What follows belongs to an exercise in optimizing a design on an open flow for small area, a short achievable clock period and few clock cycles; a production flow would make more cautious choices.
RTL that was checked went through simulation tests only; none was proved equivalent to the original.
Some runs may be left out. An edit can pass the tests and still lose a function that they never use.
Only the layout flow was run in runs 6 to 13; the RTL was not checked for function there.

File: design/flow/design.v
module fp_mult(A, B, clk, reset, C, done, flow);
    input [31:0] A, B;
    input clk;
    input reset;
    output [31:0] C;
    output done;
    output [1:0] flow;
    wire be0_one = B[0] ^ 1'b0;
    wire be0_two = (B[1] & ~B[0] & ~1'b0) | (~B[1] & B[0] & 1'b0);
    wire be0_neg = B[1];
    wire be0_x0 = (A[0] ^ B[1]);
    wire be0_x1 = (A[1] ^ B[1]);
    wire be0_x2 = (A[2] ^ B[1]);
    wire be0_x3 = (A[3] ^ B[1]);
    wire be0_x4 = (A[4] ^ B[1]);
    wire be0_x5 = (A[5] ^ B[1]);
    wire be0_x6 = (A[6] ^ B[1]);
    wire be0_x7 = (A[7] ^ B[1]);
    wire be0_x8 = (A[8] ^ B[1]);
    wire be0_x9 = (A[9] ^ B[1]);
    wire be0_x10 = (A[10] ^ B[1]);
    wire be0_x11 = (A[11] ^ B[1]);
    wire be0_x12 = (A[12] ^ B[1]);
    wire be0_x13 = (A[13] ^ B[1]);
    wire be0_x14 = (A[14] ^ B[1]);
    wire be0_x15 = (A[15] ^ B[1]);
    wire be0_x16 = (A[16] ^ B[1]);
    wire be0_x17 = (A[17] ^ B[1]);
    wire be0_x18 = (A[18] ^ B[1]);
    wire be0_x19 = (A[19] ^ B[1]);
    wire be0_x20 = (A[20] ^ B[1]);
    wire be0_x21 = (A[21] ^ B[1]);
    wire be0_x22 = (A[22] ^ B[1]);
    wire be0_x23 = ~B[1];
    wire pp1 = (be0_one & be0_x0) | (be0_two & B[1]);
    wire pp2 = (be0_one & be0_x1) | (be0_two & be0_x0);
    wire pp3 = (be0_one & be0_x2) | (be0_two & be0_x1);
    wire pp4 = (be0_one & be0_x3) | (be0_two & be0_x2);
    wire pp5 = (be0_one & be0_x4) | (be0_two & be0_x3);
    wire pp6 = (be0_one & be0_x5) | (be0_two & be0_x4);
    wire pp7 = (be0_one & be0_x6) | (be0_two & be0_x5);
    wire pp8 = (be0_one & be0_x7) | (be0_two & be0_x6);
    wire pp9 = (be0_one & be0_x8) | (be0_two & be0_x7);
    wire pp10 = (be0_one & be0_x9) | (be0_two & be0_x8);
    wire pp11 = (be0_one & be0_x10) | (be0_two & be0_x9);
    wire pp12 = (be0_one & be0_x11) | (be0_two & be0_x10);
    wire pp13 = (be0_one & be0_x12) | (be0_two & be0_x11);
    wire pp14 = (be0_one & be0_x13) | (be0_two & be0_x12);
    wire pp15 = (be0_one & be0_x14) | (be0_two & be0_x13);
    wire pp16 = (be0_one & be0_x15) | (be0_two & be0_x14);
    wire pp17 = (be0_one & be0_x16) | (be0_two & be0_x15);
    wire pp18 = (be0_one & be0_x17) | (be0_two & be0_x16);
    wire pp19 = (be0_one & be0_x18) | (be0_two & be0_x17);
    wire pp20 = (be0_one & be0_x19) | (be0_two & be0_x18);
    wire pp21 = (be0_one & be0_x20) | (be0_two & be0_x19);
    wire pp22 = (be0_one & be0_x21) | (be0_two & be0_x20);
    wire pp23 = (be0_one & be0_x22) | (be0_two & be0_x21);
    wire pp24 = (be0_one & be0_x23) | (be0_two & be0_x22);
    wire pp25 = (be0_one & B[1]) | (be0_two & be0_x23);
    wire be0_sgn = B[1] & ~(B[0] & 1'b0);
    wire pp26 = ~be0_sgn;
    wire pp27 = be0_sgn;
    wire be1_one = B[2] ^ B[1];
    wire be1_two = (B[3] & ~B[2] & ~B[1]) | (~B[3] & B[2] & B[1]);
    wire be1_neg = B[3];
    wire be1_x0 = (A[0] ^ B[3]);
    wire be1_x1 = (A[1] ^ B[3]);
    wire be1_x2 = (A[2] ^ B[3]);
    wire be1_x3 = (A[3] ^ B[3]);
    wire be1_x4 = (A[4] ^ B[3]);
    wire be1_x5 = (A[5] ^ B[3]);
    wire be1_x6 = (A[6] ^ B[3]);
    wire be1_x7 = (A[7] ^ B[3]);
    wire be1_x8 = (A[8] ^ B[3]);
    wire be1_x9 = (A[9] ^ B[3]);
    wire be1_x10 = (A[10] ^ B[3]);
    wire be1_x11 = (A[11] ^ B[3]);
    wire be1_x12 = (A[12] ^ B[3]);
    wire be1_x13 = (A[13] ^ B[3]);
    wire be1_x14 = (A[14] ^ B[3]);
    wire be1_x15 = (A[15] ^ B[3]);
    wire be1_x16 = (A[16] ^ B[3]);
    wire be1_x17 = (A[17] ^ B[3]);
    wire be1_x18 = (A[18] ^ B[3]);
    wire be1_x19 = (A[19] ^ B[3]);
    wire be1_x20 = (A[20] ^ B[3]);
    wire be1_x21 = (A[21] ^ B[3]);
    wire be1_x22 = (A[22] ^ B[3]);
    wire be1_x23 = ~B[3];
    wire pp28 = (be1_one & be1_x0) | (be1_two & B[3]);
    wire pp29 = (be1_one & be1_x1) | (be1_two & be1_x0);
    wire pp30 = (be1_one & be1_x2) | (be1_two & be1_x1);
    wire pp31 = (be1_one & be1_x3) | (be1_two & be1_x2);
    wire pp32 = (be1_one & be1_x4) | (be1_two & be1_x3);
    wire pp33 = (be1_one & be1_x5) | (be1_two & be1_x4);
    wire pp34 = (be1_one & be1_x6) | (be1_two & be1_x5);
    wire pp35 = (be1_one & be1_x7) | (be1_two & be1_x6);
    wire pp36 = (be1_one & be1_x8) | (be1_two & be1_x7);
    wire pp37 = (be1_one & be1_x9) | (be1_two & be1_x8);
    wire pp38 = (be1_one & be1_x10) | (be1_two & be1_x9);
    wire pp39 = (be1_one & be1_x11) | (be1_two & be1_x10);
    wire pp40 = (be1_one & be1_x12) | (be1_two & be1_x11);
    wire pp41 = (be1_one & be1_x13) | (be1_two & be1_x12);
    wire pp42 = (be1_one & be1_x14) | (be1_two & be1_x13);
    wire pp43 = (be1_one & be1_x15) | (be1_two & be1_x14);
    wire pp44 = (be1_one & be1_x16) | (be1_two & be1_x15);
    wire pp45 = (be1_one & be1_x17) | (be1_two & be1_x16);
    wire pp46 = (be1_one & be1_x18) | (be1_two & be1_x17);
    wire pp47 = (be1_one & be1_x19) | (be1_two & be1_x18);
    wire pp48 = (be1_one & be1_x20) | (be1_two & be1_x19);
    wire pp49 = (be1_one & be1_x21) | (be1_two & be1_x20);
    wire pp50 = (be1_one & be1_x22) | (be1_two & be1_x21);
    wire pp51 = (be1_one & be1_x23) | (be1_two & be1_x22);
    wire pp52 = (be1_one & B[3]) | (be1_two & be1_x23);
    wire be1_sgn = B[3] & ~(B[2] & B[1]);
    wire pp53 = ~be1_sgn;
    wire pp54 = be1_sgn;
    wire be2_one = B[4] ^ B[3];
    wire be2_two = (B[5] & ~B[4] & ~B[3]) | (~B[5] & B[4] & B[3]);
    wire be2_neg = B[5];
    wire be2_x0 = (A[0] ^ B[5]);
    wire be2_x1 = (A[1] ^ B[5]);
    wire be2_x2 = (A[2] ^ B[5]);
    wire be2_x3 = (A[3] ^ B[5]);
    wire be2_x4 = (A[4] ^ B[5]);
    wire be2_x5 = (A[5] ^ B[5]);
    wire be2_x6 = (A[6] ^ B[5]);
    wire be2_x7 = (A[7] ^ B[5]);
    wire be2_x8 = (A[8] ^ B[5]);
    wire be2_x9 = (A[9] ^ B[5]);
    wire be2_x10 = (A[10] ^ B[5]);
    wire be2_x11 = (A[11] ^ B[5]);
    wire be2_x12 = (A[12] ^ B[5]);
    wire be2_x13 = (A[13] ^ B[5]);
    wire be2_x14 = (A[14] ^ B[5]);
    wire be2_x15 = (A[15] ^ B[5]);
    wire be2_x16 = (A[16] ^ B[5]);
    wire be2_x17 = (A[17] ^ B[5]);
    wire be2_x18 = (A[18] ^ B[5]);
    wire be2_x19 = (A[19] ^ B[5]);
    wire be2_x20 = (A[20] ^ B[5]);
    wire be2_x21 = (A[21] ^ B[5]);
    wire be2_x22 = (A[22] ^ B[5]);
    wire be2_x23 = ~B[5];
    wire pp55 = (be2_one & be2_x0) | (be2_two & B[5]);
    wire pp56 = (be2_one & be2_x1) | (be2_two & be2_x0);
    wire pp57 = (be2_one & be2_x2) | (be2_two & be2_x1);
    wire pp58 = (be2_one & be2_x3) | (be2_two & be2_x2);
    wire pp59 = (be2_one & be2_x4) | (be2_two & be2_x3);
    wire pp60 = (be2_one & be2_x5) | (be2_two & be2_x4);
    wire pp61 = (be2_one & be2_x6) | (be2_two & be2_x5);
    wire pp62 = (be2_one & be2_x7) | (be2_two & be2_x6);
    wire pp63 = (be2_one & be2_x8) | (be2_two & be2_x7);
    wire pp64 = (be2_one & be2_x9) | (be2_two & be2_x8);
    wire pp65 = (be2_one & be2_x10) | (be2_two & be2_x9);
    wire pp66 = (be2_one & be2_x11) | (be2_two & be2_x10);
    wire pp67 = (be2_one & be2_x12) | (be2_two & be2_x11);
    wire pp68 = (be2_one & be2_x13) | (be2_two & be2_x12);
    wire pp69 = (be2_one & be2_x14) | (be2_two & be2_x13);
    wire pp70 = (be2_one & be2_x15) | (be2_two & be2_x14);
    wire pp71 = (be2_one & be2_x16) | (be2_two & be2_x15);
    wire pp72 = (be2_one & be2_x17) | (be2_two & be2_x16);
    wire pp73 = (be2_one & be2_x18) | (be2_two & be2_x17);
    wire pp74 = (be2_one & be2_x19) | (be2_two & be2_x18);
    wire pp75 = (be2_one & be2_x20) | (be2_two & be2_x19);
    wire pp76 = (be2_one & be2_x21) | (be2_two & be2_x20);
    wire pp77 = (be2_one & be2_x22) | (be2_two & be2_x21);
    wire pp78 = (be2_one & be2_x23) | (be2_two & be2_x22);
    wire pp79 = (be2_one & B[5]) | (be2_two & be2_x23);
    wire be2_sgn = B[5] & ~(B[4] & B[3]);
    wire pp80 = ~be2_sgn;
    wire pp81 = be2_sgn;
    wire be3_one = B[6] ^ B[5];
    wire be3_two = (B[7] & ~B[6] & ~B[5]) | (~B[7] & B[6] & B[5]);
    wire be3_neg = B[7];
    wire be3_x0 = (A[0] ^ B[7]);
    wire be3_x1 = (A[1] ^ B[7]);
    wire be3_x2 = (A[2] ^ B[7]);
    wire be3_x3 = (A[3] ^ B[7]);
    wire be3_x4 = (A[4] ^ B[7]);
    wire be3_x5 = (A[5] ^ B[7]);
    wire be3_x6 = (A[6] ^ B[7]);
    wire be3_x7 = (A[7] ^ B[7]);
    wire be3_x8 = (A[8] ^ B[7]);
    wire be3_x9 = (A[9] ^ B[7]);
    wire be3_x10 = (A[10] ^ B[7]);
    wire be3_x11 = (A[11] ^ B[7]);
    wire be3_x12 = (A[12] ^ B[7]);
    wire be3_x13 = (A[13] ^ B[7]);
    wire be3_x14 = (A[14] ^ B[7]);
    wire be3_x15 = (A[15] ^ B[7]);
    wire be3_x16 = (A[16] ^ B[7]);
    wire be3_x17 = (A[17] ^ B[7]);
    wire be3_x18 = (A[18] ^ B[7]);
    wire be3_x19 = (A[19] ^ B[7]);
    wire be3_x20 = (A[20] ^ B[7]);
    wire be3_x21 = (A[21] ^ B[7]);
    wire be3_x22 = (A[22] ^ B[7]);
    wire be3_x23 = ~B[7];
    wire pp82 = (be3_one & be3_x0) | (be3_two & B[7]);
    wire pp83 = (be3_one & be3_x1) | (be3_two & be3_x0);
    wire pp84 = (be3_one & be3_x2) | (be3_two & be3_x1);
    wire pp85 = (be3_one & be3_x3) | (be3_two & be3_x2);
    wire pp86 = (be3_one & be3_x4) | (be3_two & be3_x3);
    wire pp87 = (be3_one & be3_x5) | (be3_two & be3_x4);
    wire pp88 = (be3_one & be3_x6) | (be3_two & be3_x5);
    wire pp89 = (be3_one & be3_x7) | (be3_two & be3_x6);
    wire pp90 = (be3_one & be3_x8) | (be3_two & be3_x7);
    wire pp91 = (be3_one & be3_x9) | (be3_two & be3_x8);
    wire pp92 = (be3_one & be3_x10) | (be3_two & be3_x9);
    wire pp93 = (be3_one & be3_x11) | (be3_two & be3_x10);
    wire pp94 = (be3_one & be3_x12) | (be3_two & be3_x11);
    wire pp95 = (be3_one & be3_x13) | (be3_two & be3_x12);
    wire pp96 = (be3_one & be3_x14) | (be3_two & be3_x13);
    wire pp97 = (be3_one & be3_x15) | (be3_two & be3_x14);
    wire pp98 = (be3_one & be3_x16) | (be3_two & be3_x15);
    wire pp99 = (be3_one & be3_x17) | (be3_two & be3_x16);
    wire pp100 = (be3_one & be3_x18) | (be3_two & be3_x17);
    wire pp101 = (be3_one & be3_x19) | (be3_two & be3_x18);
    wire pp102 = (be3_one & be3_x20) | (be3_two & be3_x19);
    wire pp103 = (be3_one & be3_x21) | (be3_two & be3_x20);
    wire pp104 = (be3_one & be3_x22) | (be3_two & be3_x21);
    wire pp105 = (be3_one & be3_x23) | (be3_two & be3_x22);
    wire pp106 = (be3_one & B[7]) | (be3_two & be3_x23);
    wire be3_sgn = B[7] & ~(B[6] & B[5]);
    wire pp107 = ~be3_sgn;
    wire pp108 = be3_sgn;
    wire be4_one = B[8] ^ B[7];
    wire be4_two = (B[9] & ~B[8] & ~B[7]) | (~B[9] & B[8] & B[7]);
    wire be4_neg = B[9];
    wire be4_x0 = (A[0] ^ B[9]);
    wire be4_x1 = (A[1] ^ B[9]);
    wire be4_x2 = (A[2] ^ B[9]);
    wire be4_x3 = (A[3] ^ B[9]);
    wire be4_x4 = (A[4] ^ B[9]);
    wire be4_x5 = (A[5] ^ B[9]);
    wire be4_x6 = (A[6] ^ B[9]);
    wire be4_x7 = (A[7] ^ B[9]);
    wire be4_x8 = (A[8] ^ B[9]);
    wire be4_x9 = (A[9] ^ B[9]);
    wire be4_x10 = (A[10] ^ B[9]);
    wire be4_x11 = (A[11] ^ B[9]);
    wire be4_x12 = (A[12] ^ B[9]);
    wire be4_x13 = (A[13] ^ B[9]);
    wire be4_x14 = (A[14] ^ B[9]);
    wire be4_x15 = (A[15] ^ B[9]);
    wire be4_x16 = (A[16] ^ B[9]);
    wire be4_x17 = (A[17] ^ B[9]);
    wire be4_x18 = (A[18] ^ B[9]);
    wire be4_x19 = (A[19] ^ B[9]);
    wire be4_x20 = (A[20] ^ B[9]);
    wire be4_x21 = (A[21] ^ B[9]);
    wire be4_x22 = (A[22] ^ B[9]);
    wire be4_x23 = ~B[9];
    wire pp109 = (be4_one & be4_x0) | (be4_two & B[9]);
    wire pp110 = (be4_one & be4_x1) | (be4_two & be4_x0);
    wire pp111 = (be4_one & be4_x2) | (be4_two & be4_x1);
    wire pp112 = (be4_one & be4_x3) | (be4_two & be4_x2);
    wire pp113 = (be4_one & be4_x4) | (be4_two & be4_x3);
    wire pp114 = (be4_one & be4_x5) | (be4_two & be4_x4);
    wire pp115 = (be4_one & be4_x6) | (be4_two & be4_x5);
    wire pp116 = (be4_one & be4_x7) | (be4_two & be4_x6);
    wire pp117 = (be4_one & be4_x8) | (be4_two & be4_x7);
    wire pp118 = (be4_one & be4_x9) | (be4_two & be4_x8);
    wire pp119 = (be4_one & be4_x10) | (be4_two & be4_x9);
    wire pp120 = (be4_one & be4_x11) | (be4_two & be4_x10);
    wire pp121 = (be4_one & be4_x12) | (be4_two & be4_x11);
    wire pp122 = (be4_one & be4_x13) | (be4_two & be4_x12);
    wire pp123 = (be4_one & be4_x14) | (be4_two & be4_x13);
    wire pp124 = (be4_one & be4_x15) | (be4_two & be4_x14);
    wire pp125 = (be4_one & be4_x16) | (be4_two & be4_x15);
    wire pp126 = (be4_one & be4_x17) | (be4_two & be4_x16);
    wire pp127 = (be4_one & be4_x18) | (be4_two & be4_x17);
    wire pp128 = (be4_one & be4_x19) | (be4_two & be4_x18);
    wire pp129 = (be4_one & be4_x20) | (be4_two & be4_x19);
    wire pp130 = (be4_one & be4_x21) | (be4_two & be4_x20);
    wire pp131 = (be4_one & be4_x22) | (be4_two & be4_x21);
    wire pp132 = (be4_one & be4_x23) | (be4_two & be4_x22);
    wire pp133 = (be4_one & B[9]) | (be4_two & be4_x23);
    wire be4_sgn = B[9] & ~(B[8] & B[7]);
    wire pp134 = ~be4_sgn;
    wire pp135 = be4_sgn;
    wire be5_one = B[10] ^ B[9];
    wire be5_two = (B[11] & ~B[10] & ~B[9]) | (~B[11] & B[10] & B[9]);
    wire be5_neg = B[11];
    wire be5_x0 = (A[0] ^ B[11]);
    wire be5_x1 = (A[1] ^ B[11]);
    wire be5_x2 = (A[2] ^ B[11]);
    wire be5_x3 = (A[3] ^ B[11]);
    wire be5_x4 = (A[4] ^ B[11]);
    wire be5_x5 = (A[5] ^ B[11]);
    wire be5_x6 = (A[6] ^ B[11]);
    wire be5_x7 = (A[7] ^ B[11]);
    wire be5_x8 = (A[8] ^ B[11]);
    wire be5_x9 = (A[9] ^ B[11]);
    wire be5_x10 = (A[10] ^ B[11]);
    wire be5_x11 = (A[11] ^ B[11]);
    wire be5_x12 = (A[12] ^ B[11]);
    wire be5_x13 = (A[13] ^ B[11]);
    wire be5_x14 = (A[14] ^ B[11]);
    wire be5_x15 = (A[15] ^ B[11]);
    wire be5_x16 = (A[16] ^ B[11]);
    wire be5_x17 = (A[17] ^ B[11]);
    wire be5_x18 = (A[18] ^ B[11]);
    wire be5_x19 = (A[19] ^ B[11]);
    wire be5_x20 = (A[20] ^ B[11]);
    wire be5_x21 = (A[21] ^ B[11]);
    wire be5_x22 = (A[22] ^ B[11]);
    wire be5_x23 = ~B[11];
    wire pp136 = (be5_one & be5_x0) | (be5_two & B[11]);
    wire pp137 = (be5_one & be5_x1) | (be5_two & be5_x0);
    wire pp138 = (be5_one & be5_x2) | (be5_two & be5_x1);
    wire pp139 = (be5_one & be5_x3) | (be5_two & be5_x2);
    wire pp140 = (be5_one & be5_x4) | (be5_two & be5_x3);
    wire pp141 = (be5_one & be5_x5) | (be5_two & be5_x4);
    wire pp142 = (be5_one & be5_x6) | (be5_two & be5_x5);
    wire pp143 = (be5_one & be5_x7) | (be5_two & be5_x6);
    wire pp144 = (be5_one & be5_x8) | (be5_two & be5_x7);
    wire pp145 = (be5_one & be5_x9) | (be5_two & be5_x8);
    wire pp146 = (be5_one & be5_x10) | (be5_two & be5_x9);
    wire pp147 = (be5_one & be5_x11) | (be5_two & be5_x10);
    wire pp148 = (be5_one & be5_x12) | (be5_two & be5_x11);
    wire pp149 = (be5_one & be5_x13) | (be5_two & be5_x12);
    wire pp150 = (be5_one & be5_x14) | (be5_two & be5_x13);
    wire pp151 = (be5_one & be5_x15) | (be5_two & be5_x14);
    wire pp152 = (be5_one & be5_x16) | (be5_two & be5_x15);
    wire pp153 = (be5_one & be5_x17) | (be5_two & be5_x16);
    wire pp154 = (be5_one & be5_x18) | (be5_two & be5_x17);
    wire pp155 = (be5_one & be5_x19) | (be5_two & be5_x18);
    wire pp156 = (be5_one & be5_x20) | (be5_two & be5_x19);
    wire pp157 = (be5_one & be5_x21) | (be5_two & be5_x20);
    wire pp158 = (be5_one & be5_x22) | (be5_two & be5_x21);
    wire pp159 = (be5_one & be5_x23) | (be5_two & be5_x22);
    wire pp160 = (be5_one & B[11]) | (be5_two & be5_x23);
    wire be5_sgn = B[11] & ~(B[10] & B[9]);
    wire pp161 = ~be5_sgn;
    wire pp162 = be5_sgn;
    wire be6_one = B[12] ^ B[11];
    wire be6_two = (B[13] & ~B[12] & ~B[11]) | (~B[13] & B[12] & B[11]);
    wire be6_neg = B[13];
    wire be6_x0 = (A[0] ^ B[13]);
    wire be6_x1 = (A[1] ^ B[13]);
    wire be6_x2 = (A[2] ^ B[13]);
    wire be6_x3 = (A[3] ^ B[13]);
    wire be6_x4 = (A[4] ^ B[13]);
    wire be6_x5 = (A[5] ^ B[13]);
    wire be6_x6 = (A[6] ^ B[13]);
    wire be6_x7 = (A[7] ^ B[13]);
    wire be6_x8 = (A[8] ^ B[13]);
    wire be6_x9 = (A[9] ^ B[13]);
    wire be6_x10 = (A[10] ^ B[13]);
    wire be6_x11 = (A[11] ^ B[13]);
    wire be6_x12 = (A[12] ^ B[13]);
    wire be6_x13 = (A[13] ^ B[13]);
    wire be6_x14 = (A[14] ^ B[13]);
    wire be6_x15 = (A[15] ^ B[13]);
    wire be6_x16 = (A[16] ^ B[13]);
    wire be6_x17 = (A[17] ^ B[13]);
    wire be6_x18 = (A[18] ^ B[13]);
    wire be6_x19 = (A[19] ^ B[13]);
    wire be6_x20 = (A[20] ^ B[13]);
    wire be6_x21 = (A[21] ^ B[13]);
    wire be6_x22 = (A[22] ^ B[13]);
    wire be6_x23 = ~B[13];
    wire pp163 = (be6_one & be6_x0) | (be6_two & B[13]);
    wire pp164 = (be6_one & be6_x1) | (be6_two & be6_x0);
    wire pp165 = (be6_one & be6_x2) | (be6_two & be6_x1);
    wire pp166 = (be6_one & be6_x3) | (be6_two & be6_x2);
    wire pp167 = (be6_one & be6_x4) | (be6_two & be6_x3);
    wire pp168 = (be6_one & be6_x5) | (be6_two & be6_x4);
    wire pp169 = (be6_one & be6_x6) | (be6_two & be6_x5);
    wire pp170 = (be6_one & be6_x7) | (be6_two & be6_x6);
    wire pp171 = (be6_one & be6_x8) | (be6_two & be6_x7);
    wire pp172 = (be6_one & be6_x9) | (be6_two & be6_x8);
    wire pp173 = (be6_one & be6_x10) | (be6_two & be6_x9);
    wire pp174 = (be6_one & be6_x11) | (be6_two & be6_x10);
    wire pp175 = (be6_one & be6_x12) | (be6_two & be6_x11);
    wire pp176 = (be6_one & be6_x13) | (be6_two & be6_x12);
    wire pp177 = (be6_one & be6_x14) | (be6_two & be6_x13);
    wire pp178 = (be6_one & be6_x15) | (be6_two & be6_x14);
    wire pp179 = (be6_one & be6_x16) | (be6_two & be6_x15);
    wire pp180 = (be6_one & be6_x17) | (be6_two & be6_x16);
    wire pp181 = (be6_one & be6_x18) | (be6_two & be6_x17);
    wire pp182 = (be6_one & be6_x19) | (be6_two & be6_x18);
    wire pp183 = (be6_one & be6_x20) | (be6_two & be6_x19);
    wire pp184 = (be6_one & be6_x21) | (be6_two & be6_x20);
    wire pp185 = (be6_one & be6_x22) | (be6_two & be6_x21);
    wire pp186 = (be6_one & be6_x23) | (be6_two & be6_x22);
    wire pp187 = (be6_one & B[13]) | (be6_two & be6_x23);
    wire be6_sgn = B[13] & ~(B[12] & B[11]);
    wire pp188 = ~be6_sgn;
    wire pp189 = be6_sgn;
    wire be7_one = B[14] ^ B[13];
    wire be7_two = (B[15] & ~B[14] & ~B[13]) | (~B[15] & B[14] & B[13]);
    wire be7_neg = B[15];
    wire be7_x0 = (A[0] ^ B[15]);
    wire be7_x1 = (A[1] ^ B[15]);
    wire be7_x2 = (A[2] ^ B[15]);
    wire be7_x3 = (A[3] ^ B[15]);
    wire be7_x4 = (A[4] ^ B[15]);
    wire be7_x5 = (A[5] ^ B[15]);
    wire be7_x6 = (A[6] ^ B[15]);
    wire be7_x7 = (A[7] ^ B[15]);
    wire be7_x8 = (A[8] ^ B[15]);
    wire be7_x9 = (A[9] ^ B[15]);
    wire be7_x10 = (A[10] ^ B[15]);
    wire be7_x11 = (A[11] ^ B[15]);
    wire be7_x12 = (A[12] ^ B[15]);
    wire be7_x13 = (A[13] ^ B[15]);
    wire be7_x14 = (A[14] ^ B[15]);
    wire be7_x15 = (A[15] ^ B[15]);
    wire be7_x16 = (A[16] ^ B[15]);
    wire be7_x17 = (A[17] ^ B[15]);
    wire be7_x18 = (A[18] ^ B[15]);
    wire be7_x19 = (A[19] ^ B[15]);
    wire be7_x20 = (A[20] ^ B[15]);
    wire be7_x21 = (A[21] ^ B[15]);
    wire be7_x22 = (A[22] ^ B[15]);
    wire be7_x23 = ~B[15];
    wire pp190 = (be7_one & be7_x0) | (be7_two & B[15]);
    wire pp191 = (be7_one & be7_x1) | (be7_two & be7_x0);
    wire pp192 = (be7_one & be7_x2) | (be7_two & be7_x1);
    wire pp193 = (be7_one & be7_x3) | (be7_two & be7_x2);
    wire pp194 = (be7_one & be7_x4) | (be7_two & be7_x3);
    wire pp195 = (be7_one & be7_x5) | (be7_two & be7_x4);
    wire pp196 = (be7_one & be7_x6) | (be7_two & be7_x5);
    wire pp197 = (be7_one & be7_x7) | (be7_two & be7_x6);
    wire pp198 = (be7_one & be7_x8) | (be7_two & be7_x7);
    wire pp199 = (be7_one & be7_x9) | (be7_two & be7_x8);
    wire pp200 = (be7_one & be7_x10) | (be7_two & be7_x9);
    wire pp201 = (be7_one & be7_x11) | (be7_two & be7_x10);
    wire pp202 = (be7_one & be7_x12) | (be7_two & be7_x11);
    wire pp203 = (be7_one & be7_x13) | (be7_two & be7_x12);
    wire pp204 = (be7_one & be7_x14) | (be7_two & be7_x13);
    wire pp205 = (be7_one & be7_x15) | (be7_two & be7_x14);
    wire pp206 = (be7_one & be7_x16) | (be7_two & be7_x15);
    wire pp207 = (be7_one & be7_x17) | (be7_two & be7_x16);
    wire pp208 = (be7_one & be7_x18) | (be7_two & be7_x17);
    wire pp209 = (be7_one & be7_x19) | (be7_two & be7_x18);
    wire pp210 = (be7_one & be7_x20) | (be7_two & be7_x19);
    wire pp211 = (be7_one & be7_x21) | (be7_two & be7_x20);
    wire pp212 = (be7_one & be7_x22) | (be7_two & be7_x21);
    wire pp213 = (be7_one & be7_x23) | (be7_two & be7_x22);
    wire pp214 = (be7_one & B[15]) | (be7_two & be7_x23);
    wire be7_sgn = B[15] & ~(B[14] & B[13]);
    wire pp215 = ~be7_sgn;
    wire pp216 = be7_sgn;
    wire be8_one = B[16] ^ B[15];
    wire be8_two = (B[17] & ~B[16] & ~B[15]) | (~B[17] & B[16] & B[15]);
    wire be8_neg = B[17];
    wire be8_x0 = (A[0] ^ B[17]);
    wire be8_x1 = (A[1] ^ B[17]);
    wire be8_x2 = (A[2] ^ B[17]);
    wire be8_x3 = (A[3] ^ B[17]);
    wire be8_x4 = (A[4] ^ B[17]);
    wire be8_x5 = (A[5] ^ B[17]);
    wire be8_x6 = (A[6] ^ B[17]);
    wire be8_x7 = (A[7] ^ B[17]);
    wire be8_x8 = (A[8] ^ B[17]);
    wire be8_x9 = (A[9] ^ B[17]);
    wire be8_x10 = (A[10] ^ B[17]);
    wire be8_x11 = (A[11] ^ B[17]);
    wire be8_x12 = (A[12] ^ B[17]);
    wire be8_x13 = (A[13] ^ B[17]);
    wire be8_x14 = (A[14] ^ B[17]);
    wire be8_x15 = (A[15] ^ B[17]);
    wire be8_x16 = (A[16] ^ B[17]);
    wire be8_x17 = (A[17] ^ B[17]);
    wire be8_x18 = (A[18] ^ B[17]);
    wire be8_x19 = (A[19] ^ B[17]);
    wire be8_x20 = (A[20] ^ B[17]);
    wire be8_x21 = (A[21] ^ B[17]);
    wire be8_x22 = (A[22] ^ B[17]);
    wire be8_x23 = ~B[17];
    wire pp217 = (be8_one & be8_x0) | (be8_two & B[17]);
    wire pp218 = (be8_one & be8_x1) | (be8_two & be8_x0);
    wire pp219 = (be8_one & be8_x2) | (be8_two & be8_x1);
    wire pp220 = (be8_one & be8_x3) | (be8_two & be8_x2);
    wire pp221 = (be8_one & be8_x4) | (be8_two & be8_x3);
    wire pp222 = (be8_one & be8_x5) | (be8_two & be8_x4);
    wire pp223 = (be8_one & be8_x6) | (be8_two & be8_x5);
    wire pp224 = (be8_one & be8_x7) | (be8_two & be8_x6);
    wire pp225 = (be8_one & be8_x8) | (be8_two & be8_x7);
    wire pp226 = (be8_one & be8_x9) | (be8_two & be8_x8);
    wire pp227 = (be8_one & be8_x10) | (be8_two & be8_x9);
    wire pp228 = (be8_one & be8_x11) | (be8_two & be8_x10);
    wire pp229 = (be8_one & be8_x12) | (be8_two & be8_x11);
    wire pp230 = (be8_one & be8_x13) | (be8_two & be8_x12);
    wire pp231 = (be8_one & be8_x14) | (be8_two & be8_x13);
    wire pp232 = (be8_one & be8_x15) | (be8_two & be8_x14);
    wire pp233 = (be8_one & be8_x16) | (be8_two & be8_x15);
    wire pp234 = (be8_one & be8_x17) | (be8_two & be8_x16);
    wire pp235 = (be8_one & be8_x18) | (be8_two & be8_x17);
    wire pp236 = (be8_one & be8_x19) | (be8_two & be8_x18);
    wire pp237 = (be8_one & be8_x20) | (be8_two & be8_x19);
    wire pp238 = (be8_one & be8_x21) | (be8_two & be8_x20);
    wire pp239 = (be8_one & be8_x22) | (be8_two & be8_x21);
    wire pp240 = (be8_one & be8_x23) | (be8_two & be8_x22);
    wire pp241 = (be8_one & B[17]) | (be8_two & be8_x23);
    wire be8_sgn = B[17] & ~(B[16] & B[15]);
    wire pp242 = ~be8_sgn;
    wire pp243 = be8_sgn;
    wire be9_one = B[18] ^ B[17];
    wire be9_two = (B[19] & ~B[18] & ~B[17]) | (~B[19] & B[18] & B[17]);
    wire be9_neg = B[19];
    wire be9_x0 = (A[0] ^ B[19]);
    wire be9_x1 = (A[1] ^ B[19]);
    wire be9_x2 = (A[2] ^ B[19]);
    wire be9_x3 = (A[3] ^ B[19]);
    wire be9_x4 = (A[4] ^ B[19]);
    wire be9_x5 = (A[5] ^ B[19]);
    wire be9_x6 = (A[6] ^ B[19]);
    wire be9_x7 = (A[7] ^ B[19]);
    wire be9_x8 = (A[8] ^ B[19]);
    wire be9_x9 = (A[9] ^ B[19]);
    wire be9_x10 = (A[10] ^ B[19]);
    wire be9_x11 = (A[11] ^ B[19]);
    wire be9_x12 = (A[12] ^ B[19]);
    wire be9_x13 = (A[13] ^ B[19]);
    wire be9_x14 = (A[14] ^ B[19]);
    wire be9_x15 = (A[15] ^ B[19]);
    wire be9_x16 = (A[16] ^ B[19]);
    wire be9_x17 = (A[17] ^ B[19]);
    wire be9_x18 = (A[18] ^ B[19]);
    wire be9_x19 = (A[19] ^ B[19]);
    wire be9_x20 = (A[20] ^ B[19]);
    wire be9_x21 = (A[21] ^ B[19]);
    wire be9_x22 = (A[22] ^ B[19]);
    wire be9_x23 = ~B[19];
    wire pp244 = (be9_one & be9_x0) | (be9_two & B[19]);
    wire pp245 = (be9_one & be9_x1) | (be9_two & be9_x0);
    wire pp246 = (be9_one & be9_x2) | (be9_two & be9_x1);
    wire pp247 = (be9_one & be9_x3) | (be9_two & be9_x2);
    wire pp248 = (be9_one & be9_x4) | (be9_two & be9_x3);
    wire pp249 = (be9_one & be9_x5) | (be9_two & be9_x4);
    wire pp250 = (be9_one & be9_x6) | (be9_two & be9_x5);
    wire pp251 = (be9_one & be9_x7) | (be9_two & be9_x6);
    wire pp252 = (be9_one & be9_x8) | (be9_two & be9_x7);
    wire pp253 = (be9_one & be9_x9) | (be9_two & be9_x8);
    wire pp254 = (be9_one & be9_x10) | (be9_two & be9_x9);
    wire pp255 = (be9_one & be9_x11) | (be9_two & be9_x10);
    wire pp256 = (be9_one & be9_x12) | (be9_two & be9_x11);
    wire pp257 = (be9_one & be9_x13) | (be9_two & be9_x12);
    wire pp258 = (be9_one & be9_x14) | (be9_two & be9_x13);
    wire pp259 = (be9_one & be9_x15) | (be9_two & be9_x14);
    wire pp260 = (be9_one & be9_x16) | (be9_two & be9_x15);
    wire pp261 = (be9_one & be9_x17) | (be9_two & be9_x16);
    wire pp262 = (be9_one & be9_x18) | (be9_two & be9_x17);
    wire pp263 = (be9_one & be9_x19) | (be9_two & be9_x18);
    wire pp264 = (be9_one & be9_x20) | (be9_two & be9_x19);
    wire pp265 = (be9_one & be9_x21) | (be9_two & be9_x20);
    wire pp266 = (be9_one & be9_x22) | (be9_two & be9_x21);
    wire pp267 = (be9_one & be9_x23) | (be9_two & be9_x22);
    wire pp268 = (be9_one & B[19]) | (be9_two & be9_x23);
    wire be9_sgn = B[19] & ~(B[18] & B[17]);
    wire pp269 = ~be9_sgn;
    wire pp270 = be9_sgn;
    wire be10_one = B[20] ^ B[19];
    wire be10_two = (B[21] & ~B[20] & ~B[19]) | (~B[21] & B[20] & B[19]);
    wire be10_neg = B[21];
    wire be10_x0 = (A[0] ^ B[21]);
    wire be10_x1 = (A[1] ^ B[21]);
    wire be10_x2 = (A[2] ^ B[21]);
    wire be10_x3 = (A[3] ^ B[21]);
    wire be10_x4 = (A[4] ^ B[21]);
    wire be10_x5 = (A[5] ^ B[21]);
    wire be10_x6 = (A[6] ^ B[21]);
    wire be10_x7 = (A[7] ^ B[21]);
    wire be10_x8 = (A[8] ^ B[21]);
    wire be10_x9 = (A[9] ^ B[21]);
    wire be10_x10 = (A[10] ^ B[21]);
    wire be10_x11 = (A[11] ^ B[21]);
    wire be10_x12 = (A[12] ^ B[21]);
    wire be10_x13 = (A[13] ^ B[21]);
    wire be10_x14 = (A[14] ^ B[21]);
    wire be10_x15 = (A[15] ^ B[21]);
    wire be10_x16 = (A[16] ^ B[21]);
    wire be10_x17 = (A[17] ^ B[21]);
    wire be10_x18 = (A[18] ^ B[21]);
    wire be10_x19 = (A[19] ^ B[21]);
    wire be10_x20 = (A[20] ^ B[21]);
    wire be10_x21 = (A[21] ^ B[21]);
    wire be10_x22 = (A[22] ^ B[21]);
    wire be10_x23 = ~B[21];
    wire pp271 = (be10_one & be10_x0) | (be10_two & B[21]);
    wire pp272 = (be10_one & be10_x1) | (be10_two & be10_x0);
    wire pp273 = (be10_one & be10_x2) | (be10_two & be10_x1);
    wire pp274 = (be10_one & be10_x3) | (be10_two & be10_x2);
    wire pp275 = (be10_one & be10_x4) | (be10_two & be10_x3);
    wire pp276 = (be10_one & be10_x5) | (be10_two & be10_x4);
    wire pp277 = (be10_one & be10_x6) | (be10_two & be10_x5);
    wire pp278 = (be10_one & be10_x7) | (be10_two & be10_x6);
    wire pp279 = (be10_one & be10_x8) | (be10_two & be10_x7);
    wire pp280 = (be10_one & be10_x9) | (be10_two & be10_x8);
    wire pp281 = (be10_one & be10_x10) | (be10_two & be10_x9);
    wire pp282 = (be10_one & be10_x11) | (be10_two & be10_x10);
    wire pp283 = (be10_one & be10_x12) | (be10_two & be10_x11);
    wire pp284 = (be10_one & be10_x13) | (be10_two & be10_x12);
    wire pp285 = (be10_one & be10_x14) | (be10_two & be10_x13);
    wire pp286 = (be10_one & be10_x15) | (be10_two & be10_x14);
    wire pp287 = (be10_one & be10_x16) | (be10_two & be10_x15);
    wire pp288 = (be10_one & be10_x17) | (be10_two & be10_x16);
    wire pp289 = (be10_one & be10_x18) | (be10_two & be10_x17);
    wire pp290 = (be10_one & be10_x19) | (be10_two & be10_x18);
    wire pp291 = (be10_one & be10_x20) | (be10_two & be10_x19);
    wire pp292 = (be10_one & be10_x21) | (be10_two & be10_x20);
    wire pp293 = (be10_one & be10_x22) | (be10_two & be10_x21);
    wire pp294 = (be10_one & be10_x23) | (be10_two & be10_x22);
    wire pp295 = (be10_one & B[21]) | (be10_two & be10_x23);
    wire be10_sgn = B[21] & ~(B[20] & B[19]);
    wire pp296 = ~be10_sgn;
    wire pp297 = be10_sgn;
    wire be11_one = B[22] ^ B[21];
    wire be11_two = (1'b1 & ~B[22] & ~B[21]) | (~1'b1 & B[22] & B[21]);
    wire be11_neg = 1'b1;
    wire pp298 = ((be11_one & A[0])) ^ be11_neg;
    wire pp299 = ((be11_one & A[1]) | (be11_two & A[0])) ^ be11_neg;
    wire pp300 = ((be11_one & A[2]) | (be11_two & A[1])) ^ be11_neg;
    wire pp301 = ((be11_one & A[3]) | (be11_two & A[2])) ^ be11_neg;
    wire pp302 = ((be11_one & A[4]) | (be11_two & A[3])) ^ be11_neg;
    wire pp303 = ((be11_one & A[5]) | (be11_two & A[4])) ^ be11_neg;
    wire pp304 = ((be11_one & A[6]) | (be11_two & A[5])) ^ be11_neg;
    wire pp305 = ((be11_one & A[7]) | (be11_two & A[6])) ^ be11_neg;
    wire pp306 = ((be11_one & A[8]) | (be11_two & A[7])) ^ be11_neg;
    wire pp307 = ((be11_one & A[9]) | (be11_two & A[8])) ^ be11_neg;
    wire pp308 = ((be11_one & A[10]) | (be11_two & A[9])) ^ be11_neg;
    wire pp309 = ((be11_one & A[11]) | (be11_two & A[10])) ^ be11_neg;
    wire pp310 = ((be11_one & A[12]) | (be11_two & A[11])) ^ be11_neg;
    wire pp311 = ((be11_one & A[13]) | (be11_two & A[12])) ^ be11_neg;
    wire pp312 = ((be11_one & A[14]) | (be11_two & A[13])) ^ be11_neg;
    wire pp313 = ((be11_one & A[15]) | (be11_two & A[14])) ^ be11_neg;
    wire pp314 = ((be11_one & A[16]) | (be11_two & A[15])) ^ be11_neg;
    wire pp315 = ((be11_one & A[17]) | (be11_two & A[16])) ^ be11_neg;
    wire pp316 = ((be11_one & A[18]) | (be11_two & A[17])) ^ be11_neg;
    wire pp317 = ((be11_one & A[19]) | (be11_two & A[18])) ^ be11_neg;
    wire pp318 = ((be11_one & A[20]) | (be11_two & A[19])) ^ be11_neg;
    wire pp319 = ((be11_one & A[21]) | (be11_two & A[20])) ^ be11_neg;
    wire pp320 = ((be11_one & A[22]) | (be11_two & A[21])) ^ be11_neg;
    wire pp321 = (be11_one | (be11_two & A[22])) ^ be11_neg;
    wire pp322 = (be11_two) ^ be11_neg;
    wire pp323 = A[0];
    wire pp324 = A[1];
    wire pp325 = A[2];
    wire pp326 = A[3];
    wire pp327 = A[4];
    wire pp328 = A[5];
    wire pp329 = A[6];
    wire pp330 = A[7];
    wire pp331 = A[8];
    wire pp332 = A[9];
    wire pp333 = A[10];
    wire pp334 = A[11];
    wire pp335 = A[12];
    wire pp336 = A[13];
    wire pp337 = A[14];
    wire pp338 = A[15];
    wire pp339 = A[16];
    wire pp340 = A[17];
    wire pp341 = A[18];
    wire pp342 = A[19];
    wire pp343 = A[20];
    wire pp344 = A[21];
    wire pp345 = A[22];
    wire s346, c347;
    ha_cell u_s346 (.a(pp54), .b(pp3), .s(s346), .co(c347));
    wire s348, c349;
    ha_cell u_s348 (.a(pp4), .b(pp29), .s(s348), .co(c349));
    wire s350, c351;
    fa_cell u_s350 (.a(pp81), .b(pp5), .c(pp30), .s(s350), .co(c351));
    wire s352, c353;
    ha_cell u_s352 (.a(pp55), .b(c349), .s(s352), .co(c353));
    wire s354, c355;
    fa_cell u_s354 (.a(pp6), .b(pp31), .c(pp56), .s(s354), .co(c355));
    wire s356, c357;
    ha_cell u_s356 (.a(c353), .b(c351), .s(s356), .co(c357));
    wire s358, c359;
    fa_cell u_s358 (.a(pp108), .b(pp7), .c(pp32), .s(s358), .co(c359));
    wire s360, c361;
    fa_cell u_s360 (.a(pp57), .b(pp82), .c(c355), .s(s360), .co(c361));
    wire s362, c363;
    ha_cell u_s362 (.a(s358), .b(c357), .s(s362), .co(c363));
    wire s364, c365;
    fa_cell u_s364 (.a(pp8), .b(pp33), .c(pp58), .s(s364), .co(c365));
    wire s366, c367;
    fa_cell u_s366 (.a(pp83), .b(c359), .c(s364), .s(s366), .co(c367));
    wire s368, c369;
    ha_cell u_s368 (.a(c363), .b(c361), .s(s368), .co(c369));
    wire s370, c371;
    fa_cell u_s370 (.a(pp135), .b(pp9), .c(pp34), .s(s370), .co(c371));
    wire s372, c373;
    fa_cell u_s372 (.a(pp59), .b(pp84), .c(pp109), .s(s372), .co(c373));
    wire s374, c375;
    fa_cell u_s374 (.a(c365), .b(s370), .c(s372), .s(s374), .co(c375));
    wire s376, c377;
    ha_cell u_s376 (.a(c367), .b(s374), .s(s376), .co(c377));
    wire s378, c379;
    fa_cell u_s378 (.a(pp10), .b(pp35), .c(pp60), .s(s378), .co(c379));
    wire s380, c381;
    fa_cell u_s380 (.a(pp85), .b(pp110), .c(c371), .s(s380), .co(c381));
    wire s382, c383;
    fa_cell u_s382 (.a(c373), .b(s378), .c(c375), .s(s382), .co(c383));
    wire s384, c385;
    ha_cell u_s384 (.a(s380), .b(c377), .s(s384), .co(c385));
    wire s386, c387;
    fa_cell u_s386 (.a(pp162), .b(pp11), .c(pp36), .s(s386), .co(c387));
    wire s388, c389;
    fa_cell u_s388 (.a(pp61), .b(pp86), .c(pp111), .s(s388), .co(c389));
    wire s390, c391;
    fa_cell u_s390 (.a(pp136), .b(c379), .c(s386), .s(s390), .co(c391));
    wire s392, c393;
    fa_cell u_s392 (.a(s388), .b(c381), .c(s390), .s(s392), .co(c393));
    wire s394, c395;
    ha_cell u_s394 (.a(c383), .b(c385), .s(s394), .co(c395));
    wire s396, c397;
    fa_cell u_s396 (.a(pp12), .b(pp37), .c(pp62), .s(s396), .co(c397));
    wire s398, c399;
    fa_cell u_s398 (.a(pp87), .b(pp112), .c(pp137), .s(s398), .co(c399));
    wire s400, c401;
    fa_cell u_s400 (.a(c387), .b(c389), .c(s396), .s(s400), .co(c401));
    wire s402, c403;
    fa_cell u_s402 (.a(s398), .b(c391), .c(s400), .s(s402), .co(c403));
    wire s404, c405;
    ha_cell u_s404 (.a(c393), .b(s402), .s(s404), .co(c405));
    wire s406, c407;
    fa_cell u_s406 (.a(pp189), .b(pp13), .c(pp38), .s(s406), .co(c407));
    wire s408, c409;
    fa_cell u_s408 (.a(pp63), .b(pp88), .c(pp113), .s(s408), .co(c409));
    wire s410, c411;
    fa_cell u_s410 (.a(pp138), .b(pp163), .c(c397), .s(s410), .co(c411));
    wire s412, c413;
    fa_cell u_s412 (.a(c399), .b(s406), .c(s408), .s(s412), .co(c413));
    wire s414, c415;
    fa_cell u_s414 (.a(c401), .b(s410), .c(s412), .s(s414), .co(c415));
    wire s416, c417;
    ha_cell u_s416 (.a(c403), .b(s414), .s(s416), .co(c417));
    wire s418, c419;
    fa_cell u_s418 (.a(pp14), .b(pp39), .c(pp64), .s(s418), .co(c419));
    wire s420, c421;
    fa_cell u_s420 (.a(pp89), .b(pp114), .c(pp139), .s(s420), .co(c421));
    wire s422, c423;
    fa_cell u_s422 (.a(pp164), .b(c407), .c(c409), .s(s422), .co(c423));
    wire s424, c425;
    fa_cell u_s424 (.a(s418), .b(s420), .c(c411), .s(s424), .co(c425));
    wire s426, c427;
    fa_cell u_s426 (.a(c413), .b(s422), .c(s424), .s(s426), .co(c427));
    wire s428, c429;
    ha_cell u_s428 (.a(c415), .b(c417), .s(s428), .co(c429));
    wire s430, c431;
    fa_cell u_s430 (.a(pp216), .b(pp15), .c(pp40), .s(s430), .co(c431));
    wire s432, c433;
    fa_cell u_s432 (.a(pp65), .b(pp90), .c(pp115), .s(s432), .co(c433));
    wire s434, c435;
    fa_cell u_s434 (.a(pp140), .b(pp165), .c(pp190), .s(s434), .co(c435));
    wire s436, c437;
    fa_cell u_s436 (.a(c419), .b(c421), .c(s430), .s(s436), .co(c437));
    wire s438, c439;
    fa_cell u_s438 (.a(s432), .b(s434), .c(c423), .s(s438), .co(c439));
    wire s440, c441;
    fa_cell u_s440 (.a(s436), .b(c425), .c(s438), .s(s440), .co(c441));
    wire s442, c443;
    ha_cell u_s442 (.a(c427), .b(s440), .s(s442), .co(c443));
    wire s444, c445;
    fa_cell u_s444 (.a(pp16), .b(pp41), .c(pp66), .s(s444), .co(c445));
    wire s446, c447;
    fa_cell u_s446 (.a(pp91), .b(pp116), .c(pp141), .s(s446), .co(c447));
    wire s448, c449;
    fa_cell u_s448 (.a(pp166), .b(pp191), .c(c431), .s(s448), .co(c449));
    wire s450, c451;
    fa_cell u_s450 (.a(c433), .b(c435), .c(s444), .s(s450), .co(c451));
    wire s452, c453;
    fa_cell u_s452 (.a(s446), .b(c437), .c(s448), .s(s452), .co(c453));
    wire s454, c455;
    fa_cell u_s454 (.a(s450), .b(c439), .c(s452), .s(s454), .co(c455));
    wire s456, c457;
    ha_cell u_s456 (.a(c441), .b(s454), .s(s456), .co(c457));
    wire s458, c459;
    fa_cell u_s458 (.a(pp243), .b(pp17), .c(pp42), .s(s458), .co(c459));
    wire s460, c461;
    fa_cell u_s460 (.a(pp67), .b(pp92), .c(pp117), .s(s460), .co(c461));
    wire s462, c463;
    fa_cell u_s462 (.a(pp142), .b(pp167), .c(pp192), .s(s462), .co(c463));
    wire s464, c465;
    fa_cell u_s464 (.a(pp217), .b(c445), .c(c447), .s(s464), .co(c465));
    wire s466, c467;
    fa_cell u_s466 (.a(s458), .b(s460), .c(s462), .s(s466), .co(c467));
    wire s468, c469;
    fa_cell u_s468 (.a(c449), .b(c451), .c(s464), .s(s468), .co(c469));
    wire s470, c471;
    fa_cell u_s470 (.a(s466), .b(c453), .c(s468), .s(s470), .co(c471));
    wire s472, c473;
    ha_cell u_s472 (.a(c455), .b(s470), .s(s472), .co(c473));
    wire s474, c475;
    fa_cell u_s474 (.a(pp18), .b(pp43), .c(pp68), .s(s474), .co(c475));
    wire s476, c477;
    fa_cell u_s476 (.a(pp93), .b(pp118), .c(pp143), .s(s476), .co(c477));
    wire s478, c479;
    fa_cell u_s478 (.a(pp168), .b(pp193), .c(pp218), .s(s478), .co(c479));
    wire s480, c481;
    fa_cell u_s480 (.a(c459), .b(c461), .c(c463), .s(s480), .co(c481));
    wire s482, c483;
    fa_cell u_s482 (.a(s474), .b(s476), .c(s478), .s(s482), .co(c483));
    wire s484, c485;
    fa_cell u_s484 (.a(c465), .b(c467), .c(s480), .s(s484), .co(c485));
    wire s486, c487;
    fa_cell u_s486 (.a(s482), .b(c469), .c(s484), .s(s486), .co(c487));
    wire s488, c489;
    ha_cell u_s488 (.a(c471), .b(s486), .s(s488), .co(c489));
    wire s490, c491;
    fa_cell u_s490 (.a(pp270), .b(pp19), .c(pp44), .s(s490), .co(c491));
    wire s492, c493;
    fa_cell u_s492 (.a(pp69), .b(pp94), .c(pp119), .s(s492), .co(c493));
    wire s494, c495;
    fa_cell u_s494 (.a(pp144), .b(pp169), .c(pp194), .s(s494), .co(c495));
    wire s496, c497;
    fa_cell u_s496 (.a(pp219), .b(pp244), .c(c475), .s(s496), .co(c497));
    wire s498, c499;
    fa_cell u_s498 (.a(c477), .b(c479), .c(s490), .s(s498), .co(c499));
    wire s500, c501;
    fa_cell u_s500 (.a(s492), .b(s494), .c(c481), .s(s500), .co(c501));
    wire s502, c503;
    fa_cell u_s502 (.a(c483), .b(s496), .c(s498), .s(s502), .co(c503));
    wire s504, c505;
    fa_cell u_s504 (.a(s500), .b(c485), .c(s502), .s(s504), .co(c505));
    wire s506, c507;
    ha_cell u_s506 (.a(c487), .b(s504), .s(s506), .co(c507));
    wire s508, c509;
    fa_cell u_s508 (.a(pp20), .b(pp45), .c(pp70), .s(s508), .co(c509));
    wire s510, c511;
    fa_cell u_s510 (.a(pp95), .b(pp120), .c(pp145), .s(s510), .co(c511));
    wire s512, c513;
    fa_cell u_s512 (.a(pp170), .b(pp195), .c(pp220), .s(s512), .co(c513));
    wire s514, c515;
    fa_cell u_s514 (.a(pp245), .b(c491), .c(c493), .s(s514), .co(c515));
    wire s516, c517;
    fa_cell u_s516 (.a(c495), .b(s508), .c(s510), .s(s516), .co(c517));
    wire s518, c519;
    fa_cell u_s518 (.a(s512), .b(c497), .c(c499), .s(s518), .co(c519));
    wire s520, c521;
    fa_cell u_s520 (.a(s514), .b(s516), .c(c501), .s(s520), .co(c521));
    wire s522, c523;
    fa_cell u_s522 (.a(s518), .b(c503), .c(s520), .s(s522), .co(c523));
    wire s524, c525;
    ha_cell u_s524 (.a(c505), .b(c507), .s(s524), .co(c525));
    wire s526, c527;
    fa_cell u_s526 (.a(pp297), .b(pp21), .c(pp46), .s(s526), .co(c527));
    wire s528, c529;
    fa_cell u_s528 (.a(pp71), .b(pp96), .c(pp121), .s(s528), .co(c529));
    wire s530, c531;
    fa_cell u_s530 (.a(pp146), .b(pp171), .c(pp196), .s(s530), .co(c531));
    wire s532, c533;
    fa_cell u_s532 (.a(pp221), .b(pp246), .c(pp271), .s(s532), .co(c533));
    wire s534, c535;
    fa_cell u_s534 (.a(c509), .b(c511), .c(c513), .s(s534), .co(c535));
    wire s536, c537;
    fa_cell u_s536 (.a(s526), .b(s528), .c(s530), .s(s536), .co(c537));
    wire s538, c539;
    fa_cell u_s538 (.a(s532), .b(c515), .c(c517), .s(s538), .co(c539));
    wire s540, c541;
    fa_cell u_s540 (.a(s534), .b(s536), .c(c519), .s(s540), .co(c541));
    wire s542, c543;
    fa_cell u_s542 (.a(s538), .b(c521), .c(s540), .s(s542), .co(c543));
    wire s544, c545;
    ha_cell u_s544 (.a(c523), .b(s542), .s(s544), .co(c545));
    wire s546, c547;
    fa_cell u_s546 (.a(pp22), .b(pp47), .c(pp72), .s(s546), .co(c547));
    wire s548, c549;
    fa_cell u_s548 (.a(pp97), .b(pp122), .c(pp147), .s(s548), .co(c549));
    wire s550, c551;
    fa_cell u_s550 (.a(pp172), .b(pp197), .c(pp222), .s(s550), .co(c551));
    wire s552, c553;
    fa_cell u_s552 (.a(pp247), .b(pp272), .c(c527), .s(s552), .co(c553));
    wire s554, c555;
    fa_cell u_s554 (.a(c529), .b(c531), .c(c533), .s(s554), .co(c555));
    wire s556, c557;
    fa_cell u_s556 (.a(s546), .b(s548), .c(s550), .s(s556), .co(c557));
    wire s558, c559;
    fa_cell u_s558 (.a(c535), .b(c537), .c(s552), .s(s558), .co(c559));
    wire s560, c561;
    fa_cell u_s560 (.a(s554), .b(s556), .c(c539), .s(s560), .co(c561));
    wire s562, c563;
    fa_cell u_s562 (.a(s558), .b(c541), .c(s560), .s(s562), .co(c563));
    wire s564, c565;
    ha_cell u_s564 (.a(c543), .b(s562), .s(s564), .co(c565));
    wire s566, c567;
    fa_cell u_s566 (.a(pp23), .b(pp48), .c(pp73), .s(s566), .co(c567));
    wire s568, c569;
    fa_cell u_s568 (.a(pp98), .b(pp123), .c(pp148), .s(s568), .co(c569));
    wire s570, c571;
    fa_cell u_s570 (.a(pp173), .b(pp198), .c(pp223), .s(s570), .co(c571));
    wire s572, c573;
    fa_cell u_s572 (.a(pp248), .b(pp273), .c(pp298), .s(s572), .co(c573));
    wire s574, c575;
    fa_cell u_s574 (.a(c547), .b(c549), .c(c551), .s(s574), .co(c575));
    wire s576, c577;
    fa_cell u_s576 (.a(s566), .b(s568), .c(s570), .s(s576), .co(c577));
    wire s578, c579;
    fa_cell u_s578 (.a(s572), .b(c553), .c(c555), .s(s578), .co(c579));
    wire s580, c581;
    fa_cell u_s580 (.a(c557), .b(s574), .c(s576), .s(s580), .co(c581));
    wire s582, c583;
    fa_cell u_s582 (.a(s578), .b(c559), .c(s580), .s(s582), .co(c583));
    wire s584, c585;
    fa_cell u_s584 (.a(c561), .b(s582), .c(c563), .s(s584), .co(c585));
    wire s586 = ~(pp24 ^ pp49);
    wire c587 = pp24 | pp49;
    wire s588, c589;
    fa_cell u_s588 (.a(pp74), .b(pp99), .c(pp124), .s(s588), .co(c589));
    wire s590, c591;
    fa_cell u_s590 (.a(pp149), .b(pp174), .c(pp199), .s(s590), .co(c591));
    wire s592, c593;
    fa_cell u_s592 (.a(pp224), .b(pp249), .c(pp274), .s(s592), .co(c593));
    wire s594, c595;
    fa_cell u_s594 (.a(pp299), .b(c567), .c(c569), .s(s594), .co(c595));
    wire s596, c597;
    fa_cell u_s596 (.a(c571), .b(c573), .c(s586), .s(s596), .co(c597));
    wire s598, c599;
    fa_cell u_s598 (.a(s588), .b(s590), .c(s592), .s(s598), .co(c599));
    wire s600, c601;
    fa_cell u_s600 (.a(c575), .b(c577), .c(s594), .s(s600), .co(c601));
    wire s602, c603;
    fa_cell u_s602 (.a(s596), .b(s598), .c(c579), .s(s602), .co(c603));
    wire s604, c605;
    fa_cell u_s604 (.a(c581), .b(s600), .c(s602), .s(s604), .co(c605));
    wire s606, c607;
    ha_cell u_s606 (.a(c583), .b(s604), .s(s606), .co(c607));
    wire s608, c609;
    fa_cell u_s608 (.a(pp323), .b(pp25), .c(pp50), .s(s608), .co(c609));
    wire s610, c611;
    fa_cell u_s610 (.a(pp75), .b(pp100), .c(pp125), .s(s610), .co(c611));
    wire s612, c613;
    fa_cell u_s612 (.a(pp150), .b(pp175), .c(pp200), .s(s612), .co(c613));
    wire s614, c615;
    fa_cell u_s614 (.a(pp225), .b(pp250), .c(pp275), .s(s614), .co(c615));
    wire s616, c617;
    fa_cell u_s616 (.a(pp300), .b(c587), .c(c589), .s(s616), .co(c617));
    wire s618, c619;
    fa_cell u_s618 (.a(c591), .b(c593), .c(s608), .s(s618), .co(c619));
    wire s620, c621;
    fa_cell u_s620 (.a(s610), .b(s612), .c(s614), .s(s620), .co(c621));
    wire s622, c623;
    fa_cell u_s622 (.a(c595), .b(c597), .c(c599), .s(s622), .co(c623));
    wire s624, c625;
    fa_cell u_s624 (.a(s616), .b(s618), .c(s620), .s(s624), .co(c625));
    wire s626, c627;
    fa_cell u_s626 (.a(c601), .b(s622), .c(s624), .s(s626), .co(c627));
    wire s628, c629;
    fa_cell u_s628 (.a(c603), .b(s626), .c(c605), .s(s628), .co(c629));
    wire s630 = ~(pp324 ^ pp26);
    wire c631 = pp324 | pp26;
    wire s632, c633;
    fa_cell u_s632 (.a(pp51), .b(pp76), .c(pp101), .s(s632), .co(c633));
    wire s634, c635;
    fa_cell u_s634 (.a(pp126), .b(pp151), .c(pp176), .s(s634), .co(c635));
    wire s636, c637;
    fa_cell u_s636 (.a(pp201), .b(pp226), .c(pp251), .s(s636), .co(c637));
    wire s638, c639;
    fa_cell u_s638 (.a(pp276), .b(pp301), .c(s630), .s(s638), .co(c639));
    wire s640, c641;
    fa_cell u_s640 (.a(c609), .b(c611), .c(c613), .s(s640), .co(c641));
    wire s642, c643;
    fa_cell u_s642 (.a(c615), .b(s632), .c(s634), .s(s642), .co(c643));
    wire s644, c645;
    fa_cell u_s644 (.a(s636), .b(s638), .c(c617), .s(s644), .co(c645));
    wire s646, c647;
    fa_cell u_s646 (.a(c619), .b(c621), .c(s640), .s(s646), .co(c647));
    wire s648, c649;
    fa_cell u_s648 (.a(s642), .b(c623), .c(s644), .s(s648), .co(c649));
    wire s650, c651;
    fa_cell u_s650 (.a(c625), .b(s646), .c(s648), .s(s650), .co(c651));
    wire s652, c653;
    ha_cell u_s652 (.a(c627), .b(s650), .s(s652), .co(c653));
    wire s654 = ~(pp325 ^ c631);
    wire c655 = pp325 | c631;
    wire s656, c657;
    fa_cell u_s656 (.a(pp52), .b(pp77), .c(pp102), .s(s656), .co(c657));
    wire s658, c659;
    fa_cell u_s658 (.a(pp127), .b(pp152), .c(pp177), .s(s658), .co(c659));
    wire s660, c661;
    fa_cell u_s660 (.a(pp202), .b(pp227), .c(pp252), .s(s660), .co(c661));
    wire s662, c663;
    fa_cell u_s662 (.a(pp277), .b(pp302), .c(c633), .s(s662), .co(c663));
    wire s664, c665;
    fa_cell u_s664 (.a(c635), .b(c637), .c(c639), .s(s664), .co(c665));
    wire s666, c667;
    fa_cell u_s666 (.a(s654), .b(s656), .c(s658), .s(s666), .co(c667));
    wire s668, c669;
    fa_cell u_s668 (.a(s660), .b(c641), .c(c643), .s(s668), .co(c669));
    wire s670, c671;
    fa_cell u_s670 (.a(s662), .b(s664), .c(s666), .s(s670), .co(c671));
    wire s672, c673;
    fa_cell u_s672 (.a(c645), .b(c647), .c(s668), .s(s672), .co(c673));
    wire s674, c675;
    fa_cell u_s674 (.a(s670), .b(c649), .c(s672), .s(s674), .co(c675));
    wire s676, c677;
    ha_cell u_s676 (.a(c651), .b(s674), .s(s676), .co(c677));
    wire s678, c679;
    fa_cell u_s678 (.a(pp326), .b(pp53), .c(pp78), .s(s678), .co(c679));
    wire s680, c681;
    fa_cell u_s680 (.a(pp103), .b(pp128), .c(pp153), .s(s680), .co(c681));
    wire s682, c683;
    fa_cell u_s682 (.a(pp178), .b(pp203), .c(pp228), .s(s682), .co(c683));
    wire s684, c685;
    fa_cell u_s684 (.a(pp253), .b(pp278), .c(pp303), .s(s684), .co(c685));
    wire s686, c687;
    fa_cell u_s686 (.a(c655), .b(c657), .c(c659), .s(s686), .co(c687));
    wire s688, c689;
    fa_cell u_s688 (.a(c661), .b(s678), .c(s680), .s(s688), .co(c689));
    wire s690, c691;
    fa_cell u_s690 (.a(s682), .b(s684), .c(c663), .s(s690), .co(c691));
    wire s692, c693;
    fa_cell u_s692 (.a(c665), .b(c667), .c(s686), .s(s692), .co(c693));
    wire s694, c695;
    fa_cell u_s694 (.a(s688), .b(c669), .c(s690), .s(s694), .co(c695));
    wire s696, c697;
    fa_cell u_s696 (.a(c671), .b(s692), .c(c673), .s(s696), .co(c697));
    wire s698, c699;
    fa_cell u_s698 (.a(s694), .b(c675), .c(s696), .s(s698), .co(c699));
    wire s700 = ~(pp327 ^ pp79);
    wire c701 = pp327 | pp79;
    wire s702, c703;
    fa_cell u_s702 (.a(pp104), .b(pp129), .c(pp154), .s(s702), .co(c703));
    wire s704, c705;
    fa_cell u_s704 (.a(pp179), .b(pp204), .c(pp229), .s(s704), .co(c705));
    wire s706, c707;
    fa_cell u_s706 (.a(pp254), .b(pp279), .c(pp304), .s(s706), .co(c707));
    wire s708, c709;
    fa_cell u_s708 (.a(c679), .b(c681), .c(c683), .s(s708), .co(c709));
    wire s710, c711;
    fa_cell u_s710 (.a(c685), .b(s700), .c(s702), .s(s710), .co(c711));
    wire s712, c713;
    fa_cell u_s712 (.a(s704), .b(s706), .c(c687), .s(s712), .co(c713));
    wire s714, c715;
    fa_cell u_s714 (.a(c689), .b(s708), .c(s710), .s(s714), .co(c715));
    wire s716, c717;
    fa_cell u_s716 (.a(c691), .b(s712), .c(c693), .s(s716), .co(c717));
    wire s718, c719;
    fa_cell u_s718 (.a(s714), .b(c695), .c(s716), .s(s718), .co(c719));
    wire s720, c721;
    ha_cell u_s720 (.a(c697), .b(s718), .s(s720), .co(c721));
    wire s722, c723;
    fa_cell u_s722 (.a(pp328), .b(pp80), .c(pp105), .s(s722), .co(c723));
    wire s724, c725;
    fa_cell u_s724 (.a(pp130), .b(pp155), .c(pp180), .s(s724), .co(c725));
    wire s726, c727;
    fa_cell u_s726 (.a(pp205), .b(pp230), .c(pp255), .s(s726), .co(c727));
    wire s728, c729;
    fa_cell u_s728 (.a(pp280), .b(pp305), .c(c701), .s(s728), .co(c729));
    wire s730, c731;
    fa_cell u_s730 (.a(c703), .b(c705), .c(c707), .s(s730), .co(c731));
    wire s732, c733;
    fa_cell u_s732 (.a(s722), .b(s724), .c(s726), .s(s732), .co(c733));
    wire s734, c735;
    fa_cell u_s734 (.a(c709), .b(c711), .c(s728), .s(s734), .co(c735));
    wire s736, c737;
    fa_cell u_s736 (.a(s730), .b(s732), .c(c713), .s(s736), .co(c737));
    wire s738, c739;
    fa_cell u_s738 (.a(c715), .b(s734), .c(s736), .s(s738), .co(c739));
    wire s740, c741;
    fa_cell u_s740 (.a(c717), .b(s738), .c(c719), .s(s740), .co(c741));
    wire s742 = ~(pp329 ^ pp106);
    wire c743 = pp329 | pp106;
    wire s744, c745;
    fa_cell u_s744 (.a(pp131), .b(pp156), .c(pp181), .s(s744), .co(c745));
    wire s746, c747;
    fa_cell u_s746 (.a(pp206), .b(pp231), .c(pp256), .s(s746), .co(c747));
    wire s748, c749;
    fa_cell u_s748 (.a(pp281), .b(pp306), .c(c723), .s(s748), .co(c749));
    wire s750, c751;
    fa_cell u_s750 (.a(c725), .b(c727), .c(s742), .s(s750), .co(c751));
    wire s752, c753;
    fa_cell u_s752 (.a(s744), .b(s746), .c(c729), .s(s752), .co(c753));
    wire s754, c755;
    fa_cell u_s754 (.a(c731), .b(c733), .c(s748), .s(s754), .co(c755));
    wire s756, c757;
    fa_cell u_s756 (.a(s750), .b(s752), .c(c735), .s(s756), .co(c757));
    wire s758, c759;
    fa_cell u_s758 (.a(s754), .b(c737), .c(s756), .s(s758), .co(c759));
    wire s760, c761;
    ha_cell u_s760 (.a(c739), .b(s758), .s(s760), .co(c761));
    wire s762, c763;
    fa_cell u_s762 (.a(pp330), .b(pp107), .c(pp132), .s(s762), .co(c763));
    wire s764, c765;
    fa_cell u_s764 (.a(pp157), .b(pp182), .c(pp207), .s(s764), .co(c765));
    wire s766, c767;
    fa_cell u_s766 (.a(pp232), .b(pp257), .c(pp282), .s(s766), .co(c767));
    wire s768, c769;
    fa_cell u_s768 (.a(pp307), .b(c743), .c(c745), .s(s768), .co(c769));
    wire s770, c771;
    fa_cell u_s770 (.a(c747), .b(s762), .c(s764), .s(s770), .co(c771));
    wire s772, c773;
    fa_cell u_s772 (.a(s766), .b(c749), .c(c751), .s(s772), .co(c773));
    wire s774, c775;
    fa_cell u_s774 (.a(s768), .b(s770), .c(c753), .s(s774), .co(c775));
    wire s776, c777;
    fa_cell u_s776 (.a(c755), .b(s772), .c(s774), .s(s776), .co(c777));
    wire s778, c779;
    fa_cell u_s778 (.a(c757), .b(s776), .c(c759), .s(s778), .co(c779));
    wire s780 = ~(pp331 ^ pp133);
    wire c781 = pp331 | pp133;
    wire s782, c783;
    fa_cell u_s782 (.a(pp158), .b(pp183), .c(pp208), .s(s782), .co(c783));
    wire s784, c785;
    fa_cell u_s784 (.a(pp233), .b(pp258), .c(pp283), .s(s784), .co(c785));
    wire s786, c787;
    fa_cell u_s786 (.a(pp308), .b(c763), .c(c765), .s(s786), .co(c787));
    wire s788, c789;
    fa_cell u_s788 (.a(c767), .b(s780), .c(s782), .s(s788), .co(c789));
    wire s790, c791;
    fa_cell u_s790 (.a(s784), .b(c769), .c(c771), .s(s790), .co(c791));
    wire s792, c793;
    fa_cell u_s792 (.a(s786), .b(s788), .c(c773), .s(s792), .co(c793));
    wire s794, c795;
    fa_cell u_s794 (.a(s790), .b(c775), .c(s792), .s(s794), .co(c795));
    wire s796, c797;
    ha_cell u_s796 (.a(c777), .b(s794), .s(s796), .co(c797));
    wire s798, c799;
    fa_cell u_s798 (.a(pp332), .b(pp134), .c(pp159), .s(s798), .co(c799));
    wire s800, c801;
    fa_cell u_s800 (.a(pp184), .b(pp209), .c(pp234), .s(s800), .co(c801));
    wire s802, c803;
    fa_cell u_s802 (.a(pp259), .b(pp284), .c(pp309), .s(s802), .co(c803));
    wire s804, c805;
    fa_cell u_s804 (.a(c781), .b(c783), .c(c785), .s(s804), .co(c805));
    wire s806, c807;
    fa_cell u_s806 (.a(s798), .b(s800), .c(s802), .s(s806), .co(c807));
    wire s808, c809;
    fa_cell u_s808 (.a(c787), .b(c789), .c(s804), .s(s808), .co(c809));
    wire s810, c811;
    fa_cell u_s810 (.a(s806), .b(c791), .c(s808), .s(s810), .co(c811));
    wire s812, c813;
    fa_cell u_s812 (.a(c793), .b(s810), .c(c795), .s(s812), .co(c813));
    wire s814 = ~(pp333 ^ pp160);
    wire c815 = pp333 | pp160;
    wire s816, c817;
    fa_cell u_s816 (.a(pp185), .b(pp210), .c(pp235), .s(s816), .co(c817));
    wire s818, c819;
    fa_cell u_s818 (.a(pp260), .b(pp285), .c(pp310), .s(s818), .co(c819));
    wire s820, c821;
    fa_cell u_s820 (.a(c799), .b(c801), .c(c803), .s(s820), .co(c821));
    wire s822, c823;
    fa_cell u_s822 (.a(s814), .b(s816), .c(s818), .s(s822), .co(c823));
    wire s824, c825;
    fa_cell u_s824 (.a(c805), .b(c807), .c(s820), .s(s824), .co(c825));
    wire s826, c827;
    fa_cell u_s826 (.a(s822), .b(c809), .c(s824), .s(s826), .co(c827));
    wire s828, c829;
    ha_cell u_s828 (.a(c811), .b(s826), .s(s828), .co(c829));
    wire s830, c831;
    fa_cell u_s830 (.a(pp334), .b(pp161), .c(pp186), .s(s830), .co(c831));
    wire s832, c833;
    fa_cell u_s832 (.a(pp211), .b(pp236), .c(pp261), .s(s832), .co(c833));
    wire s834, c835;
    fa_cell u_s834 (.a(pp286), .b(pp311), .c(c815), .s(s834), .co(c835));
    wire s836, c837;
    fa_cell u_s836 (.a(c817), .b(c819), .c(s830), .s(s836), .co(c837));
    wire s838, c839;
    fa_cell u_s838 (.a(s832), .b(c821), .c(c823), .s(s838), .co(c839));
    wire s840, c841;
    fa_cell u_s840 (.a(s834), .b(s836), .c(c825), .s(s840), .co(c841));
    wire s842, c843;
    fa_cell u_s842 (.a(s838), .b(c827), .c(s840), .s(s842), .co(c843));
    wire s844 = ~(pp335 ^ pp187);
    wire c845 = pp335 | pp187;
    wire s846, c847;
    fa_cell u_s846 (.a(pp212), .b(pp237), .c(pp262), .s(s846), .co(c847));
    wire s848, c849;
    fa_cell u_s848 (.a(pp287), .b(pp312), .c(c831), .s(s848), .co(c849));
    wire s850, c851;
    fa_cell u_s850 (.a(c833), .b(s844), .c(s846), .s(s850), .co(c851));
    wire s852, c853;
    fa_cell u_s852 (.a(c835), .b(c837), .c(s848), .s(s852), .co(c853));
    wire s854, c855;
    fa_cell u_s854 (.a(s850), .b(c839), .c(s852), .s(s854), .co(c855));
    wire s856, c857;
    ha_cell u_s856 (.a(c841), .b(s854), .s(s856), .co(c857));
    wire s858, c859;
    fa_cell u_s858 (.a(pp336), .b(pp188), .c(pp213), .s(s858), .co(c859));
    wire s860, c861;
    fa_cell u_s860 (.a(pp238), .b(pp263), .c(pp288), .s(s860), .co(c861));
    wire s862, c863;
    fa_cell u_s862 (.a(pp313), .b(c845), .c(c847), .s(s862), .co(c863));
    wire s864, c865;
    fa_cell u_s864 (.a(s858), .b(s860), .c(c849), .s(s864), .co(c865));
    wire s866, c867;
    fa_cell u_s866 (.a(c851), .b(s862), .c(s864), .s(s866), .co(c867));
    wire s868, c869;
    fa_cell u_s868 (.a(c853), .b(s866), .c(c855), .s(s868), .co(c869));
    wire s870 = ~(pp337 ^ pp214);
    wire c871 = pp337 | pp214;
    wire s872, c873;
    fa_cell u_s872 (.a(pp239), .b(pp264), .c(pp289), .s(s872), .co(c873));
    wire s874, c875;
    fa_cell u_s874 (.a(pp314), .b(c859), .c(c861), .s(s874), .co(c875));
    wire s876, c877;
    fa_cell u_s876 (.a(s870), .b(s872), .c(c863), .s(s876), .co(c877));
    wire s878, c879;
    fa_cell u_s878 (.a(s874), .b(c865), .c(s876), .s(s878), .co(c879));
    wire s880, c881;
    ha_cell u_s880 (.a(c867), .b(s878), .s(s880), .co(c881));
    wire s882, c883;
    fa_cell u_s882 (.a(pp338), .b(pp215), .c(pp240), .s(s882), .co(c883));
    wire s884, c885;
    fa_cell u_s884 (.a(pp265), .b(pp290), .c(pp315), .s(s884), .co(c885));
    wire s886, c887;
    fa_cell u_s886 (.a(c871), .b(c873), .c(s882), .s(s886), .co(c887));
    wire s888, c889;
    fa_cell u_s888 (.a(s884), .b(c875), .c(s886), .s(s888), .co(c889));
    wire s890, c891;
    fa_cell u_s890 (.a(c877), .b(s888), .c(c879), .s(s890), .co(c891));
    wire s892 = ~(pp339 ^ pp241);
    wire c893 = pp339 | pp241;
    wire s894, c895;
    fa_cell u_s894 (.a(pp266), .b(pp291), .c(pp316), .s(s894), .co(c895));
    wire s896, c897;
    fa_cell u_s896 (.a(c883), .b(c885), .c(s892), .s(s896), .co(c897));
    wire s898, c899;
    fa_cell u_s898 (.a(s894), .b(c887), .c(s896), .s(s898), .co(c899));
    wire s900, c901;
    ha_cell u_s900 (.a(c889), .b(s898), .s(s900), .co(c901));
    wire s902, c903;
    fa_cell u_s902 (.a(pp340), .b(pp242), .c(pp267), .s(s902), .co(c903));
    wire s904, c905;
    fa_cell u_s904 (.a(pp292), .b(pp317), .c(c893), .s(s904), .co(c905));
    wire s906, c907;
    fa_cell u_s906 (.a(c895), .b(s902), .c(c897), .s(s906), .co(c907));
    wire s908, c909;
    fa_cell u_s908 (.a(s904), .b(s906), .c(c899), .s(s908), .co(c909));
    wire s910 = ~(pp341 ^ pp268);
    wire c911 = pp341 | pp268;
    wire s912, c913;
    fa_cell u_s912 (.a(pp293), .b(pp318), .c(c903), .s(s912), .co(c913));
    wire s914, c915;
    fa_cell u_s914 (.a(s910), .b(c905), .c(s912), .s(s914), .co(c915));
    wire s916, c917;
    ha_cell u_s916 (.a(c907), .b(s914), .s(s916), .co(c917));
    wire s918, c919;
    fa_cell u_s918 (.a(pp342), .b(pp269), .c(pp294), .s(s918), .co(c919));
    wire s920, c921;
    fa_cell u_s920 (.a(pp319), .b(c911), .c(s918), .s(s920), .co(c921));
    wire s922, c923;
    fa_cell u_s922 (.a(c913), .b(s920), .c(c915), .s(s922), .co(c923));
    wire s924 = ~(pp343 ^ pp295);
    wire c925 = pp343 | pp295;
    wire s926, c927;
    fa_cell u_s926 (.a(pp320), .b(c919), .c(s924), .s(s926), .co(c927));
    wire s928, c929;
    ha_cell u_s928 (.a(c921), .b(s926), .s(s928), .co(c929));
    wire s930, c931;
    fa_cell u_s930 (.a(pp344), .b(pp296), .c(pp321), .s(s930), .co(c931));
    wire s932, c933;
    fa_cell u_s932 (.a(c925), .b(s930), .c(c927), .s(s932), .co(c933));
    wire s934 = ~(pp345 ^ pp322);
    wire c935 = pp345 | pp322;
    wire s936, c937;
    ha_cell u_s936 (.a(c931), .b(s934), .s(s936), .co(c937));
    wire s938 = ~c935;
    wire c939 = c935;
    wire g940 = pp27 & pp1;
    wire p941 = pp27 ^ pp1;
    wire g942 = pp28 & s346;
    wire p943 = pp28 ^ s346;
    wire g944 = c347 & s348;
    wire p945 = c347 ^ s348;
    wire g946 = s352 & s350;
    wire p947 = s352 ^ s350;
    wire g948 = s354 & s356;
    wire p949 = s354 ^ s356;
    wire g950 = s362 & s360;
    wire p951 = s362 ^ s360;
    wire g952 = s366 & s368;
    wire p953 = s366 ^ s368;
    wire g954 = c369 & s376;
    wire p955 = c369 ^ s376;
    wire g956 = s382 & s384;
    wire p957 = s382 ^ s384;
    wire g958 = s392 & s394;
    wire p959 = s392 ^ s394;
    wire g960 = c395 & s404;
    wire p961 = c395 ^ s404;
    wire g962 = c405 & s416;
    wire p963 = c405 ^ s416;
    wire g964 = s426 & s428;
    wire p965 = s426 ^ s428;
    wire g966 = c429 & s442;
    wire p967 = c429 ^ s442;
    wire g968 = c443 & s456;
    wire p969 = c443 ^ s456;
    wire g970 = c457 & s472;
    wire p971 = c457 ^ s472;
    wire g972 = c473 & s488;
    wire p973 = c473 ^ s488;
    wire g974 = c489 & s506;
    wire p975 = c489 ^ s506;
    wire g976 = s522 & s524;
    wire p977 = s522 ^ s524;
    wire g978 = c525 & s544;
    wire p979 = c525 ^ s544;
    wire g980 = c545 & s564;
    wire p981 = c545 ^ s564;
    wire G982 = 1'b0 | (pp2 & g940);
    wire P983 = 1'b0;
    wire G984 = g942 | (p943 & G982);
    wire P985 = 1'b0;
    wire G986 = g944 | (p945 & G984);
    wire P987 = 1'b0;
    wire G988 = g946 | (p947 & G986);
    wire P989 = 1'b0;
    wire G990 = g948 | (p949 & G988);
    wire P991 = 1'b0;
    wire G992 = g950 | (p951 & G990);
    wire P993 = 1'b0;
    wire G994 = g952 | (p953 & G992);
    wire P995 = 1'b0;
    wire G996 = g954 | (p955 & G994);
    wire P997 = 1'b0;
    wire G998 = g956 | (p957 & G996);
    wire P999 = 1'b0;
    wire G1000 = g958 | (p959 & G998);
    wire P1001 = 1'b0;
    wire G1002 = g962 | (p963 & g960);
    wire P1003 = p963 & p961;
    reg [73:0] r_m;           
    reg [8:0] r_esum;
    reg r_sign;
    reg r_done;
    wire [73:0] m_next;
    hold_mux #(.W(74)) u_hold (.load(reset), .q(r_m), .d({s564, c545, s544, c525, s524, s522, s506, c489, s488, c473, s472, c457, s456, c443, s442, c429, s428, s426, P1003, G1002, P1001, G1000, s938, c937, c933, s936, s932, c929, c923, s928, s922, c917, c909, s916, s908, c901, c891, s900, s890, c881, c869, s880, s868, c857, c843, s856, s842, c829, c813, s828, s812, c797, c779, s796, s778, c761, c741, s760, s740, c721, c699, s720, s698, c677, s676, c653, c629, s652, s628, c607, c585, s606, s584, c565}), .y(m_next));
    always @(posedge clk)
        r_m <= m_next;
    always @(posedge clk) begin
        if (reset) begin
            r_esum <= {1'b0, A[30:23]} + {1'b0, B[30:23]};
            r_sign <= A[31] ^ B[31];
            r_done <= 1'b1;
        end
    end
    wire s1004, c1005;
    ha_cell u_s1004 (.a(r_m[0]), .b(r_m[1]), .s(s1004), .co(c1005));
    wire s1006, c1007;
    ha_cell u_s1006 (.a(r_m[2]), .b(r_m[3]), .s(s1006), .co(c1007));
    wire s1008, c1009;
    ha_cell u_s1008 (.a(r_m[4]), .b(r_m[5]), .s(s1008), .co(c1009));
    wire s1010, c1011;
    ha_cell u_s1010 (.a(r_m[6]), .b(r_m[7]), .s(s1010), .co(c1011));
    wire s1012, c1013;
    ha_cell u_s1012 (.a(r_m[8]), .b(r_m[9]), .s(s1012), .co(c1013));
    wire s1014, c1015;
    ha_cell u_s1014 (.a(r_m[10]), .b(r_m[11]), .s(s1014), .co(c1015));
    wire s1016, c1017;
    ha_cell u_s1016 (.a(r_m[12]), .b(r_m[13]), .s(s1016), .co(c1017));
    wire s1018, c1019;
    ha_cell u_s1018 (.a(r_m[14]), .b(r_m[15]), .s(s1018), .co(c1019));
    wire s1020, c1021;
    ha_cell u_s1020 (.a(r_m[16]), .b(r_m[17]), .s(s1020), .co(c1021));
    wire s1022, c1023;
    ha_cell u_s1022 (.a(r_m[18]), .b(r_m[19]), .s(s1022), .co(c1023));
    wire s1024, c1025;
    ha_cell u_s1024 (.a(r_m[20]), .b(r_m[21]), .s(s1024), .co(c1025));
    wire s1026, c1027;
    ha_cell u_s1026 (.a(r_m[22]), .b(r_m[23]), .s(s1026), .co(c1027));
    wire s1028, c1029;
    ha_cell u_s1028 (.a(r_m[24]), .b(r_m[25]), .s(s1028), .co(c1029));
    wire s1030, c1031;
    ha_cell u_s1030 (.a(r_m[26]), .b(r_m[27]), .s(s1030), .co(c1031));
    wire s1032, c1033;
    ha_cell u_s1032 (.a(r_m[28]), .b(r_m[29]), .s(s1032), .co(c1033));
    wire s1034, c1035;
    ha_cell u_s1034 (.a(r_m[30]), .b(r_m[31]), .s(s1034), .co(c1035));
    wire s1036, c1037;
    ha_cell u_s1036 (.a(r_m[32]), .b(r_m[33]), .s(s1036), .co(c1037));
    wire s1038, c1039;
    ha_cell u_s1038 (.a(r_m[34]), .b(r_m[35]), .s(s1038), .co(c1039));
    wire s1040, c1041;
    ha_cell u_s1040 (.a(r_m[36]), .b(r_m[37]), .s(s1040), .co(c1041));
    wire s1042, c1043;
    ha_cell u_s1042 (.a(r_m[38]), .b(r_m[39]), .s(s1042), .co(c1043));
    wire s1044, c1045;
    ha_cell u_s1044 (.a(r_m[40]), .b(r_m[41]), .s(s1044), .co(c1045));
    wire s1046, c1047;
    ha_cell u_s1046 (.a(r_m[42]), .b(r_m[43]), .s(s1046), .co(c1047));
    wire s1048, c1049;
    ha_cell u_s1048 (.a(r_m[44]), .b(r_m[45]), .s(s1048), .co(c1049));
    wire s1050, c1051;
    ha_cell u_s1050 (.a(r_m[46]), .b(r_m[47]), .s(s1050), .co(c1051));
    wire s1052, c1053;
    ha_cell u_s1052 (.a(r_m[48]), .b(r_m[49]), .s(s1052), .co(c1053));
    wire s1054, c1055;
    ha_cell u_s1054 (.a(r_m[50]), .b(r_m[51]), .s(s1054), .co(c1055));
    wire g1056 = r_m[56] & r_m[57];
    wire p1057 = r_m[56] ^ r_m[57];
    wire g1058 = r_m[58] & r_m[59];
    wire p1059 = r_m[58] ^ r_m[59];
    wire g1060 = r_m[60] & r_m[61];
    wire p1061 = r_m[60] ^ r_m[61];
    wire g1062 = r_m[62] & r_m[63];
    wire p1063 = r_m[62] ^ r_m[63];
    wire g1064 = r_m[64] & r_m[65];
    wire p1065 = r_m[64] ^ r_m[65];
    wire g1066 = r_m[66] & r_m[67];
    wire p1067 = r_m[66] ^ r_m[67];
    wire g1068 = r_m[68] & r_m[69];
    wire p1069 = r_m[68] ^ r_m[69];
    wire g1070 = r_m[70] & r_m[71];
    wire p1071 = r_m[70] ^ r_m[71];
    wire g1072 = r_m[72] & r_m[73];
    wire p1073 = r_m[72] ^ r_m[73];
    wire G1074 = r_m[54] | (r_m[55] & r_m[52]);
    wire P1075 = 1'b0;
    wire G1076 = g1056 | (p1057 & G1074);
    wire P1077 = 1'b0;
    wire G1078 = g1060 | (p1061 & g1058);
    wire P1079 = p1061 & p1059;
    wire G1080 = g1064 | (p1065 & g1062);
    wire P1081 = p1065 & p1063;
    wire G1082 = g1068 | (p1069 & g1066);
    wire P1083 = p1069 & p1067;
    wire G1084 = g1072 | (p1073 & g1070);
    wire P1085 = p1073 & p1071;
    wire G1086 = G1078 | (P1079 & G1076);
    wire P1087 = 1'b0;
    wire G1088 = G1082 | (P1083 & G1080);
    wire P1089 = P1083 & P1081;
    wire G1090 = G1088 | (P1089 & G1086);
    wire P1091 = 1'b0;
    wire G1092 = G1084 | (P1085 & G1090);
    wire P1093 = 1'b0;
    wire cin = G1092;
    wire [25:0] r_a = {c1053, c1051, c1049, c1047, c1045, c1043, c1041, c1039, c1037, c1035, c1033, c1031, c1029, c1027, c1025, c1023, c1021, c1019, c1017, c1015, c1013, c1011, c1009, c1007, c1005, s1004};
    wire [24:0] r_b = {s1054, s1052, s1050, s1048, s1046, s1044, s1042, s1040, s1038, s1036, s1034, s1032, s1030, s1028, s1026, s1024, s1022, s1020, s1018, s1016, s1014, s1012, s1010, s1008, s1006};
    wire [24:0] xa = r_a[25:1];
    wire [24:0] xb = r_b;
    wire [24:0] gg = xa & xb;
    wire [24:0] pp = xa ^ xb;
    wire G0_1 = gg[1] | (pp[1] & gg[0]);
    wire P0_1 = pp[1] & pp[0];
    wire G0_3 = gg[3] | (pp[3] & gg[2]);
    wire P0_3 = pp[3] & pp[2];
    wire G0_5 = gg[5] | (pp[5] & gg[4]);
    wire P0_5 = pp[5] & pp[4];
    wire G0_7 = gg[7] | (pp[7] & gg[6]);
    wire P0_7 = pp[7] & pp[6];
    wire G0_9 = gg[9] | (pp[9] & gg[8]);
    wire P0_9 = pp[9] & pp[8];
    wire G0_11 = gg[11] | (pp[11] & gg[10]);
    wire P0_11 = pp[11] & pp[10];
    wire G0_13 = gg[13] | (pp[13] & gg[12]);
    wire P0_13 = pp[13] & pp[12];
    wire G0_15 = gg[15] | (pp[15] & gg[14]);
    wire P0_15 = pp[15] & pp[14];
    wire G0_17 = gg[17] | (pp[17] & gg[16]);
    wire P0_17 = pp[17] & pp[16];
    wire G0_19 = gg[19] | (pp[19] & gg[18]);
    wire P0_19 = pp[19] & pp[18];
    wire G0_21 = gg[21] | (pp[21] & gg[20]);
    wire P0_21 = pp[21] & pp[20];
    wire G0_23 = gg[23] | (pp[23] & gg[22]);
    wire P0_23 = pp[23] & pp[22];
    wire G1_2 = gg[2] | (pp[2] & G0_1);
    wire P1_2 = pp[2] & P0_1;
    wire G1_3 = G0_3 | (P0_3 & G0_1);
    wire P1_3 = P0_3 & P0_1;
    wire G1_6 = gg[6] | (pp[6] & G0_5);
    wire P1_6 = pp[6] & P0_5;
    wire G1_7 = G0_7 | (P0_7 & G0_5);
    wire P1_7 = P0_7 & P0_5;
    wire G1_10 = gg[10] | (pp[10] & G0_9);
    wire P1_10 = pp[10] & P0_9;
    wire G1_11 = G0_11 | (P0_11 & G0_9);
    wire P1_11 = P0_11 & P0_9;
    wire G1_14 = gg[14] | (pp[14] & G0_13);
    wire P1_14 = pp[14] & P0_13;
    wire G1_15 = G0_15 | (P0_15 & G0_13);
    wire P1_15 = P0_15 & P0_13;
    wire G1_18 = gg[18] | (pp[18] & G0_17);
    wire P1_18 = pp[18] & P0_17;
    wire G1_19 = G0_19 | (P0_19 & G0_17);
    wire P1_19 = P0_19 & P0_17;
    wire G1_22 = gg[22] | (pp[22] & G0_21);
    wire P1_22 = pp[22] & P0_21;
    wire G1_23 = G0_23 | (P0_23 & G0_21);
    wire P1_23 = P0_23 & P0_21;
    wire G2_4 = gg[4] | (pp[4] & G1_3);
    wire P2_4 = pp[4] & P1_3;
    wire G2_5 = G0_5 | (P0_5 & G1_3);
    wire P2_5 = P0_5 & P1_3;
    wire G2_6 = G1_6 | (P1_6 & G1_3);
    wire P2_6 = P1_6 & P1_3;
    wire G2_7 = G1_7 | (P1_7 & G1_3);
    wire P2_7 = P1_7 & P1_3;
    wire G2_12 = gg[12] | (pp[12] & G1_11);
    wire P2_12 = pp[12] & P1_11;
    wire G2_13 = G0_13 | (P0_13 & G1_11);
    wire P2_13 = P0_13 & P1_11;
    wire G2_14 = G1_14 | (P1_14 & G1_11);
    wire P2_14 = P1_14 & P1_11;
    wire G2_15 = G1_15 | (P1_15 & G1_11);
    wire P2_15 = P1_15 & P1_11;
    wire G2_20 = gg[20] | (pp[20] & G1_19);
    wire P2_20 = pp[20] & P1_19;
    wire G2_21 = G0_21 | (P0_21 & G1_19);
    wire P2_21 = P0_21 & P1_19;
    wire G2_22 = G1_22 | (P1_22 & G1_19);
    wire P2_22 = P1_22 & P1_19;
    wire G2_23 = G1_23 | (P1_23 & G1_19);
    wire P2_23 = P1_23 & P1_19;
    wire G3_8 = gg[8] | (pp[8] & G2_7);
    wire P3_8 = pp[8] & P2_7;
    wire G3_9 = G0_9 | (P0_9 & G2_7);
    wire P3_9 = P0_9 & P2_7;
    wire G3_10 = G1_10 | (P1_10 & G2_7);
    wire P3_10 = P1_10 & P2_7;
    wire G3_11 = G1_11 | (P1_11 & G2_7);
    wire P3_11 = P1_11 & P2_7;
    wire G3_12 = G2_12 | (P2_12 & G2_7);
    wire P3_12 = P2_12 & P2_7;
    wire G3_13 = G2_13 | (P2_13 & G2_7);
    wire P3_13 = P2_13 & P2_7;
    wire G3_14 = G2_14 | (P2_14 & G2_7);
    wire P3_14 = P2_14 & P2_7;
    wire G3_15 = G2_15 | (P2_15 & G2_7);
    wire P3_15 = P2_15 & P2_7;
    wire G3_24 = gg[24] | (pp[24] & G2_23);
    wire P3_24 = pp[24] & P2_23;
    wire G4_16 = gg[16] | (pp[16] & G3_15);
    wire P4_16 = pp[16] & P3_15;
    wire G4_17 = G0_17 | (P0_17 & G3_15);
    wire P4_17 = P0_17 & P3_15;
    wire G4_18 = G1_18 | (P1_18 & G3_15);
    wire P4_18 = P1_18 & P3_15;
    wire G4_19 = G1_19 | (P1_19 & G3_15);
    wire P4_19 = P1_19 & P3_15;
    wire G4_20 = G2_20 | (P2_20 & G3_15);
    wire P4_20 = P2_20 & P3_15;
    wire G4_21 = G2_21 | (P2_21 & G3_15);
    wire P4_21 = P2_21 & P3_15;
    wire G4_22 = G2_22 | (P2_22 & G3_15);
    wire P4_22 = P2_22 & P3_15;
    wire G4_23 = G2_23 | (P2_23 & G3_15);
    wire P4_23 = P2_23 & P3_15;
    wire G4_24 = G3_24 | (P3_24 & G3_15);
    wire P4_24 = P3_24 & P3_15;
    wire [25:0] uu = {1'b0, pp} ^ {G4_24, G4_23, G4_22, G4_21, G4_20, G4_19, G4_18, G4_17, G4_16, G3_15, G3_14, G3_13, G3_12, G3_11, G3_10, G3_9, G3_8, G2_7, G2_6, G2_5, G2_4, G1_3, G1_2, G0_1, gg[0], 1'b0};
    wire [25:0] vv = {1'b0, pp} ^ {(G4_24 | P4_24), (G4_23 | P4_23), (G4_22 | P4_22), (G4_21 | P4_21), (G4_20 | P4_20), (G4_19 | P4_19), (G4_18 | P4_18), (G4_17 | P4_17), (G4_16 | P4_16), (G3_15 | P3_15), (G3_14 | P3_14), (G3_13 | P3_13), (G3_12 | P3_12), (G3_11 | P3_11), (G3_10 | P3_10), (G3_9 | P3_9), (G3_8 | P3_8), (G2_7 | P2_7), (G2_6 | P2_6), (G2_5 | P2_5), (G2_4 | P2_4), (G1_3 | P1_3), (G1_2 | P1_2), (G0_1 | P0_1), (gg[0] | pp[0]), 1'b1};
    wire a0 = r_a[0];
    wire uf = r_esum < 9'd127;
    wire [9:0] e0 = {1'b0, r_esum} - 10'd127;
    wire [9:0] e1 = {1'b0, r_esum} - 10'd126;
    wire [9:0] e2 = {1'b0, r_esum} - 10'd125;
    wire ov0 = e0 >= 10'd255;
    wire ov1 = e1 >= 10'd255;
    wire ov2 = e2 >= 10'd255;
    wire sel_0 = uu[24];                  
    wire [22:0] frac_0 = sel_0 ? (a0 ? vv[23:1] : uu[23:1]) : uu[22:0];
    wire rinc_0 = sel_0 & (a0 ? vv[25] : uu[25]);    
    wire sel_1 = a0 ? vv[24] : uu[24];
    wire [22:0] frac_1 = sel_1 ? vv[23:1] : (a0 ? vv[22:0] : uu[22:0]);
    wire rinc_1 = sel_1 & vv[25];
    wire [9:0] e_0 = sel_0 ? (rinc_0 ? e2 : e1) : e0;
    wire [9:0] e_1 = sel_1 ? (rinc_1 ? e2 : e1) : e0;
    wire ov_0 = !uf && (sel_0 ? (rinc_0 ? ov2 : ov1) : ov0);
    wire ov_1 = !uf && (sel_1 ? (rinc_1 ? ov2 : ov1) : ov0);
    wire [31:0] c_0 = (uf || ov_0) ? 32'd0 : {r_sign, e_0[7:0], frac_0};
    wire [31:0] c_1 = (uf || ov_1) ? 32'd0 : {r_sign, e_1[7:0], frac_1};
    assign done = r_done;
    assign flow = uf ? 2'b10 : (cin ? ov_1 : ov_0) ? 2'b01 : 2'b00;
    assign C = cin ? c_1 : c_0;
endmodule
module fa_cell(a, b, c, s, co);
    input a, b, c;
    output s, co;
    assign s = a ^ b ^ c;
    assign co = (a & b) | (a & c) | (b & c);
endmodule
module ha_cell(a, b, s, co);
    input a, b;
    output s, co;
    assign s = a ^ b;
    assign co = a & b;
endmodule
module hold_mux(load, q, d, y);
    parameter W = 1;
    input load;
    input [W-1:0] q, d;
    output [W-1:0] y;
    assign y = load ? d : q;
endmodule
File: design/flow/standard.sh
#!/bin/bash
# synth_recipe.tcl (not shown) runs the flow's synth.tcl, then flattens the netlist and writes it again
# the make line also repeats each setting of config.mk as NAME=value (left out here)
make -C /OpenROAD-flow-scripts/flow DESIGN_CONFIG=/design/flow/config.mk WORK_HOME=/design/flow/orfs CLKGATE_MAP_FILE= SYNTH_SCRIPT=/design/flow/synth_recipe.tcl "${@:-finish}"
File: design/flow/flow/run.sh
#!/bin/bash
set -o pipefail
export BUFFER_PORTS_ARGS="-buffer_cell sky130_fd_sc_hd__buf_2"
bash standard.sh > standard.log 2>&1
File: design/flow/constraint.sdc
create_clock -name core_clock -period 5.0 [get_ports {clk}]
set_input_delay 1.0000 -clock core_clock [delete_from_list [all_inputs] [get_ports {clk}]]
set_output_delay 1.0000 -clock core_clock [all_outputs]
set_load 0.01 [all_outputs]
File: design/flow/config.mk
export PLATFORM = sky130hd
export DESIGN_NAME = fp_mult
export DESIGN_NICKNAME = fp_mult
export VERILOG_FILES = /design/flow/design.v
export SDC_FILE = /design/flow/constraint.sdc
export NUM_CORES = 4
export LEC_CHECK = 0
export ABC_AREA = 1
export CAP_MARGIN = 20
export CORE_MARGIN = 2
export CORE_UTILIZATION = 40
export SLEW_MARGIN = 20
export SYNTH_HIERARCHICAL = 1
Run 1, wires at chosen ports, followed through buffers:
Scale: 2 px per um.
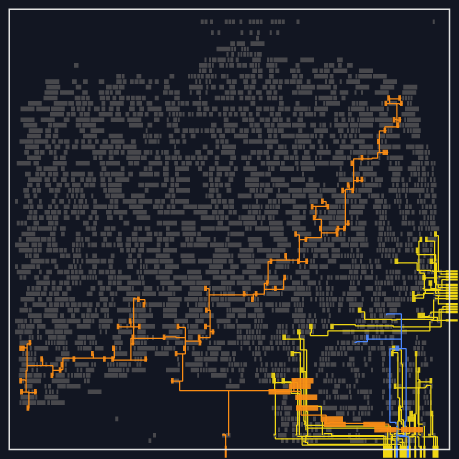
`reset`: shown in orange, direction input, edge bottom, end cells 84, buffers 2, wire 786 um. `flow`: shown in blue, direction output, edge bottom, end cells 2, buffers 2, wire 169 um. `C`: shown in yellow, direction output, edge 17 bottom, 15 right, end cells 32, buffers 32, wire 1540 um.
number of top-level design ports: 101
total of buffers placed on input and output ports: 99

Run 1, clock network drawn from the DEF:
Scale: 2 px per um.
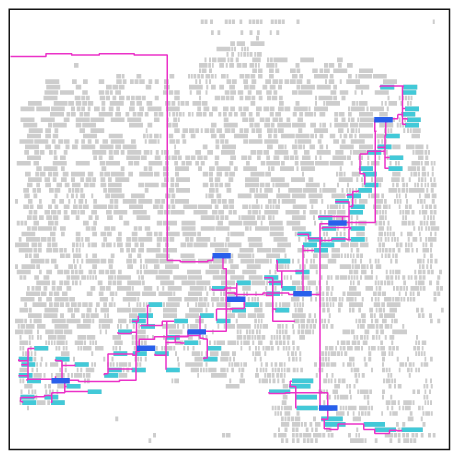
flip-flops: shown in cyan, count 83. clock drivers: shown in blue, count 9. clock wires: shown in magenta, length 1400 um.
There are 10 routed clock nets.
worst-case clock skew: 0 ns

Run 1, local utilization:
Scale: 1.5 px per um. The die is cut into 22 by 22 equal tiles; black is low, pale yellow is high, 0 to 100% covered.
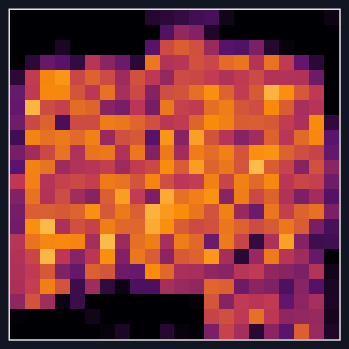
17% of the tiles are nearly empty. The fullest tile reaches 85%. 5.8% of the tiles are over 75% full. The densest ninth of the die: centre.
initial core utilization: 40.7%
core region area: 45600 um^2
Util after Layout: 45.5%

Run 1, wiring by layer:
Scale: 1.5 px per um. Two of the layers only.
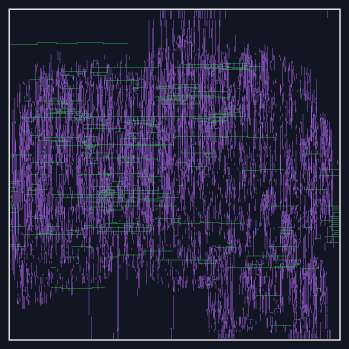
metal 3: shown in green, wire length 3160 um. metal 2: shown in purple, wire length 29.3 mm.
routed wire length per instance: 20.3 um
total routing usage reported by global routing: 26.0%
overall routed net length: 62000 um
via count of the routed design: 16800

==> impl_metrics.tcl, run 1 <==
set metrics [dict create \
    fin_hold_ws_ns 0.449 \
    cts.repair_timing.setup_buffer_count 0 \
    required_ns 4.00 \
    cts-resized-gates 1 \
    final_report_setup_violation_count 0 \
    setup_tns_ns 0 \
    min-delay-start "r_m[51]" \
    path_max_fanout 10 \
    fin_area_um2 20700 \
    crit_arrival_ns 3.76 \
    timing.critical_path.from_type "flop" \
    critical-path-top-delay-family "simple AND/OR/NAND/NOR gates" \
    use_met3_pct 3.12 \
    cts.sink_count 83 \
    gr-max-usage-layer "met2" \
    routed.top_layer "met4" \
    reg_top3 "r_m x73, r_esum x9, r_sign x1" \
    clock-root-buffer "sky130_fd_sc_hd__clkbuf_16" \
    worstReg2RegEnd "r_m[2]" \
    drt_iter0_markers 1214 \
    drt-met1-wl_um 26100 \
    die-width_um 219 \
    via_count_of_the_first_global_routing_pass 16600 \
    crit_start "r_m[3]" \
    syn_to_layout_area_delta_pct 11.7 \
    syn_avg_cell_area_um2 7.90 \
    clk-insertion-delay-late_ns 0.37 \
    global_route.overflow_total 0 \
    timing.reg2reg.worst_path_depth 2 \
    regToRegSetupSlack_ns 4.41 \
    worst_setup_path_end_kind "output port" \
    h-tree-depth 3 \
    placed_cells_incl_taps 3038 \
    dpl-instance-area_um2 20300 \
    crit_buf_inv 4 \
    outcome "no timing/DRC/antenna violations" \
    fmaxAchievable_mhz 210 \
    grt_antenna_before_repair 0 \
    place_hpwl_um 52400 \
    die_h_um 219 \
    hold_path_class "flop to flop" \
    syn_area_um2 18600 \
    layout.cells.non_filler 3057 \
    area_of_the_die_um2 48100 \
    synthCells 2350 \
    finish.net_count 2918 \
    routed_via_density 5.49 \
    number_of_flip_flops_under_the_largest_register_name 73 \
    global_route.usage.met2_pct 43.1 \
    timing.final.ws_setup_ns 0.239 \
    drt_pass1_iterations 5 \
]
Testbench counts for the RTL of run 1, summed over its fixed seeds: cycles 2,400.
## run 1: layout by cell type (no fill, tap or decap), types with 31 or more instances in the layout
cell type and instances:
sky130_fd_sc_hd__nand2_1 520, sky130_fd_sc_hd__o22ai_1 274, sky130_fd_sc_hd__fa_1 254, sky130_fd_sc_hd__xnor2_1 253, sky130_fd_sc_hd__inv_1 237, sky130_fd_sc_hd__buf_4 144
sky130_fd_sc_hd__ha_1 143, sky130_fd_sc_hd__buf_2 99, sky130_fd_sc_hd__nand3_1 78, sky130_fd_sc_hd__dfxtp_1 72, sky130_fd_sc_hd__nor2_1 70, sky130_fd_sc_hd__o21ai_0 65
sky130_fd_sc_hd__a21oi_1 37, sky130_fd_sc_hd__xor2_1 31
## run 1: area by class of cell
class                      instances  area, um^2
tap                              600         751
clock inverter                     5        42.5
timing repair buffer             254        1790
fill                            4585       24800
clock buffer                      11         253
multi-input combinational       1856       15200
inverter                         248         931
sequential                        83        1760
==> run 2, diff against run 1 <==
==> design/flow/flow/run.sh (replaced) <==
#!/bin/bash
set -o pipefail
export BUFFER_PORTS_ARGS="-buffer_cell sky130_fd_sc_hd__buf_4"
bash standard.sh > standard.log 2>&1
--- a/design/flow/config.mk
+++ b/design/flow/config.mk
@@ -8,2 +8,3 @@
 export ABC_AREA = 1
+export ABC_CLOCK_PERIOD_IN_PS = 3000
 export CAP_MARGIN = 20
Run 2, signal routing as the flow saved it:
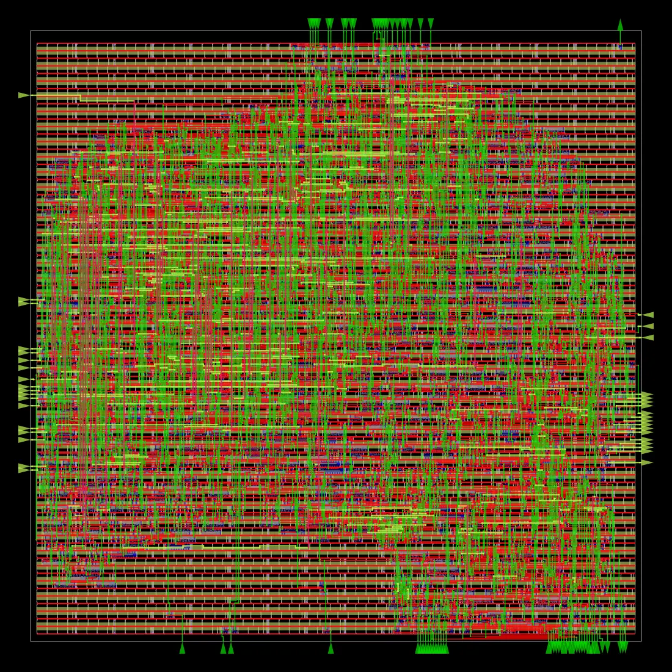
total routing usage reported by global routing: 25.3%
post-route met1 wirelength: 25000 um
via count of the routed design: 16600
top routing layer used: met4

==> run 2 against run 1 <==
  * Still clean
  * Area after synthesis did not move
  * Clock-buffer cell count is 2 lower
  * First-iteration DRC count shrank 11%
  * Die area unchanged
  * Critical path type unchanged
  * Highest routed layer unchanged
==> impl_metrics.tcl, run 2 <==
set metrics [dict create \
    h-tree-depth 3 \
    core_area_um2 45600 \
    worst_setup_path_end_kind "output port" \
    die-width_um 219 \
    cts.sink_count 83 \
    syn_avg_cell_area_um2 7.90 \
    fin_hold_ws_ns 0.449 \
    synthCells 2350 \
    timing.critical_path.from_type "flop" \
    die_h_um 219 \
    grt_antenna_before_repair 0 \
    reg_top3 "r_m x73, r_esum x9, r_sign x1" \
    routed_wl_um 60100 \
    outcome "no timing/DRC/antenna violations" \
    place_hpwl_um 51200 \
    routed_via_density 5.52 \
    area_of_the_die_um2 48100 \
    layout_common_cells "sky130_fd_sc_hd__nand2_1, sky130_fd_sc_hd__o22ai_1, sky130_fd_sc_hd__fa_1, sky130_fd_sc_hd__xnor2_1, sky130_fd_sc_hd__inv_1" \
    final_report_setup_violation_count 0 \
    placed_cells_incl_taps 2993 \
    path_max_fanout 15 \
    routedWlPerCell_um 20.0 \
    via_count_of_the_first_global_routing_pass 16500 \
    min-delay-start "r_m[52]" \
    final_core_utilization_pct 45.3 \
    drt_iter0_markers 1084 \
    place.port_buffers 99 \
    skew_ns 0 \
    use_met3_pct 3.80 \
    drt_pass1_iterations 7 \
    worstReg2RegEnd "r_m[31]" \
    ioPinCount 101 \
    syn_area_um2 18600 \
    regToRegSetupSlack_ns 4.42 \
    crit_start "r_m[3]" \
    gr-max-usage-layer "met2" \
]
Run 2, clock network drawn from the DEF:
Scale: 2 px per um.
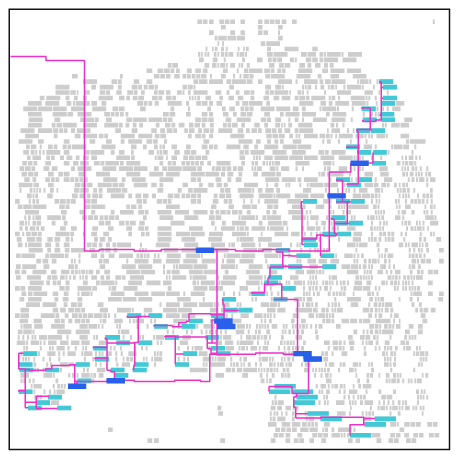
clock drivers: shown in blue, count 9. flip-flops: shown in cyan, count 83. clock wires: shown in magenta, length 1320 um.
Position of the flops: spread over the die.
clock network latency to the later pin of the worst-skew pair: 0.35 ns

==> run 2: layout make-up <==
class	count	area, um^2
Timing Repair Buffer	208	1690
Multi-Input combinational cell	1856	15200
Clock inverter	7	85.1
Inverter	248	933
Clock buffer	9	225
Fill cell	4545	24900
Sequential cell	83	1760
Tap cell	600	751
==> run 2: worst max-delay path by stage <==
stage | endpoint | slack, ns | cells past startpoint
floorplan | r_m[11] | 0.002 | 16
global placement | r_m[15] | 0.04 | 13
detailed placement | r_m[15] | -0.007 | 13
CTS | C[17] | 0.007 | 25
global route | C[17] | 0.02 | 25
finish | C[5] | 0.30 | 23
==> run 2: what timing repair did <==
action	in CTS	in global routing
resized for setup	1	11
buffers inserted	0	2
pin swaps	1	3
endpoints found under the setup margin	1	31
==> run 2: through the flow <==
| stage | setup WS [ns] | area, um^2 |
|---|---|---|
| final | 0.304 | 20600 |
| after floorplan | 0.00238 | 18600 |
| after CTS | 0.00664 | 20600 |
| after detailed placement | -0.00661 | 20300 |
| after global placement | 0.0403 | 20300 |
| after global routing | 0.0164 | 20600 |
==> run 3, diff against run 2 <==
--- a/design/flow/config.mk
+++ b/design/flow/config.mk
@@ -8,6 +8,5 @@
 export ABC_AREA = 1
-export ABC_CLOCK_PERIOD_IN_PS = 3000
 export CAP_MARGIN = 20
 export CORE_MARGIN = 2
-export CORE_UTILIZATION = 40
+export CORE_UTILIZATION = 50
 export SLEW_MARGIN = 20
Run 3, clock network drawn from the DEF:
Scale: 2 px per um.
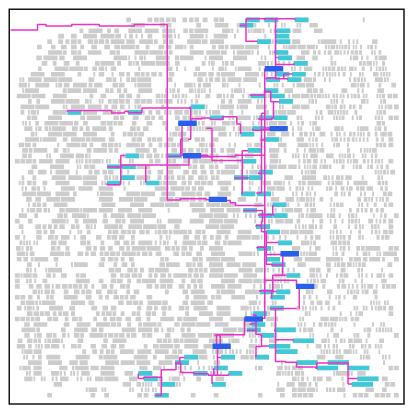
clock wires: shown in magenta, length 1380 um. clock drivers: shown in blue, count 9. flip-flops: shown in cyan, count 83.
There are 10 routed clock nets.

==> run 3 against run 2 <==
  * Still clean on timing, DRC and antenna
  * Area after synthesis did not move
  * Clock-buffer cell count rose by 1
  * Via count shrank 1.4%
  * Non-clock buffer count shrank 3
  * Worst setup slack gained 0.0091 ns
  * Utilization rose by 11 points
==> impl_metrics.tcl, run 3 <==
set metrics [dict create \
    syn_to_layout_area_delta_pct 10.1 \
    regToRegSetupSlack_ns 4.28 \
    fmaxAchievable_mhz 213 \
    dpl-instance-area_um2 20000 \
    global_route.usage.total_pct 30.5 \
    global_route.overflow_total 0 \
    place.port_buffers 99 \
    routed_wl_um 57800 \
    worstReg2RegEnd "r_m[25]" \
    crit_start "B[9]" \
    rsz0062_at_grt "false" \
    layout.cells.non_filler 2876 \
    fin_area_um2 20400 \
    core_area_um2 36600 \
    hold_path_class "flop to flop" \
    clk-insertion-delay-late_ns 0.35 \
    synthCells 2350 \
    worst_setup_path_end_kind "flop" \
    final_report_setup_violation_count 0 \
    start_util_pct 50.7 \
    drt_pass1_iterations 5 \
    h-tree-depth 3 \
    die_h_um 197 \
    dp_slack_ns -0.0221 \
    ioPinCount 101 \
    cts.sink_count 83 \
    min-delay-start "r_m[54]" \
    timing.critical_path.from_type "input pin" \
    routed-via-count 16400 \
    routed_via_density 5.70 \
    finish.net_count 2869 \
    clock-root-buffer "sky130_fd_sc_hd__clkbuf_16" \
    setup_tns_ns 0 \
    final_core_utilization_pct 55.8 \
    reg_top3 "r_m x73, r_esum x9, r_sign x1" \
    placed_cells_incl_taps 2856 \
    final_common_cell "sky130_fd_sc_hd__nand2_1" \
    area_of_the_die_um2 38700 \
    crit_arrival_ns 4.99 \
    cts.repair_timing.setup_buffer_count 0 \
    fin_hold_ws_ns 0.448 \
    cts-resized-gates 1 \
    path_max_fanout 13 \
    drt_iter0_markers 1230 \
    skew_ns 0 \
    outcome "no timing/DRC/antenna violations" \
    timing.reg2reg.worst_path_depth 2 \
    required_ns 5.30 \
    syn_area_um2 18600 \
    place_hpwl_um 47500 \
    timing.final.crit_period_ns 4.69 \
    slew_headroom_pct 48.4 \
    die-width_um 197 \
    layout_common_cells "sky130_fd_sc_hd__nand2_1, sky130_fd_sc_hd__o22ai_1, sky130_fd_sc_hd__fa_1, sky130_fd_sc_hd__xnor2_1, sky130_fd_sc_hd__inv_1" \
]
Run 3, wires at chosen ports, followed through buffers:
Scale: 2 px per um.
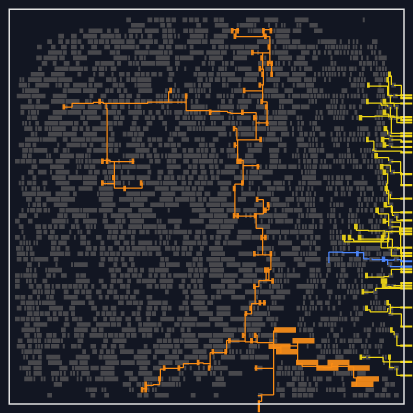

-- run 3: critical path: cells and delay by family --
| family | cells | cell delay [ns] |
|---|---|---|
| adders and majority gates | 7 | 3.06 |
| buffers and inverters | 3 | 0.61 |
| AOI/OAI and AO/OA | 1 | 0.15 |
| and+or+nand+nor | 2 | 0.13 |
-- run 3: area by class of cell --
| class | count | area [um^2] |
|---|---|---|
| clock buffers | 10 | 229 |
| inverters | 248 | 931 |
| repair buffers | 205 | 1640 |
| clock inverters | 6 | 96.3 |
| flip-flops and latches | 83 | 1760 |
| fillers | 3563 | 16200 |
| well taps | 468 | 586 |
| multi-input cells | 1856 | 15200 |
-- run 3: layer usage --
| metal | vias up | track usage (%) | wire [um] |
|---|---|---|---|
| met5 | - | 0 | 0 |
| met4 | 0 | 10.4 | 1990 |
| met3 | 96 | 5.46 | 4570 |
| met2 | 686 | 48.3 | 25900 |
| met1 | 7769 | 42.2 | 25400 |
| li1 | 7840 | - | - |
==> run 4, diff against run 3 <==
--- a/design/flow/config.mk
+++ b/design/flow/config.mk
@@ -10,3 +10,3 @@
 export CORE_MARGIN = 2
-export CORE_UTILIZATION = 50
+export CORE_UTILIZATION = 60
 export SLEW_MARGIN = 20
Run 4, signal routing as the flow saved it:
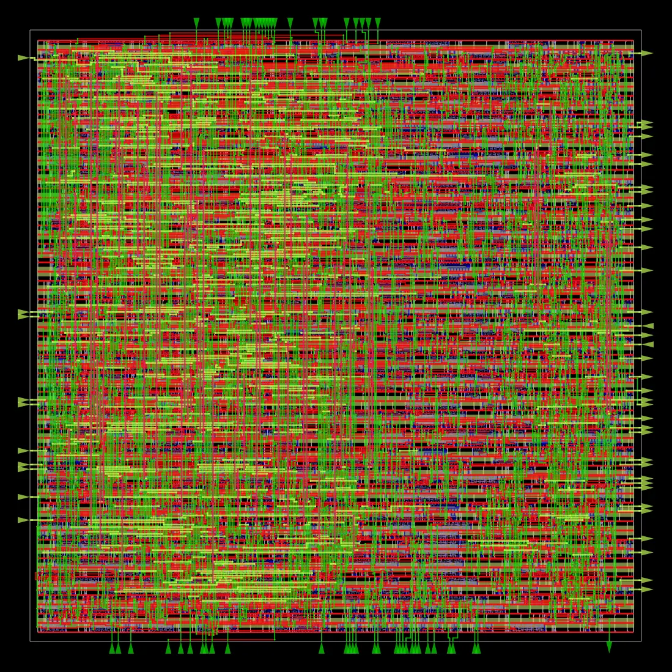
amount of wire on met2 after detailed routing: 25600 um
via count of the routed design: 16700
post-route met1 wirelength: 24400 um
total routing usage reported by global routing: 36.2%
routed wire length per instance: 20.8 um

==> run 4 against run 3 <==
  * Global-route usage increased by 5.7 points
  * Synthesized cell count unchanged
  * Sequential share of layout area barely moved
  * Highest routed layer unchanged
==> impl_metrics.tcl, run 4 <==
set metrics [dict create \
    outcome "no timing/DRC/antenna violations" \
    timing.critical_path.from_type "flop" \
    cts-resized-gates 0 \
    critical-path-top-delay-family "simple AND/OR/NAND/NOR gates" \
    crit_arrival_ns 3.72 \
    path_max_fanout 13 \
    placed_cells_incl_taps 2788 \
    gr-max-usage-layer "met2" \
    fmaxAchievable_mhz 212 \
    ioPinCount 101 \
    place_hpwl_um 48300 \
    final_core_utilization_pct 66.7 \
    fill_cell_total_of_the_finished_layout 2725 \
    die_h_um 180 \
    cp-endpoint "C[13]" \
    use_met3_pct 6.04 \
    via_count_of_the_first_global_routing_pass 16300 \
    crit_start "r_m[3]" \
    final_common_cell "sky130_fd_sc_hd__nand2_1" \
    min-delay-start "r_m[63]" \
    drt_pass1_iterations 6 \
    global_route.overflow_total 0 \
    met3_wirelength_um 5570 \
    place.port_buffers 99 \
    grt_antenna_before_repair 0 \
    number_of_flip_flops_under_the_largest_register_name 73 \
]
Run 4, clock network drawn from the DEF:
Scale: 3 px per um.
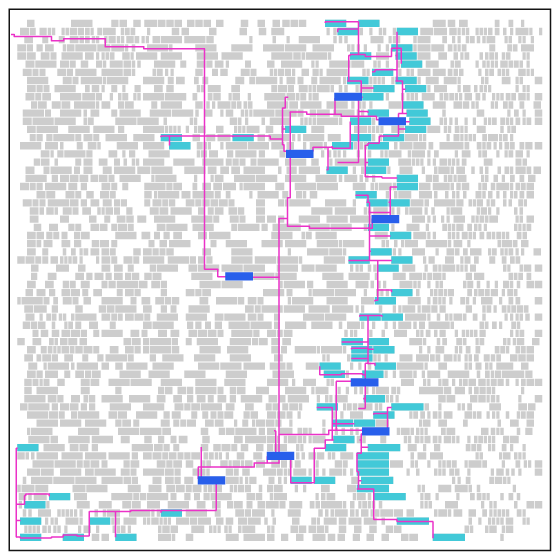

## run 4: cell types whose count changed in the layout (fill, tap and decap cells not counted), sizes merged
| cell | before | now |
|---|---|---|
| clkinv | 0 | 2 |
| buf | 205 | 209 |
| clkbuf | 10 | 11 |
| bufinv | 2 | 1 |
| inv | 251 | 249 |
## run 4: metrics by stage
| stage | worst slack (ns) | hold slack (ns) | instance area (um^2) |
|---|---|---|---|
| final | 0.282 | 0.449 | 20300 |
| after global routing | 0.00335 | 0.460 | 20300 |
| after CTS | 0.0564 | 0.449 | 20300 |
| after detailed placement | -0.0304 | 0.435 | 20000 |
| after global placement | 0.0169 | 0.431 | 20000 |
| after floorplan | 0.00238 | 0.419 | 18600 |
## run 4: area by class of cell
type	instances	area (um^2)	area share, %
Tap cell	396	495	2.44
Multi-Input combinational cell	1856	15200	74.6
Clock inverter	5	60.1	0.295
Sequential cell	83	1760	8.66
Timing Repair Buffer	209	1660	8.14
Clock buffer	11	253	1.24
Inverter	248	933	4.59
==> run 5, diff against run 4 <==
--- a/design/flow/config.mk
+++ b/design/flow/config.mk
@@ -10,3 +10,3 @@
 export CORE_MARGIN = 2
-export CORE_UTILIZATION = 60
+export CORE_UTILIZATION = 45
 export SLEW_MARGIN = 20
Run 5, wires at chosen ports, followed through buffers:
Scale: 2 px per um.
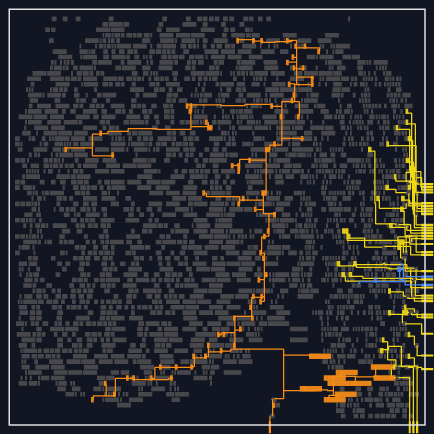
`flow`: shown in blue, direction output, edge right, end cells 2, buffers 2, wire 60.7 um. `reset`: shown in orange, direction input, edge bottom, end cells 84, buffers 2, wire 833 um. `C`: shown in yellow, direction output, edge 29 right, 3 bottom, end cells 32, buffers 32, wire 1060 um.

==> run 5 against run 4 <==
  * Worst setup slack got worse by 0.058 ns
  * Sequential share of layout area down 0.12 points
  * Non-clock buffer count increased by 6
  * Wire length down 0.15%
  * Utilization decreased by 16 points
  * Cell count grew 5.1%
  * Still clean
  * Register-to-register slack improved by 0.03 ns
==> impl_metrics.tcl, run 5 <==
set metrics [dict create \
    outcome "no timing/DRC/antenna violations" \
    core_area_um2 40700 \
    fmaxAchievable_mhz 209 \
    use_met3_pct 4.46 \
    drt_iter0_markers 1518 \
    final_common_cell "sky130_fd_sc_hd__nand2_1" \
    timing.final.crit_period_ns 4.78 \
    amount_of_wire_on_met2_after_detailed_routing_um 26400 \
    die-width_um 207 \
    clock-root-buffer "sky130_fd_sc_hd__clkbuf_16" \
    path_max_fanout 6 \
    via_count_of_the_first_global_routing_pass 16200 \
    final_report_setup_violation_count 0 \
    timing.reg2reg.worst_path_depth 2 \
    fin_area_um2 20700 \
    syn_avg_cell_area_um2 7.90 \
    skew_ns 0 \
    gr-max-usage-layer "met2" \
    global_route.usage.met2_pct 43.0 \
    drt-met1-wl_um 25800 \
    worstReg2RegEnd "r_m[21]" \
    dp_slack_ns -0.0886 \
    die_h_um 207 \
    worst_setup_path_end_kind "flop" \
    ioPinCount 101 \
    final_core_utilization_pct 50.8 \
    timing.final.ws_setup_ns 0.224 \
    routedWlPerCell_um 19.8 \
    fin_hold_ws_ns 0.452 \
    global_route.overflow_total 0 \
    number_of_flip_flops_under_the_largest_register_name 73 \
    grt_antenna_before_repair 1 \
    cts-resized-gates 2 \
    placed_cells_incl_taps 2926 \
    place_hpwl_um 48200 \
    area_of_the_die_um2 42900 \
    routed_via_density 5.60 \
    clk-insertion-delay-late_ns 0.34 \
    finish.net_count 2879 \
    reg_top3 "r_m x73, r_esum x9, r_sign x1" \
    cts.sink_count 83 \
    setup_tns_ns 0 \
    drt_pass1_iterations 5 \
    syn_area_um2 18600 \
    gr-usage-met1_pct 37.3 \
    place.port_buffers 99 \
    slew_headroom_pct 39.2 \
    dpl-instance-area_um2 20200 \
    hold_path_class "flop to flop" \
    routed.top_layer "met5" \
    cts.repair_timing.setup_buffer_count 0 \
    h-tree-depth 3 \
    regToRegSetupSlack_ns 4.37 \
]
Run 5, wiring by layer:
Scale: 2 px per um. Two of the layers only.
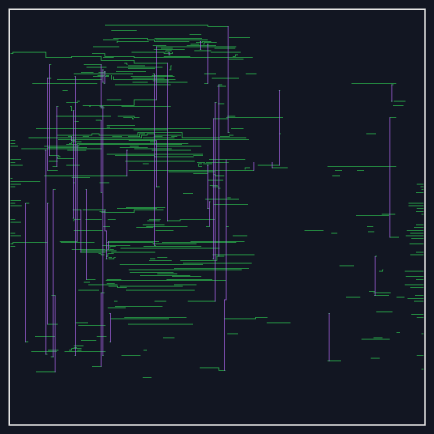
metal 3: shown in green, wire length 4150 um. metal 4: shown in purple, wire length 1920 um.
via count of the routed design: 16500
total routing usage reported by global routing: 27.0%
overall routed net length: 58300 um

run 5: worst max path at each step:
stage / to / from / depth (start not counted) / slack (ns)
6_report: r_m[11] / B[9] / 15 / 0.22
5_1_grt: C[17] / r_m[3] / 25 / 0.004
4_1_cts: C[1] / r_m[3] / 22 / 0.03
3_5_place_dp: r_m[11] / B[9] / 15 / -0.09
3_3_place_gp: r_m[11] / B[9] / 15 / -0.08
2_1_floorplan: r_m[11] / B[17] / 16 / 0.002
run 5: layout make-up:
cell class	count	area, um^2	share of cell area [%]
inverter	248	931	4.50
timing repair buffer	215	1750	8.47
clock buffer	10	250	1.21
multi-input combinational	1856	15200	73.5
tap	532	666	3.22
clock inverter	6	118	0.569
sequential	83	1770	8.54
run 5: critical path: cells and delay by family:
kind	cells	cell delay [ns]
AOI/OAI and AO/OA	1	0.28
adders and majority gates	6	2.72
buffers and inverters	4	0.40
and+or+nand+nor	4	0.67
==> run 6, diff against run 5 <==
--- a/design/flow/design.v
+++ b/design/flow/design.v
@@ -62,3 +62,4 @@
     wire pp27 = be0_sgn;
-    wire be1_one = B[2] ^ B[1];
+    wire be1_one;
+    xor_cell u_be1_one (.a(B[2]), .b(B[1]), .y(be1_one));
     wire be1_two = (B[3] & ~B[2] & ~B[1]) | (~B[3] & B[2] & B[1]);
@@ -117,3 +118,4 @@
     wire pp54 = be1_sgn;
-    wire be2_one = B[4] ^ B[3];
+    wire be2_one;
+    xor_cell u_be2_one (.a(B[4]), .b(B[3]), .y(be2_one));
     wire be2_two = (B[5] & ~B[4] & ~B[3]) | (~B[5] & B[4] & B[3]);
@@ -172,3 +174,4 @@
     wire pp81 = be2_sgn;
-    wire be3_one = B[6] ^ B[5];
+    wire be3_one;
+    xor_cell u_be3_one (.a(B[6]), .b(B[5]), .y(be3_one));
     wire be3_two = (B[7] & ~B[6] & ~B[5]) | (~B[7] & B[6] & B[5]);
@@ -227,3 +230,4 @@
     wire pp108 = be3_sgn;
-    wire be4_one = B[8] ^ B[7];
+    wire be4_one;
+    xor_cell u_be4_one (.a(B[8]), .b(B[7]), .y(be4_one));
     wire be4_two = (B[9] & ~B[8] & ~B[7]) | (~B[9] & B[8] & B[7]);
@@ -282,3 +286,4 @@
     wire pp135 = be4_sgn;
-    wire be5_one = B[10] ^ B[9];
+    wire be5_one;
+    xor_cell u_be5_one (.a(B[10]), .b(B[9]), .y(be5_one));
     wire be5_two = (B[11] & ~B[10] & ~B[9]) | (~B[11] & B[10] & B[9]);
@@ -337,3 +342,4 @@
     wire pp162 = be5_sgn;
-    wire be6_one = B[12] ^ B[11];
+    wire be6_one;
+    xor_cell u_be6_one (.a(B[12]), .b(B[11]), .y(be6_one));
     wire be6_two = (B[13] & ~B[12] & ~B[11]) | (~B[13] & B[12] & B[11]);
@@ -392,3 +398,4 @@
     wire pp189 = be6_sgn;
-    wire be7_one = B[14] ^ B[13];
+    wire be7_one;
+    xor_cell u_be7_one (.a(B[14]), .b(B[13]), .y(be7_one));
     wire be7_two = (B[15] & ~B[14] & ~B[13]) | (~B[15] & B[14] & B[13]);
@@ -447,3 +454,4 @@
     wire pp216 = be7_sgn;
-    wire be8_one = B[16] ^ B[15];
+    wire be8_one;
+    xor_cell u_be8_one (.a(B[16]), .b(B[15]), .y(be8_one));
     wire be8_two = (B[17] & ~B[16] & ~B[15]) | (~B[17] & B[16] & B[15]);
@@ -502,3 +510,4 @@
     wire pp243 = be8_sgn;
-    wire be9_one = B[18] ^ B[17];
+    wire be9_one;
+    xor_cell u_be9_one (.a(B[18]), .b(B[17]), .y(be9_one));
     wire be9_two = (B[19] & ~B[18] & ~B[17]) | (~B[19] & B[18] & B[17]);
@@ -557,3 +566,4 @@
     wire pp270 = be9_sgn;
-    wire be10_one = B[20] ^ B[19];
+    wire be10_one;
+    xor_cell u_be10_one (.a(B[20]), .b(B[19]), .y(be10_one));
     wire be10_two = (B[21] & ~B[20] & ~B[19]) | (~B[21] & B[20] & B[19]);
@@ -612,3 +622,4 @@
     wire pp297 = be10_sgn;
-    wire be11_one = B[22] ^ B[21];
+    wire be11_one;
+    xor_cell u_be11_one (.a(B[22]), .b(B[21]), .y(be11_one));
     wire be11_two = (1'b1 & ~B[22] & ~B[21]) | (~1'b1 & B[22] & B[21]);
@@ -1586 +1597,6 @@
 endmodule
+module xor_cell(a, b, y);
+    input a, b;
+    output y;
+    assign y = a ^ b;
+endmodule
--- a/design/flow/config.mk
+++ b/design/flow/config.mk
@@ -10,3 +10,3 @@
 export CORE_MARGIN = 2
-export CORE_UTILIZATION = 45
+export CORE_UTILIZATION = 40
 export SLEW_MARGIN = 20
Run 6, clock network drawn from the DEF:
Scale: 2 px per um.
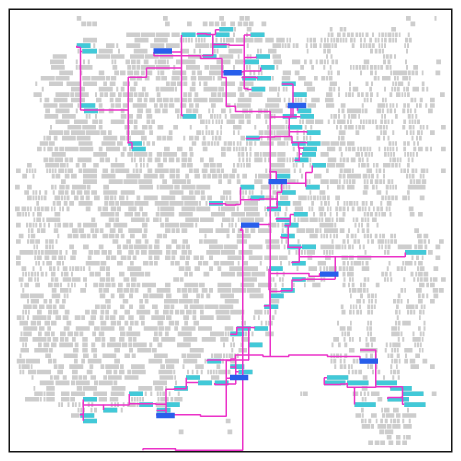
clock drivers: shown in blue, count 9. clock wires: shown in magenta, length 1530 um. flip-flops: shown in cyan, count 83.
There are 10 routed clock nets.
clock network latency to the later pin of the worst-skew pair: 0.37 ns

==> run 6 against run 5 <==
  * Clock-buffer cell count grew 3
  * Final area up 1.1%
  * Via count up 3.7%
  * Register-to-register slack got worse by 0.07 ns
  * Flip-flop and latch count unchanged
  * Synthesized cell count rose by 3.6%
  * Sequential share of layout area down 0.10 points
  * Hold slack barely moved
  * Worst setup slack better by 0.0054 ns
  * Maximum frequency increased by 0.11%
  * Area after synthesis up 0.96%
  * Critical path type is now flop to output port
==> impl_metrics.tcl, run 6 <==
set metrics [dict create \
    ff_latch_area_um2 1760 \
    crit_arrival_ns 3.77 \
    number_of_flip_flops_under_the_largest_register_name 73 \
    numSequentialCells 83 \
    use_met3_pct 4.25 \
    outcome "no timing/DRC/antenna violations" \
    gr-usage-met1_pct 35.4 \
    h-tree-depth 3 \
    timing.final.ws_setup_ns 0.230 \
    seqAreaFraction_pct 8.44 \
    worstReg2RegEnd "r_m[19]" \
    largest_cell_class "multi-input combinational cells" \
    timing.reg2reg.worst_path_depth 2 \
    drt-met1-wl_um 26700 \
    via_count_of_the_first_global_routing_pass 17000 \
    worst_setup_path_end_kind "output port" \
    multiInputGateArea_um2 15400 \
    global_route.overflow_total 0 \
    cts-resized-gates 1 \
    synthCells 2435 \
    routedWlPerCell_um 19.4 \
    reg_top3 "r_m x73, r_esum x9, r_sign x1" \
    min-delay-start "r_m[48]" \
    nWellTaps 607 \
    syn_to_layout_area_delta_pct 11.6 \
    layout.cells.non_filler 3111 \
    met3_wirelength_um 4790 \
    skew_ns 0 \
    hold_path_class "flop to flop" \
    timing.critical_path.from_type "flop" \
    layout_common_cells "sky130_fd_sc_hd__nand2_1, sky130_fd_sc_hd__fa_1, sky130_fd_sc_hd__xnor2_1, sky130_fd_sc_hd__o22ai_1, sky130_fd_sc_hd__inv_1" \
    global_route.usage.total_pct 25.3 \
    place.port_buffers 99 \
    clock-root-buffer "sky130_fd_sc_hd__clkbuf_16" \
    routed_wl_um 60400 \
    multi_input_combinational_cell_count 1947 \
    n_clock_buffer 13 \
    cts.repair_timing.setup_buffer_count 0 \
    cp-endpoint "C[9]" \
    final_common_cell "sky130_fd_sc_hd__nand2_1" \
    amount_of_wire_on_met2_after_detailed_routing_um 27000 \
    required_ns 4.00 \
    bufAreaShareNonClock_pct 8.53 \
    fill_cell_total_of_the_finished_layout 4678 \
    routed-via-count 17100 \
    syn_avg_cell_area_um2 7.70 \
]
Run 6, local utilization:
Scale: 1.5 px per um. The die is cut into 22 by 22 equal tiles; black is low, pale yellow is high, 0 to 100% covered.
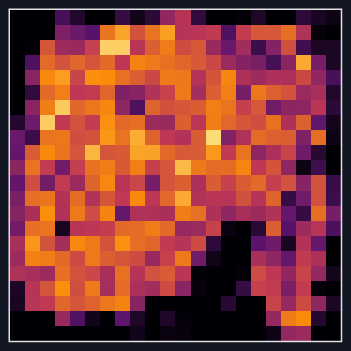
15% of the tiles are nearly empty. 5.0% of the tiles are over 75% full. The densest ninth of the die: centre. The fullest tile reaches 92%. The mean over all tiles is 42%.
core region area: 46400 um^2
Util after Layout: 45.1%
initial core utilization: 40.4%

-- run 6: critical path, cell delays in order, from the launching register on --
cell and delay (ns):
sky130_fd_sc_hd__dfxtp_1 0.32, sky130_fd_sc_hd__ha_1 0.30, sky130_fd_sc_hd__ha_1 0.14, sky130_fd_sc_hd__inv_1 0.05
sky130_fd_sc_hd__fa_1 0.43, sky130_fd_sc_hd__o21ai_2 0.17, sky130_fd_sc_hd__nand3_1 0.14, sky130_fd_sc_hd__nand2_4 0.14
sky130_fd_sc_hd__nand2_2 0.08, sky130_fd_sc_hd__nand2_4 0.16, sky130_fd_sc_hd__nand2_4 0.07, sky130_fd_sc_hd__nand2_1 0.07
sky130_fd_sc_hd__nand2_1 0.09, sky130_fd_sc_hd__nand2_4 0.18, sky130_fd_sc_hd__inv_2 0.05, sky130_fd_sc_hd__nand2_1 0.08
sky130_fd_sc_hd__nand3_2 0.14, sky130_fd_sc_hd__nor2_4 0.22, sky130_fd_sc_hd__buf_12 0.19, sky130_fd_sc_hd__nand3_1 0.08
sky130_fd_sc_hd__nand2_1 0.15, sky130_fd_sc_hd__buf_4 0.13
==> run 7, diff against run 6 <==
--- a/design/flow/design.v
+++ b/design/flow/design.v
@@ -1268,44 +1268,44 @@
     wire c939 = c935;
-    wire g940 = pp27 & pp1;
-    wire p941 = pp27 ^ pp1;
-    wire g942 = pp28 & s346;
-    wire p943 = pp28 ^ s346;
-    wire g944 = c347 & s348;
-    wire p945 = c347 ^ s348;
-    wire g946 = s352 & s350;
-    wire p947 = s352 ^ s350;
-    wire g948 = s354 & s356;
-    wire p949 = s354 ^ s356;
-    wire g950 = s362 & s360;
-    wire p951 = s362 ^ s360;
-    wire g952 = s366 & s368;
-    wire p953 = s366 ^ s368;
-    wire g954 = c369 & s376;
-    wire p955 = c369 ^ s376;
-    wire g956 = s382 & s384;
-    wire p957 = s382 ^ s384;
-    wire g958 = s392 & s394;
-    wire p959 = s392 ^ s394;
-    wire g960 = c395 & s404;
-    wire p961 = c395 ^ s404;
-    wire g962 = c405 & s416;
-    wire p963 = c405 ^ s416;
-    wire g964 = s426 & s428;
-    wire p965 = s426 ^ s428;
-    wire g966 = c429 & s442;
-    wire p967 = c429 ^ s442;
-    wire g968 = c443 & s456;
-    wire p969 = c443 ^ s456;
-    wire g970 = c457 & s472;
-    wire p971 = c457 ^ s472;
-    wire g972 = c473 & s488;
-    wire p973 = c473 ^ s488;
-    wire g974 = c489 & s506;
-    wire p975 = c489 ^ s506;
-    wire g976 = s522 & s524;
-    wire p977 = s522 ^ s524;
-    wire g978 = c525 & s544;
-    wire p979 = c525 ^ s544;
-    wire g980 = c545 & s564;
-    wire p981 = c545 ^ s564;
+    wire g940, p941;
+    ha_cell u_g940 (.a(pp27), .b(pp1), .s(p941), .co(g940));
+    wire g942, p943;
+    ha_cell u_g942 (.a(pp28), .b(s346), .s(p943), .co(g942));
+    wire g944, p945;
+    ha_cell u_g944 (.a(c347), .b(s348), .s(p945), .co(g944));
+    wire g946, p947;
+    ha_cell u_g946 (.a(s352), .b(s350), .s(p947), .co(g946));
+    wire g948, p949;
+    ha_cell u_g948 (.a(s354), .b(s356), .s(p949), .co(g948));
+    wire g950, p951;
+    ha_cell u_g950 (.a(s362), .b(s360), .s(p951), .co(g950));
+    wire g952, p953;
+    ha_cell u_g952 (.a(s366), .b(s368), .s(p953), .co(g952));
+    wire g954, p955;
+    ha_cell u_g954 (.a(c369), .b(s376), .s(p955), .co(g954));
+    wire g956, p957;
+    ha_cell u_g956 (.a(s382), .b(s384), .s(p957), .co(g956));
+    wire g958, p959;
+    ha_cell u_g958 (.a(s392), .b(s394), .s(p959), .co(g958));
+    wire g960, p961;
+    ha_cell u_g960 (.a(c395), .b(s404), .s(p961), .co(g960));
+    wire g962, p963;
+    ha_cell u_g962 (.a(c405), .b(s416), .s(p963), .co(g962));
+    wire g964, p965;
+    ha_cell u_g964 (.a(s426), .b(s428), .s(p965), .co(g964));
+    wire g966, p967;
+    ha_cell u_g966 (.a(c429), .b(s442), .s(p967), .co(g966));
+    wire g968, p969;
+    ha_cell u_g968 (.a(c443), .b(s456), .s(p969), .co(g968));
+    wire g970, p971;
+    ha_cell u_g970 (.a(c457), .b(s472), .s(p971), .co(g970));
+    wire g972, p973;
+    ha_cell u_g972 (.a(c473), .b(s488), .s(p973), .co(g972));
+    wire g974, p975;
+    ha_cell u_g974 (.a(c489), .b(s506), .s(p975), .co(g974));
+    wire g976, p977;
+    ha_cell u_g976 (.a(s522), .b(s524), .s(p977), .co(g976));
+    wire g978, p979;
+    ha_cell u_g978 (.a(c525), .b(s544), .s(p979), .co(g978));
+    wire g980, p981;
+    ha_cell u_g980 (.a(c545), .b(s564), .s(p981), .co(g980));
     wire G982 = 1'b0 | (pp2 & g940);
@@ -1399,20 +1399,20 @@
     ha_cell u_s1054 (.a(r_m[50]), .b(r_m[51]), .s(s1054), .co(c1055));
-    wire g1056 = r_m[56] & r_m[57];
-    wire p1057 = r_m[56] ^ r_m[57];
-    wire g1058 = r_m[58] & r_m[59];
-    wire p1059 = r_m[58] ^ r_m[59];
-    wire g1060 = r_m[60] & r_m[61];
-    wire p1061 = r_m[60] ^ r_m[61];
-    wire g1062 = r_m[62] & r_m[63];
-    wire p1063 = r_m[62] ^ r_m[63];
-    wire g1064 = r_m[64] & r_m[65];
-    wire p1065 = r_m[64] ^ r_m[65];
-    wire g1066 = r_m[66] & r_m[67];
-    wire p1067 = r_m[66] ^ r_m[67];
-    wire g1068 = r_m[68] & r_m[69];
-    wire p1069 = r_m[68] ^ r_m[69];
-    wire g1070 = r_m[70] & r_m[71];
-    wire p1071 = r_m[70] ^ r_m[71];
-    wire g1072 = r_m[72] & r_m[73];
-    wire p1073 = r_m[72] ^ r_m[73];
+    wire g1056, p1057;
+    ha_cell u_g1056 (.a(r_m[56]), .b(r_m[57]), .s(p1057), .co(g1056));
+    wire g1058, p1059;
+    ha_cell u_g1058 (.a(r_m[58]), .b(r_m[59]), .s(p1059), .co(g1058));
+    wire g1060, p1061;
+    ha_cell u_g1060 (.a(r_m[60]), .b(r_m[61]), .s(p1061), .co(g1060));
+    wire g1062, p1063;
+    ha_cell u_g1062 (.a(r_m[62]), .b(r_m[63]), .s(p1063), .co(g1062));
+    wire g1064, p1065;
+    ha_cell u_g1064 (.a(r_m[64]), .b(r_m[65]), .s(p1065), .co(g1064));
+    wire g1066, p1067;
+    ha_cell u_g1066 (.a(r_m[66]), .b(r_m[67]), .s(p1067), .co(g1066));
+    wire g1068, p1069;
+    ha_cell u_g1068 (.a(r_m[68]), .b(r_m[69]), .s(p1069), .co(g1068));
+    wire g1070, p1071;
+    ha_cell u_g1070 (.a(r_m[70]), .b(r_m[71]), .s(p1071), .co(g1070));
+    wire g1072, p1073;
+    ha_cell u_g1072 (.a(r_m[72]), .b(r_m[73]), .s(p1073), .co(g1072));
     wire G1074 = r_m[54] | (r_m[55] & r_m[52]);
@@ -1442,4 +1442,28 @@
     wire [24:0] xb = r_b;
-    wire [24:0] gg = xa & xb;
-    wire [24:0] pp = xa ^ xb;
+    wire [24:0] gg, pp;
+    ha_cell u_gp0 (.a(xa[0]), .b(xb[0]), .s(pp[0]), .co(gg[0]));
+    ha_cell u_gp1 (.a(xa[1]), .b(xb[1]), .s(pp[1]), .co(gg[1]));
+    ha_cell u_gp2 (.a(xa[2]), .b(xb[2]), .s(pp[2]), .co(gg[2]));
+    ha_cell u_gp3 (.a(xa[3]), .b(xb[3]), .s(pp[3]), .co(gg[3]));
+    ha_cell u_gp4 (.a(xa[4]), .b(xb[4]), .s(pp[4]), .co(gg[4]));
+    ha_cell u_gp5 (.a(xa[5]), .b(xb[5]), .s(pp[5]), .co(gg[5]));
+    ha_cell u_gp6 (.a(xa[6]), .b(xb[6]), .s(pp[6]), .co(gg[6]));
+    ha_cell u_gp7 (.a(xa[7]), .b(xb[7]), .s(pp[7]), .co(gg[7]));
+    ha_cell u_gp8 (.a(xa[8]), .b(xb[8]), .s(pp[8]), .co(gg[8]));
+    ha_cell u_gp9 (.a(xa[9]), .b(xb[9]), .s(pp[9]), .co(gg[9]));
+    ha_cell u_gp10 (.a(xa[10]), .b(xb[10]), .s(pp[10]), .co(gg[10]));
+    ha_cell u_gp11 (.a(xa[11]), .b(xb[11]), .s(pp[11]), .co(gg[11]));
+    ha_cell u_gp12 (.a(xa[12]), .b(xb[12]), .s(pp[12]), .co(gg[12]));
+    ha_cell u_gp13 (.a(xa[13]), .b(xb[13]), .s(pp[13]), .co(gg[13]));
+    ha_cell u_gp14 (.a(xa[14]), .b(xb[14]), .s(pp[14]), .co(gg[14]));
+    ha_cell u_gp15 (.a(xa[15]), .b(xb[15]), .s(pp[15]), .co(gg[15]));
+    ha_cell u_gp16 (.a(xa[16]), .b(xb[16]), .s(pp[16]), .co(gg[16]));
+    ha_cell u_gp17 (.a(xa[17]), .b(xb[17]), .s(pp[17]), .co(gg[17]));
+    ha_cell u_gp18 (.a(xa[18]), .b(xb[18]), .s(pp[18]), .co(gg[18]));
+    ha_cell u_gp19 (.a(xa[19]), .b(xb[19]), .s(pp[19]), .co(gg[19]));
+    ha_cell u_gp20 (.a(xa[20]), .b(xb[20]), .s(pp[20]), .co(gg[20]));
+    ha_cell u_gp21 (.a(xa[21]), .b(xb[21]), .s(pp[21]), .co(gg[21]));
+    ha_cell u_gp22 (.a(xa[22]), .b(xb[22]), .s(pp[22]), .co(gg[22]));
+    ha_cell u_gp23 (.a(xa[23]), .b(xb[23]), .s(pp[23]), .co(gg[23]));
+    ha_cell u_gp24 (.a(xa[24]), .b(xb[24]), .s(pp[24]), .co(gg[24]));
     wire G0_1 = gg[1] | (pp[1] & gg[0]);
Run 7, wires at chosen ports, followed through buffers:
Scale: 2 px per um.
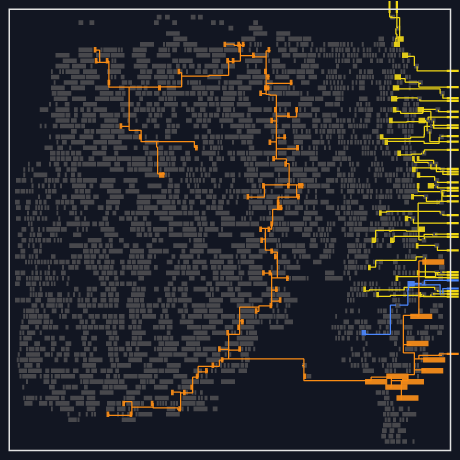
`flow`: shown in blue, direction output, edge right, end cells 2, buffers 2, wire 89.8 um. `reset`: shown in orange, direction input, edge right, end cells 84, buffers 2, wire 934 um. `C`: shown in yellow, direction output, edge 30 right, 2 top, end cells 32, buffers 32, wire 843 um.

==> run 7 against run 6 <==
  * Still clean on timing, DRC and antenna
  * Wire length shrank 1.6%
  * Hold slack lost 0.0057 ns
  * Non-clock buffer count shrank 18
  * Worst setup slack gained 0.012 ns
  * Cell count shrank 2.4%
  * Critical endpoint is now C[0]
==> impl_metrics.tcl, run 7 <==
set metrics [dict create \
    outcome "no timing/DRC/antenna violations" \
    path_max_fanout 14 \
    routedWlPerCell_um 19.6 \
    grt_antenna_before_repair 3 \
    crit_buf_inv 4 \
    number_of_flip_flops_under_the_largest_register_name 73 \
    use_met3_pct 4.00 \
    syn_to_layout_area_delta_pct 10.6 \
    routed-via-count 16700 \
    core_area_um2 46300 \
    met3_wirelength_um 4610 \
    fmaxAchievable_mhz 210 \
    via_count_of_the_first_global_routing_pass 16600 \
    required_ns 4.00 \
    routed.top_layer "met5" \
    gr-max-usage-layer "met2" \
    drt-met1-wl_um 26500 \
    clock-root-buffer "sky130_fd_sc_hd__clkbuf_16" \
    area_of_the_die_um2 48300 \
    routed_wl_um 59400 \
    crit_arrival_ns 3.76 \
    hold_path_class "flop to flop" \
    synthCells 2373 \
    slew_headroom_pct 45.7 \
    layout_common_cells "sky130_fd_sc_hd__nand2_1, sky130_fd_sc_hd__fa_1, sky130_fd_sc_hd__xnor2_1, sky130_fd_sc_hd__o22ai_1, sky130_fd_sc_hd__inv_1" \
    timing.critical_path.from_type "flop" \
    global_route.overflow_total 0 \
    gr-usage-met1_pct 34.4 \
    final_report_setup_violation_count 0 \
    place.port_buffers 99 \
    reg_top3 "r_m x73, r_esum x9, r_sign x1" \
    h-tree-depth 3 \
    global_route.usage.met2_pct 38.9 \
    drt_pass1_iterations 6 \
    die_h_um 220 \
    cpMaxStageDelayCell "sky130_fd_sc_hd__dfxtp_1" \
    crit_chain "ha_1 -> ha_1 -> nand2_1 -> nor2_2 -> inv_2 -> nor2_4 -> nand2_2 -> inv_2 -> nand4_1 -> nand2_4 -> inv_2 -> nand2_1 -> nand3_2 -> nand2_1 -> nand2_2 -> nor2_8 -> nand3_1 -> o21ai_0 -> buf_4" \
    skew_ns 0 \
    amount_of_wire_on_met2_after_detailed_routing_um 26000 \
    syn_avg_cell_area_um2 7.85 \
    die-width_um 220 \
    drt_iter0_markers 1471 \
    setup_tns_ns 0 \
    final_common_cell "sky130_fd_sc_hd__nand2_1" \
    global_route.usage.total_pct 24.9 \
]
Run 7, clock network drawn from the DEF:
Scale: 2 px per um.
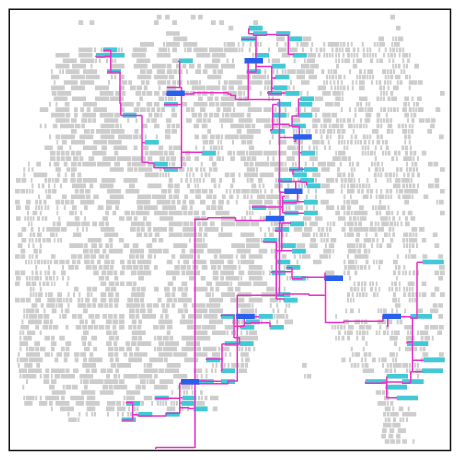
clock wires: shown in magenta, length 1430 um. clock drivers: shown in blue, count 9. flip-flops: shown in cyan, count 83.
There are 10 routed clock nets.
clock network latency to the later pin of the worst-skew pair: 0.36 ns

-- run 7: per-stage QoR --
| stage | setup WS (ns) | area (um^2) | hold slack, ns | std cells |
|---|---|---|---|---|
| floorplan | 0.00568 | 18600 | 0.419 | 2373 |
| finish | 0.241 | 20600 | 0.446 | 3036 |
| global placement | 0.108 | 20200 | 0.429 | 3012 |
| CTS | 0.0681 | 20500 | 0.450 | 3028 |
| global route | 0.00376 | 20600 | 0.470 | 3035 |
| detailed placement | 0.110 | 20200 | 0.436 | 3012 |
-- run 7: area by class of cell --
cell class / instances / area, um^2
fill: 4649 / 25700
multi-input combinational: 1898 / 15300
timing repair buffer: 205 / 1590
clock inverter: 4 / 47.5
antenna: 1 / 2.50
tap: 607 / 759
sequential: 83 / 1760
inverter: 226 / 855
clock buffer: 12 / 267
-- run 7: path summary, 6_finish.rpt --
path	depth (start not counted)	start	slack, ns	end
worst max-delay path	19	r_m[17]	0.24	C[0]
worst min-delay path	2	r_m[54]	0.45	r_m[54]
worst max register to register	2	r_m[23]	4.31	r_m[23]
worst min register to register	2	r_m[54]	0.45	r_m[54]
-- run 7: repair_timing --
action                     4_1_cts  5_1_grt
setup endpoints to repair        0       32
resized for setup                0        6
setup buffers                    0        6
==> run 8, diff against run 7 <==
--- a/design/flow/design.v
+++ b/design/flow/design.v
@@ -62,4 +62,3 @@
     wire pp27 = be0_sgn;
-    wire be1_one;
-    xor_cell u_be1_one (.a(B[2]), .b(B[1]), .y(be1_one));
+    wire be1_one = B[2] ^ B[1];
     wire be1_two = (B[3] & ~B[2] & ~B[1]) | (~B[3] & B[2] & B[1]);
@@ -118,4 +117,3 @@
     wire pp54 = be1_sgn;
-    wire be2_one;
-    xor_cell u_be2_one (.a(B[4]), .b(B[3]), .y(be2_one));
+    wire be2_one = B[4] ^ B[3];
     wire be2_two = (B[5] & ~B[4] & ~B[3]) | (~B[5] & B[4] & B[3]);
@@ -174,4 +172,3 @@
     wire pp81 = be2_sgn;
-    wire be3_one;
-    xor_cell u_be3_one (.a(B[6]), .b(B[5]), .y(be3_one));
+    wire be3_one = B[6] ^ B[5];
     wire be3_two = (B[7] & ~B[6] & ~B[5]) | (~B[7] & B[6] & B[5]);
@@ -230,4 +227,3 @@
     wire pp108 = be3_sgn;
-    wire be4_one;
-    xor_cell u_be4_one (.a(B[8]), .b(B[7]), .y(be4_one));
+    wire be4_one = B[8] ^ B[7];
     wire be4_two = (B[9] & ~B[8] & ~B[7]) | (~B[9] & B[8] & B[7]);
@@ -286,4 +282,3 @@
     wire pp135 = be4_sgn;
-    wire be5_one;
-    xor_cell u_be5_one (.a(B[10]), .b(B[9]), .y(be5_one));
+    wire be5_one = B[10] ^ B[9];
     wire be5_two = (B[11] & ~B[10] & ~B[9]) | (~B[11] & B[10] & B[9]);
@@ -342,4 +337,3 @@
     wire pp162 = be5_sgn;
-    wire be6_one;
-    xor_cell u_be6_one (.a(B[12]), .b(B[11]), .y(be6_one));
+    wire be6_one = B[12] ^ B[11];
     wire be6_two = (B[13] & ~B[12] & ~B[11]) | (~B[13] & B[12] & B[11]);
@@ -398,4 +392,3 @@
     wire pp189 = be6_sgn;
-    wire be7_one;
-    xor_cell u_be7_one (.a(B[14]), .b(B[13]), .y(be7_one));
+    wire be7_one = B[14] ^ B[13];
     wire be7_two = (B[15] & ~B[14] & ~B[13]) | (~B[15] & B[14] & B[13]);
@@ -454,4 +447,3 @@
     wire pp216 = be7_sgn;
-    wire be8_one;
-    xor_cell u_be8_one (.a(B[16]), .b(B[15]), .y(be8_one));
+    wire be8_one = B[16] ^ B[15];
     wire be8_two = (B[17] & ~B[16] & ~B[15]) | (~B[17] & B[16] & B[15]);
@@ -510,4 +502,3 @@
     wire pp243 = be8_sgn;
-    wire be9_one;
-    xor_cell u_be9_one (.a(B[18]), .b(B[17]), .y(be9_one));
+    wire be9_one = B[18] ^ B[17];
     wire be9_two = (B[19] & ~B[18] & ~B[17]) | (~B[19] & B[18] & B[17]);
@@ -566,4 +557,3 @@
     wire pp270 = be9_sgn;
-    wire be10_one;
-    xor_cell u_be10_one (.a(B[20]), .b(B[19]), .y(be10_one));
+    wire be10_one = B[20] ^ B[19];
     wire be10_two = (B[21] & ~B[20] & ~B[19]) | (~B[21] & B[20] & B[19]);
@@ -622,4 +612,3 @@
     wire pp297 = be10_sgn;
-    wire be11_one;
-    xor_cell u_be11_one (.a(B[22]), .b(B[21]), .y(be11_one));
+    wire be11_one = B[22] ^ B[21];
     wire be11_two = (1'b1 & ~B[22] & ~B[21]) | (~1'b1 & B[22] & B[21]);
@@ -1621,6 +1610 @@
 endmodule
-module xor_cell(a, b, y);
-    input a, b;
-    output y;
-    assign y = a ^ b;
-endmodule
Run 8, clock network drawn from the DEF:
Scale: 2 px per um.
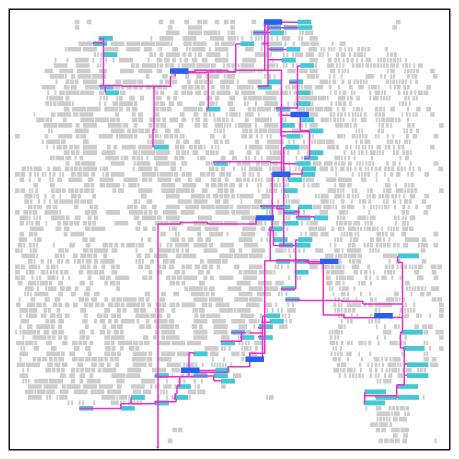
clock drivers: shown in blue, count 9. flip-flops: shown in cyan, count 83. clock wires: shown in magenta, length 1510 um.
There are 10 routed clock nets.
clock network latency to the later pin of the worst-skew pair: 0.37 ns

==> run 8 against run 7 <==
  * Register-to-register slack worse by 0.03 ns
  * Hold slack improved by 0.0025 ns
  * Global-route usage is 0.13 points lower
  * Worst setup slack worse by 0.0063 ns
  * Wire length fell by 0.52%
  * First-iteration DRC count rose by 13%
  * Clock-buffer cell count decreased by 2
  * Non-clock buffer count grew 4
  * Largest cell class unchanged
==> impl_metrics.tcl, run 8 <==
set metrics [dict create \
    routed-via-count 16500 \
    worst_setup_path_end_kind "output port" \
    skew_ns 0 \
    finish.net_count 2879 \
    syn_area_um2 18600 \
    drt_pass1_iterations 5 \
    max_incr_delay_on_cp_ns 0.49 \
    timing.final.crit_period_ns 4.76 \
    cts-resized-gates 0 \
    area_of_the_die_um2 48200 \
    place_hpwl_um 48300 \
    clock-root-buffer "sky130_fd_sc_hd__clkbuf_16" \
    place.port_buffers 99 \
    reg_top3 "r_m x73, r_esum x9, r_sign x1" \
    timing.critical_path.from_type "flop" \
    final_common_cell "sky130_fd_sc_hd__nand2_1" \
    syn_to_layout_area_delta_pct 11.2 \
    critical-path-top-delay-family "simple AND/OR/NAND/NOR gates" \
    fmaxAchievable_mhz 210 \
    h-tree-depth 3 \
    ioPinCount 101 \
    grt_antenna_before_repair 0 \
    cts.sink_count 83 \
    hold_path_class "flop to flop" \
    syn_avg_cell_area_um2 7.88 \
    fill_cell_total_of_the_finished_layout 4549 \
    cts.repair_timing.setup_buffer_count 1 \
    core_area_um2 45600 \
    die_h_um 220 \
    die-width_um 220 \
    slew_headroom_pct 47.4 \
    layout.cells.non_filler 3018 \
    setup_tns_ns 0 \
    n_antenna_cell 0 \
    outcome "no timing/DRC/antenna violations" \
    synthCells 2358 \
    required_ns 4.00 \
    routedWlPerCell_um 19.6 \
    final_report_setup_violation_count 0 \
    crit_chain "ha_1 -> ha_1 -> nand2_1 -> inv_2 -> nand2_1 -> nand2_1 -> a21oi_2 -> nand2_4 -> nand2_4 -> nand3_2 -> nand2_8 -> nand3_1 -> nand2_1 -> nand2_4 -> nor2_8 -> buf_12 -> nand3_1 -> o21ai_1 -> buf_4" \
    placed_cells_incl_taps 2996 \
    start_util_pct 40.8 \
    cpMaxStageDelayCell "sky130_fd_sc_hd__dfxtp_1" \
    routed_wl_um 59100 \
    global_route.usage.total_pct 24.7 \
    critical_path.most_common_cell "sky130_fd_sc_hd__nand2_1" \
    routed_via_density 5.47 \
    via_count_of_the_first_global_routing_pass 16200 \
]
Run 8, wires at chosen ports, followed through buffers:
Scale: 2 px per um.
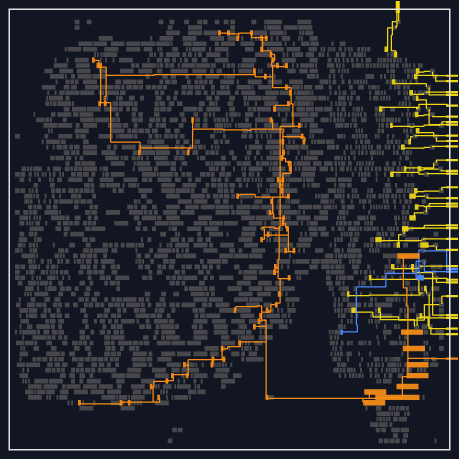

-- run 8: layout make-up --
class	instances	area [um^2]	area share [%]
Clock inverter	6	91.3	0.442
Tap cell	600	751	3.63
Sequential cell	83	1760	8.53
Clock buffer	10	250	1.21
Inverter	237	893	4.32
Timing Repair Buffer	209	1670	8.08
Multi-Input combinational cell	1873	15200	73.8
-- run 8: worst paths after layout --
check,from,end,slack (ns),depth (start not counted)
max,r_m[25],C[20],0.24,19
min,r_m[65],r_m[65],0.45,2
max reg2reg,r_m[25],r_m[25],4.28,2
min reg2reg,r_m[65],r_m[65],0.45,2
-- run 8: metal layers --
layer  share of wire (%)  global-route usage, %  vias up
met5                   0                      0        -
li1                    -                      -     7871
met1                  46                   35.2     7924
met3                 7.3                   3.86       86
met4                 2.4                   6.76        0
met2                  44                   38.9      620
-- run 8: stage by stage --
step                      utilization [%]  hold slack, ns  area [um^2]  setup WS, ns
after floorplan                         -           0.419        18600       0.00234
after global placement               44.4           0.428        20200        0.0343
after detailed placement             44.4           0.436        20200        0.0136
after CTS                            45.1           0.452        20600        0.0426
after global routing                 45.3           0.465        20700     -0.000206
final                                45.3           0.449        20700         0.235
==> run 9, diff against run 8 <==
--- a/design/flow/design.v
+++ b/design/flow/design.v
@@ -1257,44 +1257,44 @@
     wire c939 = c935;
-    wire g940, p941;
-    ha_cell u_g940 (.a(pp27), .b(pp1), .s(p941), .co(g940));
-    wire g942, p943;
-    ha_cell u_g942 (.a(pp28), .b(s346), .s(p943), .co(g942));
-    wire g944, p945;
-    ha_cell u_g944 (.a(c347), .b(s348), .s(p945), .co(g944));
-    wire g946, p947;
-    ha_cell u_g946 (.a(s352), .b(s350), .s(p947), .co(g946));
-    wire g948, p949;
-    ha_cell u_g948 (.a(s354), .b(s356), .s(p949), .co(g948));
-    wire g950, p951;
-    ha_cell u_g950 (.a(s362), .b(s360), .s(p951), .co(g950));
-    wire g952, p953;
-    ha_cell u_g952 (.a(s366), .b(s368), .s(p953), .co(g952));
-    wire g954, p955;
-    ha_cell u_g954 (.a(c369), .b(s376), .s(p955), .co(g954));
-    wire g956, p957;
-    ha_cell u_g956 (.a(s382), .b(s384), .s(p957), .co(g956));
-    wire g958, p959;
-    ha_cell u_g958 (.a(s392), .b(s394), .s(p959), .co(g958));
-    wire g960, p961;
-    ha_cell u_g960 (.a(c395), .b(s404), .s(p961), .co(g960));
-    wire g962, p963;
-    ha_cell u_g962 (.a(c405), .b(s416), .s(p963), .co(g962));
-    wire g964, p965;
-    ha_cell u_g964 (.a(s426), .b(s428), .s(p965), .co(g964));
-    wire g966, p967;
-    ha_cell u_g966 (.a(c429), .b(s442), .s(p967), .co(g966));
-    wire g968, p969;
-    ha_cell u_g968 (.a(c443), .b(s456), .s(p969), .co(g968));
-    wire g970, p971;
-    ha_cell u_g970 (.a(c457), .b(s472), .s(p971), .co(g970));
-    wire g972, p973;
-    ha_cell u_g972 (.a(c473), .b(s488), .s(p973), .co(g972));
-    wire g974, p975;
-    ha_cell u_g974 (.a(c489), .b(s506), .s(p975), .co(g974));
-    wire g976, p977;
-    ha_cell u_g976 (.a(s522), .b(s524), .s(p977), .co(g976));
-    wire g978, p979;
-    ha_cell u_g978 (.a(c525), .b(s544), .s(p979), .co(g978));
-    wire g980, p981;
-    ha_cell u_g980 (.a(c545), .b(s564), .s(p981), .co(g980));
+    wire g940 = pp27 & pp1;
+    wire p941 = pp27 ^ pp1;
+    wire g942 = pp28 & s346;
+    wire p943 = pp28 ^ s346;
+    wire g944 = c347 & s348;
+    wire p945 = c347 ^ s348;
+    wire g946 = s352 & s350;
+    wire p947 = s352 ^ s350;
+    wire g948 = s354 & s356;
+    wire p949 = s354 ^ s356;
+    wire g950 = s362 & s360;
+    wire p951 = s362 ^ s360;
+    wire g952 = s366 & s368;
+    wire p953 = s366 ^ s368;
+    wire g954 = c369 & s376;
+    wire p955 = c369 ^ s376;
+    wire g956 = s382 & s384;
+    wire p957 = s382 ^ s384;
+    wire g958 = s392 & s394;
+    wire p959 = s392 ^ s394;
+    wire g960 = c395 & s404;
+    wire p961 = c395 ^ s404;
+    wire g962 = c405 & s416;
+    wire p963 = c405 ^ s416;
+    wire g964 = s426 & s428;
+    wire p965 = s426 ^ s428;
+    wire g966 = c429 & s442;
+    wire p967 = c429 ^ s442;
+    wire g968 = c443 & s456;
+    wire p969 = c443 ^ s456;
+    wire g970 = c457 & s472;
+    wire p971 = c457 ^ s472;
+    wire g972 = c473 & s488;
+    wire p973 = c473 ^ s488;
+    wire g974 = c489 & s506;
+    wire p975 = c489 ^ s506;
+    wire g976 = s522 & s524;
+    wire p977 = s522 ^ s524;
+    wire g978 = c525 & s544;
+    wire p979 = c525 ^ s544;
+    wire g980 = c545 & s564;
+    wire p981 = c545 ^ s564;
     wire G982 = 1'b0 | (pp2 & g940);
@@ -1321,3 +1321,19 @@
     wire P1003 = p963 & p961;
-    reg [73:0] r_m;           
+    wire G1004 = G1002 | (P1003 & G1000);
+    wire P1005 = 1'b0;
+    wire G1006 = g964 | (p965 & G1004);
+    wire P1007 = 1'b0;
+    wire G1008 = g966 | (p967 & G1006);
+    wire P1009 = 1'b0;
+    wire G1010 = g970 | (p971 & g968);
+    wire P1011 = p971 & p969;
+    wire G1012 = g974 | (p975 & g972);
+    wire P1013 = p975 & p973;
+    wire G1014 = G1010 | (P1011 & G1008);
+    wire P1015 = 1'b0;
+    wire G1016 = g976 | (p977 & G1012);
+    wire P1017 = p977 & P1013;
+    wire G1018 = G1016 | (P1017 & G1014);
+    wire P1019 = 1'b0;
+    reg [57:0] r_m;           
     reg [8:0] r_esum;
@@ -1325,8 +1341,5 @@
     reg r_done;
-    wire [73:0] m_next;
-    hold_mux #(.W(74)) u_hold (.load(reset), .q(r_m), .d({s564, c545, s544, c525, s524, s522, s506, c489, s488, c473, s472, c457, s456, c443, s442, c429, s428, s426, P1003, G1002, P1001, G1000, s938, c937, c933, s936, s932, c929, c923, s928, s922, c917, c909, s916, s908, c901, c891, s900, s890, c881, c869, s880, s868, c857, c843, s856, s842, c829, c813, s828, s812, c797, c779, s796, s778, c761, c741, s760, s740, c721, c699, s720, s698, c677, s676, c653, c629, s652, s628, c607, c585, s606, s584, c565}), .y(m_next));
-    always @(posedge clk)
-        r_m <= m_next;
     always @(posedge clk) begin
         if (reset) begin
+            r_m <= {s564, c545, s544, c525, P1019, G1018, s938, c937, c933, s936, s932, c929, c923, s928, s922, c917, c909, s916, s908, c901, c891, s900, s890, c881, c869, s880, s868, c857, c843, s856, s842, c829, c813, s828, s812, c797, c779, s796, s778, c761, c741, s760, s740, c721, c699, s720, s698, c677, s676, c653, c629, s652, s628, c607, c585, s606, s584, c565};
             r_esum <= {1'b0, A[30:23]} + {1'b0, B[30:23]};
@@ -1336,123 +1349,69 @@
     end
-    wire s1004, c1005;
-    ha_cell u_s1004 (.a(r_m[0]), .b(r_m[1]), .s(s1004), .co(c1005));
-    wire s1006, c1007;
-    ha_cell u_s1006 (.a(r_m[2]), .b(r_m[3]), .s(s1006), .co(c1007));
-    wire s1008, c1009;
-    ha_cell u_s1008 (.a(r_m[4]), .b(r_m[5]), .s(s1008), .co(c1009));
-    wire s1010, c1011;
-    ha_cell u_s1010 (.a(r_m[6]), .b(r_m[7]), .s(s1010), .co(c1011));
-    wire s1012, c1013;
-    ha_cell u_s1012 (.a(r_m[8]), .b(r_m[9]), .s(s1012), .co(c1013));
-    wire s1014, c1015;
-    ha_cell u_s1014 (.a(r_m[10]), .b(r_m[11]), .s(s1014), .co(c1015));
-    wire s1016, c1017;
-    ha_cell u_s1016 (.a(r_m[12]), .b(r_m[13]), .s(s1016), .co(c1017));
-    wire s1018, c1019;
-    ha_cell u_s1018 (.a(r_m[14]), .b(r_m[15]), .s(s1018), .co(c1019));
     wire s1020, c1021;
-    ha_cell u_s1020 (.a(r_m[16]), .b(r_m[17]), .s(s1020), .co(c1021));
+    ha_cell u_s1020 (.a(r_m[0]), .b(r_m[1]), .s(s1020), .co(c1021));
     wire s1022, c1023;
-    ha_cell u_s1022 (.a(r_m[18]), .b(r_m[19]), .s(s1022), .co(c1023));
+    ha_cell u_s1022 (.a(r_m[2]), .b(r_m[3]), .s(s1022), .co(c1023));
     wire s1024, c1025;
-    ha_cell u_s1024 (.a(r_m[20]), .b(r_m[21]), .s(s1024), .co(c1025));
+    ha_cell u_s1024 (.a(r_m[4]), .b(r_m[5]), .s(s1024), .co(c1025));
     wire s1026, c1027;
-    ha_cell u_s1026 (.a(r_m[22]), .b(r_m[23]), .s(s1026), .co(c1027));
+    ha_cell u_s1026 (.a(r_m[6]), .b(r_m[7]), .s(s1026), .co(c1027));
     wire s1028, c1029;
-    ha_cell u_s1028 (.a(r_m[24]), .b(r_m[25]), .s(s1028), .co(c1029));
+    ha_cell u_s1028 (.a(r_m[8]), .b(r_m[9]), .s(s1028), .co(c1029));
     wire s1030, c1031;
-    ha_cell u_s1030 (.a(r_m[26]), .b(r_m[27]), .s(s1030), .co(c1031));
+    ha_cell u_s1030 (.a(r_m[10]), .b(r_m[11]), .s(s1030), .co(c1031));
     wire s1032, c1033;
-    ha_cell u_s1032 (.a(r_m[28]), .b(r_m[29]), .s(s1032), .co(c1033));
+    ha_cell u_s1032 (.a(r_m[12]), .b(r_m[13]), .s(s1032), .co(c1033));
     wire s1034, c1035;
-    ha_cell u_s1034 (.a(r_m[30]), .b(r_m[31]), .s(s1034), .co(c1035));
+    ha_cell u_s1034 (.a(r_m[14]), .b(r_m[15]), .s(s1034), .co(c1035));
     wire s1036, c1037;
-    ha_cell u_s1036 (.a(r_m[32]), .b(r_m[33]), .s(s1036), .co(c1037));
+    ha_cell u_s1036 (.a(r_m[16]), .b(r_m[17]), .s(s1036), .co(c1037));
     wire s1038, c1039;
-    ha_cell u_s1038 (.a(r_m[34]), .b(r_m[35]), .s(s1038), .co(c1039));
+    ha_cell u_s1038 (.a(r_m[18]), .b(r_m[19]), .s(s1038), .co(c1039));
     wire s1040, c1041;
-    ha_cell u_s1040 (.a(r_m[36]), .b(r_m[37]), .s(s1040), .co(c1041));
+    ha_cell u_s1040 (.a(r_m[20]), .b(r_m[21]), .s(s1040), .co(c1041));
     wire s1042, c1043;
-    ha_cell u_s1042 (.a(r_m[38]), .b(r_m[39]), .s(s1042), .co(c1043));
+    ha_cell u_s1042 (.a(r_m[22]), .b(r_m[23]), .s(s1042), .co(c1043));
     wire s1044, c1045;
-    ha_cell u_s1044 (.a(r_m[40]), .b(r_m[41]), .s(s1044), .co(c1045));
+    ha_cell u_s1044 (.a(r_m[24]), .b(r_m[25]), .s(s1044), .co(c1045));
     wire s1046, c1047;
-    ha_cell u_s1046 (.a(r_m[42]), .b(r_m[43]), .s(s1046), .co(c1047));
+    ha_cell u_s1046 (.a(r_m[26]), .b(r_m[27]), .s(s1046), .co(c1047));
     wire s1048, c1049;
-    ha_cell u_s1048 (.a(r_m[44]), .b(r_m[45]), .s(s1048), .co(c1049));
+    ha_cell u_s1048 (.a(r_m[28]), .b(r_m[29]), .s(s1048), .co(c1049));
     wire s1050, c1051;
-    ha_cell u_s1050 (.a(r_m[46]), .b(r_m[47]), .s(s1050), .co(c1051));
+    ha_cell u_s1050 (.a(r_m[30]), .b(r_m[31]), .s(s1050), .co(c1051));
     wire s1052, c1053;
-    ha_cell u_s1052 (.a(r_m[48]), .b(r_m[49]), .s(s1052), .co(c1053));
+    ha_cell u_s1052 (.a(r_m[32]), .b(r_m[33]), .s(s1052), .co(c1053));
     wire s1054, c1055;
-    ha_cell u_s1054 (.a(r_m[50]), .b(r_m[51]), .s(s1054), .co(c1055));
-    wire g1056, p1057;
-    ha_cell u_g1056 (.a(r_m[56]), .b(r_m[57]), .s(p1057), .co(g1056));
-    wire g1058, p1059;
-    ha_cell u_g1058 (.a(r_m[58]), .b(r_m[59]), .s(p1059), .co(g1058));
-    wire g1060, p1061;
-    ha_cell u_g1060 (.a(r_m[60]), .b(r_m[61]), .s(p1061), .co(g1060));
-    wire g1062, p1063;
-    ha_cell u_g1062 (.a(r_m[62]), .b(r_m[63]), .s(p1063), .co(g1062));
-    wire g1064, p1065;
-    ha_cell u_g1064 (.a(r_m[64]), .b(r_m[65]), .s(p1065), .co(g1064));
-    wire g1066, p1067;
-    ha_cell u_g1066 (.a(r_m[66]), .b(r_m[67]), .s(p1067), .co(g1066));
-    wire g1068, p1069;
-    ha_cell u_g1068 (.a(r_m[68]), .b(r_m[69]), .s(p1069), .co(g1068));
-    wire g1070, p1071;
-    ha_cell u_g1070 (.a(r_m[70]), .b(r_m[71]), .s(p1071), .co(g1070));
-    wire g1072, p1073;
-    ha_cell u_g1072 (.a(r_m[72]), .b(r_m[73]), .s(p1073), .co(g1072));
-    wire G1074 = r_m[54] | (r_m[55] & r_m[52]);
-    wire P1075 = 1'b0;
-    wire G1076 = g1056 | (p1057 & G1074);
+    ha_cell u_s1054 (.a(r_m[34]), .b(r_m[35]), .s(s1054), .co(c1055));
+    wire s1056, c1057;
+    ha_cell u_s1056 (.a(r_m[36]), .b(r_m[37]), .s(s1056), .co(c1057));
+    wire s1058, c1059;
+    ha_cell u_s1058 (.a(r_m[38]), .b(r_m[39]), .s(s1058), .co(c1059));
+    wire s1060, c1061;
+    ha_cell u_s1060 (.a(r_m[40]), .b(r_m[41]), .s(s1060), .co(c1061));
+    wire s1062, c1063;
+    ha_cell u_s1062 (.a(r_m[42]), .b(r_m[43]), .s(s1062), .co(c1063));
+    wire s1064, c1065;
+    ha_cell u_s1064 (.a(r_m[44]), .b(r_m[45]), .s(s1064), .co(c1065));
+    wire s1066, c1067;
+    ha_cell u_s1066 (.a(r_m[46]), .b(r_m[47]), .s(s1066), .co(c1067));
+    wire s1068, c1069;
+    ha_cell u_s1068 (.a(r_m[48]), .b(r_m[49]), .s(s1068), .co(c1069));
+    wire s1070, c1071;
+    ha_cell u_s1070 (.a(r_m[50]), .b(r_m[51]), .s(s1070), .co(c1071));
+    wire g1072 = r_m[54] & r_m[55];
+    wire p1073 = r_m[54] ^ r_m[55];
+    wire g1074 = r_m[56] & r_m[57];
+    wire p1075 = r_m[56] ^ r_m[57];
+    wire G1076 = g1072 | (p1073 & r_m[52]);
     wire P1077 = 1'b0;
-    wire G1078 = g1060 | (p1061 & g1058);
-    wire P1079 = p1061 & p1059;
-    wire G1080 = g1064 | (p1065 & g1062);
-    wire P1081 = p1065 & p1063;
-    wire G1082 = g1068 | (p1069 & g1066);
-    wire P1083 = p1069 & p1067;
-    wire G1084 = g1072 | (p1073 & g1070);
-    wire P1085 = p1073 & p1071;
-    wire G1086 = G1078 | (P1079 & G1076);
-    wire P1087 = 1'b0;
-    wire G1088 = G1082 | (P1083 & G1080);
-    wire P1089 = P1083 & P1081;
-    wire G1090 = G1088 | (P1089 & G1086);
-    wire P1091 = 1'b0;
-    wire G1092 = G1084 | (P1085 & G1090);
-    wire P1093 = 1'b0;
-    wire cin = G1092;
-    wire [25:0] r_a = {c1053, c1051, c1049, c1047, c1045, c1043, c1041, c1039, c1037, c1035, c1033, c1031, c1029, c1027, c1025, c1023, c1021, c1019, c1017, c1015, c1013, c1011, c1009, c1007, c1005, s1004};
-    wire [24:0] r_b = {s1054, s1052, s1050, s1048, s1046, s1044, s1042, s1040, s1038, s1036, s1034, s1032, s1030, s1028, s1026, s1024, s1022, s1020, s1018, s1016, s1014, s1012, s1010, s1008, s1006};
+    wire G1078 = g1074 | (p1075 & G1076);
+    wire P1079 = 1'b0;
+    wire cin = G1078;
+    wire [25:0] r_a = {c1069, c1067, c1065, c1063, c1061, c1059, c1057, c1055, c1053, c1051, c1049, c1047, c1045, c1043, c1041, c1039, c1037, c1035, c1033, c1031, c1029, c1027, c1025, c1023, c1021, s1020};
+    wire [24:0] r_b = {s1070, s1068, s1066, s1064, s1062, s1060, s1058, s1056, s1054, s1052, s1050, s1048, s1046, s1044, s1042, s1040, s1038, s1036, s1034, s1032, s1030, s1028, s1026, s1024, s1022};
     wire [24:0] xa = r_a[25:1];
     wire [24:0] xb = r_b;
-    wire [24:0] gg, pp;
-    ha_cell u_gp0 (.a(xa[0]), .b(xb[0]), .s(pp[0]), .co(gg[0]));
-    ha_cell u_gp1 (.a(xa[1]), .b(xb[1]), .s(pp[1]), .co(gg[1]));
-    ha_cell u_gp2 (.a(xa[2]), .b(xb[2]), .s(pp[2]), .co(gg[2]));
-    ha_cell u_gp3 (.a(xa[3]), .b(xb[3]), .s(pp[3]), .co(gg[3]));
-    ha_cell u_gp4 (.a(xa[4]), .b(xb[4]), .s(pp[4]), .co(gg[4]));
-    ha_cell u_gp5 (.a(xa[5]), .b(xb[5]), .s(pp[5]), .co(gg[5]));
-    ha_cell u_gp6 (.a(xa[6]), .b(xb[6]), .s(pp[6]), .co(gg[6]));
-    ha_cell u_gp7 (.a(xa[7]), .b(xb[7]), .s(pp[7]), .co(gg[7]));
-    ha_cell u_gp8 (.a(xa[8]), .b(xb[8]), .s(pp[8]), .co(gg[8]));
-    ha_cell u_gp9 (.a(xa[9]), .b(xb[9]), .s(pp[9]), .co(gg[9]));
-    ha_cell u_gp10 (.a(xa[10]), .b(xb[10]), .s(pp[10]), .co(gg[10]));
-    ha_cell u_gp11 (.a(xa[11]), .b(xb[11]), .s(pp[11]), .co(gg[11]));
-    ha_cell u_gp12 (.a(xa[12]), .b(xb[12]), .s(pp[12]), .co(gg[12]));
-    ha_cell u_gp13 (.a(xa[13]), .b(xb[13]), .s(pp[13]), .co(gg[13]));
-    ha_cell u_gp14 (.a(xa[14]), .b(xb[14]), .s(pp[14]), .co(gg[14]));
-    ha_cell u_gp15 (.a(xa[15]), .b(xb[15]), .s(pp[15]), .co(gg[15]));
-    ha_cell u_gp16 (.a(xa[16]), .b(xb[16]), .s(pp[16]), .co(gg[16]));
-    ha_cell u_gp17 (.a(xa[17]), .b(xb[17]), .s(pp[17]), .co(gg[17]));
-    ha_cell u_gp18 (.a(xa[18]), .b(xb[18]), .s(pp[18]), .co(gg[18]));
-    ha_cell u_gp19 (.a(xa[19]), .b(xb[19]), .s(pp[19]), .co(gg[19]));
-    ha_cell u_gp20 (.a(xa[20]), .b(xb[20]), .s(pp[20]), .co(gg[20]));
-    ha_cell u_gp21 (.a(xa[21]), .b(xb[21]), .s(pp[21]), .co(gg[21]));
-    ha_cell u_gp22 (.a(xa[22]), .b(xb[22]), .s(pp[22]), .co(gg[22]));
-    ha_cell u_gp23 (.a(xa[23]), .b(xb[23]), .s(pp[23]), .co(gg[23]));
-    ha_cell u_gp24 (.a(xa[24]), .b(xb[24]), .s(pp[24]), .co(gg[24]));
+    wire [24:0] gg = xa & xb;
+    wire [24:0] pp = xa ^ xb;
     wire G0_1 = gg[1] | (pp[1] & gg[0]);
@@ -1603,8 +1562 @@
 endmodule
-module hold_mux(load, q, d, y);
-    parameter W = 1;
-    input load;
-    input [W-1:0] q, d;
-    output [W-1:0] y;
-    assign y = load ? d : q;
-endmodule
Run 9, signal routing as the flow saved it:
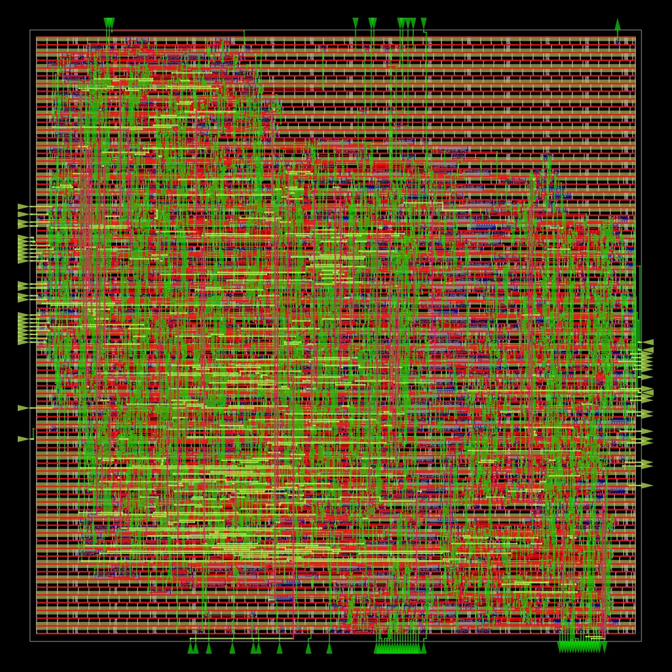
via count of the routed design: 15900
total routing usage reported by global routing: 26.6%
metal3 WL: 4210 um
routed wire length per instance: 21.4 um
overall routed net length: 61800 um

==> run 9 against run 8 <==
  * Still clean
  * Cell count is 4.5% lower
  * Non-clock buffer count is 124 higher
  * Die area is 4.4% lower
  * Synthesized cell count is 11% lower
  * Flip-flop and latch count is 16 lower
  * Area after synthesis is 4.5% lower
  * Clock-buffer cell count is 1 higher
  * Maximum frequency is 3.0% lower
  * Final area is 4.1% higher
  * Critical endpoint is now C[12]
==> impl_metrics.tcl, run 9 <==
set metrics [dict create \
    outcome "no timing/DRC/antenna violations" \
    seqAreaFraction_pct 9.35 \
    required_ns 4.00 \
    layout.cells.non_filler 2882 \
    fin_hold_ws_ns 0.953 \
    min-delay-start "A[31]" \
    dp_slack_ns -0.210 \
    worst_setup_path_end_kind "output port" \
    place.port_buffers 99 \
    ff_latch_area_um2 2010 \
    timing.final.crit_period_ns 4.91 \
    cpMaxStageDelayCell "sky130_fd_sc_hd__edfxtp_1" \
    syn_avg_cell_area_um2 8.49 \
    inverters_excl_clock 250 \
    placed_cells_incl_taps 2840 \
    worst_hold_path.endpoint "r_sign" \
    routed_via_density 5.52 \
    numSequentialCells 67 \
    bufAreaShareNonClock_pct 12.7 \
    syn_area_um2 17800 \
    rsz0062_at_grt "true" \
    count_of_plain_and_timing_repair_buffers_in_the_layout 333 \
    clock-root-buffer "sky130_fd_sc_hd__clkbuf_16" \
    final_core_utilization_pct 48.9 \
    timing.critical_path.depth 27 \
    h-tree-depth 3 \
    max_incr_delay_on_cp_ns 0.37 \
    drt_iter0_markers 1296 \
    synthCells 2091 \
    finish.net_count 2750 \
    crit_arrival_ns 3.91 \
]
Run 9, wiring by layer:
Scale: 1.5 px per um. Two of the layers only.
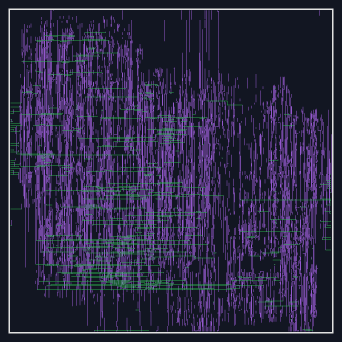
metal 3: shown in green, wire length 4210 um. metal 2: shown in purple, wire length 28.6 mm.

-- run 9: cell count changes in the layout (fill, tap and decap cells not counted), moves of 9 or more --
cell / previous run / this run
sky130_fd_sc_hd__a211oi_1: 0 / 9
sky130_fd_sc_hd__buf_4: 201 / 297
sky130_fd_sc_hd__buf_6: 0 / 25
sky130_fd_sc_hd__dfxtp_1: 72 / 0
sky130_fd_sc_hd__edfxtp_1: 10 / 67
sky130_fd_sc_hd__ha_1: 148 / 132
sky130_fd_sc_hd__ha_4: 0 / 10
sky130_fd_sc_hd__inv_1: 230 / 240
sky130_fd_sc_hd__nand2_1: 514 / 260
sky130_fd_sc_hd__nand2_2: 14 / 35
sky130_fd_sc_hd__nand3_1: 81 / 52
sky130_fd_sc_hd__o21ai_1: 25 / 7
sky130_fd_sc_hd__o22ai_2: 0 / 10
sky130_fd_sc_hd__or2_2: 13 / 2
-- run 9: routing by layer --
metal	vias up	part of all wire, %
met5	-	0
met4	0	4.6
met3	120	6.8
met2	582	46
met1	7830	42
li1	7368	-
-- run 9: per-module statistics from Yosys, one instance, submodules excluded --
module	flops+latches	cells inside
fp_mult	67	1782
ha_cell	0	1
fa_cell	0	1
==> run 10, diff against run 9 <==
--- a/design/flow/design.v
+++ b/design/flow/design.v
@@ -1341,5 +1341,8 @@
     reg r_done;
+    wire [57:0] m_next;
+    hold_mux #(.W(58)) u_hold (.load(reset), .q(r_m), .d({s564, c545, s544, c525, P1019, G1018, s938, c937, c933, s936, s932, c929, c923, s928, s922, c917, c909, s916, s908, c901, c891, s900, s890, c881, c869, s880, s868, c857, c843, s856, s842, c829, c813, s828, s812, c797, c779, s796, s778, c761, c741, s760, s740, c721, c699, s720, s698, c677, s676, c653, c629, s652, s628, c607, c585, s606, s584, c565}), .y(m_next));
+    always @(posedge clk)
+        r_m <= m_next;
     always @(posedge clk) begin
         if (reset) begin
-            r_m <= {s564, c545, s544, c525, P1019, G1018, s938, c937, c933, s936, s932, c929, c923, s928, s922, c917, c909, s916, s908, c901, c891, s900, s890, c881, c869, s880, s868, c857, c843, s856, s842, c829, c813, s828, s812, c797, c779, s796, s778, c761, c741, s760, s740, c721, c699, s720, s698, c677, s676, c653, c629, s652, s628, c607, c585, s606, s584, c565};
             r_esum <= {1'b0, A[30:23]} + {1'b0, B[30:23]};
@@ -1562 +1565,8 @@
 endmodule
+module hold_mux(load, q, d, y);
+    parameter W = 1;
+    input load;
+    input [W-1:0] q, d;
+    output [W-1:0] y;
+    assign y = load ? d : q;
+endmodule
Run 10, wiring by layer:
Scale: 1.5 px per um. Two of the layers only.
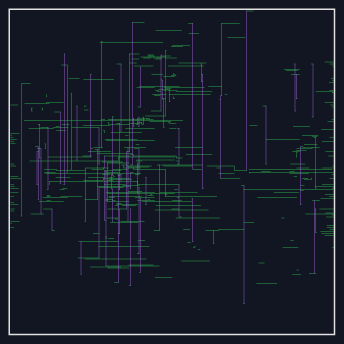
metal 4: shown in purple, wire length 2730 um. metal 3: shown in green, wire length 3430 um.
total routing usage reported by global routing: 26.3%
overall routed net length: 62700 um
via count of the routed design: 16500
routed wire length per instance: 20.7 um

==> run 10 against run 9 <==
  * The layout now fails its checks (setup timing)
  * Largest cell class unchanged
  * Area after synthesis is 1.2% higher
  * Highest routed layer is now met5
  * First-iteration DRC count is 6.5% lower
  * Flip-flop and latch count stayed put
  * Via count is 3.9% higher
==> impl_metrics.tcl, run 10 <==
set metrics [dict create \
    n_antenna_cell 0 \
    final_report_setup_violation_count 2 \
    timing.rr.start "r_m[52]" \
    outcome "failed layout checks" \
    area_of_the_die_um2 46600 \
    min-delay-start "r_m[29]" \
    rsz0062_at_grt "true" \
    required_ns 4.00 \
    dpl-instance-area_um2 20200 \
    regToRegSetupSlack_ns 4.32 \
    setup_tns_ns -0.00510 \
    place_hpwl_um 51700 \
    via_count_of_the_first_global_routing_pass 17000 \
    layout.failed_checks "setup timing" \
    syn_area_um2 18000 \
    worst_hold_path.endpoint "r_m[29]" \
    grt_antenna_before_repair 1 \
    max_incr_delay_on_cp_ns 0.38 \
    layout_common_cells "sky130_fd_sc_hd__nand2_1, sky130_fd_sc_hd__buf_4, sky130_fd_sc_hd__o22ai_1, sky130_fd_sc_hd__xnor2_1, sky130_fd_sc_hd__fa_1" \
    drt_pass1_iterations 6 \
    worstReg2RegEnd "r_m[52]" \
    syn_to_layout_area_delta_pct 20.8 \
    reg_top3 "r_m x57, r_esum x9, r_sign x1" \
    hold-path-cell-count 2 \
    timing.reg2reg.worst_path_depth 2 \
    number_of_flip_flops_under_the_largest_register_name 57 \
    timing.final.ws_setup_ns -0.00285 \
]
Run 10, local utilization:
Scale: 1.5 px per um. The die is cut into 22 by 22 equal tiles; black is low, pale yellow is high, 0 to 100% covered.
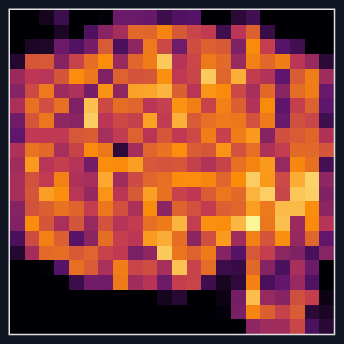
The emptiest ninth of the die: lower left. 11% of the tiles are over 75% full. The mean over all tiles is 45%. The fullest tile reaches 98%. 16% of the tiles are nearly empty.
Util after Layout: 49.0%
initial core utilization: 40.5%

## run 10: cell count changes in the layout (fill, tap and decap cells not counted), moves of 5 or more
cell                       delta
sky130_fd_sc_hd__o21ai_0     +10
sky130_fd_sc_hd__nor2_1       -8
sky130_fd_sc_hd__nand3_1      -5
sky130_fd_sc_hd__dfxtp_1     +52
sky130_fd_sc_hd__nand2_1    +178
sky130_fd_sc_hd__a211oi_2     +5
sky130_fd_sc_hd__edfxtp_1    -57
sky130_fd_sc_hd__ha_4         +6
sky130_fd_sc_hd__buf_4       -29
sky130_fd_sc_hd__nand2_4      +5
sky130_fd_sc_hd__a211oi_1     -5
sky130_fd_sc_hd__a31oi_1      -5
## run 10: per-layer routing
metal,share of wire [%],track usage [%]
met1,42,33.0
met3,5.5,3.04
met5,0.016,0
met2,49,45.9
met4,4.4,10.8
## run 10: layout make-up
class | instances | area [um^2]
Clock buffer | 11 | 264
Clock inverter | 5 | 82.6
Fill cell | 4351 | 22600
Inverter | 255 | 962
Multi-Input combinational cell | 1798 | 15700
Sequential cell | 67 | 1450
Tap cell | 592 | 741
Timing Repair Buffer | 306 | 2550
==> run 11, diff against run 10 <==
--- a/design/flow/design.v
+++ b/design/flow/design.v
@@ -1333,7 +1333,3 @@
     wire P1015 = 1'b0;
-    wire G1016 = g976 | (p977 & G1012);
-    wire P1017 = p977 & P1013;
-    wire G1018 = G1016 | (P1017 & G1014);
-    wire P1019 = 1'b0;
-    reg [57:0] r_m;           
+    reg [61:0] r_m;           
     reg [8:0] r_esum;
@@ -1341,4 +1337,4 @@
     reg r_done;
-    wire [57:0] m_next;
-    hold_mux #(.W(58)) u_hold (.load(reset), .q(r_m), .d({s564, c545, s544, c525, P1019, G1018, s938, c937, c933, s936, s932, c929, c923, s928, s922, c917, c909, s916, s908, c901, c891, s900, s890, c881, c869, s880, s868, c857, c843, s856, s842, c829, c813, s828, s812, c797, c779, s796, s778, c761, c741, s760, s740, c721, c699, s720, s698, c677, s676, c653, c629, s652, s628, c607, c585, s606, s584, c565}), .y(m_next));
+    wire [61:0] m_next;
+    hold_mux #(.W(62)) u_hold (.load(reset), .q(r_m), .d({s564, c545, s544, c525, s524, s522, P1013, G1012, P1015, G1014, s938, c937, c933, s936, s932, c929, c923, s928, s922, c917, c909, s916, s908, c901, c891, s900, s890, c881, c869, s880, s868, c857, c843, s856, s842, c829, c813, s828, s812, c797, c779, s796, s778, c761, c741, s760, s740, c721, c699, s720, s698, c677, s676, c653, c629, s652, s628, c607, c585, s606, s584, c565}), .y(m_next));
     always @(posedge clk)
@@ -1352,65 +1348,71 @@
     end
+    wire s1016, c1017;
+    ha_cell u_s1016 (.a(r_m[0]), .b(r_m[1]), .s(s1016), .co(c1017));
+    wire s1018, c1019;
+    ha_cell u_s1018 (.a(r_m[2]), .b(r_m[3]), .s(s1018), .co(c1019));
     wire s1020, c1021;
-    ha_cell u_s1020 (.a(r_m[0]), .b(r_m[1]), .s(s1020), .co(c1021));
+    ha_cell u_s1020 (.a(r_m[4]), .b(r_m[5]), .s(s1020), .co(c1021));
     wire s1022, c1023;
-    ha_cell u_s1022 (.a(r_m[2]), .b(r_m[3]), .s(s1022), .co(c1023));
+    ha_cell u_s1022 (.a(r_m[6]), .b(r_m[7]), .s(s1022), .co(c1023));
     wire s1024, c1025;
-    ha_cell u_s1024 (.a(r_m[4]), .b(r_m[5]), .s(s1024), .co(c1025));
+    ha_cell u_s1024 (.a(r_m[8]), .b(r_m[9]), .s(s1024), .co(c1025));
     wire s1026, c1027;
-    ha_cell u_s1026 (.a(r_m[6]), .b(r_m[7]), .s(s1026), .co(c1027));
+    ha_cell u_s1026 (.a(r_m[10]), .b(r_m[11]), .s(s1026), .co(c1027));
     wire s1028, c1029;
-    ha_cell u_s1028 (.a(r_m[8]), .b(r_m[9]), .s(s1028), .co(c1029));
+    ha_cell u_s1028 (.a(r_m[12]), .b(r_m[13]), .s(s1028), .co(c1029));
     wire s1030, c1031;
-    ha_cell u_s1030 (.a(r_m[10]), .b(r_m[11]), .s(s1030), .co(c1031));
+    ha_cell u_s1030 (.a(r_m[14]), .b(r_m[15]), .s(s1030), .co(c1031));
     wire s1032, c1033;
-    ha_cell u_s1032 (.a(r_m[12]), .b(r_m[13]), .s(s1032), .co(c1033));
+    ha_cell u_s1032 (.a(r_m[16]), .b(r_m[17]), .s(s1032), .co(c1033));
     wire s1034, c1035;
-    ha_cell u_s1034 (.a(r_m[14]), .b(r_m[15]), .s(s1034), .co(c1035));
+    ha_cell u_s1034 (.a(r_m[18]), .b(r_m[19]), .s(s1034), .co(c1035));
     wire s1036, c1037;
-    ha_cell u_s1036 (.a(r_m[16]), .b(r_m[17]), .s(s1036), .co(c1037));
+    ha_cell u_s1036 (.a(r_m[20]), .b(r_m[21]), .s(s1036), .co(c1037));
     wire s1038, c1039;
-    ha_cell u_s1038 (.a(r_m[18]), .b(r_m[19]), .s(s1038), .co(c1039));
+    ha_cell u_s1038 (.a(r_m[22]), .b(r_m[23]), .s(s1038), .co(c1039));
     wire s1040, c1041;
-    ha_cell u_s1040 (.a(r_m[20]), .b(r_m[21]), .s(s1040), .co(c1041));
+    ha_cell u_s1040 (.a(r_m[24]), .b(r_m[25]), .s(s1040), .co(c1041));
     wire s1042, c1043;
-    ha_cell u_s1042 (.a(r_m[22]), .b(r_m[23]), .s(s1042), .co(c1043));
+    ha_cell u_s1042 (.a(r_m[26]), .b(r_m[27]), .s(s1042), .co(c1043));
     wire s1044, c1045;
-    ha_cell u_s1044 (.a(r_m[24]), .b(r_m[25]), .s(s1044), .co(c1045));
+    ha_cell u_s1044 (.a(r_m[28]), .b(r_m[29]), .s(s1044), .co(c1045));
     wire s1046, c1047;
-    ha_cell u_s1046 (.a(r_m[26]), .b(r_m[27]), .s(s1046), .co(c1047));
+    ha_cell u_s1046 (.a(r_m[30]), .b(r_m[31]), .s(s1046), .co(c1047));
     wire s1048, c1049;
-    ha_cell u_s1048 (.a(r_m[28]), .b(r_m[29]), .s(s1048), .co(c1049));
+    ha_cell u_s1048 (.a(r_m[32]), .b(r_m[33]), .s(s1048), .co(c1049));
     wire s1050, c1051;
-    ha_cell u_s1050 (.a(r_m[30]), .b(r_m[31]), .s(s1050), .co(c1051));
+    ha_cell u_s1050 (.a(r_m[34]), .b(r_m[35]), .s(s1050), .co(c1051));
     wire s1052, c1053;
-    ha_cell u_s1052 (.a(r_m[32]), .b(r_m[33]), .s(s1052), .co(c1053));
+    ha_cell u_s1052 (.a(r_m[36]), .b(r_m[37]), .s(s1052), .co(c1053));
     wire s1054, c1055;
-    ha_cell u_s1054 (.a(r_m[34]), .b(r_m[35]), .s(s1054), .co(c1055));
+    ha_cell u_s1054 (.a(r_m[38]), .b(r_m[39]), .s(s1054), .co(c1055));
     wire s1056, c1057;
-    ha_cell u_s1056 (.a(r_m[36]), .b(r_m[37]), .s(s1056), .co(c1057));
+    ha_cell u_s1056 (.a(r_m[40]), .b(r_m[41]), .s(s1056), .co(c1057));
     wire s1058, c1059;
-    ha_cell u_s1058 (.a(r_m[38]), .b(r_m[39]), .s(s1058), .co(c1059));
+    ha_cell u_s1058 (.a(r_m[42]), .b(r_m[43]), .s(s1058), .co(c1059));
     wire s1060, c1061;
-    ha_cell u_s1060 (.a(r_m[40]), .b(r_m[41]), .s(s1060), .co(c1061));
+    ha_cell u_s1060 (.a(r_m[44]), .b(r_m[45]), .s(s1060), .co(c1061));
     wire s1062, c1063;
-    ha_cell u_s1062 (.a(r_m[42]), .b(r_m[43]), .s(s1062), .co(c1063));
+    ha_cell u_s1062 (.a(r_m[46]), .b(r_m[47]), .s(s1062), .co(c1063));
     wire s1064, c1065;
-    ha_cell u_s1064 (.a(r_m[44]), .b(r_m[45]), .s(s1064), .co(c1065));
+    ha_cell u_s1064 (.a(r_m[48]), .b(r_m[49]), .s(s1064), .co(c1065));
     wire s1066, c1067;
-    ha_cell u_s1066 (.a(r_m[46]), .b(r_m[47]), .s(s1066), .co(c1067));
-    wire s1068, c1069;
-    ha_cell u_s1068 (.a(r_m[48]), .b(r_m[49]), .s(s1068), .co(c1069));
-    wire s1070, c1071;
-    ha_cell u_s1070 (.a(r_m[50]), .b(r_m[51]), .s(s1070), .co(c1071));
-    wire g1072 = r_m[54] & r_m[55];
-    wire p1073 = r_m[54] ^ r_m[55];
-    wire g1074 = r_m[56] & r_m[57];
-    wire p1075 = r_m[56] ^ r_m[57];
-    wire G1076 = g1072 | (p1073 & r_m[52]);
+    ha_cell u_s1066 (.a(r_m[50]), .b(r_m[51]), .s(s1066), .co(c1067));
+    wire g1068 = r_m[56] & r_m[57];
+    wire p1069 = r_m[56] ^ r_m[57];
+    wire g1070 = r_m[58] & r_m[59];
+    wire p1071 = r_m[58] ^ r_m[59];
+    wire g1072 = r_m[60] & r_m[61];
+    wire p1073 = r_m[60] ^ r_m[61];
+    wire G1074 = r_m[54] | (r_m[55] & r_m[52]);
+    wire P1075 = 1'b0;
+    wire G1076 = g1068 | (p1069 & G1074);
     wire P1077 = 1'b0;
-    wire G1078 = g1074 | (p1075 & G1076);
-    wire P1079 = 1'b0;
-    wire cin = G1078;
-    wire [25:0] r_a = {c1069, c1067, c1065, c1063, c1061, c1059, c1057, c1055, c1053, c1051, c1049, c1047, c1045, c1043, c1041, c1039, c1037, c1035, c1033, c1031, c1029, c1027, c1025, c1023, c1021, s1020};
-    wire [24:0] r_b = {s1070, s1068, s1066, s1064, s1062, s1060, s1058, s1056, s1054, s1052, s1050, s1048, s1046, s1044, s1042, s1040, s1038, s1036, s1034, s1032, s1030, s1028, s1026, s1024, s1022};
+    wire G1078 = g1072 | (p1073 & g1070);
+    wire P1079 = p1073 & p1071;
+    wire G1080 = G1078 | (P1079 & G1076);
+    wire P1081 = 1'b0;
+    wire cin = G1080;
+    wire [25:0] r_a = {c1065, c1063, c1061, c1059, c1057, c1055, c1053, c1051, c1049, c1047, c1045, c1043, c1041, c1039, c1037, c1035, c1033, c1031, c1029, c1027, c1025, c1023, c1021, c1019, c1017, s1016};
+    wire [24:0] r_b = {s1066, s1064, s1062, s1060, s1058, s1056, s1054, s1052, s1050, s1048, s1046, s1044, s1042, s1040, s1038, s1036, s1034, s1032, s1030, s1028, s1026, s1024, s1022, s1020, s1018};
     wire [24:0] xa = r_a[25:1];
Run 11, wires at chosen ports, followed through buffers:
Scale: 2 px per um.
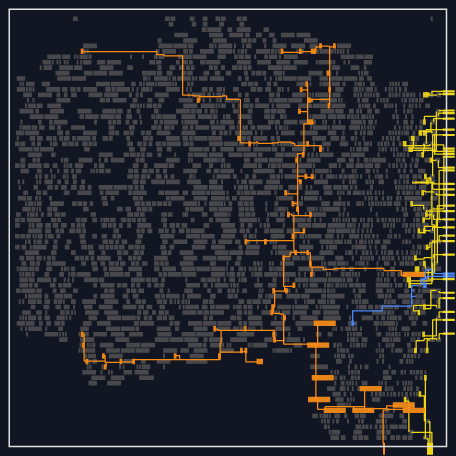

==> run 11 against run 10 <==
  * The run now finishes clean
  * Synthesized cell count increased by 1.4%
  * Non-clock buffer count is 62 lower
  * Maximum frequency rose by 3.1%
  * Final area fell by 3.6%
  * Area after synthesis increased by 1.9%
  * Cell count down 0.86%
  * Die area rose by 1.8%
  * Largest cell class unchanged
  * Highest routed layer is now met4
==> impl_metrics.tcl, run 11 <==
set metrics [dict create \
    timing.rr.start "r_m[52]" \
    clk-insertion-delay-late_ns 0.35 \
    path_max_fanout 9 \
    ff_latch_area_um2 1530 \
    drt_iter0_markers 1320 \
    global_route.usage.total_pct 25.7 \
    fill_cell_total_of_the_finished_layout 4533 \
    syn_area_um2 18300 \
    setup_tns_ns 0 \
    ioPinCount 101 \
    grt_antenna_before_repair 0 \
    clock-root-buffer "sky130_fd_sc_hd__clkbuf_16" \
    met3_wirelength_um 3560 \
    hold_path_class "flop to flop" \
    skew_ns 0 \
    die-width_um 218 \
    worst_hold_path.endpoint "r_m[55]" \
    outcome "no timing/DRC/antenna violations" \
    cts.sink_count 71 \
    placed_cells_incl_taps 2959 \
    layout_common_cells "sky130_fd_sc_hd__nand2_1, sky130_fd_sc_hd__o22ai_1, sky130_fd_sc_hd__xnor2_1, sky130_fd_sc_hd__fa_1, sky130_fd_sc_hd__inv_1" \
    syn_to_layout_area_delta_pct 14.4 \
    multiInputGateArea_um2 15300 \
    fmaxAchievable_mhz 206 \
    worst_setup_path_end_kind "output port" \
    reg_top3 "r_m x61, r_esum x9, r_sign x1" \
    fin_area_um2 20900 \
    timing.final.crit_period_ns 4.85 \
    global_route.usage.met2_pct 43.1 \
    max_incr_delay_on_cp_ns 0.36 \
    amount_of_wire_on_met2_after_detailed_routing_um 28700 \
    cpMaxStageDelayCell "sky130_fd_sc_hd__dfxtp_4" \
    syn_avg_cell_area_um2 7.91 \
    routed-via-count 16500 \
    h-tree-depth 3 \
    timing.critical_path.from_type "flop" \
    timing.final.ws_setup_ns 0.146 \
    finish.net_count 2868 \
    drt-met1-wl_um 26200 \
]
Run 11, local utilization:
Scale: 1.5 px per um. The die is cut into 22 by 22 equal tiles; black is low, pale yellow is high, 0 to 100% covered.
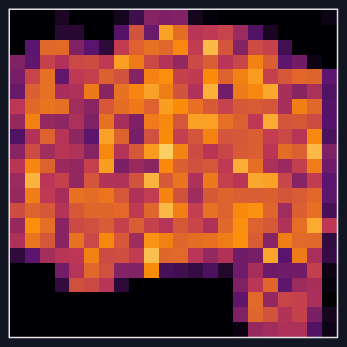
The mean over all tiles is 43%. The fullest tile reaches 89%. 6.4% of the tiles are over 75% full. 18% of the tiles are nearly empty.
core region area: 45300 um^2
initial core utilization: 40.4%
Util after Layout: 46.2%

[run 11: worst max-delay path by stage]
| stage | start | endpoint | slack (ns) | cells past startpoint |
|---|---|---|---|---|
| floorplan | B[17] | r_m[11] | 0.002 | 16 |
| global placement | B[7] | r_m[52] | -0.03 | 17 |
| detailed placement | B[5] | r_m[54] | -0.12 | 17 |
| CTS | r_m[3] | C[1] | 0.01 | 25 |
| global route | r_m[6] | C[2] | -0.08 | 24 |
| finish | r_m[3] | C[2] | 0.15 | 25 |
[run 11: repair_timing]
action                     4_1_cts  5_1_grt
setup buffers                   10       18
pin swaps                        6       21
setup endpoints to repair       32       35
cloned                           3        2
gates resized for setup         14       38
[run 11: final cells by class]
cell class                 count  share of cell area, %
antenna                        1                 0.0120
clock buffer                  11                   1.16
clock inverter                 5                  0.389
inverter                     252                   4.69
multi-input combinational   1822                   72.9
sequential                    71                   7.29
tap                          600                   3.59
timing repair buffer         244                   9.86
timing repair inverter         2                 0.0837
[run 11: worst min-delay path: stages, from the launching register on]
cell and delay, ns:
sky130_fd_sc_hd__dfxtp_1 0.32, sky130_fd_sc_hd__nand2_1 0.06, sky130_fd_sc_hd__nand2_1 0.04
## Run 12: large edit since run 11, in outline
design/flow/design.v: 1574 -> 1666 lines; modules unchanged: 3
  fp_mult: edited, 1555 -> 1647 lines
Run 12, signal routing as the flow saved it:
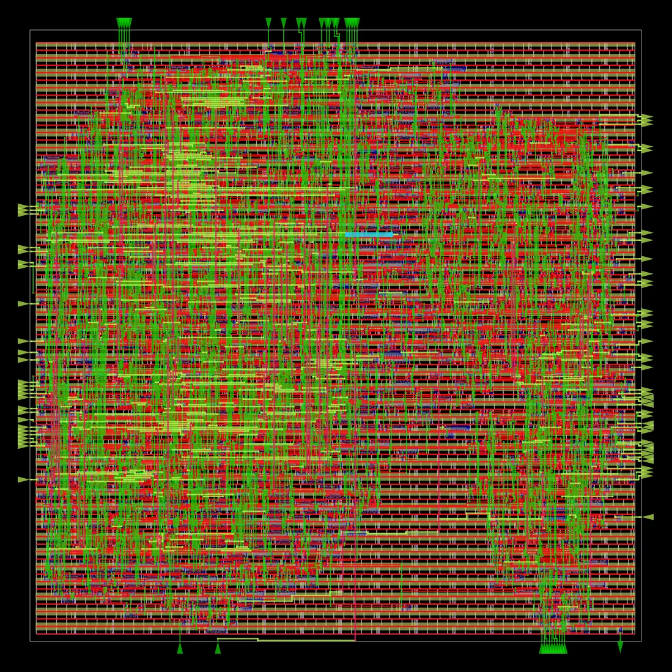
routed wire length per instance: 19.8 um
top routing layer used: met5
amount of wire on met2 after detailed routing: 28200 um

==> run 12 against run 11 <==
  * Worst setup slack better by 0.011 ns
  * Global-route usage is 0.31 points lower
  * Utilization is 1.1 points lower
  * Via count is 5.7% higher
  * Sequential share of layout area is 1.1 points higher
  * Non-clock buffer count is 31 lower
  * Flip-flop and latch count is 12 higher
==> impl_metrics.tcl, run 12 <==
set metrics [dict create \
    min-delay-start "r_m[67]" \
    cts-resized-gates 0 \
    layout.cells.non_filler 3157 \
    rsz0062_at_grt "false" \
    die-width_um 222 \
    routed-via-count 17400 \
    start_util_pct 40.8 \
    final_common_cell "sky130_fd_sc_hd__nand2_1" \
    die_h_um 222 \
    clock-root-buffer "sky130_fd_sc_hd__clkbuf_16" \
    gr-max-usage-layer "met2" \
    worstReg2RegEnd "r_m[25]" \
    fmaxAchievable_mhz 206 \
    cp-endpoint "C[26]" \
    final_report_setup_violation_count 0 \
    global_route.overflow_total 0 \
    use_met3_pct 4.81 \
    crit_start "r_m[11]" \
    gr-usage-met1_pct 33.9 \
    dp_slack_ns -0.0370 \
    h-tree-depth 3 \
    core_area_um2 46800 \
    dpl-instance-area_um2 20700 \
    placed_cells_incl_taps 3137 \
    global_route.usage.met2_pct 41.1 \
    syn_avg_cell_area_um2 7.65 \
    timing.final.ws_setup_ns 0.156 \
    timing.critical_path.from_type "flop" \
    number_of_flip_flops_under_the_largest_register_name 73 \
    path_max_fanout 16 \
    layout_common_cells "sky130_fd_sc_hd__nand2_1, sky130_fd_sc_hd__o22ai_1, sky130_fd_sc_hd__xnor2_1, sky130_fd_sc_hd__fa_1, sky130_fd_sc_hd__inv_1" \
    cts.sink_count 83 \
    reg_top3 "r_m x73, r_esum x9, r_sign x1" \
    clk-insertion-delay-late_ns 0.36 \
    setup_tns_ns 0 \
    cpMaxStageDelayCell "sky130_fd_sc_hd__nor2_4" \
    slew_headroom_pct 30.3 \
    grt_antenna_before_repair 1 \
    outcome "no timing/DRC/antenna violations" \
]
Run 12, wires at chosen ports, followed through buffers:
Scale: 2 px per um.
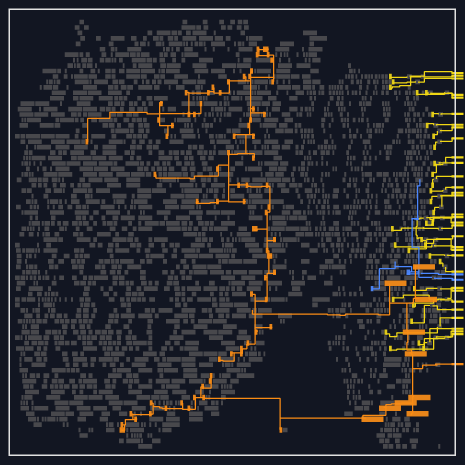

## run 12: changes by cell type in the layout (fill, tap and decap cells not counted), sizes merged, moves of 4 or more
| cell | change |
|---|---|
| nand2 | +78 |
| nand3b | -19 |
| dfxtp | +12 |
| o21bai | -5 |
| nand3 | +118 |
| nor3 | -5 |
| fa | -4 |
| buf | -30 |
| o21ai | +4 |
## run 12: metal layers
metal / wire length (um) / vias up / share of wire (%)
li1: - / 8318 / -
met1: 27900 / 8322 / 44
met2: 28200 / 640 / 45
met3: 4260 / 120 / 6.8
met4: 2250 / 2 / 3.6
met5: 15 / - / 0.024
## run 12: area by class of cell
type | instances | area (um^2)
Multi-Input combinational cell | 1987 | 15600
Inverter | 251 | 942
Clock buffer | 12 | 268
Sequential cell | 83 | 1760
Timing Repair Buffer | 213 | 1740
Clock inverter | 4 | 32.5
Fill cell | 4779 | 25600
Tap cell | 607 | 759
==> run 13: too many edits to list; what changed since run 12 <==
design/flow/design.v: 1666 -> 1536 lines; modules unchanged: 3
  fp_mult: edited, 1647 -> 1517 lines
Run 13, clock network drawn from the DEF:
Scale: 2 px per um.
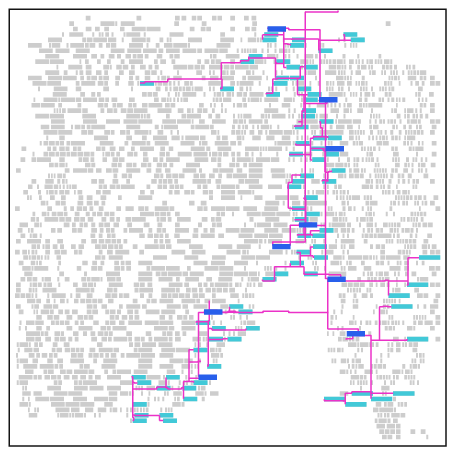
flip-flops: shown in cyan, count 82. clock drivers: shown in blue, count 9. clock wires: shown in magenta, length 1400 um.
There are 10 routed clock nets.
clock network latency to the later pin of the worst-skew pair: 0.36 ns

==> run 13 against run 12 <==
  * Global-route usage up 0.39 points
  * Synthesized cell count fell by 6.9%
  * Hold slack better by 0.0014 ns
  * Cell count fell by 3.2%
  * Critical path depth shrank 2
  * Sequential share of layout area about the same
==> impl_metrics.tcl, run 13 <==
set metrics [dict create \
    outcome "no timing/DRC/antenna violations" \
    hold_path_class "flop to flop" \
    layout_common_cells "sky130_fd_sc_hd__nand2_1, sky130_fd_sc_hd__buf_4, sky130_fd_sc_hd__o22ai_1, sky130_fd_sc_hd__fa_1, sky130_fd_sc_hd__xnor2_1" \
    dpl-instance-area_um2 20500 \
    critical_path.most_common_cell "sky130_fd_sc_hd__fa_1" \
    final_report_setup_violation_count 0 \
    gr-max-usage-layer "met2" \
    dp_slack_ns -0.221 \
    layout.cells.non_filler 3056 \
    routed_via_density 5.37 \
    routed-via-count 16400 \
    timing.final.crit_period_ns 4.89 \
    use_met3_pct 4.94 \
    worst_setup_path_end_kind "flop" \
    fmaxAchievable_mhz 204 \
    skew_ns 0 \
    path_max_fanout 25 \
    gr-usage-met1_pct 34.9 \
    fin_hold_ws_ns 0.451 \
    placed_cells_incl_taps 3037 \
    area_of_the_die_um2 47300 \
    drt-met1-wl_um 26600 \
    global_route.overflow_total 0 \
    slew_headroom_pct 38.1 \
    crit_buf_inv 3 \
    drt_pass1_iterations 6 \
    number_of_flip_flops_under_the_largest_register_name 72 \
    crit_chain "buf_4 -> buf_4 -> buf_12 -> xnor2_1 -> o22ai_1 -> fa_1 -> fa_1 -> fa_1 -> fa_1 -> fa_1 -> fa_1 -> fa_1 -> nand2_1 -> nand2_1" \
    start_util_pct 40.4 \
    fin_area_um2 20900 \
    place_hpwl_um 51100 \
    syn_area_um2 18300 \
    amount_of_wire_on_met2_after_detailed_routing_um 26600 \
    via_count_of_the_first_global_routing_pass 16400 \
]
Run 13, signal routing as the flow saved it:
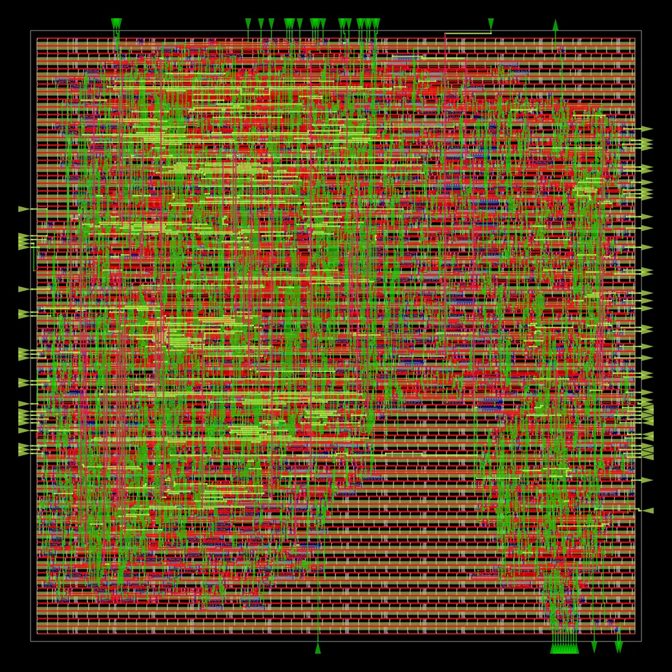
top routing layer used: met4
overall routed net length: 60200 um

## run 13: layout make-up
class,instances,area [um^2]
timing repair buffer,282,2230
clock buffer,11,254
fill,4507,24300
clock inverter,5,108
multi-input combinational,1828,14900
inverter,248,937
tap,600,751
sequential,82,1740
## run 13: worst paths after layout
| kind | start | to | slack, ns | cells past startpoint |
|---|---|---|---|---|
| max | B[13] | r_m[2] | 0.11 | 14 |
| min | r_m[65] | r_m[65] | 0.45 | 2 |
| max reg2reg | r_m[0] | r_m[0] | 4.32 | 2 |
| min reg2reg | r_m[65] | r_m[65] | 0.45 | 2 |
## run 13: what timing repair did
item	4_1_cts	5_1_grt
endpoints found under the setup margin	0	26
endpoints found under the hold margin	0	0
buffers inserted	0	3
gates resized for setup	0	5

## Gallery

Wires at chosen ports, followed through buffers.
picture 1
Scale: 2 px per um.
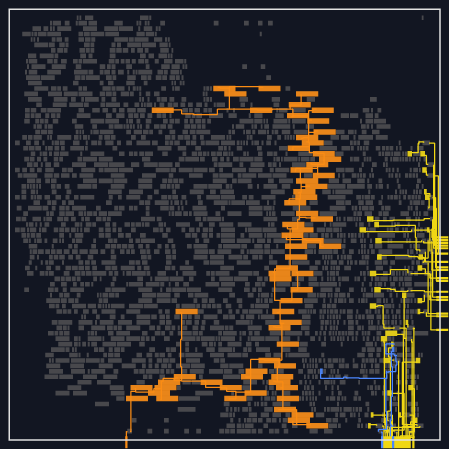
picture 2
Scale: 3 px per um.
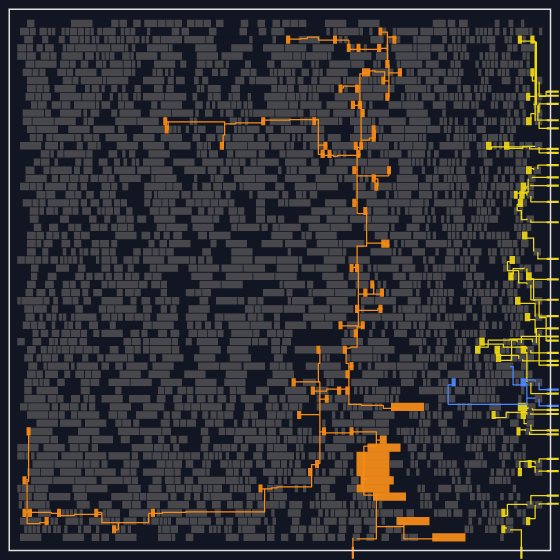
picture 3
Scale: 2 px per um.
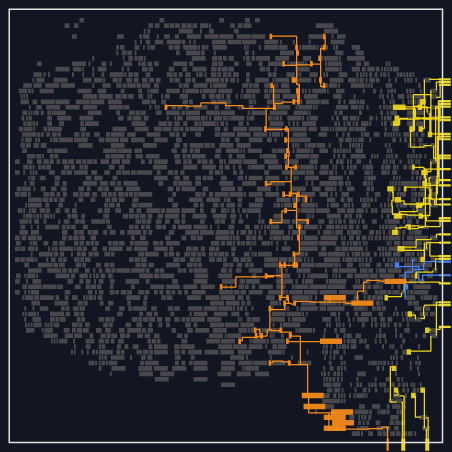
picture 4
Scale: 2 px per um.
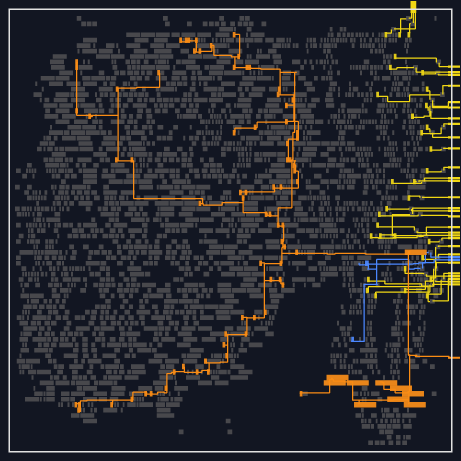
picture 5
Scale: 2 px per um.
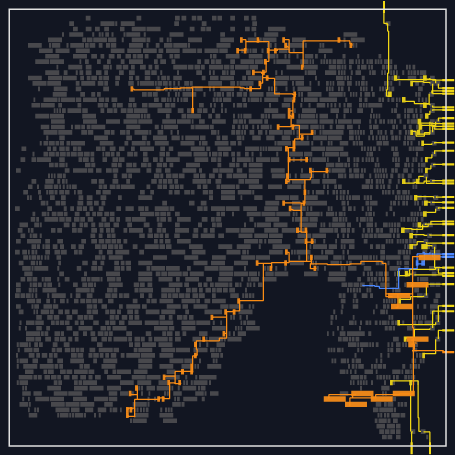
picture 6
Scale: 2 px per um.
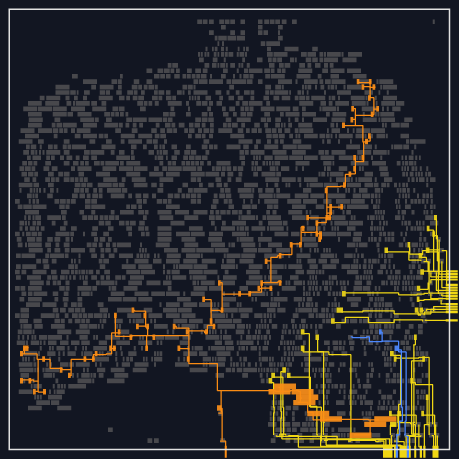
| from | picture |
|---|---|
| run 13 | picture 5 |
| run 9 | picture 1 |
| run 10 | picture 3 |
| run 2 | picture 6 |
| run 6 | picture 4 |
| run 4 | picture 2 |
- smallest die: picture 2

Key to picture 1:
`reset`: shown in orange, direction input, edge bottom, end cells 67, buffers 1, wire 666 um. `flow`: shown in blue, direction output, edge bottom, end cells 2, buffers 2, wire 154 um. `C`: shown in yellow, direction output, edge 17 right, 15 bottom, end cells 32, buffers 32, wire 1290 um.


==> notes/layouts.md <==
Pictures saved along the way, in no particular order.

Local utilization.
shot_01.png
Scale: 2 px per um. The die is cut into 18 by 18 equal tiles; black is low, pale yellow is high, 0 to 100% covered.
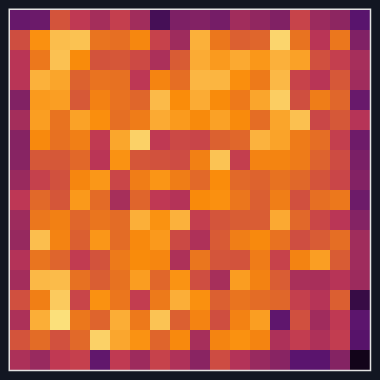
shot_02.png
Scale: 1.5 px per um. The die is cut into 21 by 21 equal tiles; black is low, pale yellow is high, 0 to 100% covered.
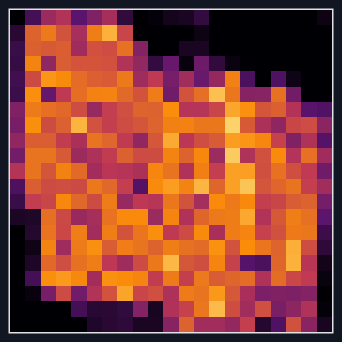
shot_03.png
Scale: 1.5 px per um. The die is cut into 22 by 22 equal tiles; black is low, pale yellow is high, 0 to 100% covered.
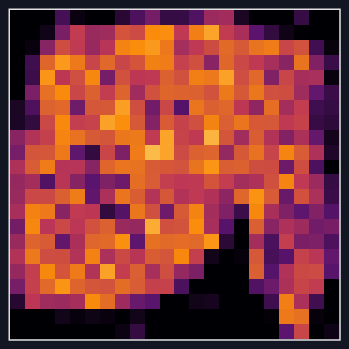
shot_04.png
Scale: 1.5 px per um. The die is cut into 22 by 22 equal tiles; black is low, pale yellow is high, 0 to 100% covered.
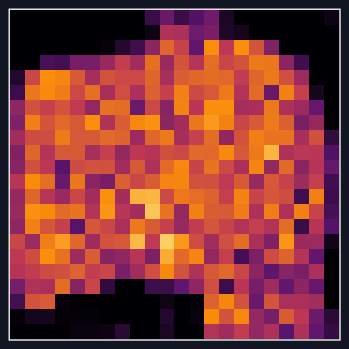
shot_05.png
Scale: 2 px per um. The die is cut into 21 by 21 equal tiles; black is low, pale yellow is high, 0 to 100% covered.
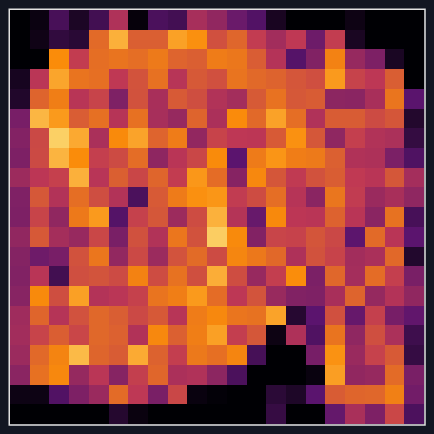
shot_06.png
Scale: 1.5 px per um. The die is cut into 22 by 22 equal tiles; black is low, pale yellow is high, 0 to 100% covered.
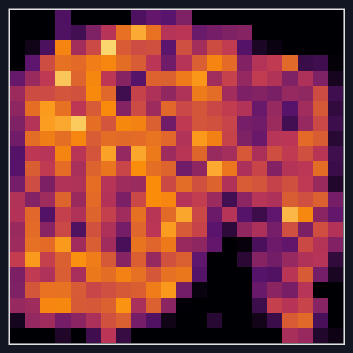
shot_01.png comes from run 4.
shot_03.png comes from run 8.
shot_05.png comes from run 5.
shot_04.png comes from run 2.
shot_06.png comes from run 12.
shot_02.png comes from run 9.
Of these, highest utilization: shot_01.png
Of these, smallest die: shot_01.png

==> what the ideal ports hide <==
The results above use ideal ports. As a check the final layouts listed here were re-extracted and re-timed, cells and wires unchanged.
Step 1, drivers: a clkbuf_16 drives clk and a buf_2 each remaining input, both assumed.
Step 2 times the ports against the registers' clock, not the clock port: input delays grow and output delays shrink by t, the midpoint of the rising clock arrivals with the driver on.
Slacks: ideal / step 1 / step 2; pairs: ideal / step 1.
| run | t, ns | slack for setup (ns) | worst register clock-pin slew, ns | worst slew at a driven data input, ns |
|---|---|---|---|---|
| run 1 | 0.418 | 0.239 / 0.184 / -0.085 | 0.07 / 0.07 | 0.09 |
| run 2 | 0.413 | 0.304 / 0.247 / -0.037 | 0.07 / 0.07 | 0.08 |
| run 3 | 0.409 | 0.313 / 0.280 / -0.062 | 0.07 / 0.07 | 0.05 |
| run 4 | 0.409 | 0.282 / 0.230 / -0.127 | 0.07 / 0.07 | 0.06 |
| run 5 | 0.404 | 0.224 / 0.195 / -0.149 | 0.08 / 0.08 | 0.05 |
| run 6 | 0.416 | 0.230 / 0.182 / -0.036 | 0.07 / 0.07 | 0.05 |
| run 7 | 0.415 | 0.241 / 0.189 / 0.055 | 0.07 / 0.07 | 0.11 |
| run 8 | 0.419 | 0.235 / 0.184 / -0.027 | 0.08 / 0.08 | 0.10 |
| run 9 | 0.395 | 0.090 / 0.042 / -0.238 | 0.06 / 0.06 | 0.11 |
| run 10 | 0.394 | -0.003 / -0.050 / -0.215 | 0.06 / 0.06 | 0.09 |
| run 11 | 0.399 | 0.146 / 0.097 / -0.124 | 0.07 / 0.07 | 0.10 |
| run 12 | 0.413 | 0.156 / 0.109 / -0.067 | 0.07 / 0.07 | 0.04 |
| run 13 | 0.404 | 0.110 / 0.130 / -0.274 | 0.08 / 0.08 | 0.05 |
With both steps, setup timing fails in 11 of these runs, where it was met with ideal ports. For run 4, which loses most, drivers alone change the setup slack by -0.052 ns; drivers and shift together by -0.409 ns.
